What follows belongs to an exercise in optimizing a design on an open flow for small area and a short achievable clock period; a production flow would make more cautious choices. The series may have gaps, and a smaller design here may also do less where the tests do not look. Function was not checked in any run shown here: the RTL went through the layout flow alone. Power is estimated from default activity; no workload was simulated.

[run.sh]
#!/bin/bash
# synth_recipe.tcl (not shown) runs the flow's synth.tcl, then flattens the netlist and writes it again
# the make line also repeats each setting of config.mk as NAME=value (left out here)
make -C /OpenROAD-flow-scripts/flow DESIGN_CONFIG=/design/flow/config.mk WORK_HOME=/design/flow/orfs CLKGATE_MAP_FILE= SYNTH_SCRIPT=/design/flow/synth_recipe.tcl finish
[config.mk]
export PLATFORM = sky130hd
export DESIGN_NAME = m6502_org
export DESIGN_NICKNAME = m6502_org
export VERILOG_FILES = /design/flow/design.v
export SDC_FILE = /design/flow/constraint.sdc
export NUM_CORES = 4
export LEC_CHECK = 0
export ABC_AREA = 1
export CAP_MARGIN = 20
export CORE_MARGIN = 2
export CORE_UTILIZATION = 40
export SLEW_MARGIN = 20
[constraint.sdc]
create_clock -name core_clock -period 14.0 [get_ports {clk}]
set_input_delay 2.8000 -clock core_clock [delete_from_list [all_inputs] [get_ports {clk}]]
set_output_delay 2.8000 -clock core_clock [all_outputs]
set_load 0.01 [all_outputs]
[design.v]
`timescale 1 ns / 1 ns 
module add4rpl (a,
   b,
   cin,
   cout,
   sum);
input   [3:0] a;  
input   [3:0] b;  
input   cin;  
output  cout;  
output  [3:0] sum;  
wire    cout; 
wire    [3:0] sum; 
wire    [3:0] cry;  
assign sum[0] = a[0] ^ b[0] ^ cry[0]; 
assign sum[1] = a[1] ^ b[1] ^ cry[1]; 
assign sum[2] = a[2] ^ b[2] ^ cry[2]; 
assign sum[3] = a[3] ^ b[3] ^ cry[3]; 
assign cry[0] = cin; 
assign cry[1] = a[0] & b[0] | cry[0] & a[0] | cry[0] & b[0]; 
assign cry[2] = a[1] & b[1] | cry[1] & a[1] | cry[1] & b[1]; 
assign cry[3] = a[2] & b[2] | cry[2] & a[2] | cry[2] & b[2]; 
assign cout = a[3] & b[3] | cry[3] & a[3] | cry[3] & b[3]; 
endmodule  
`timescale 1 ns / 1 ns  
module addsub8 (a,
   b,
   cin,
   cout4,
   cout8,
   sub,
   sum);
input   [7:0] a;  
input   [7:0] b;  
input   cin;  
output  cout4;  
output  cout8;  
input   sub;  
output  [7:0] sum;  
wire    cout4; 
wire    cout8; 
wire    [7:0] sum; 
wire    [7:0] b_sub;  
wire    [7:0] sub_v;  
wire    cout4l;  
assign sub_v = {{{{{{{sub , sub} , sub} , sub} , sub} , sub} , sub} , sub}; 
assign b_sub = b ^ sub_v; 
assign cout4 = cout4l; 
add4rpl addh (.a(a[7:4]),
          .b(b_sub[7:4]),
          .cin(cout4l),
          .cout(cout8),
.sum(sum[7:4]));
add4rpl addl (.a(a[3:0]),
          .b(b_sub[3:0]),
          .cin(cin),
          .cout(cout4l),
          .sum(sum[3:0]));
endmodule  
`timescale 1 ns / 1 ns  
module alu_log (a,
   b,
   cin,
   cout,
   ctl,
   y);
input   [7:0] a;  
input   [7:0] b;  
input   cin;  
output  cout;  
input   [2:0] ctl;  
output  [7:0] y;  
wire    cout; 
wire    [7:0] y; 
assign y = ctl == 3'b 010 ? {a[6:0] , cin} : 
	ctl == 3'b 011 ? {cin , a[7:1]} : 
	ctl == 3'b 100 ? a & b : 
	ctl == 3'b 101 ? a | b : 
	ctl == 3'b 110 ? a ^ b : 
	~a & b; 
assign cout = ctl == 3'b 010 ? a[7] : 
	a[0]; 
endmodule  
`timescale 1 ns / 1 ns  
module bcd_adj (datai,
   datao,
   bcd_en,
   cin4,
   cin8,
   cout,
   sub);
input   [7:0] datai;  
output  [7:0] datao;  
input   bcd_en;  
input   cin4;  
input   cin8;  
output  cout;  
input   sub;  
wire    [7:0] datao; 
wire    cout; 
wire    [7:0] b;  
wire    cout4;  
wire    cin4l;  
wire    cout8;  
wire    gnd;  
wire    lo_adj;  
wire    hi_adj;  
wire    lo_adj_sub;  
wire    hi_adj_sub;  
assign lo_adj = bcd_en & ~sub & (cin4 | 
		datai[3] & ~(~datai[2] & ~datai[1])); 
assign lo_adj_sub = bcd_en & sub & ~cin4; 
assign hi_adj = bcd_en & ~sub & (cin8 | 
		datai[7] & ~(~cout4 & 
		~datai[6] & ~datai[5] | cout4 & ~datai[6] & ~datai[5] & ~datai[4])); 
assign hi_adj_sub = bcd_en & sub & ~cin8; 
assign b[7:4] = hi_adj_sub == 1'b 1 ? 4'b 1010 : 
	hi_adj == 1'b 1 ? 4'b 0110 : 
	4'b 0000; 
assign b[3:0] = lo_adj_sub == 1'b 1 ? 4'b 1010 : 
	lo_adj == 1'b 1 ? 4'b 0110 : 
	4'b 0000; 
assign cout = cin8 | cout8 & ~hi_adj_sub; 
assign cin4l = cout4 & ~lo_adj_sub; 
assign gnd = 1'b 0; 
add4rpl addh (.a(datai[7:4]),
          .b(b[7:4]),
          .cin(cin4l),
          .cout(cout8),
.sum(datao[7:4]));
add4rpl addl (.a(datai[3:0]),
          .b(b[3:0]),
.cin(gnd),
          .cout(cout4),
          .sum(datao[3:0]));
endmodule  
`timescale 1 ns / 1 ns
module m6502alu (jreg, kreg, alu_ctl, alu2op, alu_out, log_out);
input   [7:0] jreg;
input   [7:0] kreg;
input   [11:0] alu_ctl;
output  [5:0] alu2op;
output  [7:0] alu_out;
output  [7:0] log_out;       
wire sub = alu_ctl[0];
wire cin = alu_ctl[4];
wire bcd_en = alu_ctl[3];
wire [7:0] j = jreg;
wire [7:0] sx = {{7{kreg[7]}}, 1'b1};
wire [7:0] bs_p = alu_ctl[7] ? kreg ^ {8{sub}} : alu_ctl[6] ? sx ^ {8{sub}} : {8{sub}};
wire [7:0] bs_g = ({8{alu_ctl[7]}} & kreg | {8{alu_ctl[6] & ~alu_ctl[7]}} & sx) ^ {8{sub}};
wire [7:0] g = j & bs_g;
wire [7:0] p = j ^ bs_p;
wire g10 = g[1] | p[1] & g[0];            wire p10 = p[1] & p[0];
wire g32 = g[3] | p[3] & g[2];            wire p32 = p[3] & p[2];
wire g54 = g[5] | p[5] & g[4];            wire p54 = p[5] & p[4];
wire g76 = g[7] | p[7] & g[6];            wire p76 = p[7] & p[6];
wire g30 = g32 | p32 & g10;               wire p30 = p32 & p10;
wire g74 = g76 | p76 & g54;               wire p74 = p76 & p54;
wire [8:0] c;
assign c[0] = cin;
assign c[1] = g[0] | p[0] & cin;
assign c[2] = g10 | p10 & cin;
assign c[3] = g[2] | p[2] & c[2];
assign c[4] = g30 | p30 & cin;
assign c[5] = g[4] | p[4] & c[4];
assign c[6] = g54 | p54 & c[4];
assign c[7] = g[6] | p[6] & c[6];
assign c[8] = g74 | p74 & c[4];
wire [7:0] d = p ^ c[7:0];                 
wire cout4 = c[4];
wire cout8 = c[8];
wire lo_adj     = bcd_en & ~sub & (cout4 | d[3] & (d[2] | d[1]));
wire lo_adj_sub = bcd_en & sub & ~cout4;
wire lo_ge10    = d[3] & (d[2] | d[1]);
wire c4p        = lo_adj & lo_ge10;        
wire cin4l      = c4p;
wire hi_adj     = bcd_en & ~sub & (cout8 | d[7] & (d[6] | d[5] | c4p & d[4]));
wire hi_adj_sub = bcd_en & sub & ~cout8;
wire [3:0] lo = lo_adj_sub ? {~(d[3] ^ (d[2] & d[1])), d[2] ^ d[1], ~d[1], d[0]} :
                lo_adj     ? {d[3] ^ (d[2] | d[1]), ~(d[2] ^ d[1]), ~d[1], d[0]} : d[3:0];
wire [3:0] h = d[7:4];
wire [3:0] h_p1 = {h[3] ^ (h[2] & h[1] & h[0]), h[2] ^ (h[1] & h[0]), h[1] ^ h[0], ~h[0]};
wire [3:0] h_p6 = {h[3] ^ (h[2] | h[1]), ~(h[2] ^ h[1]), ~h[1], h[0]};
wire [3:0] h_p7 = {h[3] ^ (h[2] | h[1] | h[0]), ~(h[2] ^ (h[1] | h[0])), ~(h[1] ^ h[0]), ~h[0]};
wire [3:0] h_pa = {~(h[3] ^ (h[2] & h[1])), h[2] ^ h[1], ~h[1], h[0]};
wire c8_p6 = h[3] & (h[2] | h[1]);
wire c8_p7 = h[3] & (h[2] | h[1] | h[0]);
wire c8_p1 = &h;
wire [3:0] hi = hi_adj_sub ? h_pa :
                hi_adj ? (cin4l ? h_p7 : h_p6) :
                cin4l ? h_p1 : h;
wire c8p = hi_adj ? (cin4l ? c8_p7 : c8_p6) : cin4l & c8_p1;
wire [7:0] bcd_out = {hi, lo};
wire bcd_cout = cout8 | c8p & ~hi_adj_sub;
wire [7:0] dcd = 8'b1 << alu_ctl[10:8];
wire [7:0] log_b_pre = alu_ctl[7] ? kreg : alu_ctl[6] ? dcd : 8'h00;
wire [7:0] lb = alu_ctl[11] ? ~log_b_pre : log_b_pre;
reg [7:0] log_out;
always @* begin
   case (alu_ctl[2:0])
   3'b010: log_out = {j[6:0], cin};
   3'b011: log_out = {cin, j[7:1]};
   3'b100: log_out = j & lb;
   3'b101: log_out = j | lb;
   3'b110: log_out = j ^ lb;
   default: log_out = ~j & lb;
   endcase
end
wire log_cout = alu_ctl[2:0] == 3'b010 ? j[7] : j[0];
wire [7:0] res = alu_ctl[5] ? 8'h00 : alu_ctl[2:1] == 2'b00 ? bcd_out : log_out;
assign alu_out = res;
wire z_flag = res == 8'h00;
wire v_flag = (~sub ^ j[7] ^ kreg[7]) & (d[7] ^ j[7]);
wire alu_cout = alu_ctl[2:1] == 2'b00 ? bcd_cout : log_cout;
wire bra_carry = cout8 ^ kreg[7] ^ (&j);
assign alu2op = {res[7], v_flag, cout8, bra_carry, z_flag, alu_cout};
endmodule
`timescale 1 ns / 1 ns  
module rg8l (di,
   ld,
   dout,
   clk);
input   [7:0] di;  
input   ld;  
output  [7:0] dout;  
input   clk;  
wire    [7:0] dout; 
reg     [7:0] ido;  
assign dout = ido; 
always @(posedge clk)
   begin : ff1
   if (ld == 1'b 1)
      begin
      ido <= di;
      end
   end
endmodule  
`timescale 1 ns / 1 ns  
module rg8l2 (dia,
   dib,
   lda,
   ldb,
   dout,
   clk);
input   [7:0] dia;  
input   [7:0] dib;  
input   lda;  
input   ldb;  
output  [7:0] dout;  
input   clk;  
wire    [7:0] dout; 
reg     [7:0] ido; 
wire    [7:0] idi; 
wire    ld; 
assign dout = ido; 
assign ld = lda | ldb; 
assign idi = lda == 1'b 1 ? dia : 
	dib; 
always @(posedge clk)
   begin : ff1
   if (ld == 1'b 1)
      begin
      ido <= idi;
      end
   end
endmodule  
`timescale 1 ns / 1 ns  
module s_reg (clk,
   reset,
   datai,
   datao,
   load,
   up,
   cnt_enb);
input   clk;  
input   reset; 
input   [7:0] datai;  
output  [7:0] datao;  
input   load;  
input   up;  
input   cnt_enb; 
wire    [7:0] datao; 
reg     [7:0] dataol;  
assign datao = dataol; 
always @(posedge clk)
   begin
   if (reset == 1'b 1)
      begin
      dataol <= 8'b 00000000;
      end
   else if (load == 1'b 1 )
      begin
      dataol <= datai;
      end
   else if (cnt_enb == 1'b 1 & up == 1'b 1 )
      begin
      dataol <= dataol + 1;
      end
   else if (cnt_enb == 1'b 1 & up == 1'b 0 )
      begin
      dataol <= dataol - 1;
      end
   else
      begin
      dataol <= dataol;
      end
   end
endmodule  
`timescale 1 ns / 1 ns  
module prog_cnt (clk,
   reset,
   alu,
   cntoh,
   cntol,
   datai,
   datao,
   prog_ctl);
input   clk;  
input   reset;  
input   [7:0] alu;  
output  [7:0] cntoh;  
output  [7:0] cntol;  
input   [7:0] datai;  
input   [7:0] datao;  
input   [6:0] prog_ctl;  
parameter RST_vec_hi = 8'b 11111111;  
parameter NMI_vec_lo = 8'b 11111010; 
parameter RST_vec_lo = 8'b 11111100; 
parameter IRQ_vec_lo = 8'b 11111110; 
wire    [7:0] cntoh; 
wire    [7:0] cntol; 
wire    [7:0] cntih;  
wire    [7:0] cntil;  
reg     [7:0] hreg;  
wire    [7:0] hreg_in;  
reg     [15:0] pc;  
assign cntoh = pc[15:8]; 
assign cntol = pc[7:0]; 
assign hreg_in = prog_ctl[3] == 1'b 1 ? datai : 
	alu; 
assign cntil = prog_ctl[6:5] == 2'b 10 ? RST_vec_lo : 
	prog_ctl[6:5] == 2'b 01 ? NMI_vec_lo : 
	prog_ctl[6:5] == 2'b 11 ? IRQ_vec_lo : 
	prog_ctl[4] == 1'b 1 ? alu : 
	hreg; 
assign cntih = prog_ctl[6:5] != 2'b 00 ? RST_vec_hi : 
	prog_ctl[3] == 1'b 1 ? datai : 
	datao; 
always @(posedge clk)
   begin : counter
   if (reset == 1'b 1)
      begin
      pc <= {RST_vec_hi , RST_vec_lo};
      end
   else if (prog_ctl[2] == 1'b 1 | prog_ctl[4] == 1'b 1 )
      begin
      pc <= {cntih , cntil};
      end
   else if (prog_ctl[0] == 1'b 1 )
      begin
      pc <= pc + 1;
      end
   else
      begin
      pc <= pc;
      end
   if (reset == 1'b 1)
      begin
      hreg <= RST_vec_lo;
      end
   else if (prog_ctl[1] == 1'b 1 )
      begin
      hreg <= hreg_in;
      end
   else
      begin
      hreg <= hreg;
      end
   end
endmodule  
`timescale 1 ns / 1 ns  
module mx81_8 (a,
   b,
   c,
   d,
   e,
   f,
   g,
   h,
   s,
   y);
input   [7:0] a;  
input   [7:0] b;  
input   [7:0] c;  
input   [7:0] d;  
input   [7:0] e;  
input   [7:0] f;  
input   [7:0] g;  
input   [7:0] h;  
input   [2:0] s;  
output  [7:0] y;  
reg     [7:0] y; 
always @(a or b or c or d or e
 or f or g or h or s)
   begin
   case (s)
   3'b 000:
      begin
      y <= a;
      end
   3'b 001:
      begin
      y <= b;
      end
   3'b 010:
      begin
      y <= c;
      end
   3'b 011:
      begin
      y <= d;
      end
   3'b 100:
      begin
      y <= e;
      end
   3'b 101:
      begin
      y <= f;
      end
   3'b 110:
      begin
      y <= g;
      end
   3'b 111:
      begin
      y <= h;
      end
   default:
      begin
      y <= {{{{{{{1'b x , 1'b x} , 1'b x} , 1'b x} , 1'b x} , 1'b x} , 1'b x} , 1'b x};
      end
   endcase
   end
endmodule  
`timescale 1 ns / 1 ns  
module adl_mux (alu,
   pcl,
   dreg,
   sreg,
   clk,
   lreg_ld,
   sel,
   y);
input   [7:0] alu;  
input   [7:0] pcl;  
input   [7:0] dreg;  
input   [7:0] sreg;  
input   clk;  
input   lreg_ld;  
input   [1:0] sel;  
output  [7:0] y;  
wire    [7:0] y; 
wire    [7:0] lreg;  
assign y = sel == 2'b 00 ? pcl : 
	sel == 2'b 01 ? dreg : 
	sel == 2'b 10 ? sreg : 
	sel == 2'b 11 ? lreg : 
	{{{{{{{1'b x , 1'b x} , 1'b x} , 1'b x} , 1'b x} , 1'b x} , 1'b x} , 1'b x}; 
rg8l lrg (.di(alu),
          .ld(lreg_ld),
          .dout(lreg),
          .clk(clk));
endmodule  
`timescale 1 ns / 1 ns  
module adh_mux (alu,
   pch,
   dreg,
   sel,
   y);
input   [7:0] alu;  
input   [7:0] pch;  
input   [7:0] dreg;  
input   [3:0] sel;  
output  [7:0] y;  
parameter zero = 8'b 00000000;  
parameter one = 8'b 00000001;  
wire    [7:0] y; 
wire    [7:0] pre_y;  
assign y = sel == 4'b 0000 ? pch : 
	pre_y; 
assign pre_y[0] = (alu[0] & sel[3] | dreg[0] & sel[2] | sel[0]) & ~sel[1]; 
assign pre_y[1] = (alu[1] & sel[3] | dreg[1] & sel[2]) & ~(sel[1] | sel[0]); 
assign pre_y[2] = (alu[2] & sel[3] | dreg[2] & sel[2]) & ~(sel[1] | sel[0]); 
assign pre_y[3] = (alu[3] & sel[3] | dreg[3] & sel[2]) & ~(sel[1] | sel[0]); 
assign pre_y[4] = (alu[4] & sel[3] | dreg[4] & sel[2]) & ~(sel[1] | sel[0]); 
assign pre_y[5] = (alu[5] & sel[3] | dreg[5] & sel[2]) & ~(sel[1] | sel[0]); 
assign pre_y[6] = (alu[6] & sel[3] | dreg[6] & sel[2]) & ~(sel[1] | sel[0]); 
assign pre_y[7] = (alu[7] & sel[3] | dreg[7] & sel[2]) & ~(sel[1] | sel[0]); 
endmodule  
`timescale 1 ns / 1 ns
module op_dcd (
   input  [7:0] opcode,
   input  [8:1] state,
   input  [7:0] psrl,
   input  type1_calc, type2_calc, type2_write, type2_done, type3_calc,
   input  z_flag_f, branch_carry_f,
   input  reset_proc, nmi_proc, irq_proc, nmi_pend, irq, resetl,
   input  rdy,
   input  [5:0] alu2op,
   input  [7:0] datai,
   input  sob_n, sob_n_f,
   input  syncl,
   output sync_dcd, vpa, we_d_n,
   output [11:0] alu_ctl_d,
   output [2:0] alu_ld,
   output sreg_up, sreg_cen,
   output [6:0] prog_ctl,
   output [6:0] rg_load,
   output [1:0] adl_sel,
   output [3:0] adh_sel,
   output [2:0] domux_sel,
   output reg [7:0] psr_d,
   output type1_read, type2_read, type3_read,
   output opcode_ld,
   output [7:0] opcode_in,
   output [8:1] state_in,
   output irq_pend,
   output adh_alu);
parameter BRK = 8'b 00000000; 
parameter ORAINX = 8'b 00000001; 
parameter TSBZPG = 8'b 00000100; 
parameter ORAZPG = 8'b 00000101; 
parameter ASLZPG = 8'b 00000110; 
parameter RMB0 = 8'b 00000111; 
parameter BBR0 = 8'b 00001111; 
parameter PHP = 8'b 00001000; 
parameter ORAIMM = 8'b 00001001; 
parameter ASLACC = 8'b 00001010; 
parameter TSBABS = 8'b 00001100; 
parameter ORAABS = 8'b 00001101; 
parameter ASLABS = 8'b 00001110; 
parameter BPL = 8'b 00010000; 
parameter ORAINY = 8'b 00010001; 
parameter ORAIND = 8'b 00010010; 
parameter TRBZPG = 8'b 00010100; 
parameter ORAZPX = 8'b 00010101; 
parameter ASLZPX = 8'b 00010110; 
parameter RMB1 = 8'b 00010111; 
parameter CLC = 8'b 00011000; 
parameter ORAABY = 8'b 00011001; 
parameter INCA = 8'b 00011010; 
parameter TRBABS = 8'b 00011100; 
parameter ORAABX = 8'b 00011101; 
parameter ASLABX = 8'b 00011110; 
parameter JSR = 8'b 00100000; 
parameter BITZPG = 8'b 00100100; 
parameter ROLZPG = 8'b 00100110; 
parameter RMB2 = 8'b 00100111; 
parameter PLP = 8'b 00101000; 
parameter ANDIMM = 8'b 00101001; 
parameter ROLACC = 8'b 00101010; 
parameter BITABS = 8'b 00101100; 
parameter BMI = 8'b 00110000; 
parameter BITZPX = 8'b 00110100; 
parameter ANDIND = 8'b 00110010; 
parameter RMB3 = 8'b 00110111; 
parameter SEC = 8'b 00111000; 
parameter DECA = 8'b 00111010; 
parameter BITABX = 8'b 00111100; 
parameter RTI = 8'b 01000000; 
parameter LSRZPG = 8'b 01000110; 
parameter RMB4 = 8'b 01000111; 
parameter LSRACC = 8'b 01001010; 
parameter PHA = 8'b 01001000; 
parameter EORIMM = 8'b 01001001; 
parameter JMP = 8'b 01001100; 
parameter BVC = 8'b 01010000; 
parameter EORIND = 8'b 01010010; 
parameter RMB5 = 8'b 01010111; 
parameter CLI = 8'b 01011000; 
parameter PHY = 8'b 01011010; 
parameter RTS = 8'b 01100000; 
parameter ADCINX = 8'b 01100001; 
parameter STZZPG = 8'b 01100100; 
parameter ADCZPG = 8'b 01100101; 
parameter RORZPG = 8'b 01100110; 
parameter RMB6 = 8'b 01100111; 
parameter RORACC = 8'b 01101010; 
parameter JMPIND = 8'b 01101100; 
parameter PLA = 8'b 01101000; 
parameter ADCIMM = 8'b 01101001; 
parameter BVS = 8'b 01110000; 
parameter ADCINY = 8'b 01110001; 
parameter ADCIND = 8'b 01110010; 
parameter STZZPX = 8'b 01110100; 
parameter RMB7 = 8'b 01110111; 
parameter SEI = 8'b 01111000; 
parameter PLY = 8'b 01111010; 
parameter JMPAIX = 8'b 01111100; 
parameter BRA = 8'b 10000000; 
parameter STAINX = 8'b 10000001; 
parameter STYZPG = 8'b 10000100; 
parameter STAZPG = 8'b 10000101; 
parameter STXZPG = 8'b 10000110; 
parameter SMB0 = 8'b 10000111; 
parameter DEY = 8'b 10001000; 
parameter BITIMM = 8'b 10001001; 
parameter TXA = 8'b 10001010; 
parameter STYABS = 8'b 10001100; 
parameter STAABS = 8'b 10001101; 
parameter STXABS = 8'b 10001110; 
parameter BCC = 8'b 10010000; 
parameter STAINY = 8'b 10010001; 
parameter STAIND = 8'b 10010010; 
parameter STYZPX = 8'b 10010100; 
parameter STAZPX = 8'b 10010101; 
parameter STXZPY = 8'b 10010110; 
parameter SMB1 = 8'b 10010111; 
parameter TYA = 8'b 10011000; 
parameter STAABY = 8'b 10011001; 
parameter TXS = 8'b 10011010; 
parameter STZABS = 8'b 10011100; 
parameter STAABX = 8'b 10011101; 
parameter STZABX = 8'b 10011110; 
parameter LDYIMM = 8'b 10100000; 
parameter LDXIMM = 8'b 10100010; 
parameter LDYZPG = 8'b 10100100; 
parameter LDXZPG = 8'b 10100110; 
parameter SMB2 = 8'b 10100111; 
parameter TAY = 8'b 10101000; 
parameter LDAIMM = 8'b 10101001; 
parameter TAX = 8'b 10101010; 
parameter LDYABS = 8'b 10101100; 
parameter LDXABS = 8'b 10101110; 
parameter BCS = 8'b 10110000; 
parameter LDAIND = 8'b 10110010; 
parameter LDYZPX = 8'b 10110100; 
parameter LDXZPY = 8'b 10110110; 
parameter SMB3 = 8'b 10110111; 
parameter CLV = 8'b 10111000; 
parameter TSX = 8'b 10111010; 
parameter LDYABX = 8'b 10111100; 
parameter LDXABY = 8'b 10111110; 
parameter CPYIMM = 8'b 11000000; 
parameter CPYZPG = 8'b 11000100; 
parameter DECZPG = 8'b 11000110; 
parameter SMB4 = 8'b 11000111; 
parameter INY = 8'b 11001000; 
parameter CMPIMM = 8'b 11001001; 
parameter DEX = 8'b 11001010; 
parameter CPYABS = 8'b 11001100; 
parameter DECABS = 8'b 11001110; 
parameter BNE = 8'b 11010000; 
parameter CMPIND = 8'b 11010010; 
parameter DECZPX = 8'b 11010110; 
parameter SMB5 = 8'b 11010111; 
parameter CLD = 8'b 11011000; 
parameter PHX = 8'b 11011010; 
parameter DECABX = 8'b 11011110; 
parameter CPXIMM = 8'b 11100000; 
parameter CPXZPG = 8'b 11100100; 
parameter INCZPG = 8'b 11100110; 
parameter SMB6 = 8'b 11100111; 
parameter CPXABS = 8'b 11101100; 
parameter INX = 8'b 11101000; 
parameter SBCIMM = 8'b 11101001; 
parameter NOP = 8'b 11101010; 
parameter INCABS = 8'b 11101110; 
parameter BEQ = 8'b 11110000; 
parameter SBCIND = 8'b 11110010; 
parameter INCZPX = 8'b 11110110; 
parameter SMB7 = 8'b 11110111; 
parameter SED = 8'b 11111000; 
parameter PLX = 8'b 11111010; 
parameter INCABX = 8'b 11111110; 
wire pc_load;
wire pc_h_load;
wire pc_cen;
wire pc_sel_datai;
wire [1:0] pc_vec_sel;
wire pcl_alu_ld;
wire aregd_load;
wire dregi_load;
wire drego_load;
wire sreg_load;
wire xreg_load;
wire yreg_load;
wire lreg_load;
wire jregi_load;
wire jrego_load;
wire kregi_load;
wire adh_dreg;
wire adh_zpg;
wire adh_onepg;
wire [2:0] domux_001;
wire [2:0] domux_010;
wire [2:0] domux_011;
wire [2:0] domux_100;
wire [2:0] domux_101;
wire [2:0] domux_110;
wire [2:0] domux_111;
wire interrupt;
wire imp2psr;
wire imp2tx;
wire imp2inc;
wire imm_1_addr;
wire rel_addr;
wire zpg_1_addr;
wire zpx_1_addr;
wire abs_1_addr;
wire abx_1_addr;
wire aby_1_addr;
wire inx_1_addr;
wire iny_1_addr;
wire ind_1_addr;
wire imm_3_addr;
wire zpg_3_addr;
wire zpx_3_addr;
wire abs_3_addr;
wire abx_3_addr;
wire acc_addr;
wire zpg_rmw_addr;
wire zpx_rmw_addr;
wire abs_rmw_addr;
wire abx_rmw_addr;
wire branch_take;
wire adc_op;
wire lda_op;
wire cmp_op;
wire cpx_op;
wire cpy_op;
wire ora_op;
wire and_op;
wire eor_op;
wire sta_op;
wire sbc_op;
wire asl_op;
wire lsr_op;
wire rol_op;
wire ror_op;
wire inc_op;
wire dec_op;
wire ldx_op;
wire ldy_op;
wire stx_op;
wire sty_op;
wire bit_op;
wire rmb_op;
wire smb_op;
wire bbx_op;
wire stz_op;
wire trb_op;
wire tsb_op;
wire [1:0] alu_ctl_bsel;
wire alu_ctl_carry;
wire alu_ctl_bcd;
wire [2:0] alu_ctl_mode;
wire log_b_inv;
assign we_d_n = opcode == BRK & reset_proc == 1'b 0 & 
		(state[1] == 1'b 1 | state[2] == 1'b 1 | state[3] == 1'b 1) | 
		(opcode == PHA | opcode == PHP | 
		opcode == PHX | opcode == PHY) & 
		state[1] == 1'b 1 | opcode == JSR & 
		(state[2] == 1'b 1 | state[3] == 1'b 1) | opcode == STAZPG & 
		state[1] == 1'b 1 | opcode == STAZPX & 
		state[2] == 1'b 1 | opcode == STAABS & 
		state[2] == 1'b 1 | opcode == STAABX & 
		state[2] == 1'b 1 | opcode == STAABY & 
		state[2] == 1'b 1 | opcode == STAIND & 
		state[3] == 1'b 1 | opcode == STAINX & 
		state[4] == 1'b 1 | opcode == STAINY & 
		state[3] == 1'b 1 | opcode == STXZPG & 
		state[1] == 1'b 1 | opcode == STXZPY & 
		state[2] == 1'b 1 | opcode == STXABS & 
		state[2] == 1'b 1 | opcode == STYZPG & 
		state[1] == 1'b 1 | opcode == STYZPX & 
		state[2] == 1'b 1 | opcode == STYABS & 
		state[2] == 1'b 1 | opcode == STZZPG & 
		state[1] == 1'b 1 | opcode == STZZPX & 
		state[2] == 1'b 1 | opcode == STZABS & 
		state[2] == 1'b 1 | opcode == STZABX & 
		state[3] == 1'b 1 | type2_calc == 1'b 1 ? 1'b 0 : 
	1'b 1; 
always @*
   begin : elr
   if (resetl == 1'b 1)
      begin
      psr_d[7] = 1'b 0;
      end
   else
      begin
      if (rdy == 1'b 1 & (
		(opcode == PLP | opcode == RTI) & 
		state[2] == 1'b 1 | type3_read == 1'b 1 & 
		bit_op == 1'b 1))
         begin
         psr_d[7] = datai[7];
         end
      else if (rdy == 1'b 1 & (type1_calc == 1'b 1 & 
		(adc_op == 1'b 1 | sbc_op == 1'b 1 | 
		asl_op == 1'b 1 | lsr_op == 1'b 1 | 
		ror_op == 1'b 1 | rol_op == 1'b 1 | 
		cmp_op == 1'b 1 | eor_op == 1'b 1 | 
		and_op == 1'b 1 | ora_op == 1'b 1 | 
		lda_op == 1'b 1) | type3_calc == 1'b 1 & 
		(cpx_op == 1'b 1 | cpy_op == 1'b 1 | 
		ldx_op == 1'b 1 | ldy_op == 1'b 1) | 
		type2_write == 1'b 1 & (asl_op == 1'b 1 | 
		lsr_op == 1'b 1 | ror_op == 1'b 1 | 
		rol_op == 1'b 1 | dec_op == 1'b 1 | 
		inc_op == 1'b 1) | state[2] == 1'b 1 & (imp2inc == 1'b 1 | 
		imp2tx == 1'b 1 & ~(opcode == 
		TXS)) | state[3] == 1'b 1 & (opcode == PLA | 
		opcode == PLX | opcode == PLY)) )
         begin
         psr_d[7] = alu2op[5];
         end
      else
         begin
         psr_d[7] = psrl[7];
         end
      end
   if (resetl == 1'b 1)
      begin
      psr_d[6] = 1'b 0;
      end
   else
      begin
      if (sob_n == 1'b 0 & sob_n_f == 1'b 1)
         begin
         psr_d[6] = 1'b 1;
         end
      else if (rdy == 1'b 1 & (
		(opcode == PLP | opcode == RTI) & 
		state[2] == 1'b 1 | type3_read == 1'b 1 & 
		bit_op == 1'b 1) )
         begin
         psr_d[6] = datai[6];
         end
      else if (rdy == 1'b 1 & opcode == CLV & 
		state[2] == 1'b 1 )
         begin
         psr_d[6] = 1'b 0;
         end
      else if (rdy == 1'b 1 & type1_calc == 1'b 1 & 
		(adc_op == 1'b 1 | sbc_op == 1'b 1) )
         begin
         psr_d[6] = alu2op[4];
         end
      else
         begin
         psr_d[6] = psrl[6];
         end
      end
   if (resetl == 1'b 1)
      begin
      psr_d[5] = 1'b 0;
      end
   else
      begin
      if (rdy == 1'b 1 & (opcode == PLP | 
		opcode == RTI) & state[2] == 1'b 1)
         begin
         psr_d[5] = datai[5];
         end
      else
         begin
         psr_d[5] = psrl[5];
         end
      end
   if (resetl == 1'b 1)
      begin
      psr_d[4] = 1'b 0;
      end
   else
      begin
      if (rdy == 1'b 1 & opcode == RTI & 
		state[2] == 1'b 1)
         begin
         psr_d[4] = 1'b 0;
         end
      else if (rdy == 1'b 1 & opcode == PLP & 
		state[2] == 1'b 1 )
         begin
         psr_d[4] = datai[4];
         end
      else if (rdy == 1'b 1 & opcode == BRK & 
		state[1] == 1'b 1 & interrupt == 1'b 0 )
         begin
         psr_d[4] = 1'b 1;
         end
      else
         begin
         psr_d[4] = psrl[4];
         end
      end
   if (resetl == 1'b 1)
      begin
      psr_d[3] = 1'b 0;
      end
   else
      begin
      if (rdy == 1'b 1 & (opcode == PLP | 
		opcode == RTI) & state[2] == 1'b 1)
         begin
         psr_d[3] = datai[3];
         end
      else if (rdy == 1'b 1 & opcode == CLD & 
		state[2] == 1'b 1 )
         begin
         psr_d[3] = 1'b 0;
         end
      else if (rdy == 1'b 1 & opcode == SED & 
		state[2] == 1'b 1 )
         begin
         psr_d[3] = 1'b 1;
         end
      else
         begin
         psr_d[3] = psrl[3];
         end
      end
   if (resetl == 1'b 1)
      begin
      psr_d[2] = 1'b 1;
      end
   else
      begin
      if (rdy == 1'b 1 & (opcode == PLP | 
		opcode == RTI) & state[2] == 1'b 1)
         begin
         psr_d[2] = datai[2];
         end
      else if (rdy == 1'b 1 & (state[5] == 1'b 1 & opcode == BRK | 
		opcode == SEI & state[2] == 1'b 1) )
         begin
         psr_d[2] = 1'b 1;
         end
      else if (rdy == 1'b 1 & opcode == CLI & 
		state[2] == 1'b 1 )
         begin
         psr_d[2] = 1'b 0;
         end
      else
         begin
         psr_d[2] = psrl[2];
         end
      end
   if (resetl == 1'b 1)
      begin
      psr_d[1] = 1'b 0;
      end
   else
      begin
      if (rdy == 1'b 1 & (opcode == PLP | 
		opcode == RTI) & state[2] == 1'b 1)
         begin
         psr_d[1] = datai[1];
         end
      else if (rdy == 1'b 1 & (type1_calc == 1'b 1 & 
		(adc_op == 1'b 1 | sbc_op == 1'b 1 | 
		asl_op == 1'b 1 | lsr_op == 1'b 1 | 
		ror_op == 1'b 1 | rol_op == 1'b 1 | 
		cmp_op == 1'b 1 | eor_op == 1'b 1 | 
		and_op == 1'b 1 | ora_op == 1'b 1 | 
		lda_op == 1'b 1) | type3_calc == 1'b 1 & 
		(cpx_op == 1'b 1 | cpy_op == 1'b 1 | 
		ldx_op == 1'b 1 | ldy_op == 1'b 1) | 
		type2_write == 1'b 1 & (asl_op == 1'b 1 | 
		lsr_op == 1'b 1 | ror_op == 1'b 1 | 
		rol_op == 1'b 1 | dec_op == 1'b 1 | 
		inc_op == 1'b 1) | state[2] == 1'b 1 & (imp2inc == 1'b 1 | 
		imp2tx == 1'b 1 & ~(opcode == 
		TXS)) | type3_calc == 1'b 1 & bit_op == 
		1'b 1 | type2_done == 1'b 1 & (tsb_op == 
		1'b 1 | trb_op == 1'b 1) | state[3] == 1'b 1 & (opcode == PLA | 
		opcode == PLX | opcode == PLY)) )
         begin
         psr_d[1] = alu2op[1];
         end
      else
         begin
         psr_d[1] = psrl[1];
         end
      end
   if (resetl == 1'b 1)
      begin
      psr_d[0] = 1'b 0;
      end
   else
      begin
      if (rdy == 1'b 1 & opcode == CLC & 
		state[2] == 1'b 1)
         begin
         psr_d[0] = 1'b 0;
         end
      else if (rdy == 1'b 1 & opcode == SEC & 
		state[2] == 1'b 1 )
         begin
         psr_d[0] = 1'b 1;
         end
      else if (rdy == 1'b 1 & (opcode == PLP | 
		opcode == RTI) & state[2] == 1'b 1 )
         begin
         psr_d[0] = datai[0];
         end
      else if (rdy == 1'b 1 & (type1_calc == 1'b 1 & 
		(adc_op == 1'b 1 | sbc_op == 1'b 1 | 
		asl_op == 1'b 1 | lsr_op == 1'b 1 | 
		ror_op == 1'b 1 | rol_op == 1'b 1 | 
		cmp_op == 1'b 1) | type3_calc == 1'b 1 & 
		(cpx_op == 1'b 1 | cpy_op == 1'b 1) | 
		type2_write == 1'b 1 & (asl_op == 1'b 1 | 
		lsr_op == 1'b 1 | ror_op == 1'b 1 | 
		rol_op == 1'b 1)) )
         begin
         psr_d[0] = alu2op[0];
         end
      else
         begin
         psr_d[0] = psrl[0];
         end
      end
   end
assign opcode_ld = syncl & rdy | resetl; 
assign opcode_in = resetl == 1'b 1 | nmi_pend == 1'b 1 | 
		irq_pend == 1'b 1 ? BRK : 
	datai; 
assign irq_pend = irq & ~psrl[2] & ~nmi_pend; 
assign state_in = opcode_ld == 1'b 1 ? 8'b 00000001 : 
	{state[7:1] , 1'b 0}; 
assign sync_dcd = opcode == BRK & state[7] == 1'b 1 | opcode == RTI & 
		state[5] == 1'b 1 | opcode == RTS & 
		state[5] == 1'b 1 | opcode == JSR & 
		state[6] == 1'b 1 | opcode == JMPIND & 
		state[5] == 1'b 1 | opcode == JMPAIX & 
		state[6] == 1'b 1 | opcode == STZABX & 
		state[5] == 1'b 1 | state[4] == 1'b 1 & bbx_op == 1'b 1 & 
		branch_take == 1'b 0 | state[5] == 1'b 1 & bbx_op == 1'b 1 & 
		branch_carry_f == 1'b 0 | state[6] == 1'b 1 & bbx_op == 1'b 1 | 
		state[2] == 1'b 1 & rel_addr == 1'b 1 & 
		branch_take == 1'b 0 | state[3] == 1'b 1 & rel_addr == 1'b 1 & 
		branch_carry_f == 1'b 0 | state[4] == 1'b 1 & rel_addr == 1'b 1 | 
		state[3] == 1'b 1 & (opcode == JMP | 
		opcode == PLX | opcode == PLY | 
		opcode == PHX | opcode == PHY | 
		opcode == PLA | opcode == PLP | 
		opcode == PHA | opcode == PHP) | 
		state[2] == 1'b 1 & (opcode == NOP | 
		imp2psr == 1'b 1 | imp2tx == 1'b 1 | 
		imp2inc == 1'b 1) | type3_calc == 1'b 1 | 
		type2_done == 1'b 1 | type1_calc == 1'b 1 | 
		state[8] == 1'b 1 ? 1'b 1 : 
	1'b 0; 
assign domux_001 = opcode == TAY | opcode == TAX | 
		type1_read == 1'b 1 | acc_addr == 1'b 1 & 
		state[1] == 1'b 1 | 
		(tsb_op == 1'b 1 | trb_op == 1'b 1) & 
		type2_read == 1'b 1 | bit_op == 1'b 1 & 
		type3_read == 1'b 1 | 
		(opcode == INCA | opcode == DECA) & 
		state[1] == 1'b 1 | opcode == PHA & 
		state[2] == 1'b 1 ? 3'b 001 : 
	3'b 000; 
assign domux_010 = opcode == PHP & state[2] == 1'b 1 | opcode == BRK & 
		state[4] == 1'b 1 ? 3'b 010 : 
	3'b 000; 
assign domux_011 = opcode == TSX ? 3'b 011 : 
	3'b 000; 
assign domux_101 = opcode == PHY & state[2] == 1'b 1 | opcode == TYA | 
		cpy_op == 1'b 1 & type3_read == 1'b 1 | 
		sty_op == 1'b 1 & type3_read == 1'b 1 | 
		(opcode == INY | opcode == DEY) & 
		state[1] == 1'b 1 | aby_1_addr == 1'b 1 & 
		state[1] == 1'b 1 | iny_1_addr == 1'b 1 & 
		state[2] == 1'b 1 | opcode == TYA | 
		opcode == STXZPY & state[1] == 1'b 1 | opcode == LDXZPY & 
		state[1] == 1'b 1 | opcode == LDXABY & 
		state[1] == 1'b 1 ? 3'b 101 : 
	3'b 000; 
assign domux_100 = opcode == PHX & state[2] == 1'b 1 | cpx_op == 1'b 1 & 
		type3_read == 1'b 1 | stx_op == 1'b 1 & 
		type3_read == 1'b 1 | opcode == TXA | 
		opcode == TXS | 
		(opcode == INX | opcode == DEX) & 
		state[1] == 1'b 1 | opcode == JMPAIX & 
		state[1] == 1'b 1 | opcode == STZABX & 
		state[1] == 1'b 1 | zpx_rmw_addr == 1'b 1 & 
		state[1] == 1'b 1 | abx_rmw_addr == 1'b 1 & 
		state[1] == 1'b 1 | inx_1_addr == 1'b 1 & 
		state[1] == 1'b 1 | abx_1_addr == 1'b 1 & 
		state[1] == 1'b 1 | abx_3_addr == 1'b 1 & 
		state[1] == 1'b 1 | zpx_1_addr == 1'b 1 & 
		state[1] == 1'b 1 | zpx_3_addr == 1'b 1 & 
		state[1] == 1'b 1 ? 3'b 100 : 
	3'b 000; 
assign domux_110 = opcode == BRK & state[2] == 1'b 1 | bbx_op == 1'b 1 & 
		state[4] == 1'b 1 | rel_addr == 1'b 1 & 
		state[2] == 1'b 1 | opcode == JSR & 
		state[3] == 1'b 1 ? 3'b 110 : 
	3'b 000; 
assign domux_111 = opcode == BRK & state[3] == 1'b 1 | bbx_op == 1'b 1 & 
		state[3] == 1'b 1 | rel_addr == 1'b 1 & 
		state[1] == 1'b 1 | opcode == JSR & 
		state[4] == 1'b 1 ? 3'b 111 : 
	3'b 000; 
assign domux_sel = domux_001 | domux_010 | domux_011 | domux_100 | 
		domux_101 | domux_110 | domux_111; 
assign adh_alu = abx_3_addr == 1'b 1 & state[3] == 1'b 1 | 
		(abx_1_addr == 1'b 1 | aby_1_addr == 1'b 1) & 
		state[3] == 1'b 1 | iny_1_addr == 1'b 1 & 
		state[4] == 1'b 1 ? 1'b 1 : 
	1'b 0; 
assign adh_dreg = abs_rmw_addr == 1'b 1 & (state[3] == 1'b 1 | state[4] == 1'b 1 | state[5] == 1'b 1) | abx_rmw_addr == 1'b 1 & 
		(state[4] == 1'b 1 | state[5] == 1'b 1 | state[6] == 1'b 1) | opcode == STZABX & 
		state[4] == 1'b 1 | abs_1_addr == 1'b 1 & 
		state[3] == 1'b 1 | abs_3_addr == 1'b 1 & 
		state[3] == 1'b 1 | ind_1_addr == 1'b 1 & 
		state[4] == 1'b 1 | inx_1_addr == 1'b 1 & 
		state[5] == 1'b 1 ? 1'b 1 : 
	1'b 0; 
assign adh_zpg = zpg_rmw_addr == 1'b 1 & (state[2] == 1'b 1 | state[3] == 1'b 1 | state[4] == 1'b 1) | zpx_rmw_addr == 1'b 1 & 
		(state[3] == 1'b 1 | state[4] == 1'b 1 | state[5] == 1'b 1) | zpg_1_addr == 1'b 1 & 
		state[2] == 1'b 1 | zpg_3_addr == 1'b 1 & 
		state[2] == 1'b 1 | zpx_1_addr == 1'b 1 & 
		state[3] == 1'b 1 | zpx_3_addr == 1'b 1 & 
		state[3] == 1'b 1 | bbx_op == 1'b 1 & 
		state[2] == 1'b 1 | ind_1_addr == 1'b 1 & 
		(state[2] == 1'b 1 | state[3] == 1'b 1) | inx_1_addr == 1'b 1 & 
		(state[3] == 1'b 1 | state[4] == 1'b 1) | iny_1_addr == 1'b 1 & 
		(state[2] == 1'b 1 | state[3] == 1'b 1) ? 1'b 1 : 
	1'b 0; 
assign adh_onepg = opcode == BRK & (state[2] == 1'b 1 | state[3] == 1'b 1 | state[4] == 1'b 1) | 
		(opcode == PHA | opcode == PHP | 
		opcode == PLA | opcode == PLP | 
		opcode == PLX | opcode == PHX | 
		opcode == PLY | opcode == PHY) & 
		state[2] == 1'b 1 | opcode == RTI & 
		~(state[5] == 1'b 1) | opcode == RTS & 
		~(state[5] == 1'b 1) | opcode == JSR & 
		(state[3] == 1'b 1 | state[4] == 1'b 1) ? 1'b 1 : 
	1'b 0; 
assign adh_sel = {{{adh_alu , adh_dreg} , adh_zpg} , adh_onepg}; 
assign adl_sel = bbx_op == 1'b 1 & state[2] == 1'b 1 | zpg_1_addr == 1'b 1 & 
		state[2] == 1'b 1 | zpg_3_addr == 1'b 1 & 
		state[2] == 1'b 1 | iny_1_addr == 1'b 1 & 
		state[2] == 1'b 1 | ind_1_addr == 1'b 1 & 
		state[2] == 1'b 1 | 
		(type2_read == 1'b 1 | type2_calc == 1'b 1 | 
		type2_write == 1'b 1) & zpg_rmw_addr == 1'b 1 ? 2'b 01 : 
	opcode == BITABS & state[3] == 1'b 1 | opcode == STZABX & 
		state[4] == 1'b 1 | zpx_1_addr == 1'b 1 & 
		state[3] == 1'b 1 | zpx_3_addr == 1'b 1 & 
		state[3] == 1'b 1 | abs_1_addr == 1'b 1 & 
		state[3] == 1'b 1 | abs_3_addr == 1'b 1 & 
		state[3] == 1'b 1 | abx_1_addr == 1'b 1 & 
		state[3] == 1'b 1 | abx_3_addr == 1'b 1 & 
		state[3] == 1'b 1 | aby_1_addr == 1'b 1 & 
		state[3] == 1'b 1 | ind_1_addr == 1'b 1 & 
		(state[3] == 1'b 1 | state[4] == 1'b 1) | iny_1_addr == 1'b 1 & 
		(state[3] == 1'b 1 | state[4] == 1'b 1) | inx_1_addr == 1'b 1 & 
		(state[3] == 1'b 1 | state[4] == 1'b 1 | state[5] == 1'b 1) | type2_read == 1'b 1 | 
		type2_calc == 1'b 1 | type2_write == 1'b 1 ? 2'b 11 : 
	opcode == BRK & (state[2] == 1'b 1 | state[3] == 1'b 1 | state[4] == 1'b 1) | 
		(opcode == PHA | opcode == PHP | 
		opcode == PLA | opcode == PLP | 
		opcode == PLX | opcode == PHX | 
		opcode == PLY | opcode == PHY) & 
		state[2] == 1'b 1 | opcode == RTI & 
		~(state[5] == 1'b 1) | opcode == RTS & 
		~(state[5] == 1'b 1) | opcode == JSR & 
		(state[3] == 1'b 1 | state[4] == 1'b 1) ? 2'b 10 : 
	2'b 00; 
assign pc_cen = rdy == 1'b 1 & (syncl == 1'b 1 & 
		nmi_pend == 1'b 0 & irq_pend == 1'b 0 | 
		opcode == BRK & interrupt == 1'b 0 & 
		state[1] == 1'b 1 | opcode == BRK & 
		state[5] == 1'b 1 | imm_1_addr == 1'b 1 & 
		state[1] == 1'b 1 | imm_3_addr == 1'b 1 & 
		state[1] == 1'b 1 | bbx_op == 1'b 1 & 
		state[1] == 1'b 1 | bbx_op == 1'b 1 & 
		state[3] == 1'b 1 | rel_addr == 1'b 1 & 
		state[1] == 1'b 1 | zpg_1_addr == 1'b 1 & 
		state[1] == 1'b 1 | zpg_3_addr == 1'b 1 & 
		state[1] == 1'b 1 | zpg_rmw_addr == 1'b 1 & 
		state[1] == 1'b 1 | zpx_rmw_addr == 1'b 1 & 
		state[1] == 1'b 1 | zpx_1_addr == 1'b 1 & 
		state[1] == 1'b 1 | zpx_3_addr == 1'b 1 & 
		state[1] == 1'b 1 | iny_1_addr == 1'b 1 & 
		state[1] == 1'b 1 | ind_1_addr == 1'b 1 & 
		state[1] == 1'b 1 | 
		(abs_1_addr == 1'b 1 | abx_1_addr == 1'b 1 | 
		aby_1_addr == 1'b 1 | abs_3_addr == 1'b 1 | 
		abx_3_addr == 1'b 1 | opcode == STZABX | 
		abs_rmw_addr == 1'b 1 | abx_rmw_addr == 1'b 1) & 
		(state[1] == 1'b 1 | state[2] == 1'b 1) | inx_1_addr == 1'b 1 & 
		state[1] == 1'b 1 | opcode == JMPAIX & 
		(state[1] == 1'b 1 | state[4] == 1'b 1) | opcode == JSR & 
		state[1] == 1'b 1 | opcode == RTS & 
		state[4] == 1'b 1 | opcode == JMP & 
		state[1] == 1'b 1 | opcode == JMPIND & 
		(state[1] == 1'b 1 | state[3] == 1'b 1)) ? 1'b 1 : 
	1'b 0; 
assign pc_load = resetl == 1'b 1 | rdy == 1'b 1 & 
		(opcode == BRK & state[4] == 1'b 1 | opcode == BRK & 
		state[6] == 1'b 1 | bbx_op == 1'b 1 & 
		state[5] == 1'b 1 & branch_carry_f == 1'b 1 | 
		rel_addr == 1'b 1 & state[3] == 1'b 1 & branch_carry_f == 1'b 1 | 
		opcode == RTI & state[4] == 1'b 1 | opcode == RTS & 
		state[3] == 1'b 1 | opcode == JMP & 
		state[2] == 1'b 1 | opcode == JMPAIX & 
		state[3] == 1'b 1 | opcode == JMPAIX & 
		state[5] == 1'b 1 | opcode == JMPIND & 
		state[2] == 1'b 1 | opcode == JSR & 
		state[5] == 1'b 1 | opcode == JMPIND & 
		state[4] == 1'b 1) ? 1'b 1 : 
	1'b 0; 
assign pc_h_load = resetl == 1'b 1 | bbx_op == 1'b 1 & 
		state[4] == 1'b 1 | rel_addr == 1'b 1 & 
		state[2] == 1'b 1 | opcode == BRK & 
		state[5] == 1'b 1 | opcode == RTI & 
		state[3] == 1'b 1 | opcode == RTS & 
		state[2] == 1'b 1 | opcode == JMP & 
		state[1] == 1'b 1 | opcode == JMPIND & 
		state[1] == 1'b 1 | opcode == JMPAIX & 
		state[2] == 1'b 1 | opcode == JMPAIX & 
		state[4] == 1'b 1 | opcode == JSR & 
		state[1] == 1'b 1 | opcode == JMPIND & 
		state[3] == 1'b 1 ? 1'b 1 : 
	1'b 0; 
assign pc_sel_datai = bbx_op == 1'b 1 & (state[4] == 1'b 1 | state[5] == 1'b 1) | rel_addr == 1'b 1 & 
		(state[2] == 1'b 1 | state[3] == 1'b 1) | opcode == JMPAIX & 
		(state[2] == 1'b 1 | state[3] == 1'b 1) | opcode == JSR & 
		state[5] == 1'b 1 ? 1'b 0 : 
	1'b 1; 
assign pc_vec_sel = resetl == 1'b 1 | opcode == BRK & 
		state[4] == 1'b 1 & reset_proc == 1'b 1 ? 2'b 10 : 
	opcode == BRK & state[4] == 1'b 1 & nmi_proc == 1'b 1 ? 2'b 01 : 
	opcode == BRK & state[4] == 1'b 1 ? 2'b 11 : 
	2'b 00; 
assign vpa = opcode == BRK & (state[5] == 1'b 1 | state[6] == 1'b 1) ? 1'b 1 : 
	1'b 0; 
assign pcl_alu_ld = bbx_op == 1'b 1 & branch_take == 1'b 1 & 
		alu2op[2] == 1'b 0 & state[4] == 1'b 1 | rel_addr == 1'b 1 & 
		branch_take == 1'b 1 & alu2op[2] == 1'b 0 & state[2] == 1'b 1 ? 1'b 1 : 
	1'b 0; 
assign prog_ctl = {{{{{pc_vec_sel , pcl_alu_ld} , pc_sel_datai} , pc_load} , pc_h_load} , pc_cen}; 
assign sreg_cen = rdy == 1'b 1 & (opcode == BRK & 
		state[2] == 1'b 1 | opcode == BRK & 
		state[3] == 1'b 1 | opcode == BRK & 
		state[4] == 1'b 1 | 
		(opcode == PHA | opcode == PHP | 
		opcode == PHX | opcode == PHY) & 
		state[2] == 1'b 1 | opcode == RTI & 
		(state[1] == 1'b 1 | state[2] == 1'b 1 | state[3] == 1'b 1) | opcode == RTS & 
		(state[1] == 1'b 1 | state[2] == 1'b 1) | opcode == JSR & 
		(state[3] == 1'b 1 | state[4] == 1'b 1) | 
		(opcode == PLA | opcode == PLP | 
		opcode == PLX | opcode == PLY) & 
		state[1] == 1'b 1) ? 1'b 1 : 
	1'b 0; 
assign sreg_up = opcode == RTS | opcode == RTI | 
		(opcode == PLA | opcode == PLP | 
		opcode == PLX | opcode == PLY) & 
		state[1] == 1'b 1 ? 1'b 1 : 
	1'b 0; 
assign interrupt = reset_proc | nmi_proc | irq_proc; 
assign aregd_load = resetl == 1'b 1 | type1_calc == 1'b 1 & 
		(adc_op == 1'b 1 | ora_op == 1'b 1 | 
		eor_op == 1'b 1 | and_op == 1'b 1 | 
		sbc_op == 1'b 1 | lda_op == 1'b 1 | 
		acc_addr == 1'b 1) | 
		(opcode == DECA | opcode == INCA) & 
		state[2] == 1'b 1 | 
		(opcode == TXA | opcode == TYA) & 
		state[1] == 1'b 1 | opcode == PLA & 
		state[3] == 1'b 1 ? 1'b 1 : 
	1'b 0; 
assign dregi_load = rdy == 1'b 1 & (bbx_op == 1'b 1 & 
		state[1] == 1'b 1 | zpg_1_addr == 1'b 1 & 
		state[1] == 1'b 1 | zpg_3_addr == 1'b 1 & 
		state[1] == 1'b 1 | abs_1_addr == 1'b 1 & 
		state[2] == 1'b 1 | abs_3_addr == 1'b 1 & 
		state[2] == 1'b 1 | abs_rmw_addr == 1'b 1 & 
		state[2] == 1'b 1 | zpg_rmw_addr == 1'b 1 & 
		state[1] == 1'b 1 | ind_1_addr == 1'b 1 & 
		state[1] == 1'b 1 | ind_1_addr == 1'b 1 & 
		state[3] == 1'b 1 | inx_1_addr == 1'b 1 & 
		state[4] == 1'b 1 | iny_1_addr == 1'b 1 & 
		state[1] == 1'b 1) ? 1'b 1 : 
	1'b 0; 
assign drego_load = resetl == 1'b 1 | rdy == 1'b 1 & 
		(opcode == STZABX & state[3] == 1'b 1 | abx_rmw_addr == 1'b 1 & 
		state[3] == 1'b 1) ? 1'b 1 : 
	1'b 0; 
assign sreg_load = opcode == TXS & state[1] == 1'b 1 ? 1'b 1 : 
	1'b 0; 
assign xreg_load = resetl == 1'b 1 | type3_calc == 1'b 1 & 
		ldx_op == 1'b 1 | opcode == PLX & 
		state[3] == 1'b 1 | 
		(opcode == INX | opcode == DEX) & 
		state[2] == 1'b 1 | 
		(opcode == TAX | opcode == TSX) & 
		state[1] == 1'b 1 ? 1'b 1 : 
	1'b 0; 
assign yreg_load = resetl == 1'b 1 | type3_calc == 1'b 1 & 
		ldy_op == 1'b 1 | 
		(opcode == INY | opcode == DEY) & 
		state[2] == 1'b 1 | opcode == PLY & 
		state[3] == 1'b 1 | opcode == TAY & 
		state[1] == 1'b 1 ? 1'b 1 : 
	1'b 0; 
assign lreg_load = resetl == 1'b 1 | rdy == 1'b 1 & 
		(abs_1_addr == 1'b 1 & state[2] == 1'b 1 | abs_3_addr == 1'b 1 & 
		state[2] == 1'b 1 | zpx_rmw_addr == 1'b 1 & 
		state[2] == 1'b 1 | abs_rmw_addr == 1'b 1 & 
		state[2] == 1'b 1 | abx_rmw_addr == 1'b 1 & 
		state[2] == 1'b 1 | 
		(abx_1_addr == 1'b 1 | aby_1_addr == 1'b 1 | 
		abx_3_addr == 1'b 1 | opcode == STZABX) & 
		state[2] == 1'b 1 | inx_1_addr == 1'b 1 & 
		(state[2] == 1'b 1 | state[3] == 1'b 1 | state[4] == 1'b 1) | iny_1_addr == 1'b 1 & 
		(state[2] == 1'b 1 | state[3] == 1'b 1) | ind_1_addr == 1'b 1 & 
		(state[2] == 1'b 1 | state[3] == 1'b 1) | opcode == BITABS & 
		state[2] == 1'b 1 | zpx_1_addr == 1'b 1 & 
		state[2] == 1'b 1 | zpx_3_addr == 1'b 1 & 
		state[2] == 1'b 1) ? 1'b 1 : 
	1'b 0; 
assign rg_load = {{{{{{lreg_load , yreg_load} , xreg_load} , sreg_load} , drego_load} , dregi_load} , aregd_load}; 
assign alu_ctl_d = {{{{{{log_b_inv , opcode[6:4]} , alu_ctl_bsel} , resetl} , alu_ctl_carry} , alu_ctl_bcd} , alu_ctl_mode}; 
assign alu_ctl_mode = trb_op == 1'b 1 & type2_calc == 1'b 1 ? 3'b 111 : 
	type1_read == 1'b 1 & eor_op == 1'b 1 ? 3'b 110 : 
	opcode == STZZPG & state[1] == 1'b 1 | opcode == STZZPX & 
		state[2] == 1'b 1 | opcode == STZABS & 
		state[2] == 1'b 1 | opcode == STZABX & 
		state[3] == 1'b 1 | bbx_op == 1'b 1 & 
		state[2] == 1'b 1 | type1_read == 1'b 1 & 
		and_op == 1'b 1 | bit_op == 1'b 1 & 
		type3_read == 1'b 1 | trb_op == 1'b 1 & 
		type2_write == 1'b 1 | tsb_op == 1'b 1 & 
		type2_write == 1'b 1 | rmb_op == 1'b 1 & 
		type2_calc == 1'b 1 ? 3'b 100 : 
	(type1_read == 1'b 1 | type2_read == 1'b 1 | 
		type2_calc == 1'b 1) & (asl_op == 1'b 1 | 
		rol_op == 1'b 1) ? 3'b 010 : 
	(type1_read == 1'b 1 | type2_read == 1'b 1 | 
		type2_calc == 1'b 1) & (lsr_op == 1'b 1 | 
		ror_op == 1'b 1) ? 3'b 011 : 
	(type2_read == 1'b 1 | type2_calc == 1'b 1) & 
		dec_op == 1'b 1 | 
		(opcode == DEX | opcode == DEY | 
		opcode == DECA) & state[1] == 1'b 1 | type1_read == 1'b 1 & 
		(sbc_op == 1'b 1 | cmp_op == 1'b 1) | 
		type3_read == 1'b 1 & (cpx_op == 1'b 1 | 
		cpy_op == 1'b 1) ? 3'b 001 : 
	bbx_op == 1'b 1 & (state[3] == 1'b 1 | state[4] == 1'b 1) | rel_addr == 1'b 1 & 
		(state[1] == 1'b 1 | state[2] == 1'b 1) | 
		(opcode == INX | opcode == INY | 
		opcode == INCA) & state[1] == 1'b 1 | opcode == JMPAIX & 
		(state[1] == 1'b 1 | state[2] == 1'b 1) | zpx_1_addr == 1'b 1 & 
		state[1] == 1'b 1 | zpx_3_addr == 1'b 1 & 
		state[1] == 1'b 1 | inx_1_addr == 1'b 1 & 
		(state[1] == 1'b 1 | state[2] == 1'b 1) | 
		(abx_1_addr == 1'b 1 | aby_1_addr == 1'b 1 | 
		abx_3_addr == 1'b 1 | opcode == STZABX) & 
		(state[1] == 1'b 1 | state[2] == 1'b 1) | ind_1_addr == 1'b 1 & 
		state[1] == 1'b 1 | iny_1_addr == 1'b 1 & 
		(state[1] == 1'b 1 | state[2] == 1'b 1 | state[3] == 1'b 1) | zpx_rmw_addr == 1'b 1 & 
		state[1] == 1'b 1 | abx_rmw_addr == 1'b 1 & 
		(state[1] == 1'b 1 | state[2] == 1'b 1) | 
		(type2_read == 1'b 1 | type2_calc == 1'b 1) & 
		inc_op == 1'b 1 | type1_read == 1'b 1 & 
		adc_op == 1'b 1 ? 3'b 000 : 
	3'b 101; 
assign alu_ctl_bcd = psrl[3] == 1'b 1 & type1_read == 1'b 1 & 
		(adc_op == 1'b 1 | sbc_op == 1'b 1) ? 1'b 1 : 
	1'b 0; 
assign alu_ctl_carry = (opcode == INX | opcode == INY | 
		opcode == INCA) & state[1] == 1'b 1 | bbx_op == 1'b 1 & 
		state[3] == 1'b 1 | rel_addr == 1'b 1 & 
		state[1] == 1'b 1 | inx_1_addr == 1'b 1 & 
		state[2] == 1'b 1 | iny_1_addr == 1'b 1 & 
		state[1] == 1'b 1 | ind_1_addr == 1'b 1 & 
		state[1] == 1'b 1 | 
		(type2_read == 1'b 1 | type2_calc == 1'b 1) & 
		inc_op == 1'b 1 | type1_read == 1'b 1 & 
		cmp_op == 1'b 1 | type3_read == 1'b 1 & 
		(cpx_op == 1'b 1 | cpy_op == 1'b 1) ? 1'b 1 : 
	type1_read == 1'b 1 & (adc_op == 1'b 1 | 
		sbc_op == 1'b 1) | 
		(type2_read == 1'b 1 | type2_calc == 1'b 1 | 
		type1_read == 1'b 1) & (ror_op == 1'b 1 | 
		rol_op == 1'b 1) ? psrl[0] : 
	opcode == JMPAIX & state[2] == 1'b 1 | abx_rmw_addr == 1'b 1 & 
		state[2] == 1'b 1 | iny_1_addr == 1'b 1 & 
		state[3] == 1'b 1 | 
		(abx_1_addr == 1'b 1 | aby_1_addr == 1'b 1 | 
		abx_3_addr == 1'b 1 | opcode == STZABX) & 
		state[2] == 1'b 1 ? alu2op[3] : 
	1'b 0; 
assign alu_ctl_bsel = bbx_op == 1'b 1 & state[4] == 1'b 1 | rel_addr == 1'b 1 & 
		state[2] == 1'b 1 | bbx_op == 1'b 1 & 
		state[2] == 1'b 1 | smb_op == 1'b 1 & 
		type2_calc == 1'b 1 | rmb_op == 1'b 1 & 
		type2_calc == 1'b 1 ? 2'b 01 : 
	type1_read == 1'b 1 & ~(lda_op == 
		1'b 1) | type3_read == 1'b 1 & (cpx_op == 
		1'b 1 | cpy_op == 1'b 1 | bit_op == 
		1'b 1) | opcode == JMPAIX & state[1] == 1'b 1 | opcode == STZABX & 
		state[1] == 1'b 1 | bbx_op == 1'b 1 & 
		state[3] == 1'b 1 | trb_op == 1'b 1 & 
		(type2_calc == 1'b 1 | type2_write == 1'b 1) | 
		tsb_op == 1'b 1 & (type2_calc == 1'b 1 | 
		type2_write == 1'b 1) | rel_addr == 1'b 1 & 
		state[1] == 1'b 1 | inx_1_addr == 1'b 1 & 
		(state[1] == 1'b 1 | state[2] == 1'b 1) | abx_3_addr == 1'b 1 & 
		state[1] == 1'b 1 | abx_1_addr == 1'b 1 & 
		state[1] == 1'b 1 | aby_1_addr == 1'b 1 & 
		state[1] == 1'b 1 | iny_1_addr == 1'b 1 & 
		state[2] == 1'b 1 | zpx_rmw_addr == 1'b 1 & 
		state[1] == 1'b 1 | abx_rmw_addr == 1'b 1 & 
		state[1] == 1'b 1 | zpx_3_addr == 1'b 1 & 
		state[1] == 1'b 1 | zpx_1_addr == 1'b 1 & 
		state[1] == 1'b 1 ? 2'b 10 : 
	2'b 00; 
assign log_b_inv = rmb_op == 1'b 1 & type2_calc == 1'b 1 ? 1'b 1 : 
	1'b 0; 
assign jregi_load = rdy == 1'b 1 & (type2_read == 1'b 1 & 
		~(tsb_op == 1'b 1 | trb_op == 
		1'b 1) | opcode == JMPAIX & state[2] == 1'b 1 | opcode == JSR & 
		state[2] == 1'b 1 | 
		(opcode == PLA | opcode == PLX | 
		opcode == PLY) & state[2] == 1'b 1 | opcode == STZABX & 
		state[2] == 1'b 1 | bbx_op == 1'b 1 & 
		state[2] == 1'b 1 | abs_1_addr == 1'b 1 & 
		state[1] == 1'b 1 | abs_3_addr == 1'b 1 & 
		state[1] == 1'b 1 | inx_1_addr == 1'b 1 & 
		state[3] == 1'b 1 | ind_1_addr == 1'b 1 & 
		(state[1] == 1'b 1 | state[2] == 1'b 1) | iny_1_addr == 1'b 1 & 
		(state[1] == 1'b 1 | state[3] == 1'b 1) | 
		(abx_1_addr == 1'b 1 | aby_1_addr == 1'b 1) & 
		state[2] == 1'b 1 | abx_3_addr == 1'b 1 & 
		state[2] == 1'b 1 | abs_rmw_addr == 1'b 1 & 
		state[1] == 1'b 1 | abx_rmw_addr == 1'b 1 & 
		state[2] == 1'b 1 | lda_op == 1'b 1 & 
		type1_read == 1'b 1 | ldx_op == 1'b 1 & 
		type3_read == 1'b 1 | ldy_op == 1'b 1 & 
		type3_read == 1'b 1) ? 1'b 1 : 
	1'b 0; 
assign jrego_load = resetl == 1'b 1 | rdy == 1'b 1 & 
		(state[1] == 1'b 1 & (imp2inc == 1'b 1 | 
		imp2tx == 1'b 1) | opcode == STZABX & 
		state[1] == 1'b 1 | type1_read == 1'b 1 | 
		type3_read == 1'b 1 | type2_read == 1'b 1 & 
		(tsb_op == 1'b 1 | trb_op == 1'b 1) | 
		zpx_1_addr == 1'b 1 & state[1] == 1'b 1 | zpx_3_addr == 1'b 1 & 
		state[1] == 1'b 1 | abx_1_addr == 1'b 1 & 
		state[1] == 1'b 1 | abx_3_addr == 1'b 1 & 
		state[1] == 1'b 1 | aby_1_addr == 1'b 1 & 
		state[1] == 1'b 1 | inx_1_addr == 1'b 1 & 
		state[1] == 1'b 1 | iny_1_addr == 1'b 1 & 
		state[2] == 1'b 1 | zpx_rmw_addr == 1'b 1 & 
		state[1] == 1'b 1 | abx_rmw_addr == 1'b 1 & 
		state[1] == 1'b 1 | opcode == JMPAIX & 
		state[1] == 1'b 1 | bbx_op == 1'b 1 & 
		(state[3] == 1'b 1 | state[4] == 1'b 1) | rel_addr == 1'b 1 & 
		(state[1] == 1'b 1 | state[2] == 1'b 1)) ? 1'b 1 : 
	1'b 0; 
assign kregi_load = resetl == 1'b 1 | rdy == 1'b 1 & 
		(type1_read == 1'b 1 | type3_read == 1'b 1 | 
		opcode == JMPAIX & state[1] == 1'b 1 | opcode == STZABX & 
		state[1] == 1'b 1 | bbx_op == 1'b 1 & 
		state[3] == 1'b 1 | type2_read == 1'b 1 & 
		(tsb_op == 1'b 1 | trb_op == 1'b 1) | 
		rel_addr == 1'b 1 & state[1] == 1'b 1 | zpx_rmw_addr == 1'b 1 & 
		state[1] == 1'b 1 | abx_rmw_addr == 1'b 1 & 
		state[1] == 1'b 1 | zpx_1_addr == 1'b 1 & 
		state[1] == 1'b 1 | zpx_3_addr == 1'b 1 & 
		state[1] == 1'b 1 | abx_1_addr == 1'b 1 & 
		state[1] == 1'b 1 | abx_3_addr == 1'b 1 & 
		state[1] == 1'b 1 | aby_1_addr == 1'b 1 & 
		state[1] == 1'b 1 | iny_1_addr == 1'b 1 & 
		state[2] == 1'b 1 | inx_1_addr == 1'b 1 & 
		state[1] == 1'b 1) ? 1'b 1 : 
	1'b 0; 
assign alu_ld = {{kregi_load , jrego_load} , jregi_load}; 
assign imp2psr = opcode == CLC | opcode == SEC | 
		opcode == CLI | opcode == SEI | 
		opcode == CLV | opcode == CLD | 
		opcode == SED ? 1'b 1 : 
	1'b 0; 
assign imp2tx = opcode == TXA | opcode == TXS | 
		opcode == TAX | opcode == TSX | 
		opcode == TYA | opcode == TAY ? 1'b 1 : 
	1'b 0; 
assign imp2inc = opcode == DECA | opcode == INCA | 
		opcode == DEX | opcode == DEY | 
		opcode == INX | opcode == INY ? 1'b 1 : 
	1'b 0; 
assign imm_1_addr = opcode[4:0] == 5'b 01001 ? 1'b 1 : 
	1'b 0; 
assign rel_addr = opcode[4:0] == BPL[4:0] | opcode == BRA ? 1'b 1 : 
	1'b 0; 
assign branch_take = opcode[3] == BPL[3] & (opcode[7:5] == BPL[7:5] & psrl[7] == 1'b 0 | opcode[7:5] == BMI[7:5] & psrl[7] == 1'b 1 | opcode[7:5] == BVC[7:5] & psrl[6] == 1'b 0 | opcode[7:5] == BVS[7:5] & psrl[6] == 1'b 1 | opcode[7:5] == BCC[7:5] & psrl[0] == 1'b 0 | opcode[7:5] == BCS[7:5] & psrl[0] == 1'b 1 | opcode[7:5] == BNE[7:5] & psrl[1] == 1'b 0 | opcode[7:5] == BEQ[7:5] & psrl[1] == 1'b 1 | opcode[7:4] == BRA[7:4]) | opcode[3] == BBR0[3] & ~z_flag_f == opcode[7] ? 1'b 1 : 
	1'b 0; 
assign zpg_1_addr = opcode[4:0] == ADCZPG[4:0] ? 1'b 1 : 
	1'b 0; 
assign zpx_1_addr = opcode[4:0] == ORAZPX[4:0] ? 1'b 1 : 
	1'b 0; 
assign abs_1_addr = opcode[4:0] == ORAABS[4:0] ? 1'b 1 : 
	1'b 0; 
assign abx_1_addr = opcode[4:0] == ORAABX[4:0] ? 1'b 1 : 
	1'b 0; 
assign aby_1_addr = opcode[4:0] == ORAABY[4:0] ? 1'b 1 : 
	1'b 0; 
assign inx_1_addr = opcode[4:0] == ADCINX[4:0] ? 1'b 1 : 
	1'b 0; 
assign iny_1_addr = opcode[4:0] == ADCINY[4:0] ? 1'b 1 : 
	1'b 0; 
assign ind_1_addr = opcode[4:0] == ADCIND[4:0] ? 1'b 1 : 
	1'b 0; 
assign acc_addr = opcode[7] == ASLACC[7] & opcode[4:0] == ASLACC[4:0] ? 1'b 1 : 
	1'b 0; 
assign zpg_rmw_addr = opcode[7] == ASLZPG[7] & opcode[4:0] == ASLZPG[4:0] | opcode == DECZPG | opcode == 
		INCZPG | rmb_op == 1'b 1 | smb_op == 
		1'b 1 | opcode == TRBZPG | opcode == 
		TSBZPG ? 1'b 1 : 
	1'b 0; 
assign zpx_rmw_addr = opcode[7] == ASLZPX[7] & opcode[4:0] == ASLZPX[4:0] | opcode == DECZPX | opcode == 
		INCZPX ? 1'b 1 : 
	1'b 0; 
assign abs_rmw_addr = opcode[7] == ASLABS[7] & opcode[4:0] == ASLABS[4:0] | opcode == DECABS | opcode == 
		INCABS | opcode == TRBABS | opcode == 
		TSBABS ? 1'b 1 : 
	1'b 0; 
assign abx_rmw_addr = opcode[7] == ASLABX[7] & opcode[4:0] == ASLABX[4:0] | opcode == DECABX | opcode == 
		INCABX ? 1'b 1 : 
	1'b 0; 
assign imm_3_addr = opcode == LDYIMM | opcode == LDXIMM | 
		opcode == CPXIMM | opcode == CPYIMM | 
		opcode == BITIMM ? 1'b 1 : 
	1'b 0; 
assign zpg_3_addr = opcode == BITZPG | opcode == STYZPG | 
		opcode == LDYZPG | opcode == CPYZPG | 
		opcode == CPXZPG | opcode == LDXZPG | 
		opcode == STXZPG | opcode == STZZPG ? 1'b 1 : 
	1'b 0; 
assign zpx_3_addr = opcode == LDXZPY | opcode == LDYZPX | 
		opcode == STXZPY | opcode == STYZPX | 
		opcode == BITZPX | opcode == STZZPX ? 1'b 1 : 
	1'b 0; 
assign abs_3_addr = opcode == STYABS | opcode == STXABS | 
		opcode == CPXABS | opcode == CPYABS | 
		opcode == BITABS | opcode == LDXABS | 
		opcode == LDYABS | opcode == STZABS ? 1'b 1 : 
	1'b 0; 
assign abx_3_addr = opcode == LDYABX | opcode == LDXABY | 
		opcode == BITABX ? 1'b 1 : 
	1'b 0; 
assign type1_read = imm_1_addr == 1'b 1 & state[1] == 1'b 1 | acc_addr == 1'b 1 & 
		state[1] == 1'b 1 | inx_1_addr == 1'b 1 & 
		state[5] == 1'b 1 | iny_1_addr == 1'b 1 & 
		state[4] == 1'b 1 | ind_1_addr == 1'b 1 & 
		state[4] == 1'b 1 | zpx_1_addr == 1'b 1 & 
		state[3] == 1'b 1 | abs_1_addr == 1'b 1 & 
		state[3] == 1'b 1 | abx_1_addr == 1'b 1 & 
		state[3] == 1'b 1 | aby_1_addr == 1'b 1 & 
		state[3] == 1'b 1 | zpg_1_addr == 1'b 1 & 
		state[2] == 1'b 1 ? 1'b 1 : 
	1'b 0; 
assign type2_read = zpg_rmw_addr == 1'b 1 & state[2] == 1'b 1 | zpx_rmw_addr == 1'b 1 & 
		state[3] == 1'b 1 | abs_rmw_addr == 1'b 1 & 
		state[3] == 1'b 1 | abx_rmw_addr == 1'b 1 & 
		state[4] == 1'b 1 ? 1'b 1 : 
	1'b 0; 
assign type3_read = imm_3_addr & state[1] | zpg_3_addr & state[2] | zpx_3_addr & state[3] | abs_3_addr & state[3] | abx_3_addr & state[3]; 
assign adc_op = opcode[7:5] == ADCIMM[7:5] & opcode[1:0] == ADCIMM[1:0] | opcode == ADCIND ? 1'b 1 : 
	1'b 0; 
assign sbc_op = opcode[7:5] == SBCIMM[7:5] & opcode[1:0] == SBCIMM[1:0] | opcode == SBCIND ? 1'b 1 : 
	1'b 0; 
assign ora_op = opcode[7:5] == ORAIMM[7:5] & opcode[1:0] == ORAIMM[1:0] | opcode == ORAIND ? 1'b 1 : 
	1'b 0; 
assign and_op = opcode[7:5] == ANDIMM[7:5] & opcode[1:0] == ANDIMM[1:0] | opcode == ANDIND ? 1'b 1 : 
	1'b 0; 
assign eor_op = opcode[7:5] == EORIMM[7:5] & opcode[1:0] == EORIMM[1:0] | opcode == EORIND ? 1'b 1 : 
	1'b 0; 
assign sta_op = opcode[7:5] == STAZPG[7:5] & opcode[1:0] == STAZPG[1:0] | opcode == STAIND ? 1'b 1 : 
	1'b 0; 
assign lda_op = opcode[7:5] == LDAIMM[7:5] & opcode[1:0] == LDAIMM[1:0] | opcode == LDAIND ? 1'b 1 : 
	1'b 0; 
assign cmp_op = opcode[7:5] == CMPIMM[7:5] & opcode[1:0] == CMPIMM[1:0] | opcode == CMPIND ? 1'b 1 : 
	1'b 0; 
assign asl_op = opcode[7:5] == ASLZPG[7:5] & opcode[2:0] == ASLZPG[2:0] | opcode == ASLACC ? 1'b 1 : 
	1'b 0; 
assign lsr_op = opcode[7:5] == LSRZPG[7:5] & opcode[2:0] == LSRZPG[2:0] | opcode == LSRACC ? 1'b 1 : 
	1'b 0; 
assign ror_op = opcode[7:5] == RORZPG[7:5] & opcode[2:0] == RORZPG[2:0] | opcode == RORACC ? 1'b 1 : 
	1'b 0; 
assign rol_op = opcode[7:5] == ROLZPG[7:5] & opcode[2:0] == ROLZPG[2:0] | opcode == ROLACC ? 1'b 1 : 
	1'b 0; 
assign inc_op = opcode[7:5] == INCZPG[7:5] & opcode[2:0] == INCZPG[2:0] ? 1'b 1 : 
	1'b 0; 
assign dec_op = opcode[7:5] == DECZPG[7:5] & opcode[2:0] == DECZPG[2:0] ? 1'b 1 : 
	1'b 0; 
assign cpx_op = opcode == CPXIMM | opcode == CPXZPG | 
		opcode == CPXABS ? 1'b 1 : 
	1'b 0; 
assign cpy_op = opcode == CPYIMM | opcode == CPYZPG | 
		opcode == CPYABS ? 1'b 1 : 
	1'b 0; 
assign ldx_op = opcode == LDXIMM | opcode == LDXZPG | 
		opcode == LDXZPY | opcode == LDXABS | 
		opcode == LDXABY ? 1'b 1 : 
	1'b 0; 
assign ldy_op = opcode == LDYIMM | opcode == LDYZPG | 
		opcode == LDYZPX | opcode == LDYABS | 
		opcode == LDYABX ? 1'b 1 : 
	1'b 0; 
assign stx_op = opcode == STXZPG | opcode == STXZPY | 
		opcode == STXABS ? 1'b 1 : 
	1'b 0; 
assign sty_op = opcode == STYZPG | opcode == STYZPX | 
		opcode == STYABS ? 1'b 1 : 
	1'b 0; 
assign bit_op = opcode == BITZPG | opcode == BITABS | 
		opcode == BITIMM | opcode == BITZPX | 
		opcode == BITABX ? 1'b 1 : 
	1'b 0; 
assign rmb_op = opcode == RMB0 | opcode == RMB1 | 
		opcode == RMB2 | opcode == RMB3 | 
		opcode == RMB4 | opcode == RMB5 | 
		opcode == RMB6 | opcode == RMB7 ? 1'b 1 : 
	1'b 0; 
assign smb_op = opcode == SMB0 | opcode == SMB1 | 
		opcode == SMB2 | opcode == SMB3 | 
		opcode == SMB4 | opcode == SMB5 | 
		opcode == SMB6 | opcode == SMB7 ? 1'b 1 : 
	1'b 0; 
assign bbx_op = opcode[3:0] == BBR0[3:0] ? 1'b 1 : 
	1'b 0; 
assign stz_op = opcode == STZZPG | opcode == STZZPX | 
		opcode == STZABS | opcode == STZABX ? 1'b 1 : 
	1'b 0; 
assign trb_op = opcode == TRBZPG | opcode == TRBABS ? 1'b 1 : 
	1'b 0; 
assign tsb_op = opcode == TSBZPG | opcode == TSBABS ? 1'b 1 : 
	1'b 0; 
endmodule  
`timescale 1 ns / 1 ns
module m6502_org (clk, addr, dataenb, datai, datao, irq_n, nmi_n, sob_n, res_n,
   rdy, vpa, sync, we_n);
input   clk;
output  [15:0] addr;
output  dataenb;
input   [7:0] datai;
output  [7:0] datao;
input   irq_n;
input   nmi_n;
input   sob_n;
input   res_n;
input   rdy;
output  vpa;
output  sync;
output  we_n;
reg  [7:0] opcode;
reg  [8:1] state;
reg  [7:0] psrl;
reg  [11:0] alu_ctl;
reg  wel_n, z_flag_f, branch_carry_f, sob_n_f;
reg  type1_calc, type2_calc, type2_write, type2_done, type3_calc;
reg  resetl, reset_proc, nmi_proc, irq_proc, irq, nmi_pend, nmi1, nmi2;
reg  [7:0] areg, xreg, yreg, sreg, dreg, jreg, kreg, lreg, hreg;
reg  [15:0] pc;
reg  syncl, vpa_r;
reg  [7:0] dsel;           
reg  dsel_reg_o;           
reg  [3:0] asel;           
reg  h_pc, h_alu, h_dreg, h_one;    
wire we_d_n, sreg_up, sreg_cen, opcode_ld, irq_pend;
wire type1_read, type2_read, type3_read;
wire [11:0] alu_ctl_d;
wire [2:0] alu_ld;
wire [6:0] prog_ctl;
wire [6:0] rg_load;
wire [7:0] psr_d, opcode_in;
wire [8:1] state_in;
wire [5:0] alu2op;
wire [7:0] alu_out;
wire [7:0] log_out;
reg  [7:0] alu_wr;         
op_dcd sm (.opcode(opcode), .state(state), .psrl(psrl),
   .type1_calc(type1_calc), .type2_calc(type2_calc), .type2_write(type2_write),
   .type2_done(type2_done), .type3_calc(type3_calc),
   .z_flag_f(z_flag_f), .branch_carry_f(branch_carry_f),
   .reset_proc(reset_proc), .nmi_proc(nmi_proc), .irq_proc(irq_proc),
   .nmi_pend(nmi_pend), .irq(irq), .resetl(resetl), .rdy(rdy),
   .alu2op(alu2op), .datai(datai), .sob_n(sob_n), .sob_n_f(sob_n_f),
   .syncl(syncl),
   .sync_dcd(), .vpa(), .we_d_n(we_d_n), .alu_ctl_d(alu_ctl_d),
   .alu_ld(alu_ld), .sreg_up(sreg_up), .sreg_cen(sreg_cen),
   .prog_ctl(prog_ctl), .rg_load(rg_load), .adl_sel(),
   .adh_sel(), .domux_sel(), .psr_d(),
   .type1_read(type1_read), .type2_read(type2_read), .type3_read(type3_read),
   .opcode_ld(opcode_ld), .opcode_in(opcode_in), .state_in(state_in),
   .irq_pend(irq_pend), .adh_alu());
wire [7:0] psr_d1;
op_dcd sm1 (.opcode(opcode), .state(state), .psrl(psrl),
   .type1_calc(type1_calc), .type2_calc(type2_calc), .type2_write(type2_write),
   .type2_done(type2_done), .type3_calc(type3_calc),
   .z_flag_f(z_flag_f), .branch_carry_f(branch_carry_f),
   .reset_proc(reset_proc), .nmi_proc(nmi_proc), .irq_proc(irq_proc),
   .nmi_pend(nmi_pend), .irq(irq), .resetl(resetl), .rdy(1'b1),
   .alu2op(alu2op), .datai(datai), .sob_n(sob_n), .sob_n_f(sob_n_f),
   .syncl(syncl),
   .sync_dcd(), .vpa(), .we_d_n(), .alu_ctl_d(),
   .alu_ld(), .sreg_up(), .sreg_cen(),
   .prog_ctl(), .rg_load(), .adl_sel(),
   .adh_sel(), .domux_sel(), .psr_d(psr_d1),
   .type1_read(), .type2_read(), .type3_read(),
   .opcode_ld(), .opcode_in(), .state_in(),
   .irq_pend(), .adh_alu());
wire sob_fall = ~sob_n & sob_n_f;
wire [7:0] psr_d0 = resetl ? 8'b0000_0100 : {psrl[7], psrl[6] | sob_fall, psrl[5:0]};
assign psr_d = rdy ? psr_d1 : psr_d0;
m6502alu alu (.jreg(jreg), .kreg(kreg), .alu_ctl(alu_ctl), .alu2op(alu2op),
   .alu_out(alu_out), .log_out(log_out));
wire [7:0] dataor = {8{dsel[1]}} & areg | {8{dsel[2]}} & psrl | {8{dsel[3]}} & sreg |
                    {8{dsel[4]}} & xreg | {8{dsel[5]}} & yreg | {8{dsel[6]}} & pc[15:8] |
                    {8{dsel[7]}} & pc[7:0];
wire dsel_alu = dsel[0];
wire [2:0] domux_s1;
op_dcd s1d (.opcode(opcode), .state(8'b0000_0001), .psrl(psrl),
   .type1_calc(1'b0), .type2_calc(1'b0), .type2_write(1'b0),
   .type2_done(1'b0), .type3_calc(1'b0),
   .z_flag_f(1'b0), .branch_carry_f(1'b0),
   .reset_proc(1'b0), .nmi_proc(1'b0), .irq_proc(1'b0),
   .nmi_pend(1'b0), .irq(1'b0), .resetl(1'b0), .rdy(1'b0),
   .alu2op(6'b0), .datai(8'h00), .sob_n(1'b1), .sob_n_f(1'b1),
   .syncl(1'b0),
   .sync_dcd(), .vpa(), .we_d_n(), .alu_ctl_d(),
   .alu_ld(), .sreg_up(), .sreg_cen(),
   .prog_ctl(), .rg_load(), .adl_sel(),
   .adh_sel(), .domux_sel(domux_s1), .psr_d(),
   .type1_read(), .type2_read(), .type3_read(),
   .opcode_ld(), .opcode_in(), .state_in(),
   .irq_pend(), .adh_alu());
wire [7:0] dsel_s1 = 8'b1 << domux_s1;
wire [7:0] dataor_s1 = {8{dsel_s1[1]}} & areg | {8{dsel_s1[2]}} & psrl | {8{dsel_s1[3]}} & sreg |
                       {8{dsel_s1[4]}} & xreg | {8{dsel_s1[5]}} & yreg | {8{dsel_s1[6]}} & pc[15:8] |
                       {8{dsel_s1[7]}} & pc[7:0];
wire [7:0] dataol = state[1] ? (dsel_s1[0] ? alu_out : dataor_s1) : dsel_alu ? alu_out : dataor;
wire reset_proc_n = resetl ? 1'b1 : state[6] ? 1'b0 : reset_proc;
wire irq_proc_n = (irq_pend & syncl & rdy) ? 1'b1 : (state[6] | resetl) ? 1'b0 : irq_proc;
wire nmi_proc_n = (nmi_pend & syncl & rdy) ? 1'b1 : (state[6] | resetl) ? 1'b0 : nmi_proc;
wire nmi_pend_n = (~nmi2 & nmi1) ? 1'b1 : (nmi_proc | resetl) ? 1'b0 : nmi_pend;
wire [11:0] alu_ctl_n = rdy ? alu_ctl_d : alu_ctl;
wire wel_n_n = rdy ? we_d_n : wel_n;
wire z_flag_f_n = rdy ? alu2op[1] : z_flag_f;
wire branch_carry_f_n = rdy ? alu2op[2] : branch_carry_f;
wire type1_calc_n = rdy ? type1_read : type1_calc;
wire type2_done_n = rdy ? type2_write : type2_done;
wire type2_write_n = rdy ? type2_calc : type2_write;
wire type2_calc_n = rdy ? type2_read : type2_calc;
wire type3_calc_n = rdy ? type3_read : type3_calc;
wire sob_n_f_n = rdy ? sob_n : sob_n_f;
wire [8:1] state_n = rdy ? state_in : state;
wire [7:0] opcode_n = opcode_ld ? opcode_in : opcode;
wire [7:0] areg_n = rg_load[0] ? dataol : areg;
wire [7:0] dreg_n = rg_load[1] ? datai : rg_load[2] ? dataol : dreg;
wire [7:0] xreg_n = rg_load[4] ? dataol : xreg;
wire [7:0] yreg_n = rg_load[5] ? dataol : yreg;
wire [7:0] lreg_n = rg_load[6] ? alu_out : lreg;
wire [7:0] jreg_n = alu_ld[0] ? datai : alu_ld[1] ? dataol : jreg;
wire [7:0] kreg_n = alu_ld[2] ? datai : kreg;
wire [7:0] sreg_n = resetl ? 8'h00 : rg_load[3] ? dataol :
                    sreg_cen ? (sreg_up ? sreg + 8'd1 : sreg - 8'd1) : sreg;
wire [7:0] cntil = prog_ctl[6:5] == 2'b10 ? 8'hFC :
                   prog_ctl[6:5] == 2'b01 ? 8'hFA :
                   prog_ctl[6:5] == 2'b11 ? 8'hFE :
                   prog_ctl[4] ? alu_out : hreg;
wire [7:0] cntih = prog_ctl[6:5] != 2'b00 ? 8'hFF :
                   prog_ctl[3] ? datai : dataol;
wire [15:0] pc_n = resetl ? 16'hFFFC :
                   (prog_ctl[2] | prog_ctl[4]) ? {cntih, cntil} :
                   prog_ctl[0] ? pc + 16'd1 : pc;
wire [7:0] hreg_n = resetl ? 8'hFC : prog_ctl[1] ? (prog_ctl[3] ? datai : alu_out) : hreg;
wire ld1 = syncl | resetl;
wire [7:0] psr_s = {psrl[7], psrl[6] | sob_fall, psrl[5:0]};
wire z_log = alu_ctl[5] | ~|log_out;
wire sync_a, vpa_a, sync_f, vpa_f;
wire [1:0] adl_sel_a, adl_sel_f;
wire [3:0] adh_sel_a, adh_sel_f;
wire [2:0] domux_sel_a, domux_sel_f;
op_dcd nxa (.opcode(opcode), .state({state[7:1], 1'b0}), .psrl(psr_s),
   .type1_calc(type1_read), .type2_calc(type2_read), .type2_write(type2_calc),
   .type2_done(type2_write), .type3_calc(type3_read),
   .z_flag_f(z_log), .branch_carry_f(alu2op[2]),
   .reset_proc(1'b0), .nmi_proc(1'b0), .irq_proc(1'b0),
   .nmi_pend(1'b0), .irq(1'b0), .resetl(1'b0), .rdy(1'b0),
   .alu2op(6'b0), .datai(8'h00), .sob_n(1'b1), .sob_n_f(1'b1),
   .syncl(1'b0),
   .sync_dcd(sync_a), .vpa(vpa_a), .we_d_n(), .alu_ctl_d(),
   .alu_ld(), .sreg_up(), .sreg_cen(),
   .prog_ctl(), .rg_load(), .adl_sel(adl_sel_a),
   .adh_sel(adh_sel_a), .domux_sel(domux_sel_a), .psr_d(),
   .type1_read(), .type2_read(), .type3_read(),
   .opcode_ld(), .opcode_in(), .state_in(),
   .irq_pend(), .adh_alu());
op_dcd nxf (.opcode(opcode_in), .state(8'b0000_0001), .psrl(psr_d1),
   .type1_calc(type1_read), .type2_calc(type2_read), .type2_write(type2_calc),
   .type2_done(type2_write), .type3_calc(type3_read),
   .z_flag_f(alu2op[1]), .branch_carry_f(alu2op[2]),
   .reset_proc(1'b0), .nmi_proc(1'b0), .irq_proc(1'b0),
   .nmi_pend(1'b0), .irq(1'b0), .resetl(1'b0), .rdy(1'b0),
   .alu2op(6'b0), .datai(8'h00), .sob_n(1'b1), .sob_n_f(1'b1),
   .syncl(1'b0),
   .sync_dcd(sync_f), .vpa(vpa_f), .we_d_n(), .alu_ctl_d(),
   .alu_ld(), .sreg_up(), .sreg_cen(),
   .prog_ctl(), .rg_load(), .adl_sel(adl_sel_f),
   .adh_sel(adh_sel_f), .domux_sel(domux_sel_f), .psr_d(),
   .type1_read(), .type2_read(), .type3_read(),
   .opcode_ld(), .opcode_in(), .state_in(),
   .irq_pend(), .adh_alu());
wire sync_n1 = ld1 ? sync_f : sync_a;
wire vpa_n1 = ld1 ? vpa_f : vpa_a;
wire [1:0] adl_sel_n1 = ld1 ? adl_sel_f : adl_sel_a;
wire [3:0] adh_sel_n1 = ld1 ? adh_sel_f : adh_sel_a;
wire [2:0] domux_sel_n1 = ld1 ? 3'b000 : domux_sel_a;
wire sync_b, vpa_b;
wire [1:0] adl_sel_b;
wire [3:0] adh_sel_b;
wire [2:0] domux_sel_b;
op_dcd brk (.opcode(8'h00), .state(state), .psrl(psrl),
   .type1_calc(type1_calc), .type2_calc(type2_calc), .type2_write(type2_write),
   .type2_done(type2_done), .type3_calc(type3_calc),
   .z_flag_f(z_flag_f), .branch_carry_f(branch_carry_f),
   .reset_proc(1'b0), .nmi_proc(1'b0), .irq_proc(1'b0),
   .nmi_pend(1'b0), .irq(1'b0), .resetl(1'b0), .rdy(1'b0),
   .alu2op(6'b0), .datai(8'h00), .sob_n(1'b1), .sob_n_f(1'b1),
   .syncl(1'b0),
   .sync_dcd(sync_b), .vpa(vpa_b), .we_d_n(), .alu_ctl_d(),
   .alu_ld(), .sreg_up(), .sreg_cen(),
   .prog_ctl(), .rg_load(), .adl_sel(adl_sel_b),
   .adh_sel(adh_sel_b), .domux_sel(domux_sel_b), .psr_d(),
   .type1_read(), .type2_read(), .type3_read(),
   .opcode_ld(), .opcode_in(), .state_in(),
   .irq_pend(), .adh_alu());
wire vpa_nx = rdy ? vpa_n1 : vpa_b;
wire [2:0] domux_sel_nx = rdy ? domux_sel_n1 : domux_sel_b;
wire [1:0] adl_sel_nx = rdy ? adl_sel_n1 : adl_sel_b;
wire [3:0] adh_sel_nx = rdy ? adh_sel_n1 : adh_sel_b;
wire bv2 = state[2] & opcode[7:6] == 2'b01 & opcode[4:0] == 5'b10000;
wire sync_n0 = bv2 ? psr_d0[6] ^ opcode[5] : syncl;
wire [7:0] wr_dcd = 8'b1 << alu_ctl_d[10:8];
wire [7:0] wr_lbp = alu_ctl_d[7] ? kreg : alu_ctl_d[6] ? wr_dcd : 8'h00;
wire [7:0] wr_lb = alu_ctl_d[11] ? ~wr_lbp : wr_lbp;
reg  [7:0] wr_log;
always @* begin
   case (alu_ctl_d[1:0])
   2'b00: wr_log = jreg & wr_lb;
   2'b01: wr_log = jreg | wr_lb;
   2'b10: wr_log = jreg ^ wr_lb;
   default: wr_log = ~jreg & wr_lb;
   endcase
end
wire [7:0] alu_wr_n = (rdy & alu_ctl_d[2]) ? (alu_ctl_d[5] ? 8'h00 : wr_log) : alu_out;
wire [7:0] addrl = {8{asel[0]}} & pc[7:0] | {8{asel[1]}} & dreg | {8{asel[2]}} & sreg |
                   {8{asel[3]}} & lreg;
wire [7:0] addrh;
assign addrh[0] = h_pc & pc[8] | h_alu & alu_adr[0] | h_dreg & dreg[0] | h_one;
assign addrh[7:1] = {7{h_pc}} & pc[15:9] | {7{h_alu}} & alu_adr[7:1] | {7{h_dreg}} & dreg[7:1];
assign addr = {addrh, addrl};
assign datao = dsel_reg_o ? dataor : alu_wr;
assign we_n = wel_n;
assign dataenb = ~wel_n;
assign sync = syncl;
assign vpa = vpa_r;
reg  [7:0] alu_adr;
wire [7:0] alu_adr_n = rdy ? datai + {7'b0, alu2op[3]} : alu_adr;
always @(posedge clk) begin
   psrl <= psr_d;
   reset_proc <= reset_proc_n;
   irq_proc <= irq_proc_n;
   nmi_proc <= nmi_proc_n;
   resetl <= ~res_n;
   irq <= ~irq_n;
   nmi_pend <= nmi_pend_n;
   nmi2 <= nmi1;
   nmi1 <= ~nmi_n;
   alu_ctl <= alu_ctl_n;
   wel_n <= wel_n_n;
   z_flag_f <= z_flag_f_n;
   branch_carry_f <= branch_carry_f_n;
   type1_calc <= type1_calc_n;
   type2_done <= type2_done_n;
   type2_write <= type2_write_n;
   type2_calc <= type2_calc_n;
   type3_calc <= type3_calc_n;
   sob_n_f <= sob_n_f_n;
   state <= state_n;
   opcode <= opcode_n;
   areg <= areg_n;
   dreg <= dreg_n;
   xreg <= xreg_n;
   yreg <= yreg_n;
   lreg <= lreg_n;
   jreg <= jreg_n;
   kreg <= kreg_n;
   sreg <= sreg_n;
   pc <= pc_n;
   hreg <= hreg_n;
   syncl <= rdy ? sync_n1 : resetl ? sync_b : sync_n0;
   if (rdy | resetl) begin
      vpa_r <= vpa_nx;
      dsel <= 8'b1 << domux_sel_nx;
      dsel_reg_o <= domux_sel_nx != 3'b000;
      asel <= 4'b1 << adl_sel_nx;
      h_pc <= adh_sel_nx == 4'b0000;
      h_alu <= adh_sel_nx[3];
      h_dreg <= adh_sel_nx[2];
      h_one <= adh_sel_nx[0];
   end
   alu_wr <= alu_wr_n;
   alu_adr <= alu_adr_n;
end
endmodule
==> reports/qor.yml, run 1 <==
p_seq_mw: 0.818
synthArstFlopShare: 0
finalHoldViolCount: 0
syn-instance-count: 2091
slowest_stage: "clkdlybuf4s50_1"
rsz0062_at_grt: "false"
cts_buffers: 17
htreeDepth: 4
p_comb_mw: 1.06
critPathRequiredTime_ps: 11200
p_leak_nw: 7.08
synth_edf_count: 128
cpPeakStageDelay_ps: 470
grt_pass1_wl_mm: 95.6
path_class: "reg -> out"
power_mw: 2.37
synth_compound_area_frac: 0.162
die_area_mm2: 0.0376
top_power_group: "combinational logic"
synth_area_leaders: "edfxtp_1 27%, nand2_1 14%, dfxtp_1 6.7%, inv_1 6.1%, nor2_1 5.7%"
viasPerCell: 6.05
worst_slew_pin_slew_ps: 1040
hold_slack_ps: 354
first_pass_iters: 6
post-place-cells: 2538
final_antenna_net_count: 0
grt.total_usage: 0.342
critPathTopFamily: "buffers and inverters"
port_buffers: 41
power_clock_mw: 0.487
yosysSeqAreaShare: 0.333
drv_slew: 0
instances_no_fill: 2570
crit_path_max_fanout: 6
synthAdderAreaFrac: 0.0370
dp_hpwl_mm: 51.4
ys_seq_elements: 176
syn_nets: 2147
synth.most_common_cell: "nand2_1"
die_w_um: 194
clockBufferDepth: 2
synth_xor_area_frac: 0.0358
p_switching_mw: 1.09
insertion_delay_ps: 470
die_h_um: 194
tns_ps: 0
rrSetupSlack_ps: 9050
fin_nets: 2152
place_congestion: 1.04
grt_max_degree: 35
power.density_mw_per_mm2: 150
synth_cell_type_count: 72
initial_core_util: 0.405
ys_warn_count: 3
drv_cap: 0
cp.arrival_ps: 2640
synth.cell_area_mm2: 0.0144
cts_resized: 0
design.core.area_mm2: 0.0356
area_growth_pct: 9.26
drive_above_1_share: 0.0811
hp-class: "reg -> reg"
synth_top_family_by_area: "simple AND/OR/NAND/NOR gates"
yosys.area.top_type: "edfxtp_1"
diodes: 0
row_count: 69
swShare: 0.460
first_global_vias: 14600
wl_per_cell_um: 25.3
drc: 0
nFillCells: 3733
ir_drop_v: 0.000105
cts_root_buf: "clkbuf_16"
seq_power_share: 0.345
cp-start-kind: "register"
antenna_found_initial: 1
combPwrFrac: 0.449
synth_top_area_frac: 0.267
max_freq_mhz: 184
synth_commonest_cells: "555 x nand2_1, 235 x inv_1, 219 x nor2_1"
fin_crit_ps: 5440
outcome: "finished clean"
slew_headroom: 0.302
clkSlewWorstSetupHoldPaths_ps: 70
cts_tree: "yes"
timing.critical_path.buf_inv: 2
pwr-share-clk: 0.205
synthMuxAreaShare: 0.00547
first_iter_violations: 2097
setup_viol: 0
avgSynthCellArea_um2: 6.90
postCtsSetupBuffers: 0
cts_hold_buf: 0
synth_ff_type: "edfxtp_1"
routed-via-count: 15600
worstPathCellList: "inv_1 -> o21ai_0 -> a221oi_1 -> nand4_1 -> mux2_2 -> clkdlybuf4s50_1"
worst_setup_path_end_kind: "output pin"
clock_skew_ps: 19.1
grt.overflow.total: 0
p_int_mw: 1.28
period_share: 0.389
-- run 1: cells in the final DEF, fill, tap and decap left out, drive strengths merged, types with 4 or more instances in the layout --
master,n
nor3,39
clkinv,9
clkbuf,19
mux2,7
xor2,38
nor4,19
nor2,237
nand2,591
o22ai,11
nand4,28
a31oi,11
a2111oi,4
a21oi,83
inv,279
a211oi,7
ha,41
xnor2,18
or2,11
a22oi,8
nand3,158
o221ai,4
o21ai,157
o2111ai,18
o31ai,7
o211ai,19
a221oi,27
buf,11
edfxtp,128
o311ai,5
dfxtp,48
clkdlybuf4s50,40
-- run 1: per-layer routing --
layer,vias to the layer above,track usage,routed length [um]
li1,7064,-,-
met3,187,0.0663,6960
met1,7280,0.466,26800
met4,2,0.179,3660
met5,-,0,12
met2,1019,0.514,27600
-- run 1: worst paths after layout --
check / from / to / cells past startpoint
worst max-delay path: dsel[3]$_SDFFCE_PP0P_ / datao[5] / 6
worst max register to register: alu_ctl[0]$_DFFE_PP_ / dreg[7]$_DFFE_PP_ / 26
worst min register to register: nmi1$_DFF_P_ / nmi2$_DFF_P_ / 0
worst min-delay path: nmi1$_DFF_P_ / nmi2$_DFF_P_ / 0
-- run 1: through the flow --
| stage | utilization | instance area (um^2) | setup WS [ps] |
|---|---|---|---|
| after floorplan | - | 14400 | 9380 |
| after global placement | 0.426 | 15200 | 8530 |
| after detailed placement | 0.427 | 15200 | 8480 |
| after CTS | 0.443 | 15700 | 8640 |
| after global routing | 0.443 | 15800 | 8500 |
| final | 0.443 | 15800 | 8560 |
-- run 1: registers in the layout, indices dropped and copies added (netlist names), 8 cells and up --
register	count
yreg	8
alu_adr	8
lreg	8
psrl	8
hreg	8
sreg	8
opcode	8
areg	8
pc	16
dreg	8
state	8
dsel	8
xreg	8
alu_ctl	12
kreg	8
jreg	8
alu_wr	8
-- run 1: final cells by class --
class                           count  area [um^2]  area share
Clock buffer                       19          454      0.0288
Clock inverter                     13          116     0.00739
Inverter                          277         1050      0.0666
Multi-Input combinational cell   1573         8270       0.525
Sequential cell                   176         4800       0.305
Tap cell                          461          577      0.0366
Timing Repair Buffer               51          480      0.0305
-- run 1: cells by family after synthesis --
kind of cell	count (synthesis)
buffers and inverters	342
AOI/OAI and AO/OA	378
xor gates and xnor gates	56
muxes	7
and+or+nand+nor	1090
DFF	176
adders and majority gates	42
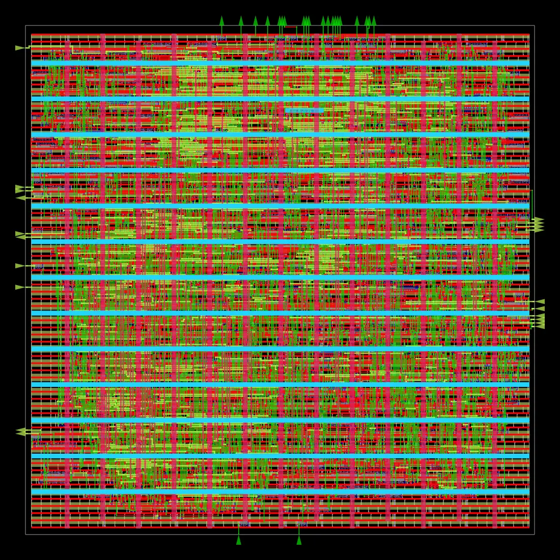
Run 1: the whole layout, all layers
Final Cell Area: 0.0158 mm^2
Top Ports: 42
total wire length: 65.0 mm

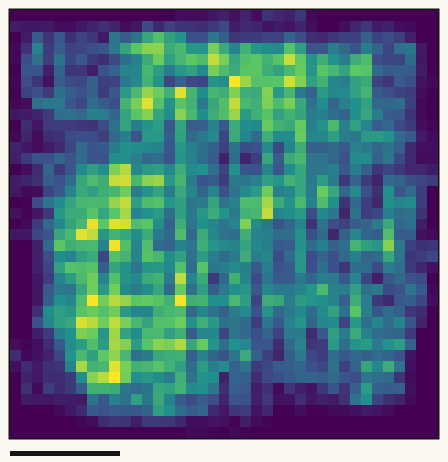
Run 1: wire density map
Bar = 50 um. 39 x 39 tiles, from dark purple (low) to yellow (high), scaled to the fullest tile. Values are wire area over tile area, all layers added.
11% of the tiles are nearly empty. The emptiest ninth of the die: bottom right. The fullest tile reaches 0.85. The mean over all tiles is 0.30.

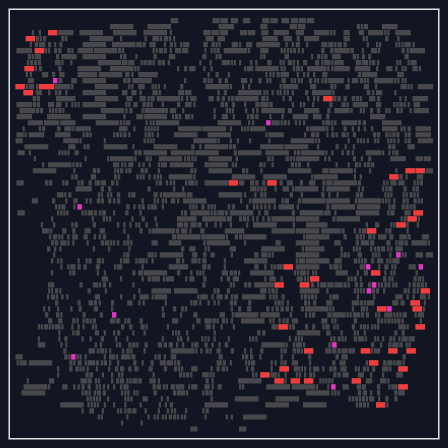
Run 1: logic cells by family
AND and OR gates: shown in magenta, cells 13, most used or2_2. adder and majority cells: shown in red, cells 42, most used ha_1, where spread over the die.

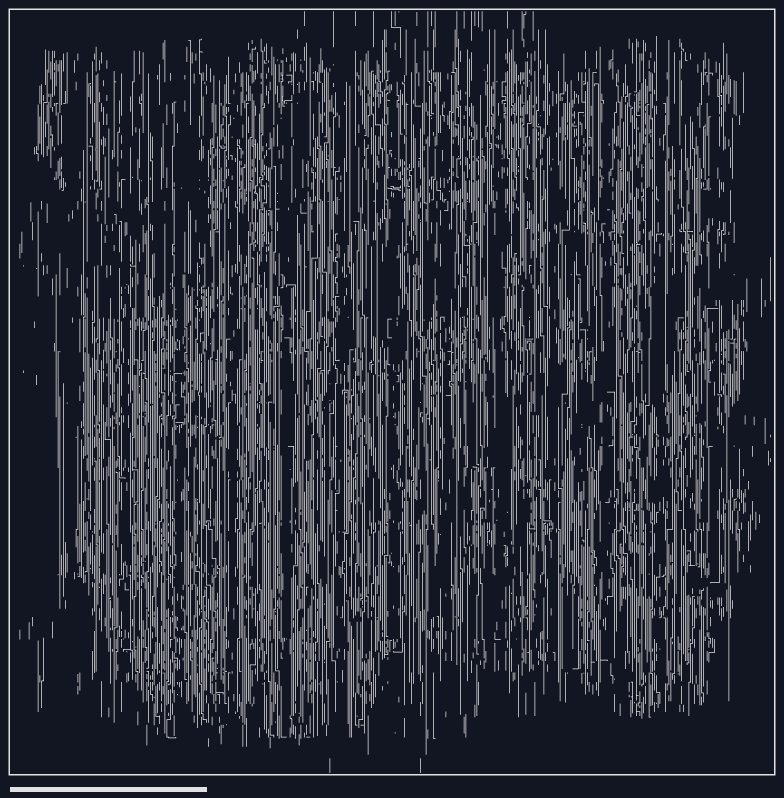
Run 1: the metal 2 layer
Bar = 50 um.
The longest straight run is 107 um. The layer carries 27.6 mm of wire.

--- run 2 (diff from run 1) ---
--- a/design.v
+++ b/design.v
@@ -1706,6 +1706,7 @@
    .opcode_ld(opcode_ld), .opcode_in(opcode_in), .state_in(state_in),
    .irq_pend(irq_pend), .adh_alu());
 wire [7:0] psr_d1;
+wire [6:0] prog_ctl1;     
 op_dcd sm1 (.opcode(opcode), .state(state), .psrl(psrl),
    .type1_calc(type1_calc), .type2_calc(type2_calc), .type2_write(type2_write),
    .type2_done(type2_done), .type3_calc(type3_calc),
@@ -1716,7 +1717,7 @@
    .syncl(syncl),
    .sync_dcd(), .vpa(), .we_d_n(), .alu_ctl_d(),
    .alu_ld(), .sreg_up(), .sreg_cen(),
-   .prog_ctl(), .rg_load(), .adl_sel(),
+   .prog_ctl(prog_ctl1), .rg_load(), .adl_sel(),
    .adh_sel(), .domux_sel(), .psr_d(psr_d1),
    .type1_read(), .type2_read(), .type3_read(),
    .opcode_ld(), .opcode_in(), .state_in(),
@@ -1782,9 +1783,10 @@
                    prog_ctl[4] ? alu_out : hreg;
 wire [7:0] cntih = prog_ctl[6:5] != 2'b00 ? 8'hFF :
                    prog_ctl[3] ? datai : dataol;
-wire [15:0] pc_n = resetl ? 16'hFFFC :
-                   (prog_ctl[2] | prog_ctl[4]) ? {cntih, cntil} :
-                   prog_ctl[0] ? pc + 16'd1 : pc;
+wire pc_en = resetl | prog_ctl[0] | prog_ctl[2] | prog_ctl[4];
+wire pc_ld = prog_ctl1[2] | prog_ctl[4];
+wire [15:0] pc_d = resetl ? 16'hFFFC : pc_ld ? {cntih, cntil} : pc + 16'd1;
+wire [15:0] pc_n = pc_en ? pc_d : pc;
 wire [7:0] hreg_n = resetl ? 8'hFC : prog_ctl[1] ? (prog_ctl[3] ? datai : alu_out) : hreg;
 wire ld1 = syncl | resetl;
 wire [7:0] psr_s = {psrl[7], psrl[6] | sob_fall, psrl[5:0]};
--- a/config.mk
+++ b/config.mk
@@ -8,5 +8,5 @@
 export ABC_AREA = 1
 export CAP_MARGIN = 20
 export CORE_MARGIN = 2
-export CORE_UTILIZATION = 40
+export CORE_UTILIZATION = 50
 export SLEW_MARGIN = 20
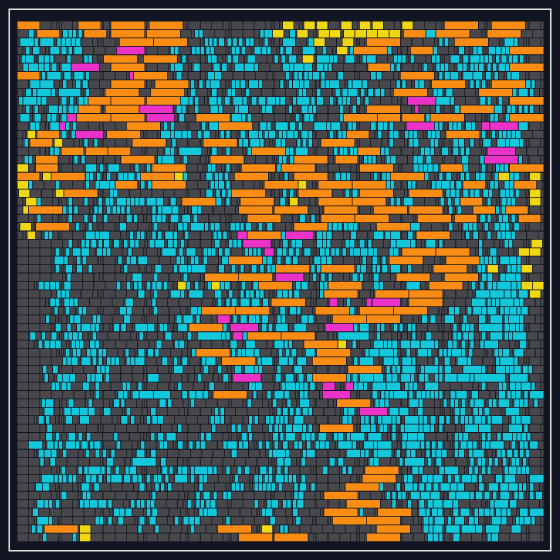
Run 2: cells coloured by class
Fill, decap, tap and diode cells in grey.
all other logic: shown in cyan, cells 1829, share of their area 61%. other buffers and delay cells: shown in yellow, cells 52, share of their area 3.2%. clock drivers and dummy loads: shown in magenta, cells 32, share of their area 3.8%. flip-flops: shown in orange, cells 176, share of their area 32%.
row count: 62
fraction of area in registers: 0.313
fin util: 0.551
Final Cell Area: 0.0159 mm^2

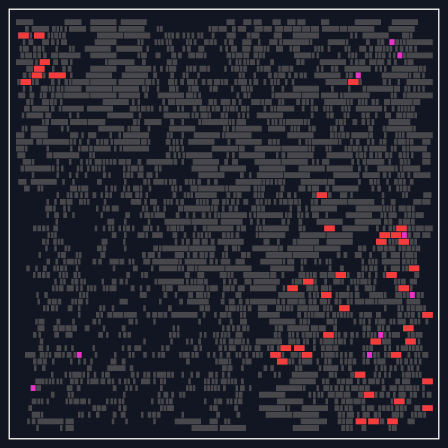
Run 2: logic cells by family
AND and OR gates: shown in magenta, cells 9, most used or2_2, where spread over the die. adder and majority cells: shown in red, cells 42, most used ha_1, where spread over the die.
commonest non-fill, non-tap cell in the layout: nand2_1
multi-input combinational area share: 0.516
non-filler cells, final: 2473

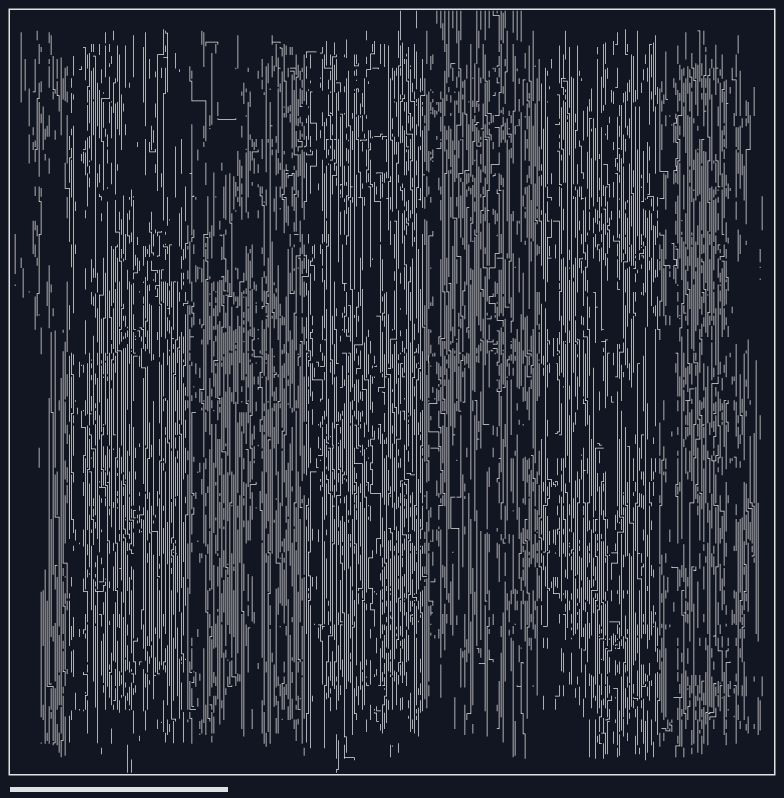
Run 2: the metal 2 layer
Bar = 50 um.
GRT met2 Usage: 0.584
total wire length: 60.5 mm

==> reports/qor.yml, run 2 <==
grt.total_usage: 0.396  # was 0.342
drc: 0  # unchanged
synth_xor_area_frac: 0.0425  # was 0.0358
syn_nets: 2123  # was 2147
slew_headroom: 0.233  # was 0.302
synth_area_leaders: "edfxtp_1 30%, nand2_1 14%, inv_1 6.8%, nor2_1 5.6%, dfxtp_1 4.4%"  # was edfxtp_1 27%, nand2_1 14%, dfxtp_1 6.7%, inv_1 6.1%, nor2_1 5.7%
yosys.area.top_type: "edfxtp_1"  # unchanged
power.density_mw_per_mm2: 145  # was 150 mW/mm^2
insertion_delay_ps: 460  # was 470 ps
tns_ps: 0  # unchanged
ios: 42  # unchanged
worst_slew_pin_slew_ps: 1140  # was 1040 ps
synth_edf_count: 144  # was 128
p_leak_nw: 7.09  # was 7.08 nW
dp_hpwl_mm: 47.2  # was 51.4 mm
fin_crit_ps: 5270  # was 5440 ps
synth_commonest_cells: "538 x nand2_1, 265 x inv_1, 219 x nor2_1"  # was 555 x nand2_1, 235 x inv_1, 219 x nor2_1
clock_skew_ps: 20.4  # was 19.1 ps
grt_pass1_wl_mm: 89.5  # was 95.6 mm
clkSlewWorstSetupHoldPaths_ps: 70  # about the same
hold_start: "nmi1$_DFF_P_"  # unchanged
synth_top_family_by_area: "simple AND/OR/NAND/NOR gates"  # unchanged
syn-instance-count: 2067  # was 2091
setup_viol: 0  # unchanged
setup_ws_ps: 8730  # was 8560 ps
yosysSeqAreaShare: 0.340  # was 0.333
cts_root_buf: "clkbuf_16"  # unchanged
critPathTopFamily: "compound AO/OA/AOI/OAI gates"  # was buffers and inverters
antenna_found_initial: 0  # was 1
first_iter_violations: 2260  # was 2097
cp.arrival_ps: 2470  # was 2640 ps
synthAdderAreaFrac: 0.0365  # was 0.0370
synth_compound_area_frac: 0.164  # was 0.162
viasPerCell: 6.23  # was 6.05
drive_above_1_share: 0.0823  # was 0.0811
critPathRequiredTime_ps: 11200  # about the same
rsz0062_at_grt: "false"  # unchanged
grt.overflow.total: 0  # unchanged
area_growth_pct: 8.48  # was 9.26%
avgSynthCellArea_um2: 7.07  # was 6.90 um^2
worst_setup_path_end_kind: "output pin"  # unchanged
worstPathCellList: "a22o_1 -> a221oi_1 -> nand4_1 -> mux2_2 -> clkdlybuf4s50_1"  # was inv_1 -> o21ai_0 -> a221oi_1 -> nand4_1 -> mux2_2 -> clkdlybuf4s50_1
grt_max_degree: 53  # was 35
routed-via-count: 15400  # was 15600
synth_cell_type_count: 79  # was 72
period_share: 0.376  # was 0.389
drv_slew: 0  # unchanged
crit_path_max_fanout: 8  # was 6
die_h_um: 175  # was 194 um
r2r_start: "alu_ctl[0]$_DFFE_PP_"  # unchanged
hold_slack_ps: 357  # was 354 ps
path_depth: 5  # was 6
initial_core_util: 0.508  # was 0.405
max_freq_mhz: 190  # was 184 MHz
largestRegisters: "pc x16, alu_ctl x12"  # unchanged
outcome: "finished clean"  # unchanged
layout_common_cells: "538 x nand2_1, 265 x inv_1, 218 x nor2_1, 144 x edfxtp_1, 126 x o21ai_0"  # was 555 x nand2_1, 235 x inv_1, 219 x nor2_1, 148 x nand3_1, 128 x edfxtp_1
die_area_mm2: 0.0306  # was 0.0376 mm^2
ys_warn_count: 3  # unchanged
hp-class: "reg -> reg"  # unchanged
final_antenna_net_count: 0  # unchanged
clockBufferDepth: 2  # unchanged
finalHoldViolCount: 0  # unchanged
holdPathStages: 0  # unchanged
first_pass_iters: 6  # unchanged
htreeDepth: 4  # unchanged
ff2ff_path_depth: 28  # was 26
nFillCells: 2868  # was 3733
synth.cell_area_mm2: 0.0146  # was 0.0144 mm^2
synthSimpleGateAreaFrac: 0.310  # was 0.332
timing.critical_path.buf_inv: 1  # was 2
first_global_vias: 14400  # was 14600
ir_drop_v: 0.0000912  # was 0.000105 V
largest_register_ffs: 16  # unchanged
cts_hold_buf: 0  # unchanged
synth.most_common_cell: "nand2_1"  # unchanged
fin_nets: 2132  # was 2152
synthMuxAreaShare: 0.00539  # was 0.00547
cts_resized: 0  # unchanged
r2r-end: "pc[15]$_SDFFCE_PP1P_"  # was dreg[7]$_DFFE_PP_
cts_num_sinks: 176  # unchanged
place_congestion: 1.03  # was 1.04
postCtsSetupBuffers: 0  # unchanged
holdPathEnd: "nmi2$_DFF_P_"  # unchanged
cpPeakStageDelay_ps: 520  # was 470 ps
synth_top_area_frac: 0.296  # was 0.267
die_w_um: 175  # was 194 um
top_register: "pc"  # unchanged
drv_cap: 0  # unchanged
synthArstFlopShare: 0  # unchanged
synth_ff_type: "edfxtp_1"  # unchanged
path_class: "reg -> out"  # unchanged
ys_seq_elements: 176  # unchanged
wl_per_cell_um: 24.5  # was 25.3 um
cts_tree: "yes"  # unchanged
cts_buffers: 17  # unchanged
rrSetupSlack_ps: 9000  # was 9050 ps
cp-start-kind: "register"  # unchanged
slowest_stage: "edfxtp_1"  # was clkdlybuf4s50_1
preCtsSetupSlack_ps: 8400  # was 8480 ps
port_buffers: 41  # unchanged
design.core.area_mm2: 0.0288  # was 0.0356 mm^2
diodes: 0  # unchanged
-- run 2: cell types whose count changed after synthesis, sizes merged, moves of 8 or more --
cell	change
inv	+23
nand2	-21
o21ai	-9
dfxtp	-16
a21oi	-9
nand3	-37
edfxtp	+16
o211ai	+8
clkinv	+9
xor2	+15
o22ai	+15
-- run 2: how the worst max path moves through the flow --
stage                                startpoint                     to  slack [ps]
after global placement                      rdy  dsel[0]$_SDFFCE_PP0P_        8500
after global routing                        rdy  dsel[0]$_SDFFCE_PP0P_        8510
after detailed placement                    rdy  dsel[4]$_SDFFCE_PN0P_        8400
final                     dsel[2]$_SDFFCE_PP0P_               datao[2]        8730
after floorplan                             rdy    pc[0]$_SDFFCE_PP0P_        9370
after CTS                 dsel[2]$_SDFFCE_PP0P_               datao[2]        8740
-- run 2: power breakdown --
group	internal, mW	total (mW)	leakage (nW)	switching [mW]
Sequential	0.685	0.795	1.72	0.110
Clock	0.267	0.488	0.278	0.222
Combinational	0.337	1.01	5.09	0.672
Total	1.29	2.29	7.09	1.00
-- run 2: routing by layer --
layer,global-route usage,up-vias,routed length (um)
met1,0.532,7140,23900
li1,-,6965,-
met5,0,-,0
met3,0.107,205,7520
met4,0.204,0,3560
met2,0.584,1085,25500
-- run 2: logic make-up (layout without fill, tap and decap cells) --
family / count (synthesis) / count (layout)
adder cells (fa/ha/maj): 42 / 42
AND/OR/NAND/NOR: 1029 / 1029
buffers and inverters: 371 / 393
multiplexers: 7 / 7
AO/OA/AOI/OAI: 377 / 377
flip-flops: 176 / 176
XOR/XNOR: 65 / 65
-- run 2: layout make-up --
type                       instances  area [um^2]  share of cell area
timing repair buffer              52          488              0.0308
clock inverter                    13          150             0.00947
multi-input combinational       1520         8180               0.516
inverter                         309         1160              0.0734
clock buffer                      19          433              0.0273
sequential                       176         4960               0.313
tap                              384          480              0.0303
-- run 2: metrics by stage --
step / cell area (um^2) / instances / util / power (mW)
4_1_cts: 15900 / 2473 / 0.551 / 2.26
5_1_grt: 15900 / 2473 / 0.551 / 2.41
3_5_place_dp: 15300 / 2441 / 0.530 / 1.77
2_1_floorplan: 14600 / 2067 / - / 1.43
6_report: 15900 / 2473 / 0.551 / 2.29
3_3_place_gp: 15300 / 2441 / 0.530 / 1.76
--- run 3 (diff from run 2) ---
--- a/design.v
+++ b/design.v
@@ -135,13 +135,12 @@
           .sum(datao[3:0]));
 endmodule  
 `timescale 1 ns / 1 ns
-module m6502alu (jreg, kreg, alu_ctl, alu2op, alu_out, log_out);
+module m6502alu (jreg, kreg, alu_ctl, alu2op, alu_out);
 input   [7:0] jreg;
 input   [7:0] kreg;
 input   [11:0] alu_ctl;
 output  [5:0] alu2op;
 output  [7:0] alu_out;
-output  [7:0] log_out;       
 wire sub = alu_ctl[0];
 wire cin = alu_ctl[4];
 wire bcd_en = alu_ctl[3];
@@ -511,8 +510,7 @@
    input  [5:0] alu2op,
    input  [7:0] datai,
    input  sob_n, sob_n_f,
-   input  syncl,
-   output sync_dcd, vpa, we_d_n,
+   output syncl, vpa, we_d_n,
    output [11:0] alu_ctl_d,
    output [2:0] alu_ld,
    output sreg_up, sreg_cen,
@@ -1031,7 +1029,7 @@
 assign irq_pend = irq & ~psrl[2] & ~nmi_pend; 
 assign state_in = opcode_ld == 1'b 1 ? 8'b 00000001 : 
 	{state[7:1] , 1'b 0}; 
-assign sync_dcd = opcode == BRK & state[7] == 1'b 1 | opcode == RTI & 
+assign syncl = opcode == BRK & state[7] == 1'b 1 | opcode == RTI & 
 		state[5] == 1'b 1 | opcode == RTS & 
 		state[5] == 1'b 1 | opcode == JSR & 
 		state[6] == 1'b 1 | opcode == JMPIND & 
@@ -1673,23 +1671,19 @@
 reg  resetl, reset_proc, nmi_proc, irq_proc, irq, nmi_pend, nmi1, nmi2;
 reg  [7:0] areg, xreg, yreg, sreg, dreg, jreg, kreg, lreg, hreg;
 reg  [15:0] pc;
-reg  syncl, vpa_r;
-reg  [7:0] dsel;           
-reg  dsel_reg_o;           
-reg  [3:0] asel;           
-reg  h_pc, h_alu, h_dreg, h_one;    
-wire we_d_n, sreg_up, sreg_cen, opcode_ld, irq_pend;
+wire syncl, vpal, we_d_n, sreg_up, sreg_cen, opcode_ld, irq_pend, adh_alu;
 wire type1_read, type2_read, type3_read;
 wire [11:0] alu_ctl_d;
 wire [2:0] alu_ld;
 wire [6:0] prog_ctl;
 wire [6:0] rg_load;
+wire [1:0] adl_sel;
+wire [3:0] adh_sel;
+wire [2:0] domux_sel;
 wire [7:0] psr_d, opcode_in;
 wire [8:1] state_in;
 wire [5:0] alu2op;
 wire [7:0] alu_out;
-wire [7:0] log_out;
-reg  [7:0] alu_wr;         
 op_dcd sm (.opcode(opcode), .state(state), .psrl(psrl),
    .type1_calc(type1_calc), .type2_calc(type2_calc), .type2_write(type2_write),
    .type2_done(type2_done), .type3_calc(type3_calc),
@@ -1697,234 +1691,95 @@
    .reset_proc(reset_proc), .nmi_proc(nmi_proc), .irq_proc(irq_proc),
    .nmi_pend(nmi_pend), .irq(irq), .resetl(resetl), .rdy(rdy),
    .alu2op(alu2op), .datai(datai), .sob_n(sob_n), .sob_n_f(sob_n_f),
-   .syncl(syncl),
-   .sync_dcd(), .vpa(), .we_d_n(we_d_n), .alu_ctl_d(alu_ctl_d),
+   .syncl(syncl), .vpa(vpal), .we_d_n(we_d_n), .alu_ctl_d(alu_ctl_d),
    .alu_ld(alu_ld), .sreg_up(sreg_up), .sreg_cen(sreg_cen),
-   .prog_ctl(prog_ctl), .rg_load(rg_load), .adl_sel(),
-   .adh_sel(), .domux_sel(), .psr_d(),
+   .prog_ctl(prog_ctl), .rg_load(rg_load), .adl_sel(adl_sel),
+   .adh_sel(adh_sel), .domux_sel(domux_sel), .psr_d(psr_d),
    .type1_read(type1_read), .type2_read(type2_read), .type3_read(type3_read),
    .opcode_ld(opcode_ld), .opcode_in(opcode_in), .state_in(state_in),
-   .irq_pend(irq_pend), .adh_alu());
-wire [7:0] psr_d1;
-wire [6:0] prog_ctl1;     
-op_dcd sm1 (.opcode(opcode), .state(state), .psrl(psrl),
-   .type1_calc(type1_calc), .type2_calc(type2_calc), .type2_write(type2_write),
-   .type2_done(type2_done), .type3_calc(type3_calc),
-   .z_flag_f(z_flag_f), .branch_carry_f(branch_carry_f),
-   .reset_proc(reset_proc), .nmi_proc(nmi_proc), .irq_proc(irq_proc),
-   .nmi_pend(nmi_pend), .irq(irq), .resetl(resetl), .rdy(1'b1),
-   .alu2op(alu2op), .datai(datai), .sob_n(sob_n), .sob_n_f(sob_n_f),
-   .syncl(syncl),
-   .sync_dcd(), .vpa(), .we_d_n(), .alu_ctl_d(),
-   .alu_ld(), .sreg_up(), .sreg_cen(),
-   .prog_ctl(prog_ctl1), .rg_load(), .adl_sel(),
-   .adh_sel(), .domux_sel(), .psr_d(psr_d1),
-   .type1_read(), .type2_read(), .type3_read(),
-   .opcode_ld(), .opcode_in(), .state_in(),
-   .irq_pend(), .adh_alu());
-wire sob_fall = ~sob_n & sob_n_f;
-wire [7:0] psr_d0 = resetl ? 8'b0000_0100 : {psrl[7], psrl[6] | sob_fall, psrl[5:0]};
-assign psr_d = rdy ? psr_d1 : psr_d0;
+   .irq_pend(irq_pend), .adh_alu(adh_alu));
 m6502alu alu (.jreg(jreg), .kreg(kreg), .alu_ctl(alu_ctl), .alu2op(alu2op),
-   .alu_out(alu_out), .log_out(log_out));
-wire [7:0] dataor = {8{dsel[1]}} & areg | {8{dsel[2]}} & psrl | {8{dsel[3]}} & sreg |
-                    {8{dsel[4]}} & xreg | {8{dsel[5]}} & yreg | {8{dsel[6]}} & pc[15:8] |
-                    {8{dsel[7]}} & pc[7:0];
-wire dsel_alu = dsel[0];
-wire [2:0] domux_s1;
-op_dcd s1d (.opcode(opcode), .state(8'b0000_0001), .psrl(psrl),
-   .type1_calc(1'b0), .type2_calc(1'b0), .type2_write(1'b0),
-   .type2_done(1'b0), .type3_calc(1'b0),
-   .z_flag_f(1'b0), .branch_carry_f(1'b0),
-   .reset_proc(1'b0), .nmi_proc(1'b0), .irq_proc(1'b0),
-   .nmi_pend(1'b0), .irq(1'b0), .resetl(1'b0), .rdy(1'b0),
-   .alu2op(6'b0), .datai(8'h00), .sob_n(1'b1), .sob_n_f(1'b1),
-   .syncl(1'b0),
-   .sync_dcd(), .vpa(), .we_d_n(), .alu_ctl_d(),
-   .alu_ld(), .sreg_up(), .sreg_cen(),
-   .prog_ctl(), .rg_load(), .adl_sel(),
-   .adh_sel(), .domux_sel(domux_s1), .psr_d(),
-   .type1_read(), .type2_read(), .type3_read(),
-   .opcode_ld(), .opcode_in(), .state_in(),
-   .irq_pend(), .adh_alu());
-wire [7:0] dsel_s1 = 8'b1 << domux_s1;
-wire [7:0] dataor_s1 = {8{dsel_s1[1]}} & areg | {8{dsel_s1[2]}} & psrl | {8{dsel_s1[3]}} & sreg |
-                       {8{dsel_s1[4]}} & xreg | {8{dsel_s1[5]}} & yreg | {8{dsel_s1[6]}} & pc[15:8] |
-                       {8{dsel_s1[7]}} & pc[7:0];
-wire [7:0] dataol = state[1] ? (dsel_s1[0] ? alu_out : dataor_s1) : dsel_alu ? alu_out : dataor;
-wire reset_proc_n = resetl ? 1'b1 : state[6] ? 1'b0 : reset_proc;
-wire irq_proc_n = (irq_pend & syncl & rdy) ? 1'b1 : (state[6] | resetl) ? 1'b0 : irq_proc;
-wire nmi_proc_n = (nmi_pend & syncl & rdy) ? 1'b1 : (state[6] | resetl) ? 1'b0 : nmi_proc;
-wire nmi_pend_n = (~nmi2 & nmi1) ? 1'b1 : (nmi_proc | resetl) ? 1'b0 : nmi_pend;
-wire [11:0] alu_ctl_n = rdy ? alu_ctl_d : alu_ctl;
-wire wel_n_n = rdy ? we_d_n : wel_n;
-wire z_flag_f_n = rdy ? alu2op[1] : z_flag_f;
-wire branch_carry_f_n = rdy ? alu2op[2] : branch_carry_f;
-wire type1_calc_n = rdy ? type1_read : type1_calc;
-wire type2_done_n = rdy ? type2_write : type2_done;
-wire type2_write_n = rdy ? type2_calc : type2_write;
-wire type2_calc_n = rdy ? type2_read : type2_calc;
-wire type3_calc_n = rdy ? type3_read : type3_calc;
-wire sob_n_f_n = rdy ? sob_n : sob_n_f;
-wire [8:1] state_n = rdy ? state_in : state;
-wire [7:0] opcode_n = opcode_ld ? opcode_in : opcode;
-wire [7:0] areg_n = rg_load[0] ? dataol : areg;
-wire [7:0] dreg_n = rg_load[1] ? datai : rg_load[2] ? dataol : dreg;
-wire [7:0] xreg_n = rg_load[4] ? dataol : xreg;
-wire [7:0] yreg_n = rg_load[5] ? dataol : yreg;
-wire [7:0] lreg_n = rg_load[6] ? alu_out : lreg;
-wire [7:0] jreg_n = alu_ld[0] ? datai : alu_ld[1] ? dataol : jreg;
-wire [7:0] kreg_n = alu_ld[2] ? datai : kreg;
-wire [7:0] sreg_n = resetl ? 8'h00 : rg_load[3] ? dataol :
-                    sreg_cen ? (sreg_up ? sreg + 8'd1 : sreg - 8'd1) : sreg;
-wire [7:0] cntil = prog_ctl[6:5] == 2'b10 ? 8'hFC :
-                   prog_ctl[6:5] == 2'b01 ? 8'hFA :
-                   prog_ctl[6:5] == 2'b11 ? 8'hFE :
-                   prog_ctl[4] ? alu_out : hreg;
-wire [7:0] cntih = prog_ctl[6:5] != 2'b00 ? 8'hFF :
-                   prog_ctl[3] ? datai : dataol;
-wire pc_en = resetl | prog_ctl[0] | prog_ctl[2] | prog_ctl[4];
-wire pc_ld = prog_ctl1[2] | prog_ctl[4];
-wire [15:0] pc_d = resetl ? 16'hFFFC : pc_ld ? {cntih, cntil} : pc + 16'd1;
-wire [15:0] pc_n = pc_en ? pc_d : pc;
-wire [7:0] hreg_n = resetl ? 8'hFC : prog_ctl[1] ? (prog_ctl[3] ? datai : alu_out) : hreg;
-wire ld1 = syncl | resetl;
-wire [7:0] psr_s = {psrl[7], psrl[6] | sob_fall, psrl[5:0]};
-wire z_log = alu_ctl[5] | ~|log_out;
-wire sync_a, vpa_a, sync_f, vpa_f;
-wire [1:0] adl_sel_a, adl_sel_f;
-wire [3:0] adh_sel_a, adh_sel_f;
-wire [2:0] domux_sel_a, domux_sel_f;
-op_dcd nxa (.opcode(opcode), .state({state[7:1], 1'b0}), .psrl(psr_s),
-   .type1_calc(type1_read), .type2_calc(type2_read), .type2_write(type2_calc),
-   .type2_done(type2_write), .type3_calc(type3_read),
-   .z_flag_f(z_log), .branch_carry_f(alu2op[2]),
-   .reset_proc(1'b0), .nmi_proc(1'b0), .irq_proc(1'b0),
-   .nmi_pend(1'b0), .irq(1'b0), .resetl(1'b0), .rdy(1'b0),
-   .alu2op(6'b0), .datai(8'h00), .sob_n(1'b1), .sob_n_f(1'b1),
-   .syncl(1'b0),
-   .sync_dcd(sync_a), .vpa(vpa_a), .we_d_n(), .alu_ctl_d(),
-   .alu_ld(), .sreg_up(), .sreg_cen(),
-   .prog_ctl(), .rg_load(), .adl_sel(adl_sel_a),
-   .adh_sel(adh_sel_a), .domux_sel(domux_sel_a), .psr_d(),
-   .type1_read(), .type2_read(), .type3_read(),
-   .opcode_ld(), .opcode_in(), .state_in(),
-   .irq_pend(), .adh_alu());
-op_dcd nxf (.opcode(opcode_in), .state(8'b0000_0001), .psrl(psr_d1),
-   .type1_calc(type1_read), .type2_calc(type2_read), .type2_write(type2_calc),
-   .type2_done(type2_write), .type3_calc(type3_read),
-   .z_flag_f(alu2op[1]), .branch_carry_f(alu2op[2]),
-   .reset_proc(1'b0), .nmi_proc(1'b0), .irq_proc(1'b0),
-   .nmi_pend(1'b0), .irq(1'b0), .resetl(1'b0), .rdy(1'b0),
-   .alu2op(6'b0), .datai(8'h00), .sob_n(1'b1), .sob_n_f(1'b1),
-   .syncl(1'b0),
-   .sync_dcd(sync_f), .vpa(vpa_f), .we_d_n(), .alu_ctl_d(),
-   .alu_ld(), .sreg_up(), .sreg_cen(),
-   .prog_ctl(), .rg_load(), .adl_sel(adl_sel_f),
-   .adh_sel(adh_sel_f), .domux_sel(domux_sel_f), .psr_d(),
-   .type1_read(), .type2_read(), .type3_read(),
-   .opcode_ld(), .opcode_in(), .state_in(),
-   .irq_pend(), .adh_alu());
-wire sync_n1 = ld1 ? sync_f : sync_a;
-wire vpa_n1 = ld1 ? vpa_f : vpa_a;
-wire [1:0] adl_sel_n1 = ld1 ? adl_sel_f : adl_sel_a;
-wire [3:0] adh_sel_n1 = ld1 ? adh_sel_f : adh_sel_a;
-wire [2:0] domux_sel_n1 = ld1 ? 3'b000 : domux_sel_a;
-wire sync_b, vpa_b;
-wire [1:0] adl_sel_b;
-wire [3:0] adh_sel_b;
-wire [2:0] domux_sel_b;
-op_dcd brk (.opcode(8'h00), .state(state), .psrl(psrl),
-   .type1_calc(type1_calc), .type2_calc(type2_calc), .type2_write(type2_write),
-   .type2_done(type2_done), .type3_calc(type3_calc),
-   .z_flag_f(z_flag_f), .branch_carry_f(branch_carry_f),
-   .reset_proc(1'b0), .nmi_proc(1'b0), .irq_proc(1'b0),
-   .nmi_pend(1'b0), .irq(1'b0), .resetl(1'b0), .rdy(1'b0),
-   .alu2op(6'b0), .datai(8'h00), .sob_n(1'b1), .sob_n_f(1'b1),
-   .syncl(1'b0),
-   .sync_dcd(sync_b), .vpa(vpa_b), .we_d_n(), .alu_ctl_d(),
-   .alu_ld(), .sreg_up(), .sreg_cen(),
-   .prog_ctl(), .rg_load(), .adl_sel(adl_sel_b),
-   .adh_sel(adh_sel_b), .domux_sel(domux_sel_b), .psr_d(),
-   .type1_read(), .type2_read(), .type3_read(),
-   .opcode_ld(), .opcode_in(), .state_in(),
-   .irq_pend(), .adh_alu());
-wire vpa_nx = rdy ? vpa_n1 : vpa_b;
-wire [2:0] domux_sel_nx = rdy ? domux_sel_n1 : domux_sel_b;
-wire [1:0] adl_sel_nx = rdy ? adl_sel_n1 : adl_sel_b;
-wire [3:0] adh_sel_nx = rdy ? adh_sel_n1 : adh_sel_b;
-wire bv2 = state[2] & opcode[7:6] == 2'b01 & opcode[4:0] == 5'b10000;
-wire sync_n0 = bv2 ? psr_d0[6] ^ opcode[5] : syncl;
-wire [7:0] wr_dcd = 8'b1 << alu_ctl_d[10:8];
-wire [7:0] wr_lbp = alu_ctl_d[7] ? kreg : alu_ctl_d[6] ? wr_dcd : 8'h00;
-wire [7:0] wr_lb = alu_ctl_d[11] ? ~wr_lbp : wr_lbp;
-reg  [7:0] wr_log;
+   .alu_out(alu_out));
+reg [7:0] dataol;
 always @* begin
-   case (alu_ctl_d[1:0])
-   2'b00: wr_log = jreg & wr_lb;
-   2'b01: wr_log = jreg | wr_lb;
-   2'b10: wr_log = jreg ^ wr_lb;
-   default: wr_log = ~jreg & wr_lb;
+   case (domux_sel)
+   3'b000: dataol = alu_out;
+   3'b001: dataol = areg;
+   3'b010: dataol = psrl;
+   3'b011: dataol = sreg;
+   3'b100: dataol = xreg;
+   3'b101: dataol = yreg;
+   3'b110: dataol = pc[15:8];
+   default: dataol = pc[7:0];
    endcase
 end
-wire [7:0] alu_wr_n = (rdy & alu_ctl_d[2]) ? (alu_ctl_d[5] ? 8'h00 : wr_log) : alu_out;
-wire [7:0] addrl = {8{asel[0]}} & pc[7:0] | {8{asel[1]}} & dreg | {8{asel[2]}} & sreg |
-                   {8{asel[3]}} & lreg;
-wire [7:0] addrh;
-assign addrh[0] = h_pc & pc[8] | h_alu & alu_adr[0] | h_dreg & dreg[0] | h_one;
-assign addrh[7:1] = {7{h_pc}} & pc[15:9] | {7{h_alu}} & alu_adr[7:1] | {7{h_dreg}} & dreg[7:1];
+wire [7:0] addrl = adl_sel == 2'b00 ? pc[7:0] :
+                   adl_sel == 2'b01 ? dreg :
+                   adl_sel == 2'b10 ? sreg : lreg;
+wire [7:0] pre_y;
+assign pre_y[0] = (alu_out[0] & adh_sel[3] | dreg[0] & adh_sel[2] | adh_sel[0]) & ~adh_sel[1];
+assign pre_y[7:1] = (alu_out[7:1] & {7{adh_sel[3]}} | dreg[7:1] & {7{adh_sel[2]}}) & ~{7{adh_sel[1] | adh_sel[0]}};
+wire [7:0] addrh = adh_sel == 4'b0000 ? pc[15:8] : pre_y;
 assign addr = {addrh, addrl};
-assign datao = dsel_reg_o ? dataor : alu_wr;
+assign datao = dataol;
 assign we_n = wel_n;
 assign dataenb = ~wel_n;
 assign sync = syncl;
-assign vpa = vpa_r;
-reg  [7:0] alu_adr;
-wire [7:0] alu_adr_n = rdy ? datai + {7'b0, alu2op[3]} : alu_adr;
+assign vpa = vpal;
 always @(posedge clk) begin
    psrl <= psr_d;
-   reset_proc <= reset_proc_n;
-   irq_proc <= irq_proc_n;
-   nmi_proc <= nmi_proc_n;
+   if (resetl) reset_proc <= 1'b1;
+   else if (state[6]) reset_proc <= 1'b0;
+   if (irq_pend & syncl & rdy) irq_proc <= 1'b1;
+   else if (state[6] | resetl) irq_proc <= 1'b0;
+   if (nmi_pend & syncl & rdy) nmi_proc <= 1'b1;
+   else if (state[6] | resetl) nmi_proc <= 1'b0;
    resetl <= ~res_n;
    irq <= ~irq_n;
-   nmi_pend <= nmi_pend_n;
+   if (~nmi2 & nmi1) nmi_pend <= 1'b1;
+   else if (nmi_proc | resetl) nmi_pend <= 1'b0;
    nmi2 <= nmi1;
    nmi1 <= ~nmi_n;
-   alu_ctl <= alu_ctl_n;
-   wel_n <= wel_n_n;
-   z_flag_f <= z_flag_f_n;
-   branch_carry_f <= branch_carry_f_n;
-   type1_calc <= type1_calc_n;
-   type2_done <= type2_done_n;
-   type2_write <= type2_write_n;
-   type2_calc <= type2_calc_n;
-   type3_calc <= type3_calc_n;
-   sob_n_f <= sob_n_f_n;
-   state <= state_n;
-   opcode <= opcode_n;
-   areg <= areg_n;
-   dreg <= dreg_n;
-   xreg <= xreg_n;
-   yreg <= yreg_n;
-   lreg <= lreg_n;
-   jreg <= jreg_n;
-   kreg <= kreg_n;
-   sreg <= sreg_n;
-   pc <= pc_n;
-   hreg <= hreg_n;
-   syncl <= rdy ? sync_n1 : resetl ? sync_b : sync_n0;
-   if (rdy | resetl) begin
-      vpa_r <= vpa_nx;
-      dsel <= 8'b1 << domux_sel_nx;
-      dsel_reg_o <= domux_sel_nx != 3'b000;
-      asel <= 4'b1 << adl_sel_nx;
-      h_pc <= adh_sel_nx == 4'b0000;
-      h_alu <= adh_sel_nx[3];
-      h_dreg <= adh_sel_nx[2];
-      h_one <= adh_sel_nx[0];
+   if (rdy) begin
+      alu_ctl <= alu_ctl_d;
+      wel_n <= we_d_n;
+      z_flag_f <= alu2op[1];
+      branch_carry_f <= alu2op[2];
+      type1_calc <= type1_read;
+      type2_done <= type2_write;
+      type2_write <= type2_calc;
+      type2_calc <= type2_read;
+      type3_calc <= type3_read;
+      sob_n_f <= sob_n;
+      state <= state_in;
    end
-   alu_wr <= alu_wr_n;
-   alu_adr <= alu_adr_n;
+   if (opcode_ld) opcode <= opcode_in;
+end
+always @(posedge clk) begin
+   if (rg_load[0]) areg <= dataol;
+   if (rg_load[1]) dreg <= datai;
+   else if (rg_load[2]) dreg <= dataol;
+   if (rg_load[4]) xreg <= dataol;
+   if (rg_load[5]) yreg <= dataol;
+   if (rg_load[6]) lreg <= alu_out;
+   if (alu_ld[0]) jreg <= datai;
+   else if (alu_ld[1]) jreg <= dataol;
+   if (alu_ld[2]) kreg <= datai;
+   if (resetl) sreg <= 8'h00;
+   else if (rg_load[3]) sreg <= dataol;
+   else if (sreg_cen) sreg <= sreg_up ? sreg + 8'd1 : sreg - 8'd1;
+end
+wire [7:0] cntil = prog_ctl[6:5] == 2'b10 ? 8'hFC :
+                   prog_ctl[6:5] == 2'b01 ? 8'hFA :
+                   prog_ctl[6:5] == 2'b11 ? 8'hFE :
+                   prog_ctl[4] ? alu_out : hreg;
+wire [7:0] cntih = prog_ctl[6:5] != 2'b00 ? 8'hFF :
+                   prog_ctl[3] ? datai : dataol;
+always @(posedge clk) begin
+   if (resetl) pc <= 16'hFFFC;
+   else if (prog_ctl[2] | prog_ctl[4]) pc <= {cntih, cntil};
+   else if (prog_ctl[0]) pc <= pc + 16'd1;
+   if (resetl) hreg <= 8'hFC;
+   else if (prog_ctl[1]) hreg <= prog_ctl[3] ? datai : alu_out;
 end
 endmodule
--- a/config.mk
+++ b/config.mk
@@ -5,8 +5,7 @@
 export SDC_FILE = /design/flow/constraint.sdc
 export NUM_CORES = 4
 export LEC_CHECK = 0
-export ABC_AREA = 1
 export CAP_MARGIN = 20
 export CORE_MARGIN = 2
-export CORE_UTILIZATION = 50
+export CORE_UTILIZATION = 40
 export SLEW_MARGIN = 20
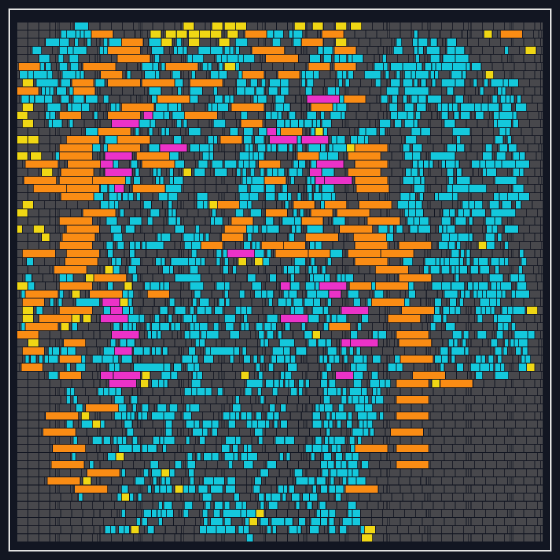
Run 3: cells coloured by class
Fill, decap, tap and diode cells in grey.
all other logic: shown in cyan, cells 1298, share of their area 62%. flip-flops: shown in orange, cells 141, share of their area 28%. other buffers and delay cells: shown in yellow, cells 75, share of their area 4.9%. clock drivers and dummy loads: shown in magenta, cells 32, share of their area 4.6%.

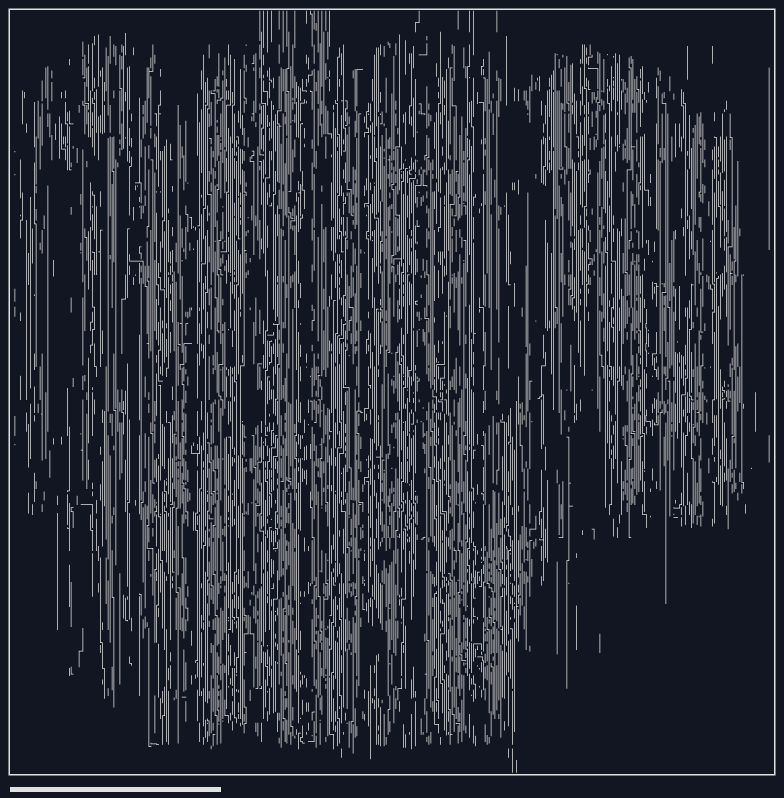
Run 3: the metal 2 layer
Bar = 50 um.
1300 nets have wire on it. The layer carries 23.4 mm of wire. The longest straight run is 83.5 um.

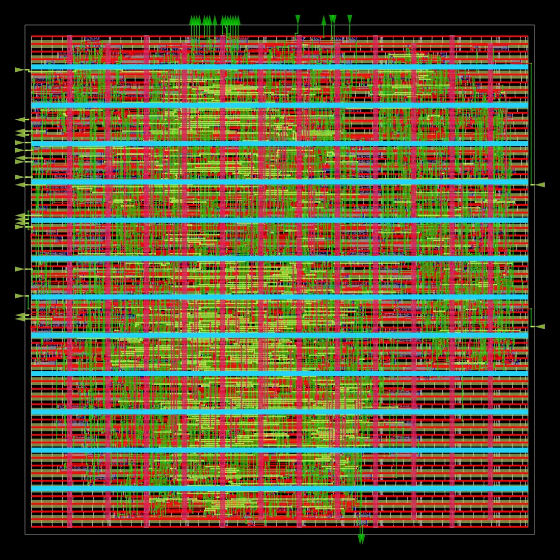
Run 3: the whole layout, all layers
row count: 64
die area: 0.0327 mm^2
non-filler cells, final: 1944
Final Cell Area: 0.0138 mm^2
total wire length: 53.5 mm

==> reports/qor.yml, run 3 <==
synth_commonest_cells: "173 x nand2_1, 141 x nor2_1, 93 x edfxtp_1"  # was 538 x nand2_1, 265 x inv_1, 219 x nor2_1
rrSetupSlack_ps: 7540  # was 9000 ps
max_freq_mhz: 102  # was 190 MHz
drv_cap: 0  # unchanged
preCtsSetupSlack_ps: 4770  # was 8400 ps
synth_edf_count: 93  # was 144
r2r_start: "alu_ctl[7]$_SDFFCE_PP0P_"  # was alu_ctl[0]$_DFFE_PP_
finalHoldViolCount: 0  # unchanged
antenna_found_initial: 0  # unchanged
first_iter_violations: 2072  # was 2260
viasPerCell: 6.80  # was 6.23
cts_num_sinks: 141  # was 176
crit_path_max_fanout: 32  # was 8
critPathRequiredTime_ps: 11200  # about the same
first_global_vias: 12500  # was 14400
grt_pass1_wl_mm: 80.8  # was 89.5 mm
slew_headroom: 0.220  # was 0.233
synth.cell_area_mm2: 0.0125  # was 0.0146 mm^2
area_growth_pct: 10.7  # was 8.48%
p_leak_nw: 5.22  # was 7.09 nW
ios: 42  # unchanged
cts_hold_buf: 0  # unchanged
design.core.area_mm2: 0.0307  # was 0.0288 mm^2
synth_ff_type: "edfxtp_1"  # unchanged
path_class: "reg -> out"  # unchanged
tns_ps: 0  # unchanged
yosys.area.top_type: "edfxtp_1"  # unchanged
worst_slew_pin_slew_ps: 1160  # was 1140 ps
drc: 0  # unchanged
htreeDepth: 4  # unchanged
dp_hpwl_mm: 38.8  # was 47.2 mm
grt_max_degree: 53  # unchanged
placed_area_mm2: 0.0132  # was 0.0153 mm^2
top_register: "pc"  # unchanged
routed-via-count: 13200  # was 15400
final_antenna_net_count: 0  # unchanged
period_share: 0.703  # was 0.376
fin_util: 0.451  # was 0.551
yosysSeqAreaShare: 0.300  # was 0.340
setup_viol: 0  # unchanged
cts_buffers: 17  # unchanged
grt.overflow.total: 0  # unchanged
ir_drop_v: 0.0000865  # was 0.0000912 V
insertion_delay_ps: 440  # was 460 ps
clock_skew_ps: 17.9  # was 20.4 ps
fin_nets: 1576  # was 2132
nFillCells: 3011  # was 2868
seq_area_mm2: 0.00375  # was 0.00496 mm^2
synth_cell_type_count: 112  # was 79
outcome: "finished clean"  # unchanged
fin_crit_ps: 9840  # was 5270 ps
power.density_mw_per_mm2: 166  # was 145 mW/mm^2
final_common_cell: "nand2_1"  # unchanged
multi_input_area_mm2: 0.00808  # was 0.00818 mm^2
first_pass_iters: 8  # was 6
die_h_um: 181  # was 175 um
port_buffers: 41  # unchanged
cts_tree: "yes"  # unchanged
clockBufferDepth: 2  # unchanged
ys_seq_elements: 141  # was 176
rsz0062_at_grt: "false"  # unchanged
-- run 3: cell count changes after synthesis, moves of 32 or more --
cell and change:
edfxtp_1 -51, o21ai_0 -39, nand3_1 -50, clkbuf_1 +32, xor2_1 -33, nand2_1 -365, nor2_1 -78, inv_1 -206
-- run 3: how the worst max path moves through the flow --
stage	start	endpoint	slack [ps]
global route	alu_ctl[7]$_SDFFCE_PP0P_	datao[6]	3770
floorplan	alu_ctl[6]$_SDFFCE_PP1P_	addr[15]	6440
finish	alu_ctl[7]$_SDFFCE_PP0P_	datao[6]	4160
global placement	alu_ctl[7]$_SDFFCE_PP0P_	datao[6]	4890
CTS	alu_ctl[7]$_SDFFCE_PP0P_	datao[6]	4280
detailed placement	alu_ctl[7]$_SDFFCE_PP0P_	datao[6]	4770
-- run 3: layout make-up --
type | count | share of cell area
diodes | 2 | 0.000361
clock buffers | 17 | 0.0307
clock inverters | 15 | 0.0136
inverters | 65 | 0.0176
multi-input cells | 1233 | 0.583
flip-flops and latches | 141 | 0.271
well taps | 396 | 0.0358
repair buffers | 75 | 0.0477
-- run 3: layer usage --
| metal | track usage | vias up | wire length [um] |
|---|---|---|---|
| met1 | 0.433 | 6357 | 22000 |
| li1 | - | 5806 | - |
| met3 | 0.0810 | 157 | 5800 |
| met4 | 0.121 | 0 | 2320 |
| met5 | 0 | - | 0 |
| met2 | 0.501 | 890 | 23400 |
-- run 3: power breakdown --
part	total (mW)	internal, mW	switching, mW
clock	0.478	0.259	0.219
sequential	0.652	0.552	0.100
combinational	1.17	0.450	0.716
total	2.30	1.26	1.04
-- run 3: cells by family after synthesis --
logic type / share of synthesized area
xor+xnor: 0.0466
compound gates: 0.262
flops: 0.300
fa+ha+maj: 0.0337
simple gates: 0.252
mux: 0.0483
buf+inv: 0.0569
-- run 3: critical path: stages (launching register included) --
cell and delay, ps:
edfxtp_1 890, mux2i_1 390, xnor2_1 180, maj3_1 390
maj3_1 360, ha_1 190, a31oi_1 170, xor2_1 360
ha_1 430, and3_1 330, ha_1 180, nand2b_1 160
o21ai_0 110, a221oi_1 260, a21oi_1 110, a31oi_1 150
o221ai_1 130, o221ai_1 630, o2bb2ai_1 510, clkdlybuf4s50_1 690
--- run 4 (diff from run 3) ---
--- a/config.mk
+++ b/config.mk
@@ -5,6 +5,7 @@
 export SDC_FILE = /design/flow/constraint.sdc
 export NUM_CORES = 4
 export LEC_CHECK = 0
+export ABC_AREA = 1
 export CAP_MARGIN = 20
 export CORE_MARGIN = 2
 export CORE_UTILIZATION = 40
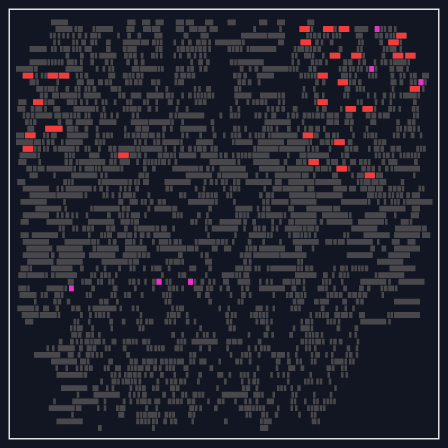
Run 4: logic cells by family
AND and OR gates: shown in magenta, cells 6, most used or2_2. adder and majority cells: shown in red, cells 29, most used ha_1.
multi-input combinational area share: 0.527
non-filler cells, final: 2190

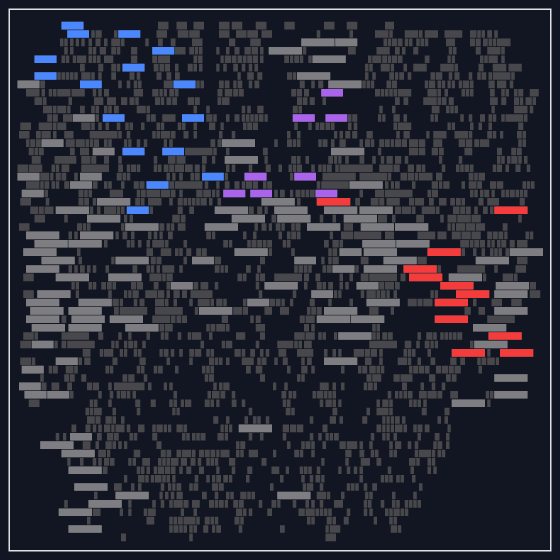
Run 4: sequential cells grouped by signal name
alu_ctl: shown in red, placed flops 12, where right middle. hreg: shown in purple, placed flops 8. pc: shown in blue, placed flops 16, where top left.
Another 105 sequential cells are not coloured.
seq pwr: 0.635 mW
Sequential Area: 0.00375 mm^2
fin util: 0.453

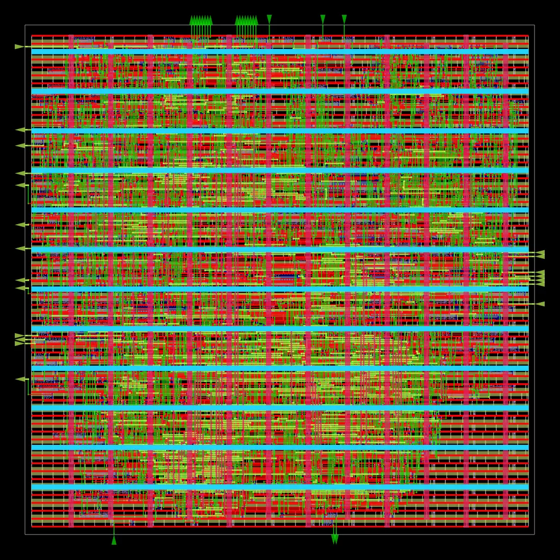
Run 4: the whole layout, all layers
total wire length: 50.7 mm
die area: 0.0306 mm^2
Die Y: 175 um
Final Cell Area: 0.0131 mm^2

==> reports/qor.yml, run 4 <==
outcome: "finished clean"  # unchanged
synth_top_area_frac: 0.239  # was 0.223
top_layer: "met4"  # unchanged
holdPathEnd: "nmi2$_DFF_P_"  # unchanged
clkSlewWorstSetupHoldPaths_ps: 70  # about the same
top_register: "pc"  # unchanged
p_comb_mw: 0.977  # was 1.17 mW
drive_above_1_share: 0.0698  # was 0.0983
area_growth_pct: 11.5  # was 10.7%
cp-start-kind: "register"  # unchanged
avgSynthCellArea_um2: 6.63  # was 8.09 um^2
power.density_mw_per_mm2: 159  # was 166 mW/mm^2
crit_path_max_fanout: 14  # was 32
grt.overflow.total: 0  # unchanged
hp-class: "reg -> reg"  # unchanged
final_antenna_net_count: 0  # unchanged
fin_crit_ps: 8470  # was 9840 ps
dr_wl_met2_mm: 21.3  # was 23.4 mm
clock_skew_ps: 15.5  # was 17.9 ps
drv_slew: 0  # unchanged
ios: 42  # unchanged
worst_setup_path_end_kind: "output pin"  # unchanged
cts_root_buf: "clkbuf_16"  # unchanged
ir_drop_v: 0.0000888  # was 0.0000865 V
die_w_um: 175  # was 181 um
p_switching_mw: 0.936  # was 1.04 mW
synth_area_leaders: "edfxtp_1 24%, nand2_1 14%, dfxtp_1 8.2%, nor2_1 7.7%, inv_1 6.7%"  # was edfxtp_1 22%, dfxtp_1 7.7%, nand2_1 5.2%, nor2_1 4.2%, o21ai_0 3.6%
first_iter_violations: 1956  # was 2072
grt_pass1_wl_mm: 75.9  # was 80.8 mm
setup_viol: 0  # unchanged
max_freq_mhz: 118  # was 102 MHz
cts_num_sinks: 141  # unchanged
largest_register_ffs: 16  # unchanged
path_class: "reg -> out"  # unchanged
ys_seq_elements: 141  # unchanged
p_int_mw: 1.14  # was 1.26 mW
clockBufferDepth: 2  # unchanged
synth_cell_type_count: 64  # was 112
critPathRequiredTime_ps: 11200  # about the same
postCtsSetupBuffers: 0  # unchanged
routed-via-count: 13000  # was 13200
initial_core_util: 0.407  # was 0.408
drt-met1-wl_mm: 21.9  # was 22.0 mm
place_congestion: 1.05  # was 0.992
power_clock_mw: 0.467  # was 0.478 mW
largestRegisters: "pc x16, alu_ctl x12"  # unchanged
first_global_vias: 12100  # was 12500
drc: 0  # unchanged
syn-instance-count: 1765  # was 1545
ys_warn_count: 3  # unchanged
cts_buffers: 17  # unchanged
rrSetupSlack_ps: 9080  # was 7540 ps
r2r-end: "xreg[7]$_DFFE_PP_"  # was jreg[6]$_DFFE_PP_
diodes: 0  # was 2
p_leak_nw: 5.82  # was 5.22 nW
antenna_found_initial: 1  # was 0
finalHoldViolCount: 0  # unchanged
syn_nets: 1808  # was 1588
pwr-share-clk: 0.225  # was 0.208
worst_slew_pin_slew_ps: 1070  # was 1160 ps
yosysSeqAreaShare: 0.321  # was 0.300
r2r_start: "alu_ctl[0]$_SDFFCE_PP1P_"  # was alu_ctl[7]$_SDFFCE_PP0P_
insertion_delay_ps: 450  # was 440 ps
first_pass_iters: 7  # was 8
synth_ff_type: "edfxtp_1"  # unchanged
holdPathStages: 0  # unchanged
grt.total_usage: 0.331  # was 0.323
fin_nets: 1836  # was 1576
synthArstFlopShare: 0  # unchanged
synth_edf_count: 93  # unchanged
synth.most_common_cell: "nand2_1"  # unchanged
cts_tree: "yes"  # unchanged
layout_common_cells: "450 x nand2_1, 239 x nor2_1, 209 x inv_1, 132 x o21ai_0, 119 x nand3_1"  # was 173 x nand2_1, 141 x nor2_1, 93 x edfxtp_1, 89 x o21ai_0, 87 x a21oi_1
hold_start: "nmi1$_DFF_P_"  # unchanged
htreeDepth: 4  # unchanged
final_common_cell: "nand2_1"  # unchanged
port_buffers: 41  # unchanged
grt_max_degree: 44  # was 53
tns_ps: 0  # unchanged
cts_hold_buf: 0  # unchanged
ff2ff_path_depth: 24  # was 20
yosys.area.top_type: "edfxtp_1"  # unchanged
rsz0062_at_grt: "false"  # unchanged
synth.cell_area_mm2: 0.0117  # was 0.0125 mm^2
swShare: 0.450  # was 0.451
wl_per_cell_um: 23.2  # was 27.5 um
period_share: 0.605  # was 0.703
design.core.area_mm2: 0.0288  # was 0.0307 mm^2
slew_headroom: 0.285  # was 0.220
top_power_group: "combinational logic"  # unchanged
seq_power_share: 0.306  # was 0.284
wl_met3_mm: 5.46  # was 5.80 mm
cts_resized: 0  # unchanged
cp.arrival_ps: 5670  # was 7040 ps
synth_commonest_cells: "450 x nand2_1, 240 x nor2_1, 209 x inv_1"  # was 173 x nand2_1, 141 x nor2_1, 93 x edfxtp_1
combPwrFrac: 0.470  # was 0.508
placed_area_mm2: 0.0125  # was 0.0132 mm^2
viasPerCell: 5.94  # was 6.80
row_count: 62  # was 64
dp_hpwl_mm: 40.1  # was 38.8 mm
drv_cap: 0  # unchanged
[run 4: cell count changes after synthesis, moves of 25 or more]
cell      before  now
nand2_1      173  450
nor2_1       141  240
clkbuf_1      67   20
xor2_1        16   41
mux2_2        30    0
inv_1         59  209
o21ai_0       89  133
nand3_1       62  119
xnor2_1       41    7
[run 4: routing by layer]
metal,up-vias,track usage
met2,791,0.492
met3,137,0.0664
li1,5951,-
met4,0,0.128
met1,6122,0.471
met5,-,0
[run 4: critical path, cell delays in order, from the launching register on]
cell             delay [ps]
edfxtp_1                750
inv_1                   390
nand3_1                 220
nand3_1                 110
nand2_1                 120
inv_1                    50
ha_1                    180
or2_2                   290
xor2_1                  180
ha_1                    200
inv_1                    50
ha_1                    130
inv_1                    50
nor2_1                  380
ha_1                    220
o21ai_1                  60
nand3_1                 180
nand2_1                 140
nand2_1                  90
nand3_1                  70
nand2_1                 100
nand3_1                 200
nand2_1                 180
nand2_1                 180
inv_1                   170
clkdlybuf4s50_1         550
[run 4: through the flow]
stage                      util  hold WS [ps]  power, mW  cells  setup slack [ps]
after floorplan               -           331       1.25   1765              7820
after global placement    0.433           346       1.59   2158              6140
after detailed placement  0.433           347       1.59   2158              6100
after CTS                 0.453           359       2.06   2190              5630
after global routing      0.453           366       2.21   2190              5130
final                     0.453           357       2.08   2190              5530
[run 4: logic make-up after synthesis]
kind of cell / share of synthesized area
XOR/XNOR: 0.0415
AO/OA/AOI/OAI: 0.170
AND/OR/NAND/NOR: 0.342
flip-flops: 0.321
buffers and inverters: 0.0936
adder cells (fa/ha/maj): 0.0316
[run 4: worst max-delay path by stage]
stage,startpoint,end
floorplan,alu_ctl[7]$_SDFFCE_PP0P_,addr[15]
detailed placement,alu_ctl[0]$_SDFFCE_PP1P_,datao[7]
global route,alu_ctl[0]$_SDFFCE_PP1P_,addr[13]
global placement,alu_ctl[0]$_SDFFCE_PP1P_,datao[7]
finish,alu_ctl[0]$_SDFFCE_PP1P_,datao[7]
CTS,alu_ctl[0]$_SDFFCE_PP1P_,datao[7]
[run 4: area by class of cell]
class                      instances  area, um^2
clock buffer                      17         425
clock inverter                    15         155
fill                            3004       15700
inverter                         234         883
multi-input combinational       1348        6870
sequential                       141        3750
tap                              384         480
timing repair buffer              51         480
--- run 5 (diff from run 4) ---
--- a/config.mk
+++ b/config.mk
@@ -6,7 +6,7 @@
 export NUM_CORES = 4
 export LEC_CHECK = 0
 export ABC_AREA = 1
-export CAP_MARGIN = 20
+export CAP_MARGIN = 60
 export CORE_MARGIN = 2
 export CORE_UTILIZATION = 40
-export SLEW_MARGIN = 20
+export SLEW_MARGIN = 60
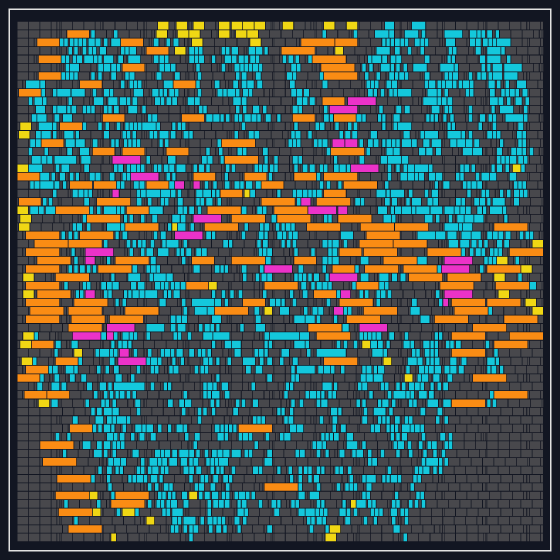
Run 5: cells coloured by class
Fill, decap, tap and diode cells in grey.
clock drivers and dummy loads: shown in magenta, cells 32, share of their area 4.5%. all other logic: shown in cyan, cells 1582, share of their area 62%. flip-flops: shown in orange, cells 141, share of their area 30%. other buffers and delay cells: shown in yellow, cells 57, share of their area 4.1%.
Final Cell Area: 0.0132 mm^2
fin util: 0.457
core area: 0.0288 mm^2

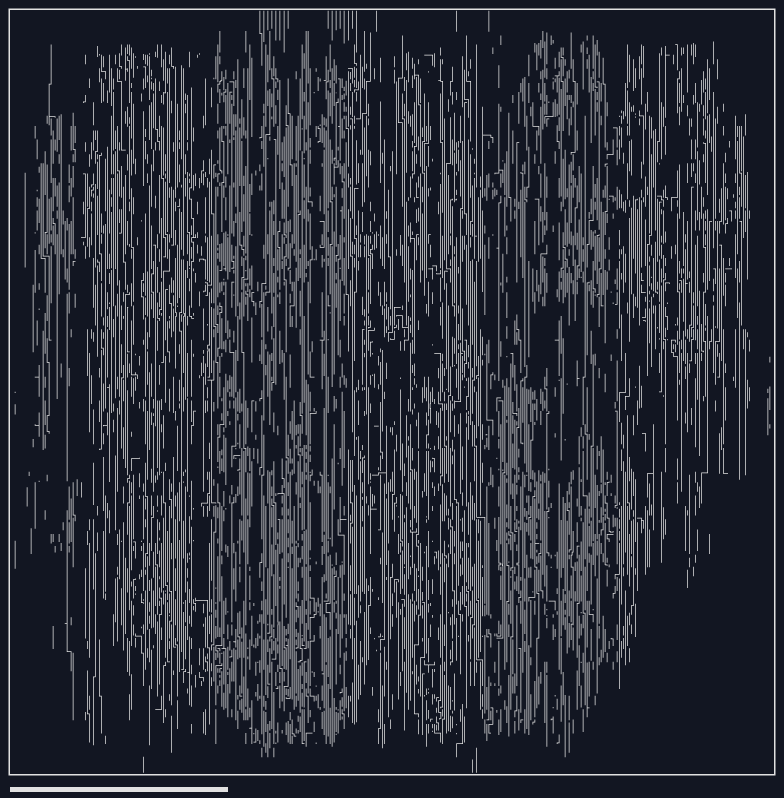
Run 5: the metal 2 layer
Bar = 50 um.
The wires run mostly vertical. The layer holds 43% of the routed length.
total wire length: 50.9 mm
GRT met2 Usage: 0.502
routed vias: 13100

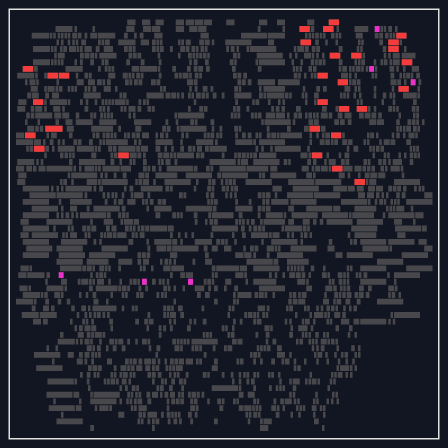
Run 5: logic cells by family
adder and majority cells: shown in red, cells 29, most used ha_1. AND and OR gates: shown in magenta, cells 6, most used or2_2.

==> reports/qor.yml, run 5 <==
synth_cell_type_count: 64  # unchanged
grt.total_usage: 0.332  # was 0.331
syn_nets: 1808  # unchanged
cts_hold_buf: 0  # unchanged
holdPathEnd: "nmi2$_DFF_P_"  # unchanged
postCtsSetupBuffers: 0  # unchanged
layout_common_cells: "448 x nand2_1, 234 x nor2_1, 206 x inv_1, 131 x o21ai_0, 119 x nand3_1"  # was 450 x nand2_1, 239 x nor2_1, 209 x inv_1, 132 x o21ai_0, 119 x nand3_1
die_area_mm2: 0.0306  # unchanged
outcome: "finished clean"  # unchanged
dp_hpwl_mm: 40.4  # was 40.1 mm
clock_skew_ps: 20.8  # was 15.5 ps
row_count: 62  # unchanged
placed_area_mm2: 0.0126  # was 0.0125 mm^2
preCtsSetupSlack_ps: 6330  # was 6100 ps
yosys.area.top_type: "edfxtp_1"  # unchanged
fin_crit_ps: 8180  # was 8470 ps
grt_max_degree: 44  # unchanged
antenna_found_initial: 0  # was 1
clockBufferDepth: 2  # unchanged
cp-start-kind: "register"  # unchanged
grt.overflow.total: 0  # unchanged
avgSynthCellArea_um2: 6.63  # unchanged
viasPerCell: 5.98  # was 5.94
synth_ff_type: "edfxtp_1"  # unchanged
drv_cap: 0  # unchanged
drc: 0  # unchanged
cts_root_buf: "clkbuf_16"  # unchanged
drive_above_1_share: 0.0800  # was 0.0698
period_share: 0.585  # was 0.605
area_growth_pct: 12.3  # was 11.5%
instances_no_fill: 2196  # was 2190
place_congestion: 1.05  # unchanged
final_antenna_net_count: 0  # unchanged
crit_top_cell: "nand2_1"  # unchanged
grt_pass1_wl_mm: 76.3  # was 75.9 mm
hold_start: "nmi1$_DFF_P_"  # unchanged
holdPathStages: 0  # unchanged
setup_viol: 0  # unchanged
slew_headroom: 0.586  # was 0.285
ios: 42  # unchanged
diodes: 0  # unchanged
power_mw: 2.07  # was 2.08 mW
top_register: "pc"  # unchanged
first_pass_iters: 6  # was 7
worst_slew_pin_slew_ps: 615  # was 1070 ps
cts_tree: "yes"  # unchanged
hp-class: "reg -> reg"  # unchanged
synthArstFlopShare: 0  # unchanged
synth_commonest_cells: "450 x nand2_1, 240 x nor2_1, 209 x inv_1"  # unchanged
crit_path_max_fanout: 12  # was 14
path_class: "reg -> out"  # unchanged
yosysSeqAreaShare: 0.321  # unchanged
p_leak_nw: 5.85  # was 5.82 nW
cts_buffers: 17  # unchanged
synth_top_area_frac: 0.239  # unchanged
ys_seq_elements: 141  # unchanged
first_iter_violations: 1858  # was 1956
initial_core_util: 0.407  # unchanged
ir_drop_v: 0.0000795  # was 0.0000888 V
insertion_delay_ps: 450  # about the same
setup_ws_ps: 5820  # was 5530 ps
cts_resized: 0  # unchanged
finalHoldViolCount: 0  # unchanged
ys_warn_count: 3  # unchanged
r2r-end: "jreg[7]$_DFFE_PP_"  # was xreg[7]$_DFFE_PP_
clkSlewWorstSetupHoldPaths_ps: 70  # about the same
die_w_um: 175  # unchanged
r2r_start: "alu_ctl[0]$_SDFFCE_PP1P_"  # unchanged
worst_setup_path_end_kind: "output pin"  # unchanged
## run 5: layout make-up
cell class              count  area [um^2]
flip-flops and latches    141         3750
fillers                  3054        15600
multi-input cells        1348         6950
clock buffers              18          450
clock inverters            14          116
repair buffers             57          522
inverters                 234          883
well taps                 384          480
## run 5: where the power goes
group	total (mW)	internal, mW	leakage [nW]	switching (mW)
logic	0.983	0.327	4.22	0.657
registers	0.632	0.555	1.35	0.0773
clock network	0.458	0.244	0.287	0.214
total	2.07	1.13	5.85	0.947
## run 5: worst max-delay path, delay by kind of cell, from the launching register on
| kind | cells | cell delay, ps |
|---|---|---|
| AND/OR/NAND/NOR | 14 | 2180 |
| buffers and inverters | 6 | 1250 |
| adder cells (fa/ha/maj) | 4 | 730 |
| flip-flops | 1 | 540 |
| XOR/XNOR | 1 | 180 |
| AO/OA/AOI/OAI | 1 | 60 |
## run 5: cell families (layout without fill, tap and decap cells)
kind of cell             after synthesis  in the layout  share of synthesized area
XOR/XNOR                              52             52                     0.0415
AO/OA/AOI/OAI                        341            341                      0.170
AND/OR/NAND/NOR                      926            926                      0.342
adder cells (fa/ha/maj)               29             29                     0.0316
buffers and inverters                276            323                     0.0936
flip-flops                           141            141                      0.321
## run 5: worst max-delay path by stage
stage                                         from        to  slack (ps)  cells after the start
after floorplan           alu_ctl[7]$_SDFFCE_PP0P_  addr[15]        7820                     26
after global placement    alu_ctl[0]$_SDFFCE_PP1P_  datao[7]        6140                     25
after detailed placement  alu_ctl[0]$_SDFFCE_PP1P_  datao[7]        6330                     26
after CTS                 alu_ctl[0]$_SDFFCE_PP1P_  datao[7]        5850                     26
after global routing      alu_ctl[0]$_SDFFCE_PP1P_  addr[13]        5400                     26
final                     alu_ctl[0]$_SDFFCE_PP1P_  datao[7]        5820                     26
## run 5: per-layer routing
| metal | up-vias | GRT usage | wire [um] |
|---|---|---|---|
| li1 | 5968 | - | - |
| met1 | 6235 | 0.477 | 22000 |
| met2 | 816 | 0.502 | 21900 |
| met3 | 104 | 0.0548 | 5220 |
| met4 | 0 | 0.114 | 1770 |
| met5 | - | 0 | 0 |
--- run 6 (diff from run 5) ---
--- a/design.v
+++ b/design.v
@@ -135,12 +135,13 @@
           .sum(datao[3:0]));
 endmodule  
 `timescale 1 ns / 1 ns
-module m6502alu (jreg, kreg, alu_ctl, alu2op, alu_out);
+module m6502alu (jreg, kreg, alu_ctl, alu2op, alu_out, log_out);
 input   [7:0] jreg;
 input   [7:0] kreg;
 input   [11:0] alu_ctl;
 output  [5:0] alu2op;
 output  [7:0] alu_out;
+output  [7:0] log_out;       
 wire sub = alu_ctl[0];
 wire cin = alu_ctl[4];
 wire bcd_en = alu_ctl[3];
@@ -510,7 +511,8 @@
    input  [5:0] alu2op,
    input  [7:0] datai,
    input  sob_n, sob_n_f,
-   output syncl, vpa, we_d_n,
+   input  syncl,
+   output sync_dcd, vpa, we_d_n,
    output [11:0] alu_ctl_d,
    output [2:0] alu_ld,
    output sreg_up, sreg_cen,
@@ -525,7 +527,9 @@
    output [7:0] opcode_in,
    output [8:1] state_in,
    output irq_pend,
-   output adh_alu);
+   output adh_alu,
+   output pc_cen_p,        
+   output pcl_alu_pre);    
 parameter BRK = 8'b 00000000; 
 parameter ORAINX = 8'b 00000001; 
 parameter TSBZPG = 8'b 00000100; 
@@ -1029,7 +1033,7 @@
 assign irq_pend = irq & ~psrl[2] & ~nmi_pend; 
 assign state_in = opcode_ld == 1'b 1 ? 8'b 00000001 : 
 	{state[7:1] , 1'b 0}; 
-assign syncl = opcode == BRK & state[7] == 1'b 1 | opcode == RTI & 
+assign sync_dcd = opcode == BRK & state[7] == 1'b 1 | opcode == RTI & 
 		state[5] == 1'b 1 | opcode == RTS & 
 		state[5] == 1'b 1 | opcode == JSR & 
 		state[6] == 1'b 1 | opcode == JMPIND & 
@@ -1171,10 +1175,8 @@
 		~(state[5] == 1'b 1) | opcode == JSR & 
 		(state[3] == 1'b 1 | state[4] == 1'b 1) ? 2'b 10 : 
 	2'b 00; 
-assign pc_cen = rdy == 1'b 1 & (syncl == 1'b 1 & 
-		nmi_pend == 1'b 0 & irq_pend == 1'b 0 | 
-		opcode == BRK & interrupt == 1'b 0 & 
-		state[1] == 1'b 1 | opcode == BRK & 
+assign pc_cen = rdy & (syncl & ~nmi_pend & ~irq_pend | opcode == BRK & ~interrupt & state[1] | pc_cen_p);
+assign pc_cen_p = (opcode == BRK & 
 		state[5] == 1'b 1 | imm_1_addr == 1'b 1 & 
 		state[1] == 1'b 1 | imm_3_addr == 1'b 1 & 
 		state[1] == 1'b 1 | bbx_op == 1'b 1 & 
@@ -1199,8 +1201,7 @@
 		state[1] == 1'b 1 | opcode == RTS & 
 		state[4] == 1'b 1 | opcode == JMP & 
 		state[1] == 1'b 1 | opcode == JMPIND & 
-		(state[1] == 1'b 1 | state[3] == 1'b 1)) ? 1'b 1 : 
-	1'b 0; 
+		(state[1] == 1'b 1 | state[3] == 1'b 1)); 
 assign pc_load = resetl == 1'b 1 | rdy == 1'b 1 & 
 		(opcode == BRK & state[4] == 1'b 1 | opcode == BRK & 
 		state[6] == 1'b 1 | bbx_op == 1'b 1 & 
@@ -1240,10 +1241,8 @@
 	2'b 00; 
 assign vpa = opcode == BRK & (state[5] == 1'b 1 | state[6] == 1'b 1) ? 1'b 1 : 
 	1'b 0; 
-assign pcl_alu_ld = bbx_op == 1'b 1 & branch_take == 1'b 1 & 
-		alu2op[2] == 1'b 0 & state[4] == 1'b 1 | rel_addr == 1'b 1 & 
-		branch_take == 1'b 1 & alu2op[2] == 1'b 0 & state[2] == 1'b 1 ? 1'b 1 : 
-	1'b 0; 
+assign pcl_alu_pre = bbx_op & branch_take & state[4] | rel_addr & branch_take & state[2];
+assign pcl_alu_ld = pcl_alu_pre & ~alu2op[2];
 assign prog_ctl = {{{{{pc_vec_sel , pcl_alu_ld} , pc_sel_datai} , pc_load} , pc_h_load} , pc_cen}; 
 assign sreg_cen = rdy == 1'b 1 & (opcode == BRK & 
 		state[2] == 1'b 1 | opcode == BRK & 
@@ -1671,19 +1670,22 @@
 reg  resetl, reset_proc, nmi_proc, irq_proc, irq, nmi_pend, nmi1, nmi2;
 reg  [7:0] areg, xreg, yreg, sreg, dreg, jreg, kreg, lreg, hreg;
 reg  [15:0] pc;
-wire syncl, vpal, we_d_n, sreg_up, sreg_cen, opcode_ld, irq_pend, adh_alu;
+reg  syncl;
+reg  [7:0] dsel;           
+reg  [3:0] asel;           
+reg  h_pc, h_alu, h_alu0, h_dreg, h_dreg0, h_one;    
+wire we_d_n, sreg_up, sreg_cen, opcode_ld, irq_pend;
 wire type1_read, type2_read, type3_read;
 wire [11:0] alu_ctl_d;
+wire [6:0] prog_ctl_c;
 wire [2:0] alu_ld;
 wire [6:0] prog_ctl;
 wire [6:0] rg_load;
-wire [1:0] adl_sel;
-wire [3:0] adh_sel;
-wire [2:0] domux_sel;
 wire [7:0] psr_d, opcode_in;
 wire [8:1] state_in;
 wire [5:0] alu2op;
 wire [7:0] alu_out;
+reg  [7:0] alu_wr;         
 op_dcd sm (.opcode(opcode), .state(state), .psrl(psrl),
    .type1_calc(type1_calc), .type2_calc(type2_calc), .type2_write(type2_write),
    .type2_done(type2_done), .type3_calc(type3_calc),
@@ -1691,95 +1693,220 @@
    .reset_proc(reset_proc), .nmi_proc(nmi_proc), .irq_proc(irq_proc),
    .nmi_pend(nmi_pend), .irq(irq), .resetl(resetl), .rdy(rdy),
    .alu2op(alu2op), .datai(datai), .sob_n(sob_n), .sob_n_f(sob_n_f),
-   .syncl(syncl), .vpa(vpal), .we_d_n(we_d_n), .alu_ctl_d(alu_ctl_d),
-   .alu_ld(alu_ld), .sreg_up(sreg_up), .sreg_cen(sreg_cen),
-   .prog_ctl(prog_ctl), .rg_load(rg_load), .adl_sel(adl_sel),
-   .adh_sel(adh_sel), .domux_sel(domux_sel), .psr_d(psr_d),
+   .syncl(syncl),
+   .sync_dcd(), .vpa(), .we_d_n(we_d_n), .alu_ctl_d(alu_ctl_d),
+   .alu_ld(), .sreg_up(), .sreg_cen(),
+   .prog_ctl(prog_ctl_c), .rg_load(), .adl_sel(),
+   .adh_sel(), .domux_sel(), .psr_d(),
    .type1_read(type1_read), .type2_read(type2_read), .type3_read(type3_read),
    .opcode_ld(opcode_ld), .opcode_in(opcode_in), .state_in(state_in),
-   .irq_pend(irq_pend), .adh_alu(adh_alu));
+   .irq_pend(irq_pend), .adh_alu(), .pc_cen_p(), .pcl_alu_pre());
+wire interrupt = reset_proc | nmi_proc | irq_proc;
+assign alu_ld = {resetl | rdy & cr[12], resetl | rdy & cr[11], rdy & cr[10]};
+assign rg_load = {resetl | rdy & cr[19], resetl | cr[18], resetl | cr[17], cr[16],
+                  resetl | rdy & cr[15], rdy & cr[14], resetl | cr[13]};
+assign prog_ctl = {prog_ctl_c[6:5], pcl_pre & ~alu2op[2], cr[24], resetl | rdy & cr[23],
+                   resetl | cr[22],
+                   rdy & (syncl & ~nmi_pend & ~irq_pend | opcode == 8'h00 & ~interrupt & state[1] | cr[20])};
+assign sreg_cen = rdy & cr[26];
+assign sreg_up = cr[27];
+wire [7:0] psr_d1;
+op_dcd sm1 (.opcode(opcode), .state(state), .psrl(psrl),
+   .type1_calc(type1_calc), .type2_calc(type2_calc), .type2_write(type2_write),
+   .type2_done(type2_done), .type3_calc(type3_calc),
+   .z_flag_f(z_flag_f), .branch_carry_f(branch_carry_f),
+   .reset_proc(reset_proc), .nmi_proc(nmi_proc), .irq_proc(irq_proc),
+   .nmi_pend(nmi_pend), .irq(irq), .resetl(resetl), .rdy(1'b1),
+   .alu2op(alu2op), .datai(datai), .sob_n(sob_n), .sob_n_f(sob_n_f),
+   .syncl(syncl),
+   .sync_dcd(), .vpa(), .we_d_n(), .alu_ctl_d(),
+   .alu_ld(), .sreg_up(), .sreg_cen(),
+   .prog_ctl(), .rg_load(), .adl_sel(),
+   .adh_sel(), .domux_sel(), .psr_d(psr_d1),
+   .type1_read(), .type2_read(), .type3_read(),
+   .opcode_ld(), .opcode_in(), .state_in(),
+   .irq_pend(), .adh_alu(), .pc_cen_p(), .pcl_alu_pre());
+wire sob_fall = ~sob_n & sob_n_f;
+wire [7:0] psr_d0 = resetl ? 8'b0000_0100 : {psrl[7], psrl[6] | sob_fall, psrl[5:0]};
+assign psr_d = rdy ? psr_d1 : psr_d0;
 m6502alu alu (.jreg(jreg), .kreg(kreg), .alu_ctl(alu_ctl), .alu2op(alu2op),
-   .alu_out(alu_out));
-reg [7:0] dataol;
+   .alu_out(alu_out), .log_out());
+wire [7:0] dataor = {8{dsel[1]}} & areg | {8{dsel[2]}} & psrl | {8{dsel[3]}} & sreg |
+                    {8{dsel[4]}} & xreg | {8{dsel[5]}} & yreg | {8{dsel[6]}} & pc[15:8] |
+                    {8{dsel[7]}} & pc[7:0];
+wire dsel_alu = dsel[0];
+wire [7:0] dataol = dsel_alu ? alu_out : dataor;
+wire reset_proc_n = resetl ? 1'b1 : state[6] ? 1'b0 : reset_proc;
+wire irq_proc_n = (irq_pend & syncl & rdy) ? 1'b1 : (state[6] | resetl) ? 1'b0 : irq_proc;
+wire nmi_proc_n = (nmi_pend & syncl & rdy) ? 1'b1 : (state[6] | resetl) ? 1'b0 : nmi_proc;
+wire nmi_pend_n = (~nmi2 & nmi1) ? 1'b1 : (nmi_proc | resetl) ? 1'b0 : nmi_pend;
+wire [11:0] alu_ctl_n = rdy ? {ctlr[11:6], resetl, alu_ctl_d[4], ctlr[3:0]} : alu_ctl;
+wire wel_n_n = rdy ? we_d_n : wel_n;
+wire z_flag_f_n = rdy ? alu2op[1] : z_flag_f;
+wire branch_carry_f_n = rdy ? alu2op[2] : branch_carry_f;
+wire type1_calc_n = rdy ? type1_read : type1_calc;
+wire type2_done_n = rdy ? type2_write : type2_done;
+wire type2_write_n = rdy ? type2_calc : type2_write;
+wire type2_calc_n = rdy ? type2_read : type2_calc;
+wire type3_calc_n = rdy ? type3_read : type3_calc;
+wire sob_n_f_n = rdy ? sob_n : sob_n_f;
+wire [8:1] state_n = rdy ? state_in : state;
+wire [7:0] opcode_n = opcode_ld ? opcode_in : opcode;
+wire [7:0] areg_n = rg_load[0] ? dataol : areg;
+wire [7:0] dreg_n = rg_load[1] ? datai : rg_load[2] ? dataol : dreg;
+wire [7:0] xreg_n = rg_load[4] ? dataol : xreg;
+wire [7:0] yreg_n = rg_load[5] ? dataol : yreg;
+wire [7:0] lreg_n = rg_load[6] ? alu_out : lreg;
+wire [7:0] jreg_n = alu_ld[0] ? datai : alu_ld[1] ? dataol : jreg;
+wire [7:0] kreg_n = alu_ld[2] ? datai : kreg;
+wire [7:0] sreg_n = resetl ? 8'h00 : rg_load[3] ? dataol :
+                    sreg_cen ? (sreg_up ? sreg + 8'd1 : sreg - 8'd1) : sreg;
+wire [7:0] cntil = prog_ctl[6:5] == 2'b10 ? 8'hFC :
+                   prog_ctl[6:5] == 2'b01 ? 8'hFA :
+                   prog_ctl[6:5] == 2'b11 ? 8'hFE :
+                   prog_ctl[4] ? alu_out : hreg;
+wire [7:0] cntih = prog_ctl[6:5] != 2'b00 ? 8'hFF :
+                   prog_ctl[3] ? datai : dataol;
+wire [15:0] pc_n = resetl ? 16'hFFFC :
+                   (prog_ctl[2] | prog_ctl[4]) ? {cntih, cntil} :
+                   prog_ctl[0] ? pc + 16'd1 : pc;
+wire [7:0] hreg_n = resetl ? 8'hFC : prog_ctl[1] ? (prog_ctl[3] ? datai : alu_out) : hreg;
+wire ld1 = syncl | resetl;
+wire [30:0] c_a, c_f, c_b;
+wire [11:0] ctl_a, ctl_f, ctl_b;
+wire [6:0] pg_a, pg_f, pg_b;
+op_dcd nxa (.opcode(opcode), .state({state[7:1], 1'b0}), .psrl(psr_d1),
+   .type1_calc(type1_read), .type2_calc(type2_read), .type2_write(type2_calc),
+   .type2_done(type2_write), .type3_calc(type3_read),
+   .z_flag_f(alu2op[1]), .branch_carry_f(alu2op[2]),
+   .reset_proc(1'b0), .nmi_proc(1'b0), .irq_proc(1'b0),
+   .nmi_pend(1'b0), .irq(1'b0), .resetl(1'b0), .rdy(1'b1),
+   .alu2op(6'b0), .datai(8'h00), .sob_n(1'b1), .sob_n_f(1'b1),
+   .syncl(1'b0),
+   .sync_dcd(c_a[0]), .vpa(c_a[1]), .we_d_n(), .alu_ctl_d(ctl_a),
+   .alu_ld(c_a[12:10]), .sreg_up(c_a[27]), .sreg_cen(c_a[26]),
+   .prog_ctl(pg_a), .rg_load(c_a[19:13]), .adl_sel(c_a[3:2]),
+   .adh_sel(c_a[9:6]), .domux_sel({c_a[5:4], c_a[30]}), .psr_d(),
+   .type1_read(), .type2_read(), .type3_read(),
+   .opcode_ld(), .opcode_in(), .state_in(),
+   .irq_pend(), .adh_alu(), .pc_cen_p(c_a[20]), .pcl_alu_pre(c_a[25]));
+assign c_a[24:21] = {pg_a[3:1], 1'b0};
+assign c_a[29:28] = 2'b00;
+op_dcd nxf (.opcode(opcode_in), .state(8'b0000_0001), .psrl(psr_d1),
+   .type1_calc(type1_read), .type2_calc(type2_read), .type2_write(type2_calc),
+   .type2_done(type2_write), .type3_calc(type3_read),
+   .z_flag_f(alu2op[1]), .branch_carry_f(alu2op[2]),
+   .reset_proc(1'b0), .nmi_proc(1'b0), .irq_proc(1'b0),
+   .nmi_pend(1'b0), .irq(1'b0), .resetl(1'b0), .rdy(1'b1),
+   .alu2op(6'b0), .datai(8'h00), .sob_n(1'b1), .sob_n_f(1'b1),
+   .syncl(1'b0),
+   .sync_dcd(c_f[0]), .vpa(c_f[1]), .we_d_n(), .alu_ctl_d(ctl_f),
+   .alu_ld(c_f[12:10]), .sreg_up(c_f[27]), .sreg_cen(c_f[26]),
+   .prog_ctl(pg_f), .rg_load(c_f[19:13]), .adl_sel(c_f[3:2]),
+   .adh_sel(c_f[9:6]), .domux_sel({c_f[5:4], c_f[30]}), .psr_d(),
+   .type1_read(), .type2_read(), .type3_read(),
+   .opcode_ld(), .opcode_in(), .state_in(),
+   .irq_pend(), .adh_alu(), .pc_cen_p(c_f[20]), .pcl_alu_pre(c_f[25]));
+assign c_f[24:21] = {pg_f[3:1], 1'b0};
+assign c_f[29:28] = 2'b00;
+op_dcd brk (.opcode(8'h00), .state(state), .psrl(psrl),
+   .type1_calc(type1_calc), .type2_calc(type2_calc), .type2_write(type2_write),
+   .type2_done(type2_done), .type3_calc(type3_calc),
+   .z_flag_f(z_flag_f), .branch_carry_f(branch_carry_f),
+   .reset_proc(1'b0), .nmi_proc(1'b0), .irq_proc(1'b0),
+   .nmi_pend(1'b0), .irq(1'b0), .resetl(1'b0), .rdy(1'b1),
+   .alu2op(6'b0), .datai(8'h00), .sob_n(1'b1), .sob_n_f(1'b1),
+   .syncl(1'b0),
+   .sync_dcd(c_b[0]), .vpa(c_b[1]), .we_d_n(), .alu_ctl_d(ctl_b),
+   .alu_ld(c_b[12:10]), .sreg_up(c_b[27]), .sreg_cen(c_b[26]),
+   .prog_ctl(pg_b), .rg_load(c_b[19:13]), .adl_sel(c_b[3:2]),
+   .adh_sel(c_b[9:6]), .domux_sel({c_b[5:4], c_b[30]}), .psr_d(),
+   .type1_read(), .type2_read(), .type3_read(),
+   .opcode_ld(), .opcode_in(), .state_in(),
+   .irq_pend(), .adh_alu(), .pc_cen_p(c_b[20]), .pcl_alu_pre(c_b[25]));
+assign c_b[24:21] = {pg_b[3:1], 1'b0};
+assign c_b[29:28] = 2'b00;
+wire [30:0] c_n1 = ld1 ? c_f : c_a;
+wire [11:0] ctl_n1 = ld1 ? ctl_f : ctl_a;
+wire bv2 = state[2] & opcode[7:6] == 2'b01 & opcode[4:0] == 5'b10000;
+wire sync_n0 = bv2 ? psr_d0[6] ^ opcode[5] : syncl;
+wire pclp_n0 = bv2 ? psr_d0[6] ^ ~opcode[5] : pcl_pre;
+reg  [30:1] cr;            
+reg  [11:0] ctlr;          
+wire [30:0] c_nx = rdy ? c_n1 : c_b;
+wire [11:0] ctl_nx = rdy ? ctl_n1 : ctl_b;
+wire pcl_pre = cr[25];
+wire [7:0] wr_dcd = 8'b1 << ctlr[10:8];
+wire [7:0] wr_lbp = ctlr[7] ? kreg : ctlr[6] ? wr_dcd : 8'h00;
+wire [7:0] wr_lb = ctlr[11] ? ~wr_lbp : wr_lbp;
+reg  [7:0] wr_log;
 always @* begin
-   case (domux_sel)
-   3'b000: dataol = alu_out;
-   3'b001: dataol = areg;
-   3'b010: dataol = psrl;
-   3'b011: dataol = sreg;
-   3'b100: dataol = xreg;
-   3'b101: dataol = yreg;
-   3'b110: dataol = pc[15:8];
-   default: dataol = pc[7:0];
+   case (ctlr[1:0])
+   2'b00: wr_log = jreg & wr_lb;
+   2'b01: wr_log = jreg | wr_lb;
+   2'b10: wr_log = jreg ^ wr_lb;
+   default: wr_log = ~jreg & wr_lb;
    endcase
 end
-wire [7:0] addrl = adl_sel == 2'b00 ? pc[7:0] :
-                   adl_sel == 2'b01 ? dreg :
-                   adl_sel == 2'b10 ? sreg : lreg;
-wire [7:0] pre_y;
-assign pre_y[0] = (alu_out[0] & adh_sel[3] | dreg[0] & adh_sel[2] | adh_sel[0]) & ~adh_sel[1];
-assign pre_y[7:1] = (alu_out[7:1] & {7{adh_sel[3]}} | dreg[7:1] & {7{adh_sel[2]}}) & ~{7{adh_sel[1] | adh_sel[0]}};
-wire [7:0] addrh = adh_sel == 4'b0000 ? pc[15:8] : pre_y;
+wire [7:0] alu_wr_n = (rdy & ctlr[2]) ? (resetl ? 8'h00 : wr_log) : alu_out;
+wire [7:0] alu_adr = jreg + {7'b0, alu_ctl[4]};
+wire [7:0] addrl = {8{asel[0]}} & pc[7:0] | {8{asel[1]}} & dreg | {8{asel[2]}} & sreg |
+                   {8{asel[3]}} & lreg;
+wire [7:0] addrh;
+assign addrh[0] = h_pc & pc[8] | h_alu0 & alu_adr[0] | h_dreg0 & dreg[0] | h_one;
+assign addrh[7:1] = {7{h_pc}} & pc[15:9] | {7{h_alu}} & alu_adr[7:1] | {7{h_dreg}} & dreg[7:1];
 assign addr = {addrh, addrl};
-assign datao = dataol;
+assign datao = dsel_alu ? alu_wr : dataor;
 assign we_n = wel_n;
 assign dataenb = ~wel_n;
 assign sync = syncl;
-assign vpa = vpal;
+assign vpa = cr[1];
 always @(posedge clk) begin
    psrl <= psr_d;
-   if (resetl) reset_proc <= 1'b1;
-   else if (state[6]) reset_proc <= 1'b0;
-   if (irq_pend & syncl & rdy) irq_proc <= 1'b1;
-   else if (state[6] | resetl) irq_proc <= 1'b0;
-   if (nmi_pend & syncl & rdy) nmi_proc <= 1'b1;
-   else if (state[6] | resetl) nmi_proc <= 1'b0;
+   reset_proc <= reset_proc_n;
+   irq_proc <= irq_proc_n;
+   nmi_proc <= nmi_proc_n;
    resetl <= ~res_n;
    irq <= ~irq_n;
-   if (~nmi2 & nmi1) nmi_pend <= 1'b1;
-   else if (nmi_proc | resetl) nmi_pend <= 1'b0;
+   nmi_pend <= nmi_pend_n;
    nmi2 <= nmi1;
    nmi1 <= ~nmi_n;
-   if (rdy) begin
-      alu_ctl <= alu_ctl_d;
-      wel_n <= we_d_n;
-      z_flag_f <= alu2op[1];
-      branch_carry_f <= alu2op[2];
-      type1_calc <= type1_read;
-      type2_done <= type2_write;
-      type2_write <= type2_calc;
-      type2_calc <= type2_read;
-      type3_calc <= type3_read;
-      sob_n_f <= sob_n;
-      state <= state_in;
-   end
-   if (opcode_ld) opcode <= opcode_in;
-end
-always @(posedge clk) begin
-   if (rg_load[0]) areg <= dataol;
-   if (rg_load[1]) dreg <= datai;
-   else if (rg_load[2]) dreg <= dataol;
-   if (rg_load[4]) xreg <= dataol;
-   if (rg_load[5]) yreg <= dataol;
-   if (rg_load[6]) lreg <= alu_out;
-   if (alu_ld[0]) jreg <= datai;
-   else if (alu_ld[1]) jreg <= dataol;
-   if (alu_ld[2]) kreg <= datai;
-   if (resetl) sreg <= 8'h00;
-   else if (rg_load[3]) sreg <= dataol;
-   else if (sreg_cen) sreg <= sreg_up ? sreg + 8'd1 : sreg - 8'd1;
-end
-wire [7:0] cntil = prog_ctl[6:5] == 2'b10 ? 8'hFC :
-                   prog_ctl[6:5] == 2'b01 ? 8'hFA :
-                   prog_ctl[6:5] == 2'b11 ? 8'hFE :
-                   prog_ctl[4] ? alu_out : hreg;
-wire [7:0] cntih = prog_ctl[6:5] != 2'b00 ? 8'hFF :
-                   prog_ctl[3] ? datai : dataol;
-always @(posedge clk) begin
-   if (resetl) pc <= 16'hFFFC;
-   else if (prog_ctl[2] | prog_ctl[4]) pc <= {cntih, cntil};
-   else if (prog_ctl[0]) pc <= pc + 16'd1;
-   if (resetl) hreg <= 8'hFC;
-   else if (prog_ctl[1]) hreg <= prog_ctl[3] ? datai : alu_out;
+   alu_ctl <= alu_ctl_n;
+   wel_n <= wel_n_n;
+   z_flag_f <= z_flag_f_n;
+   branch_carry_f <= branch_carry_f_n;
+   type1_calc <= type1_calc_n;
+   type2_done <= type2_done_n;
+   type2_write <= type2_write_n;
+   type2_calc <= type2_calc_n;
+   type3_calc <= type3_calc_n;
+   sob_n_f <= sob_n_f_n;
+   state <= state_n;
+   opcode <= opcode_n;
+   areg <= areg_n;
+   dreg <= dreg_n;
+   xreg <= xreg_n;
+   yreg <= yreg_n;
+   lreg <= lreg_n;
+   jreg <= jreg_n;
+   kreg <= kreg_n;
+   sreg <= sreg_n;
+   pc <= pc_n;
+   hreg <= hreg_n;
+   syncl <= rdy ? c_n1[0] : resetl ? c_b[0] : sync_n0;
+   if (rdy | resetl) begin
+      cr <= c_nx[30:1];
+      ctlr <= ctl_nx;
+      dsel <= 8'b1 << {c_nx[5:4], c_nx[30]};
+      asel <= 4'b1 << c_nx[3:2];
+      h_pc <= c_nx[9:6] == 4'b0000;
+      h_alu <= c_nx[9] & ~c_nx[7] & ~c_nx[6];
+      h_alu0 <= c_nx[9] & ~c_nx[7];
+      h_dreg <= c_nx[8] & ~c_nx[7] & ~c_nx[6];
+      h_dreg0 <= c_nx[8] & ~c_nx[7];
+      h_one <= c_nx[6] & ~c_nx[7];
+   end else
+      cr[25] <= pclp_n0;
+   alu_wr <= alu_wr_n;
 end
 endmodule
--- a/config.mk
+++ b/config.mk
@@ -6,7 +6,7 @@
 export NUM_CORES = 4
 export LEC_CHECK = 0
 export ABC_AREA = 1
-export CAP_MARGIN = 60
+export CAP_MARGIN = 20
 export CORE_MARGIN = 2
 export CORE_UTILIZATION = 40
-export SLEW_MARGIN = 60
+export SLEW_MARGIN = 20
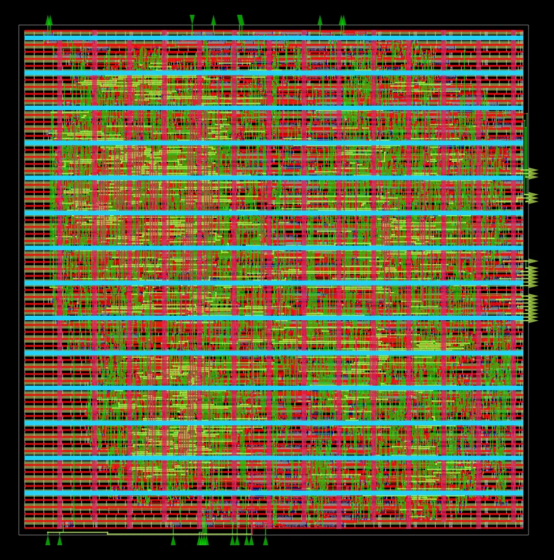
Run 6: the whole layout, all layers
Final Cell Area: 0.0165 mm^2
Die Y: 198 um
die area: 0.0393 mm^2
total wire length: 64.4 mm

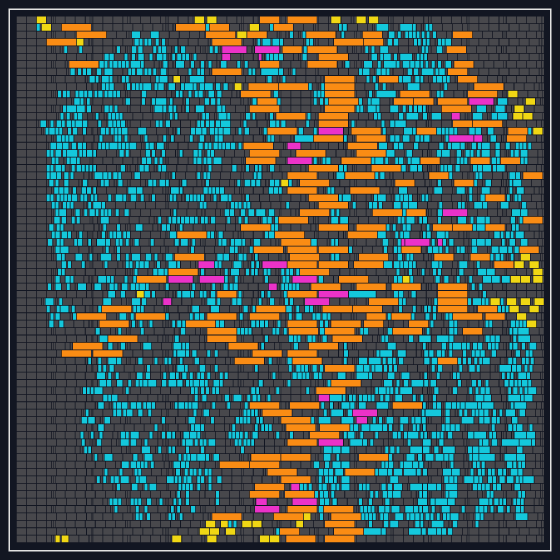
Run 6: cells coloured by class
Fill, decap, tap and diode cells in grey.
fin util: 0.442
fraction of area in registers: 0.323
core area: 0.0374 mm^2
row count: 71

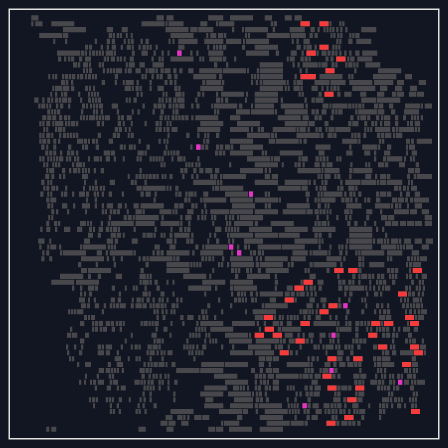
Run 6: logic cells by family
adder and majority cells: shown in red, cells 42, most used ha_1. AND and OR gates: shown in magenta, cells 10, most used or2_2.

==> reports/qor.yml, run 6 <==
outcome: "finished clean"  # unchanged
routed-via-count: 16100  # was 13100
insertion_delay_ps: 460  # was 450 ps
yosysSeqAreaShare: 0.354  # was 0.321
diodes: 0  # unchanged
timing.critical_path.buf_inv: 5  # was 6
synth.cell_area_mm2: 0.0151  # was 0.0117 mm^2
drv_slew: 0  # unchanged
htreeDepth: 4  # unchanged
seq_area_mm2: 0.00534  # was 0.00375 mm^2
nFillCells: 3848  # was 3054
hp-class: "reg -> reg"  # unchanged
port_buffers: 41  # unchanged
syn_nets: 2189  # was 1808
syn-instance-count: 2133  # was 1765
yosys.area.top_type: "edfxtp_1"  # unchanged
postCtsSetupBuffers: 0  # unchanged
power.density_mw_per_mm2: 128  # was 158 mW/mm^2
grt.overflow.total: 0  # unchanged
clock_skew_ps: 18.9  # was 20.8 ps
avgSynthCellArea_um2: 7.07  # was 6.63 um^2
viasPerCell: 6.03  # was 5.98
ir_drop_v: 0.0000767  # was 0.0000795 V
first_pass_iters: 6  # unchanged
first_global_vias: 15300  # was 12100
clkSlewWorstSetupHoldPaths_ps: 70  # about the same
synth_area_leaders: "edfxtp_1 29%, nand2_1 11%, nor2_1 7.6%, inv_1 7.4%, dfxtp_1 6.5%"  # was edfxtp_1 24%, nand2_1 14%, dfxtp_1 8.2%, nor2_1 7.7%, inv_1 6.7%
p_leak_nw: 6.98  # was 5.85 nW
multi_input_area_mm2: 0.00829  # was 0.00695 mm^2
grt.total_usage: 0.333  # was 0.332
setup_viol: 0  # unchanged
cpPeakStageDelay_ps: 670  # was 550 ps
place_congestion: 1.09  # was 1.05
synth_cell_type_count: 72  # was 64
rsz0062_at_grt: "false"  # unchanged
final_common_cell: "nand2_1"  # unchanged
critPathTopFamily: "simple AND/OR/NAND/NOR gates"  # unchanged
cp.arrival_ps: 6350  # was 5380 ps
synth_edf_count: 145  # was 93
cts_buffers: 17  # unchanged
max_freq_mhz: 163  # was 122 MHz
worst_setup_path_end_kind: "register"  # was output pin
synth_commonest_cells: "443 x nand2_1, 304 x nor2_1, 297 x inv_1"  # was 450 x nand2_1, 240 x nor2_1, 209 x inv_1
ios: 42  # unchanged
ys_warn_count: 3  # unchanged
die_w_um: 198  # was 175 um
crit_top_cell: "nor2_1"  # was nand2_1
drc: 0  # unchanged
grt_max_degree: 51  # was 44
dp_hpwl_mm: 51.0  # was 40.4 mm
first_iter_violations: 1919  # was 1858
synth.most_common_cell: "nand2_1"  # unchanged
hold_slack_ps: 363  # was 354 ps
slowest_stage: "clkdlybuf4s50_1"  # unchanged
initial_core_util: 0.403  # was 0.407
synth_ff_type: "edfxtp_1"  # unchanged
cts_tree: "yes"  # unchanged
cts_root_buf: "clkbuf_16"  # unchanged
cts_resized: 0  # unchanged
clockBufferDepth: 2  # unchanged
drv_cap: 0  # unchanged
cp-start-kind: "primary input"  # was register
critPathRequiredTime_ps: 14210  # was 11200 ps
cts_num_sinks: 194  # was 141
area_growth_pct: 9.65  # was 12.3%
grt_pass1_wl_mm: 96.6  # was 76.3 mm
setup_ws_ps: 7860  # was 5820 ps
antenna_found_initial: 1  # was 0
layout_common_cells: "443 x nand2_1, 304 x nor2_1, 296 x inv_1, 164 x o21ai_0, 145 x edfxtp_1"  # was 448 x nand2_1, 234 x nor2_1, 206 x inv_1, 131 x o21ai_0, 119 x nand3_1
worst_slew_pin_slew_ps: 1060  # was 615 ps
final_antenna_net_count: 0  # unchanged
synthArstFlopShare: 0  # unchanged
crit_path_max_fanout: 8  # was 12
worstPathCellList: "clkdlybuf4s50_1 -> inv_1 -> nor2_1 -> inv_1 -> nor2_1 -> inv_1 -> nor2_1 -> nand2_1 -> o21ai_1 -> nor3_1 -> a41oi_1 -> nor2_2 -> inv_2 -> nor2_1"
slew_headroom: 0.290  # was 0.586
path_class: "in -> reg"  # was reg -> out
wl_per_cell_um: 24.1  # was 23.2 um
preCtsSetupSlack_ps: 7560  # was 6330 ps
tns_ps: 0  # unchanged
drive_above_1_share: 0.0547  # was 0.0800
finalHoldViolCount: 0  # unchanged
fin_nets: 2202  # was 1842
ys_seq_elements: 194  # was 141
synth_top_area_frac: 0.289  # was 0.239
fin_crit_ps: 6140  # was 8180 ps
cts_hold_buf: 0  # unchanged
largestRegisters: "cr x16, pc x16, alu_ctl x12"  # was pc x16, alu_ctl x12
period_share: 0.439  # was 0.585
-- run 6: cell count changes in the layout (fill, tap and decap cells not counted), sizes merged, moves of 9 or more --
cell,before,now
edfxtp,93,145
ha,28,41
o21ai,153,184
inv,240,317
nor2,254,321
o2111ai,8,23
o31ai,5,14
a221oi,2,15
nand2,477,459
nor3,29,50
o221ai,7,18
-- run 6: final timing paths --
kind | start | endpoint | slack (ps) | depth (start not counted)
worst max-delay path | datai[5] | dsel[3]$_SDFFCE_PP0P_ | 7860 | 14
worst min-delay path | nmi1$_DFF_P_ | nmi2$_DFF_P_ | 360 | 0
worst max register to register | alu_ctl[0]$_DFFE_PP_ | syncl$_DFFE_PP_ | 8630 | 36
worst min register to register | nmi1$_DFF_P_ | nmi2$_DFF_P_ | 360 | 0
-- run 6: final cells by class --
class,instances,area share
clock buffer,19,0.0268
clock inverter,13,0.00855
inverter,319,0.0728
multi-input combinational,1563,0.501
sequential,194,0.323
tap,511,0.0387
timing repair buffer,51,0.0291
-- run 6: metrics by stage --
| stage | std cells | area [um^2] | power (mW) | utilization |
|---|---|---|---|---|
| floorplan | 2133 | 15100 | 1.29 | - |
| finish | 2670 | 16500 | 2.12 | 0.442 |
| global route | 2670 | 16500 | 2.23 | 0.442 |
| CTS | 2670 | 16500 | 2.10 | 0.442 |
| detailed placement | 2638 | 15900 | 1.61 | 0.426 |
| global placement | 2638 | 15900 | 1.59 | 0.426 |
-- run 6: cell families (layout without fill, tap and decap cells) --
kind of cell,count (synthesis),after routing,synth area share
AND/OR/NAND/NOR,1007,1007,0.287
AO/OA/AOI/OAI,464,464,0.196
buffers and inverters,376,402,0.0964
flip-flops,194,194,0.354
XOR/XNOR,50,50,0.0313
adder cells (fa/ha/maj),42,42,0.0354
-- run 6: per-layer routing --
layer / vias to the layer above / GRT usage / part of all wire
met5: - / 0 / 0
met2: 983 / 0.542 / 0.45
met4: 0 / 0.170 / 0.057
li1: 7324 / - / -
met3: 216 / 0.0491 / 0.088
met1: 7580 / 0.431 / 0.40
-- run 6: power breakdown --
part | internal, mW | total (mW) | switching (mW)
Clock | 0.258 | 0.500 | 0.242
Combinational | 0.259 | 0.796 | 0.537
Sequential | 0.723 | 0.819 | 0.0952
--- run 7: outline of the changes from run 6 ---
design.v: 1912 -> 2022 lines; modules unchanged: 11
  m6502alu: edited, 81 -> 120 lines
  op_dcd: edited, 1145 -> 1310 lines
  m6502_org: edited, 264 -> 170 lines
==> module m6502alu as of run 7 <==
module m6502alu (clk,
   datai,
   datao,
   alu_ctl,
   alu_ld,
   alu2op,
   alu_out);
input   clk;  
input   [7:0] datai;  
input   [7:0] datao;  
input   [11:0] alu_ctl;  
input   [2:0] alu_ld;  
output  [5:0] alu2op;  
output  [7:0] alu_out;  
parameter zero = 8'b 00000000; 
parameter XES = 8'b xxxxxxxx; 
wire    [5:0] alu2op; 
wire    [7:0] alu_out; 
wire    [7:0] jreg;  
wire    [7:0] kreg;  
wire    [7:0] add_b;  
wire    [7:0] log_b_preinv;  
wire    [7:0] log_b;  
wire    [7:0] add_out;  
wire    [7:0] log_out;  
wire    [7:0] bcd_out;  
wire    [7:0] dcd;  
wire    [2:0] log_ctl;  
wire    [7:0] alu_outl;  
wire    add_sub;  
wire    add_cin;  
wire    add_cout4;  
wire    add_cout;  
wire    alu_cout;  
wire    log_cin;  
wire    log_cout;  
wire    bcd_en;  
wire    bcd_cout;  
wire    [7:0] sign_ext;  
wire    z_flag;  
wire    n_flag;  
wire    v_flag;  
wire    bra_carry;  
rg8l2 jrg (.dia(datai),
          .dib(datao),
          .lda(alu_ld[0]),
          .ldb(alu_ld[1]),
          .dout(jreg),
          .clk(clk));
rg8l krg (.di(datai),
          .ld(alu_ld[2]),
          .dout(kreg),
          .clk(clk));
addsub8 adder (.a(jreg),
          .b(add_b),
          .cin(add_cin),
          .cout4(add_cout4),
          .cout8(add_cout),
          .sub(add_sub),
          .sum(add_out));
alu_log logic_v (.a(jreg),
          .b(log_b),
          .cin(log_cin),
          .cout(log_cout),
          .ctl(log_ctl),
          .y(log_out));
bcd_adj bcd (.datai(add_out),
          .datao(bcd_out),
          .bcd_en(bcd_en),
          .cin4(add_cout4),
          .cin8(add_cout),
          .cout(bcd_cout),
          .sub(add_sub));
assign alu_outl = alu_ctl[5] == 1'b 1 ? zero : 
	alu_ctl[2:1] == 2'b 00 ? bcd_out : 
	log_out; 
assign alu_out = alu_outl; 
assign add_b = alu_ctl[7:6] == 2'b 00 ? zero : 
	alu_ctl[7:6] == 2'b 01 ? sign_ext : 
	alu_ctl[7:6] == 2'b 10 ? kreg : 
	alu_ctl[7:6] == 2'b 11 ? kreg : 
	XES; 
assign log_b_preinv = alu_ctl[7:6] == 2'b 00 ? zero : 
	alu_ctl[7:6] == 2'b 01 ? dcd : 
	alu_ctl[7:6] == 2'b 10 ? kreg : 
	alu_ctl[7:6] == 2'b 11 ? kreg : 
	XES; 
assign log_b = alu_ctl[11] == 1'b 1 ? ~log_b_preinv : 
	log_b_preinv; 
assign dcd[0] = alu_ctl[10:8] == 3'b 000 ? 1'b 1 : 
	1'b 0; 
assign dcd[1] = alu_ctl[10:8] == 3'b 001 ? 1'b 1 : 
	1'b 0; 
assign dcd[2] = alu_ctl[10:8] == 3'b 010 ? 1'b 1 : 
	1'b 0; 
assign dcd[3] = alu_ctl[10:8] == 3'b 011 ? 1'b 1 : 
	1'b 0; 
assign dcd[4] = alu_ctl[10:8] == 3'b 100 ? 1'b 1 : 
	1'b 0; 
assign dcd[5] = alu_ctl[10:8] == 3'b 101 ? 1'b 1 : 
	1'b 0; 
assign dcd[6] = alu_ctl[10:8] == 3'b 110 ? 1'b 1 : 
	1'b 0; 
assign dcd[7] = alu_ctl[10:8] == 3'b 111 ? 1'b 1 : 
	1'b 0; 
assign alu2op = {{{{{n_flag , v_flag} , add_cout} , bra_carry} , z_flag} , alu_cout}; 
assign bcd_en = alu_ctl[3]; 
assign sign_ext = {{{{{{{kreg[7] , kreg[7]} , kreg[7]} , kreg[7]} , kreg[7]} , kreg[7]} , kreg[7]} , 1'b 1}; 
assign z_flag = alu_outl == 8'b 00000000 ? 1'b 1 : 
	1'b 0; 
assign n_flag = alu_outl[7]; 
assign v_flag = (~alu_ctl[0] ^ jreg[7] ^ kreg[7]) & (add_out[7] ^ jreg[7]); 
assign add_sub = alu_ctl[0]; 
assign log_cin = add_cin; 
assign log_ctl = alu_ctl[2:0]; 
assign add_cin = alu_ctl[4]; 
assign alu_cout = alu_ctl[2:1] == 2'b 00 ? bcd_cout : 
	log_cout; 
assign bra_carry = add_cout ^ kreg[7] ^ jreg[7] & jreg[6] & jreg[5] & jreg[4] & jreg[3] & jreg[2] & jreg[1] & jreg[0]; 
endmodule  
==> module m6502_org as of run 7 <==
module m6502_org (clk,
   addr,
   dataenb,
   datai,
   datao,
   irq_n,
   nmi_n,
   sob_n,
   res_n,
   rdy,
   vpa,
   sync,
   we_n
   );
parameter LEFT = 0;
parameter RIGHT = 1;
input   clk;  
output  [15:0] addr;  
output  dataenb;  
input   [7:0] datai;  
output  [7:0] datao;  
input   irq_n;  
input   nmi_n;  
input   sob_n;  
input   res_n;  
input   rdy;  
output  vpa;  
output  sync;  
output  we_n;  
wire    [15:0] addr; 
wire    dataenb; 
wire    [7:0] datao; 
wire    vpa; 
wire    sync; 
wire    we_n; 
wire    [7:0] areg; 
wire    [7:0] sreg; 
wire    [7:0] xreg; 
wire    [7:0] yreg; 
wire    [7:0] pch; 
wire    [7:0] pcl; 
wire    [7:0] alu_out; 
wire    [7:0] dreg; 
wire    [7:0] psr; 
wire    [7:0] addrh;  
wire    [7:0] addrl;  
wire    [7:0] dataol;  
wire    [7:0] xregl;  
wire    [7:0] yregl;  
wire    [7:0] sregl;  
wire    [7:0] aregl;  
wire    [7:0] dregl;  
wire    [7:0] alu_outl;  
wire    [7:0] pchl;  
wire    [7:0] pcll;  
wire    [7:0] psrl;  
wire    [11:0] alu_ctl;  
wire    [5:0] alu2op;  
wire    [2:0] alu_ld;  
wire    [6:0] rg_load;  
wire    sreg_up;  
wire    sreg_cen;  
wire    [6:0] pc_ctl;  
wire    [1:0] adl_sel;  
wire    [3:0] adh_sel;  
wire    [2:0] domux_sel;  
wire    reset;  
wire    [7:0] opcde;  
wire    [8:1] cycle;  
assign areg = aregl; 
assign xreg = xregl; 
assign yreg = yregl; 
assign sreg = sregl; 
assign dreg = dregl; 
assign pch = pchl; 
assign pcl = pcll; 
assign psr = psrl; 
assign alu_out = alu_outl; 
assign datao = dataol; 
assign addr = {addrh , addrl}; 
op_dcd sm (.clk(clk),
          .datai(datai),
          .irq_n(irq_n),
          .nmi_n(nmi_n),
          .res_n(res_n),
          .rdy(rdy),
          .sob_n(sob_n),
          .sync(sync),
          .vpa(vpa),
.we_n(we_n),
          .dataenb(dataenb),
          .alu_ctl(alu_ctl),
          .alu_ld(alu_ld),
          .sreg_up(sreg_up),
          .sreg_cen(sreg_cen),
          .prog_ctl(pc_ctl),
          .reset(reset),
          .rg_load(rg_load),
          .adl_sel(adl_sel),
          .adh_sel(adh_sel),
          .domux_sel(domux_sel),
          .alu2op(alu2op),
          .psr(psrl),
          .opcde(opcde),
.cycle(cycle));
m6502alu alu (.clk(clk),
          .datai(datai),
          .datao(dataol),
          .alu_ctl(alu_ctl),
          .alu_ld(alu_ld),
          .alu2op(alu2op),
.alu_out(alu_outl));
rg8l arg (.di(dataol),
          .ld(rg_load[0]),
          .dout(aregl),
.clk(clk));
rg8l2 drg (.dia(datai),
          .dib(dataol),
          .lda(rg_load[1]),
          .ldb(rg_load[2]),
          .dout(dregl),
.clk(clk));
s_reg srg (.datai(dataol),
          .datao(sregl),
          .load(rg_load[3]),
          .up(sreg_up),
          .cnt_enb(sreg_cen),
          .reset(reset),
.clk(clk));
rg8l xrg (.di(dataol),
          .ld(rg_load[4]),
          .dout(xregl),
.clk(clk));
rg8l yrg (.di(dataol),
          .ld(rg_load[5]),
          .dout(yregl),
.clk(clk));
prog_cnt pc (.clk(clk),
          .reset(reset),
          .alu(alu_outl),
          .cntoh(pchl),
          .cntol(pcll),
          .datai(datai),
          .datao(dataol),
.prog_ctl(pc_ctl));
mx81_8 domx ( 
.a(alu_outl),
.b(aregl),
.c(psrl),
          .d(sregl),
          .e(xregl),
          .f(yregl),
          .g(pchl),
          .h(pcll),
          .s(domux_sel),
.y(dataol));
adl_mux adlmx (.alu(alu_outl),
          .pcl(pcll),
          .dreg(dregl),
          .sreg(sregl),
          .clk(clk),
          .lreg_ld(rg_load[6]),
          .sel(adl_sel),
.y(addrl));
adh_mux adhmx (.alu(alu_outl),
          .pch(pchl),
          .dreg(dregl),
          .sel(adh_sel),
          .y(addrh));
endmodule  
--- a/config.mk
+++ b/config.mk
@@ -6,5 +6,4 @@
 export NUM_CORES = 4
 export LEC_CHECK = 0
-export ABC_AREA = 1
 export CAP_MARGIN = 20
 export CORE_MARGIN = 2
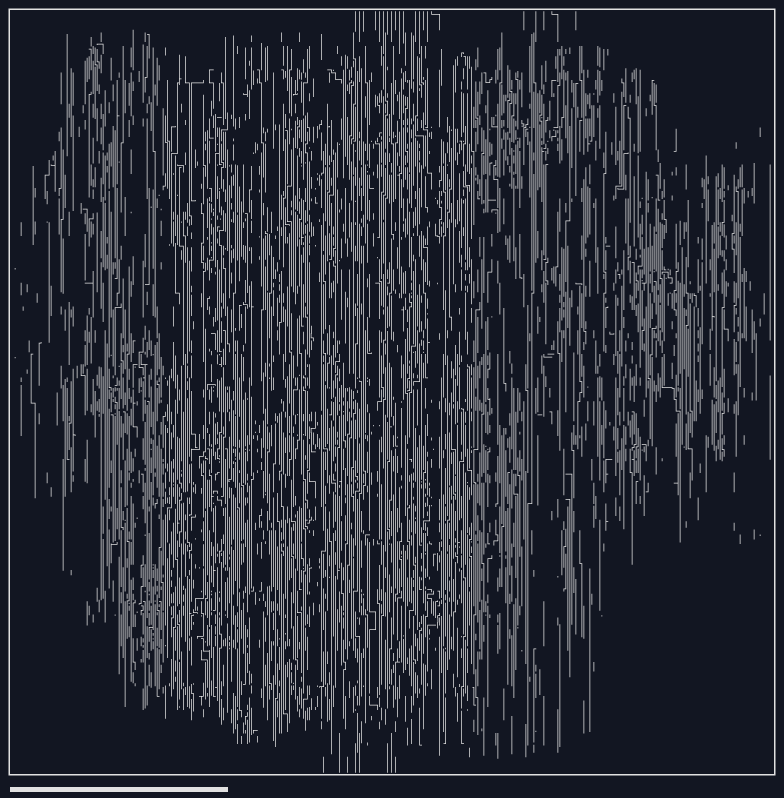
Run 7: the metal 2 layer
Bar = 50 um.
GRT met2 Usage: 0.474
routed vias: 12200
total wire length: 49.5 mm

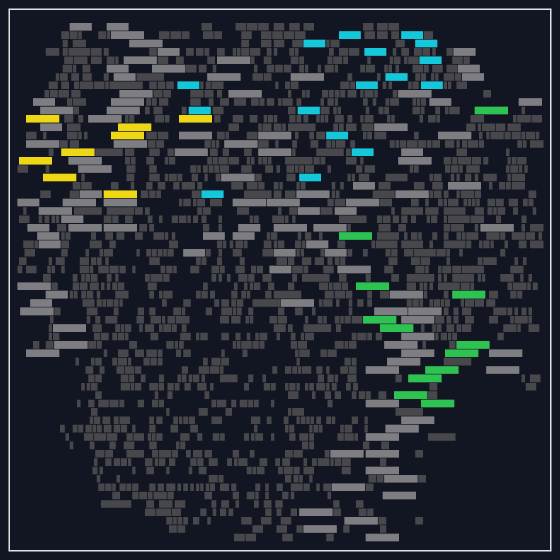
Run 7: sequential cells grouped by signal name
fin util: 0.453
fraction of area in registers: 0.288
Sequential Area: 0.00375 mm^2

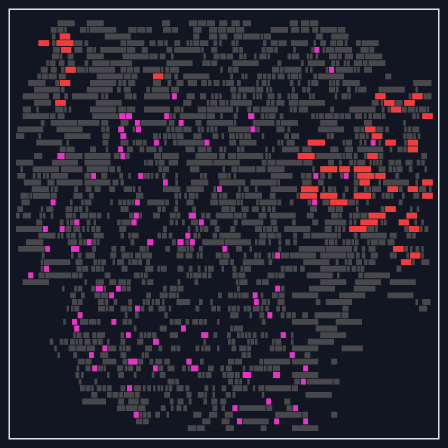
Run 7: logic cells by family
AND and OR gates: shown in magenta, cells 83, most used and2_1. adder and majority cells: shown in red, cells 47, most used ha_1.

==> reports/qor.yml, run 7 <==
outcome: "finished clean"  # unchanged
final_antenna_net_count: 0  # unchanged
layout_common_cells: "176 x nand2_1, 114 x nor2_1, 97 x a21oi_1, 93 x edfxtp_1, 87 x o21ai_0"  # was 443 x nand2_1, 304 x nor2_1, 296 x inv_1, 164 x o21ai_0, 145 x edfxtp_1
cts_num_sinks: 141  # was 194
first_global_vias: 11400  # was 15300
worst_slew_pin_slew_ps: 1090  # was 1060 ps
die_w_um: 175  # was 198 um
cts_tree: "yes"  # unchanged
drv_cap: 0  # unchanged
finalHoldViolCount: 0  # unchanged
r2r_start: "sm.alu_ctl[7]$_SDFFCE_PP0P_"  # was alu_ctl[0]$_DFFE_PP_
grt_pass1_wl_mm: 74.2  # was 96.6 mm
largestRegisters: "pc.pc x16, sm.alu_ctl x12"  # was cr x16, pc x16, alu_ctl x12
synth.most_common_cell: "nand2_1"  # unchanged
setup_viol: 0  # unchanged
instances_no_fill: 1826  # was 2670
rsz0062_at_grt: "false"  # unchanged
cts_resized: 0  # unchanged
grt_max_degree: 68  # was 51
clock_skew_ps: 28.7  # was 18.9 ps
use_met3: 0.0595  # was 0.0491
ys_seq_elements: 141  # was 194
cts_buffers: 17  # unchanged
synth_commonest_cells: "176 x nand2_1, 114 x nor2_1, 97 x a21oi_1"  # was 443 x nand2_1, 304 x nor2_1, 297 x inv_1
worst_setup_path_end_kind: "output pin"  # was register
critPathRequiredTime_ps: 11200  # was 14210 ps
htreeDepth: 4  # unchanged
cpPeakStageDelay_ps: 550  # was 670 ps
grt.overflow.total: 0  # unchanged
avgSynthCellArea_um2: 8.21  # was 7.07 um^2
busiest_layer: "met2"  # unchanged
viasPerCell: 6.65  # was 6.03
period_share: 0.778  # was 0.439
row_count: 62  # was 71
crit_path_max_fanout: 11  # was 8
dp_hpwl_mm: 35.4  # was 51.0 mm
grt.total_usage: 0.320  # was 0.333
yosysSeqAreaShare: 0.319  # was 0.354
fin_nets: 1490  # was 2202
hold_start: "sm.nmi1$_DFF_P_"  # was nmi1$_DFF_P_
slowest_stage: "fa_1"  # was clkdlybuf4s50_1
ff2ff_path_depth: 29  # was 36
area_growth_pct: 11.1  # was 9.65%
drive_above_1_share: 0.0825  # was 0.0547
drv_slew: 0  # unchanged
drc: 0  # unchanged
top_register: "pc.pc"
critPathTopFamily: "adder cells"  # was simple AND/OR/NAND/NOR gates
wl_per_cell_um: 27.1  # was 24.1 um
synth_area_leaders: "edfxtp_1 24%, dfxtp_1 8.2%, nand2_1 5.6%, a21oi_1 4.1%, o21ai_0 3.7%"  # was edfxtp_1 29%, nand2_1 11%, nor2_1 7.6%, inv_1 7.4%, dfxtp_1 6.5%
ios: 42  # unchanged
port_buffers: 41  # unchanged
syn_nets: 1493  # was 2189
power.density_mw_per_mm2: 146  # was 128 mW/mm^2
post-place-cells: 1794  # was 2638
largest_register_ffs: 16
clkSlewWorstSetupHoldPaths_ps: 60  # was 70 ps
cp.arrival_ps: 8090  # was 6350 ps
synth_top_area_frac: 0.238  # was 0.289
diodes: 0  # unchanged
fin_crit_ps: 10890  # was 6140 ps
met1_usage: 0.448  # was 0.431
slew_headroom: 0.274  # was 0.290
initial_core_util: 0.407  # was 0.403
rrSetupSlack_ps: 6610  # was 8630 ps
die_area_mm2: 0.0308  # was 0.0393 mm^2
syn-instance-count: 1432  # was 2133
synth_ff_type: "edfxtp_1"  # unchanged
cts_root_buf: "clkbuf_16"  # unchanged
antenna_found_initial: 0  # was 1
synth_cell_type_count: 94  # was 72
final_common_cell: "nand2_1"  # unchanged
synthArstFlopShare: 0  # unchanged
tns_ps: 0  # unchanged
crit_top_cell: "fa_1"  # was nor2_1
path_class: "reg -> out"  # was in -> reg
ys_warn_count: 6  # was 3
first_iter_violations: 2143  # was 1919
die_h_um: 175  # was 198 um
insertion_delay_ps: 450  # was 460 ps
place_congestion: 1.03  # was 1.09
timing.critical_path.buf_inv: 8  # was 5
design.core.area_mm2: 0.0289  # was 0.0374 mm^2
holdPathEnd: "sm.nmi2$_DFF_P_"  # was nmi2$_DFF_P_
hp-class: "reg -> reg"  # unchanged
r2r-end: "srg.dataol[7]$_SDFFE_PP0P_"  # was syncl$_DFFE_PP_
first_pass_iters: 8  # was 6
cts_hold_buf: 0  # unchanged
ir_drop_v: 0.0000788  # was 0.0000767 V
max_freq_mhz: 91.8  # was 163 MHz
clockBufferDepth: 2  # unchanged
yosys.area.top_type: "edfxtp_1"  # unchanged
nFillCells: 2898  # was 3848
holdPathStages: 0  # unchanged
synth_edf_count: 93  # was 145
cp-start-kind: "register"  # was primary input
power_mw: 1.90  # was 2.12 mW
p_leak_nw: 4.99  # was 6.98 nW
postCtsSetupBuffers: 0  # unchanged
synth.cell_area_mm2: 0.0118  # was 0.0151 mm^2
-- run 7: power breakdown --
group	leakage, nW	total (mW)	internal, mW	switching, mW
Sequential	1.33	0.623	0.550	0.0726
Clock	0.263	0.457	0.248	0.208
Combinational	3.39	0.822	0.311	0.511
-- run 7: cells by family after synthesis --
| family | after synthesis | synth area share |
|---|---|---|
| buf+inv | 163 | 0.0580 |
| xor+xnor | 39 | 0.0291 |
| flops | 141 | 0.319 |
| fa+ha+maj | 47 | 0.0590 |
| compound gates | 422 | 0.244 |
| mux | 49 | 0.0431 |
| simple gates | 571 | 0.247 |
-- run 7: layer usage --
layer	share of wire	vias up
met1	0.41	5820
met2	0.42	862
met5	0	-
met3	0.11	168
li1	-	5302
met4	0.054	0
-- run 7: worst max path at each step --
stage	startpoint	endpoint	slack [ps]	cells after the start
6_report	sm.alu_ctl[7]$_SDFFCE_PP0P_	datao[7]	3110	30
5_1_grt	sm.alu_ctl[7]$_SDFFCE_PP0P_	datao[7]	2660	30
4_1_cts	sm.alu_ctl[7]$_SDFFCE_PP0P_	datao[7]	3130	30
3_5_place_dp	sm.alu_ctl[7]$_SDFFCE_PP0P_	datao[7]	3580	30
3_3_place_gp	sm.alu_ctl[7]$_SDFFCE_PP0P_	datao[7]	3830	30
2_1_floorplan	sm.alu_ctl[0]$_SDFFCE_PP1P_	datao[7]	3910	31
-- run 7: layout make-up --
cell class                 count  area (um^2)  area share
clock buffer                  19          433      0.0331
clock inverter                13          130     0.00996
inverter                      61          229      0.0175
multi-input combinational   1128         7330       0.562
sequential                   141         3750       0.288
tap                          384          480      0.0368
timing repair buffer          80          698      0.0535
-- run 7: per-stage QoR --
stage,utilization,instance area (um^2),hold WS [ps],worst slack (ps)
after floorplan,-,11800,331,3910
after global placement,0.433,12500,335,3830
after detailed placement,0.433,12500,346,3580
after CTS,0.452,13100,358,3130
after global routing,0.453,13100,363,2660
final,0.453,13100,355,3110
-- run 7: worst register-to-register path: cells and delay by family, from the launching register on --
| family | cells | cell delay, ps |
|---|---|---|
| buffers and inverters | 6 | 410 |
| and+or+nand+nor | 4 | 1040 |
| adders and majority gates | 11 | 3810 |
| DFF | 1 | 520 |
| AOI/OAI and AO/OA | 7 | 1260 |
| xor gates and xnor gates | 1 | 210 |

## Gallery

Cells coloured by class.
Fill, decap, tap and diode cells in grey.
picture 1
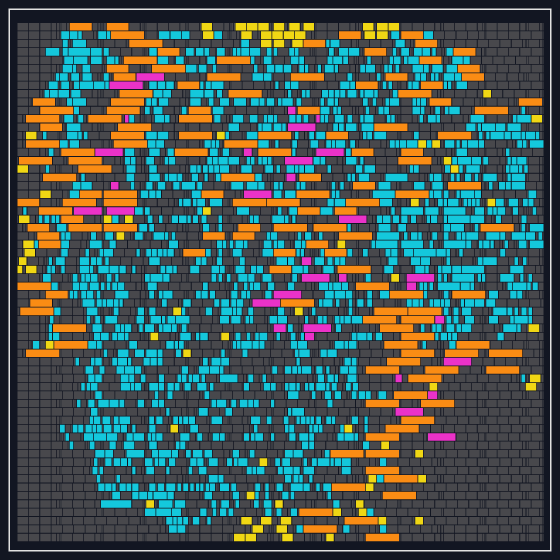
picture 2
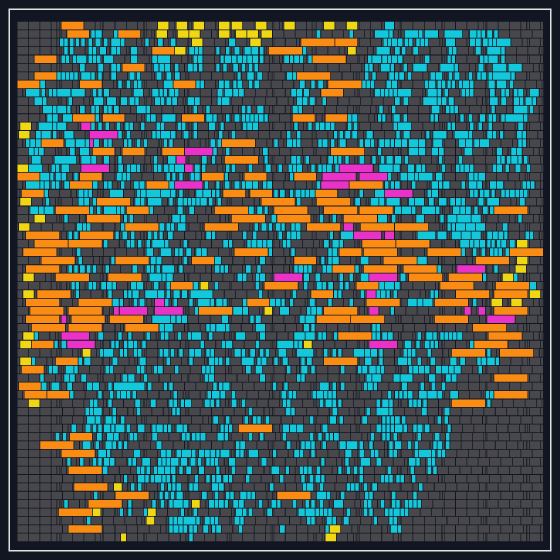
picture 3
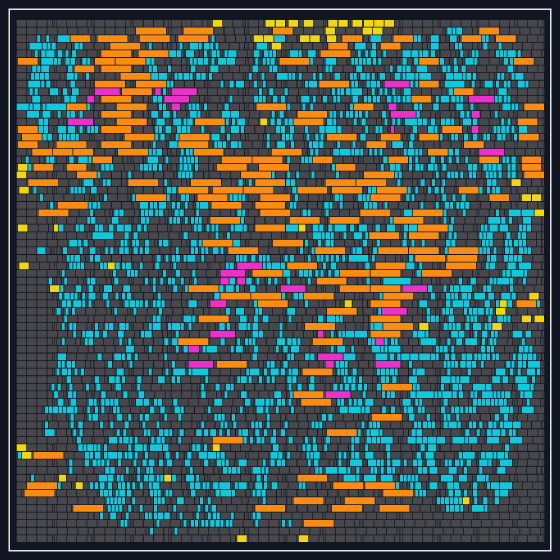
- most sequential cells: picture 3
- most cells: picture 3
run 4: picture 2
run 1: picture 3
run 7: picture 1

Key to picture 3:
clock drivers and dummy loads: shown in magenta, cells 32, share of their area 3.8%. all other logic: shown in cyan, cells 1850, share of their area 61%. flip-flops: shown in orange, cells 176, share of their area 32%. other buffers and delay cells: shown in yellow, cells 51, share of their area 3.2%.


==> gallery <==
The whole layout, all layers.
panel A
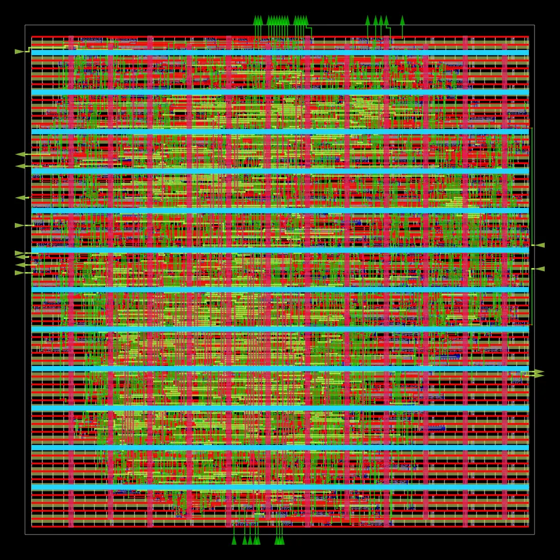
panel B
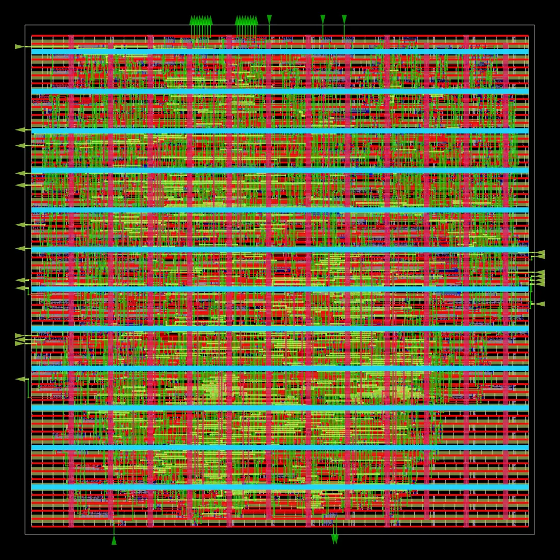
panel C
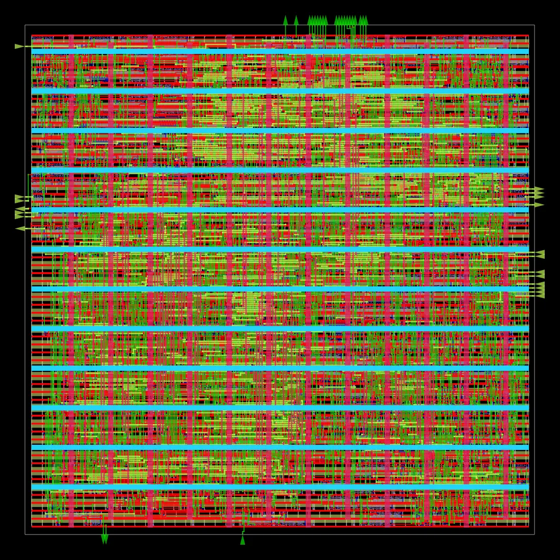
run 2: panel C
run 5: panel B
run 7: panel A
Of these, most wire: panel C

separate check: timing with driven ports:
The flow's constraints put no driver on any port. The routed layouts listed below were extracted and timed again, unchanged, in two steps.
Step 1 sets driving cells, clkbuf_16 on the clock port and buf_2 on the other inputs (assumed; they add their load-dependent delay and slew).
Step 2 also shifts input and output timing later by t, the mid clock arrival at the registers, as if the neighbouring blocks saw the same clock.
Slacks: ideal ports / drivers / drivers and shift; pairs: ideal ports / drivers.
| run | shift t [ns] | setup slack, ns | worst setup path at the end | worst data-port slew with drivers (ns) |
|---|---|---|---|---|
| run 1 | 0.518 | 8.560 / 8.503 / 8.384 | input to register | 0.07 |
| run 2 | 0.503 | 8.731 / 8.676 / 8.292 | input to register | 0.04 |
| run 3 | 0.482 | 4.155 / 4.105 / 4.587 | register to output | 0.05 |
| run 4 | 0.488 | 5.528 / 5.477 / 5.966 | register to output | 0.04 |
| run 5 | 0.489 | 5.816 / 5.764 / 6.253 | register to output | 0.04 |
| run 6 | 0.502 | 7.856 / 7.885 / 7.382 | input to register | 0.03 |
| run 7 | 0.494 | 3.112 / 3.057 / 3.551 | register to output | 0.04 |
After both steps every run listed still meets setup and hold. For run 6, which loses most, drivers alone change the setup slack by +0.029 ns; drivers and shift together by -0.474 ns.
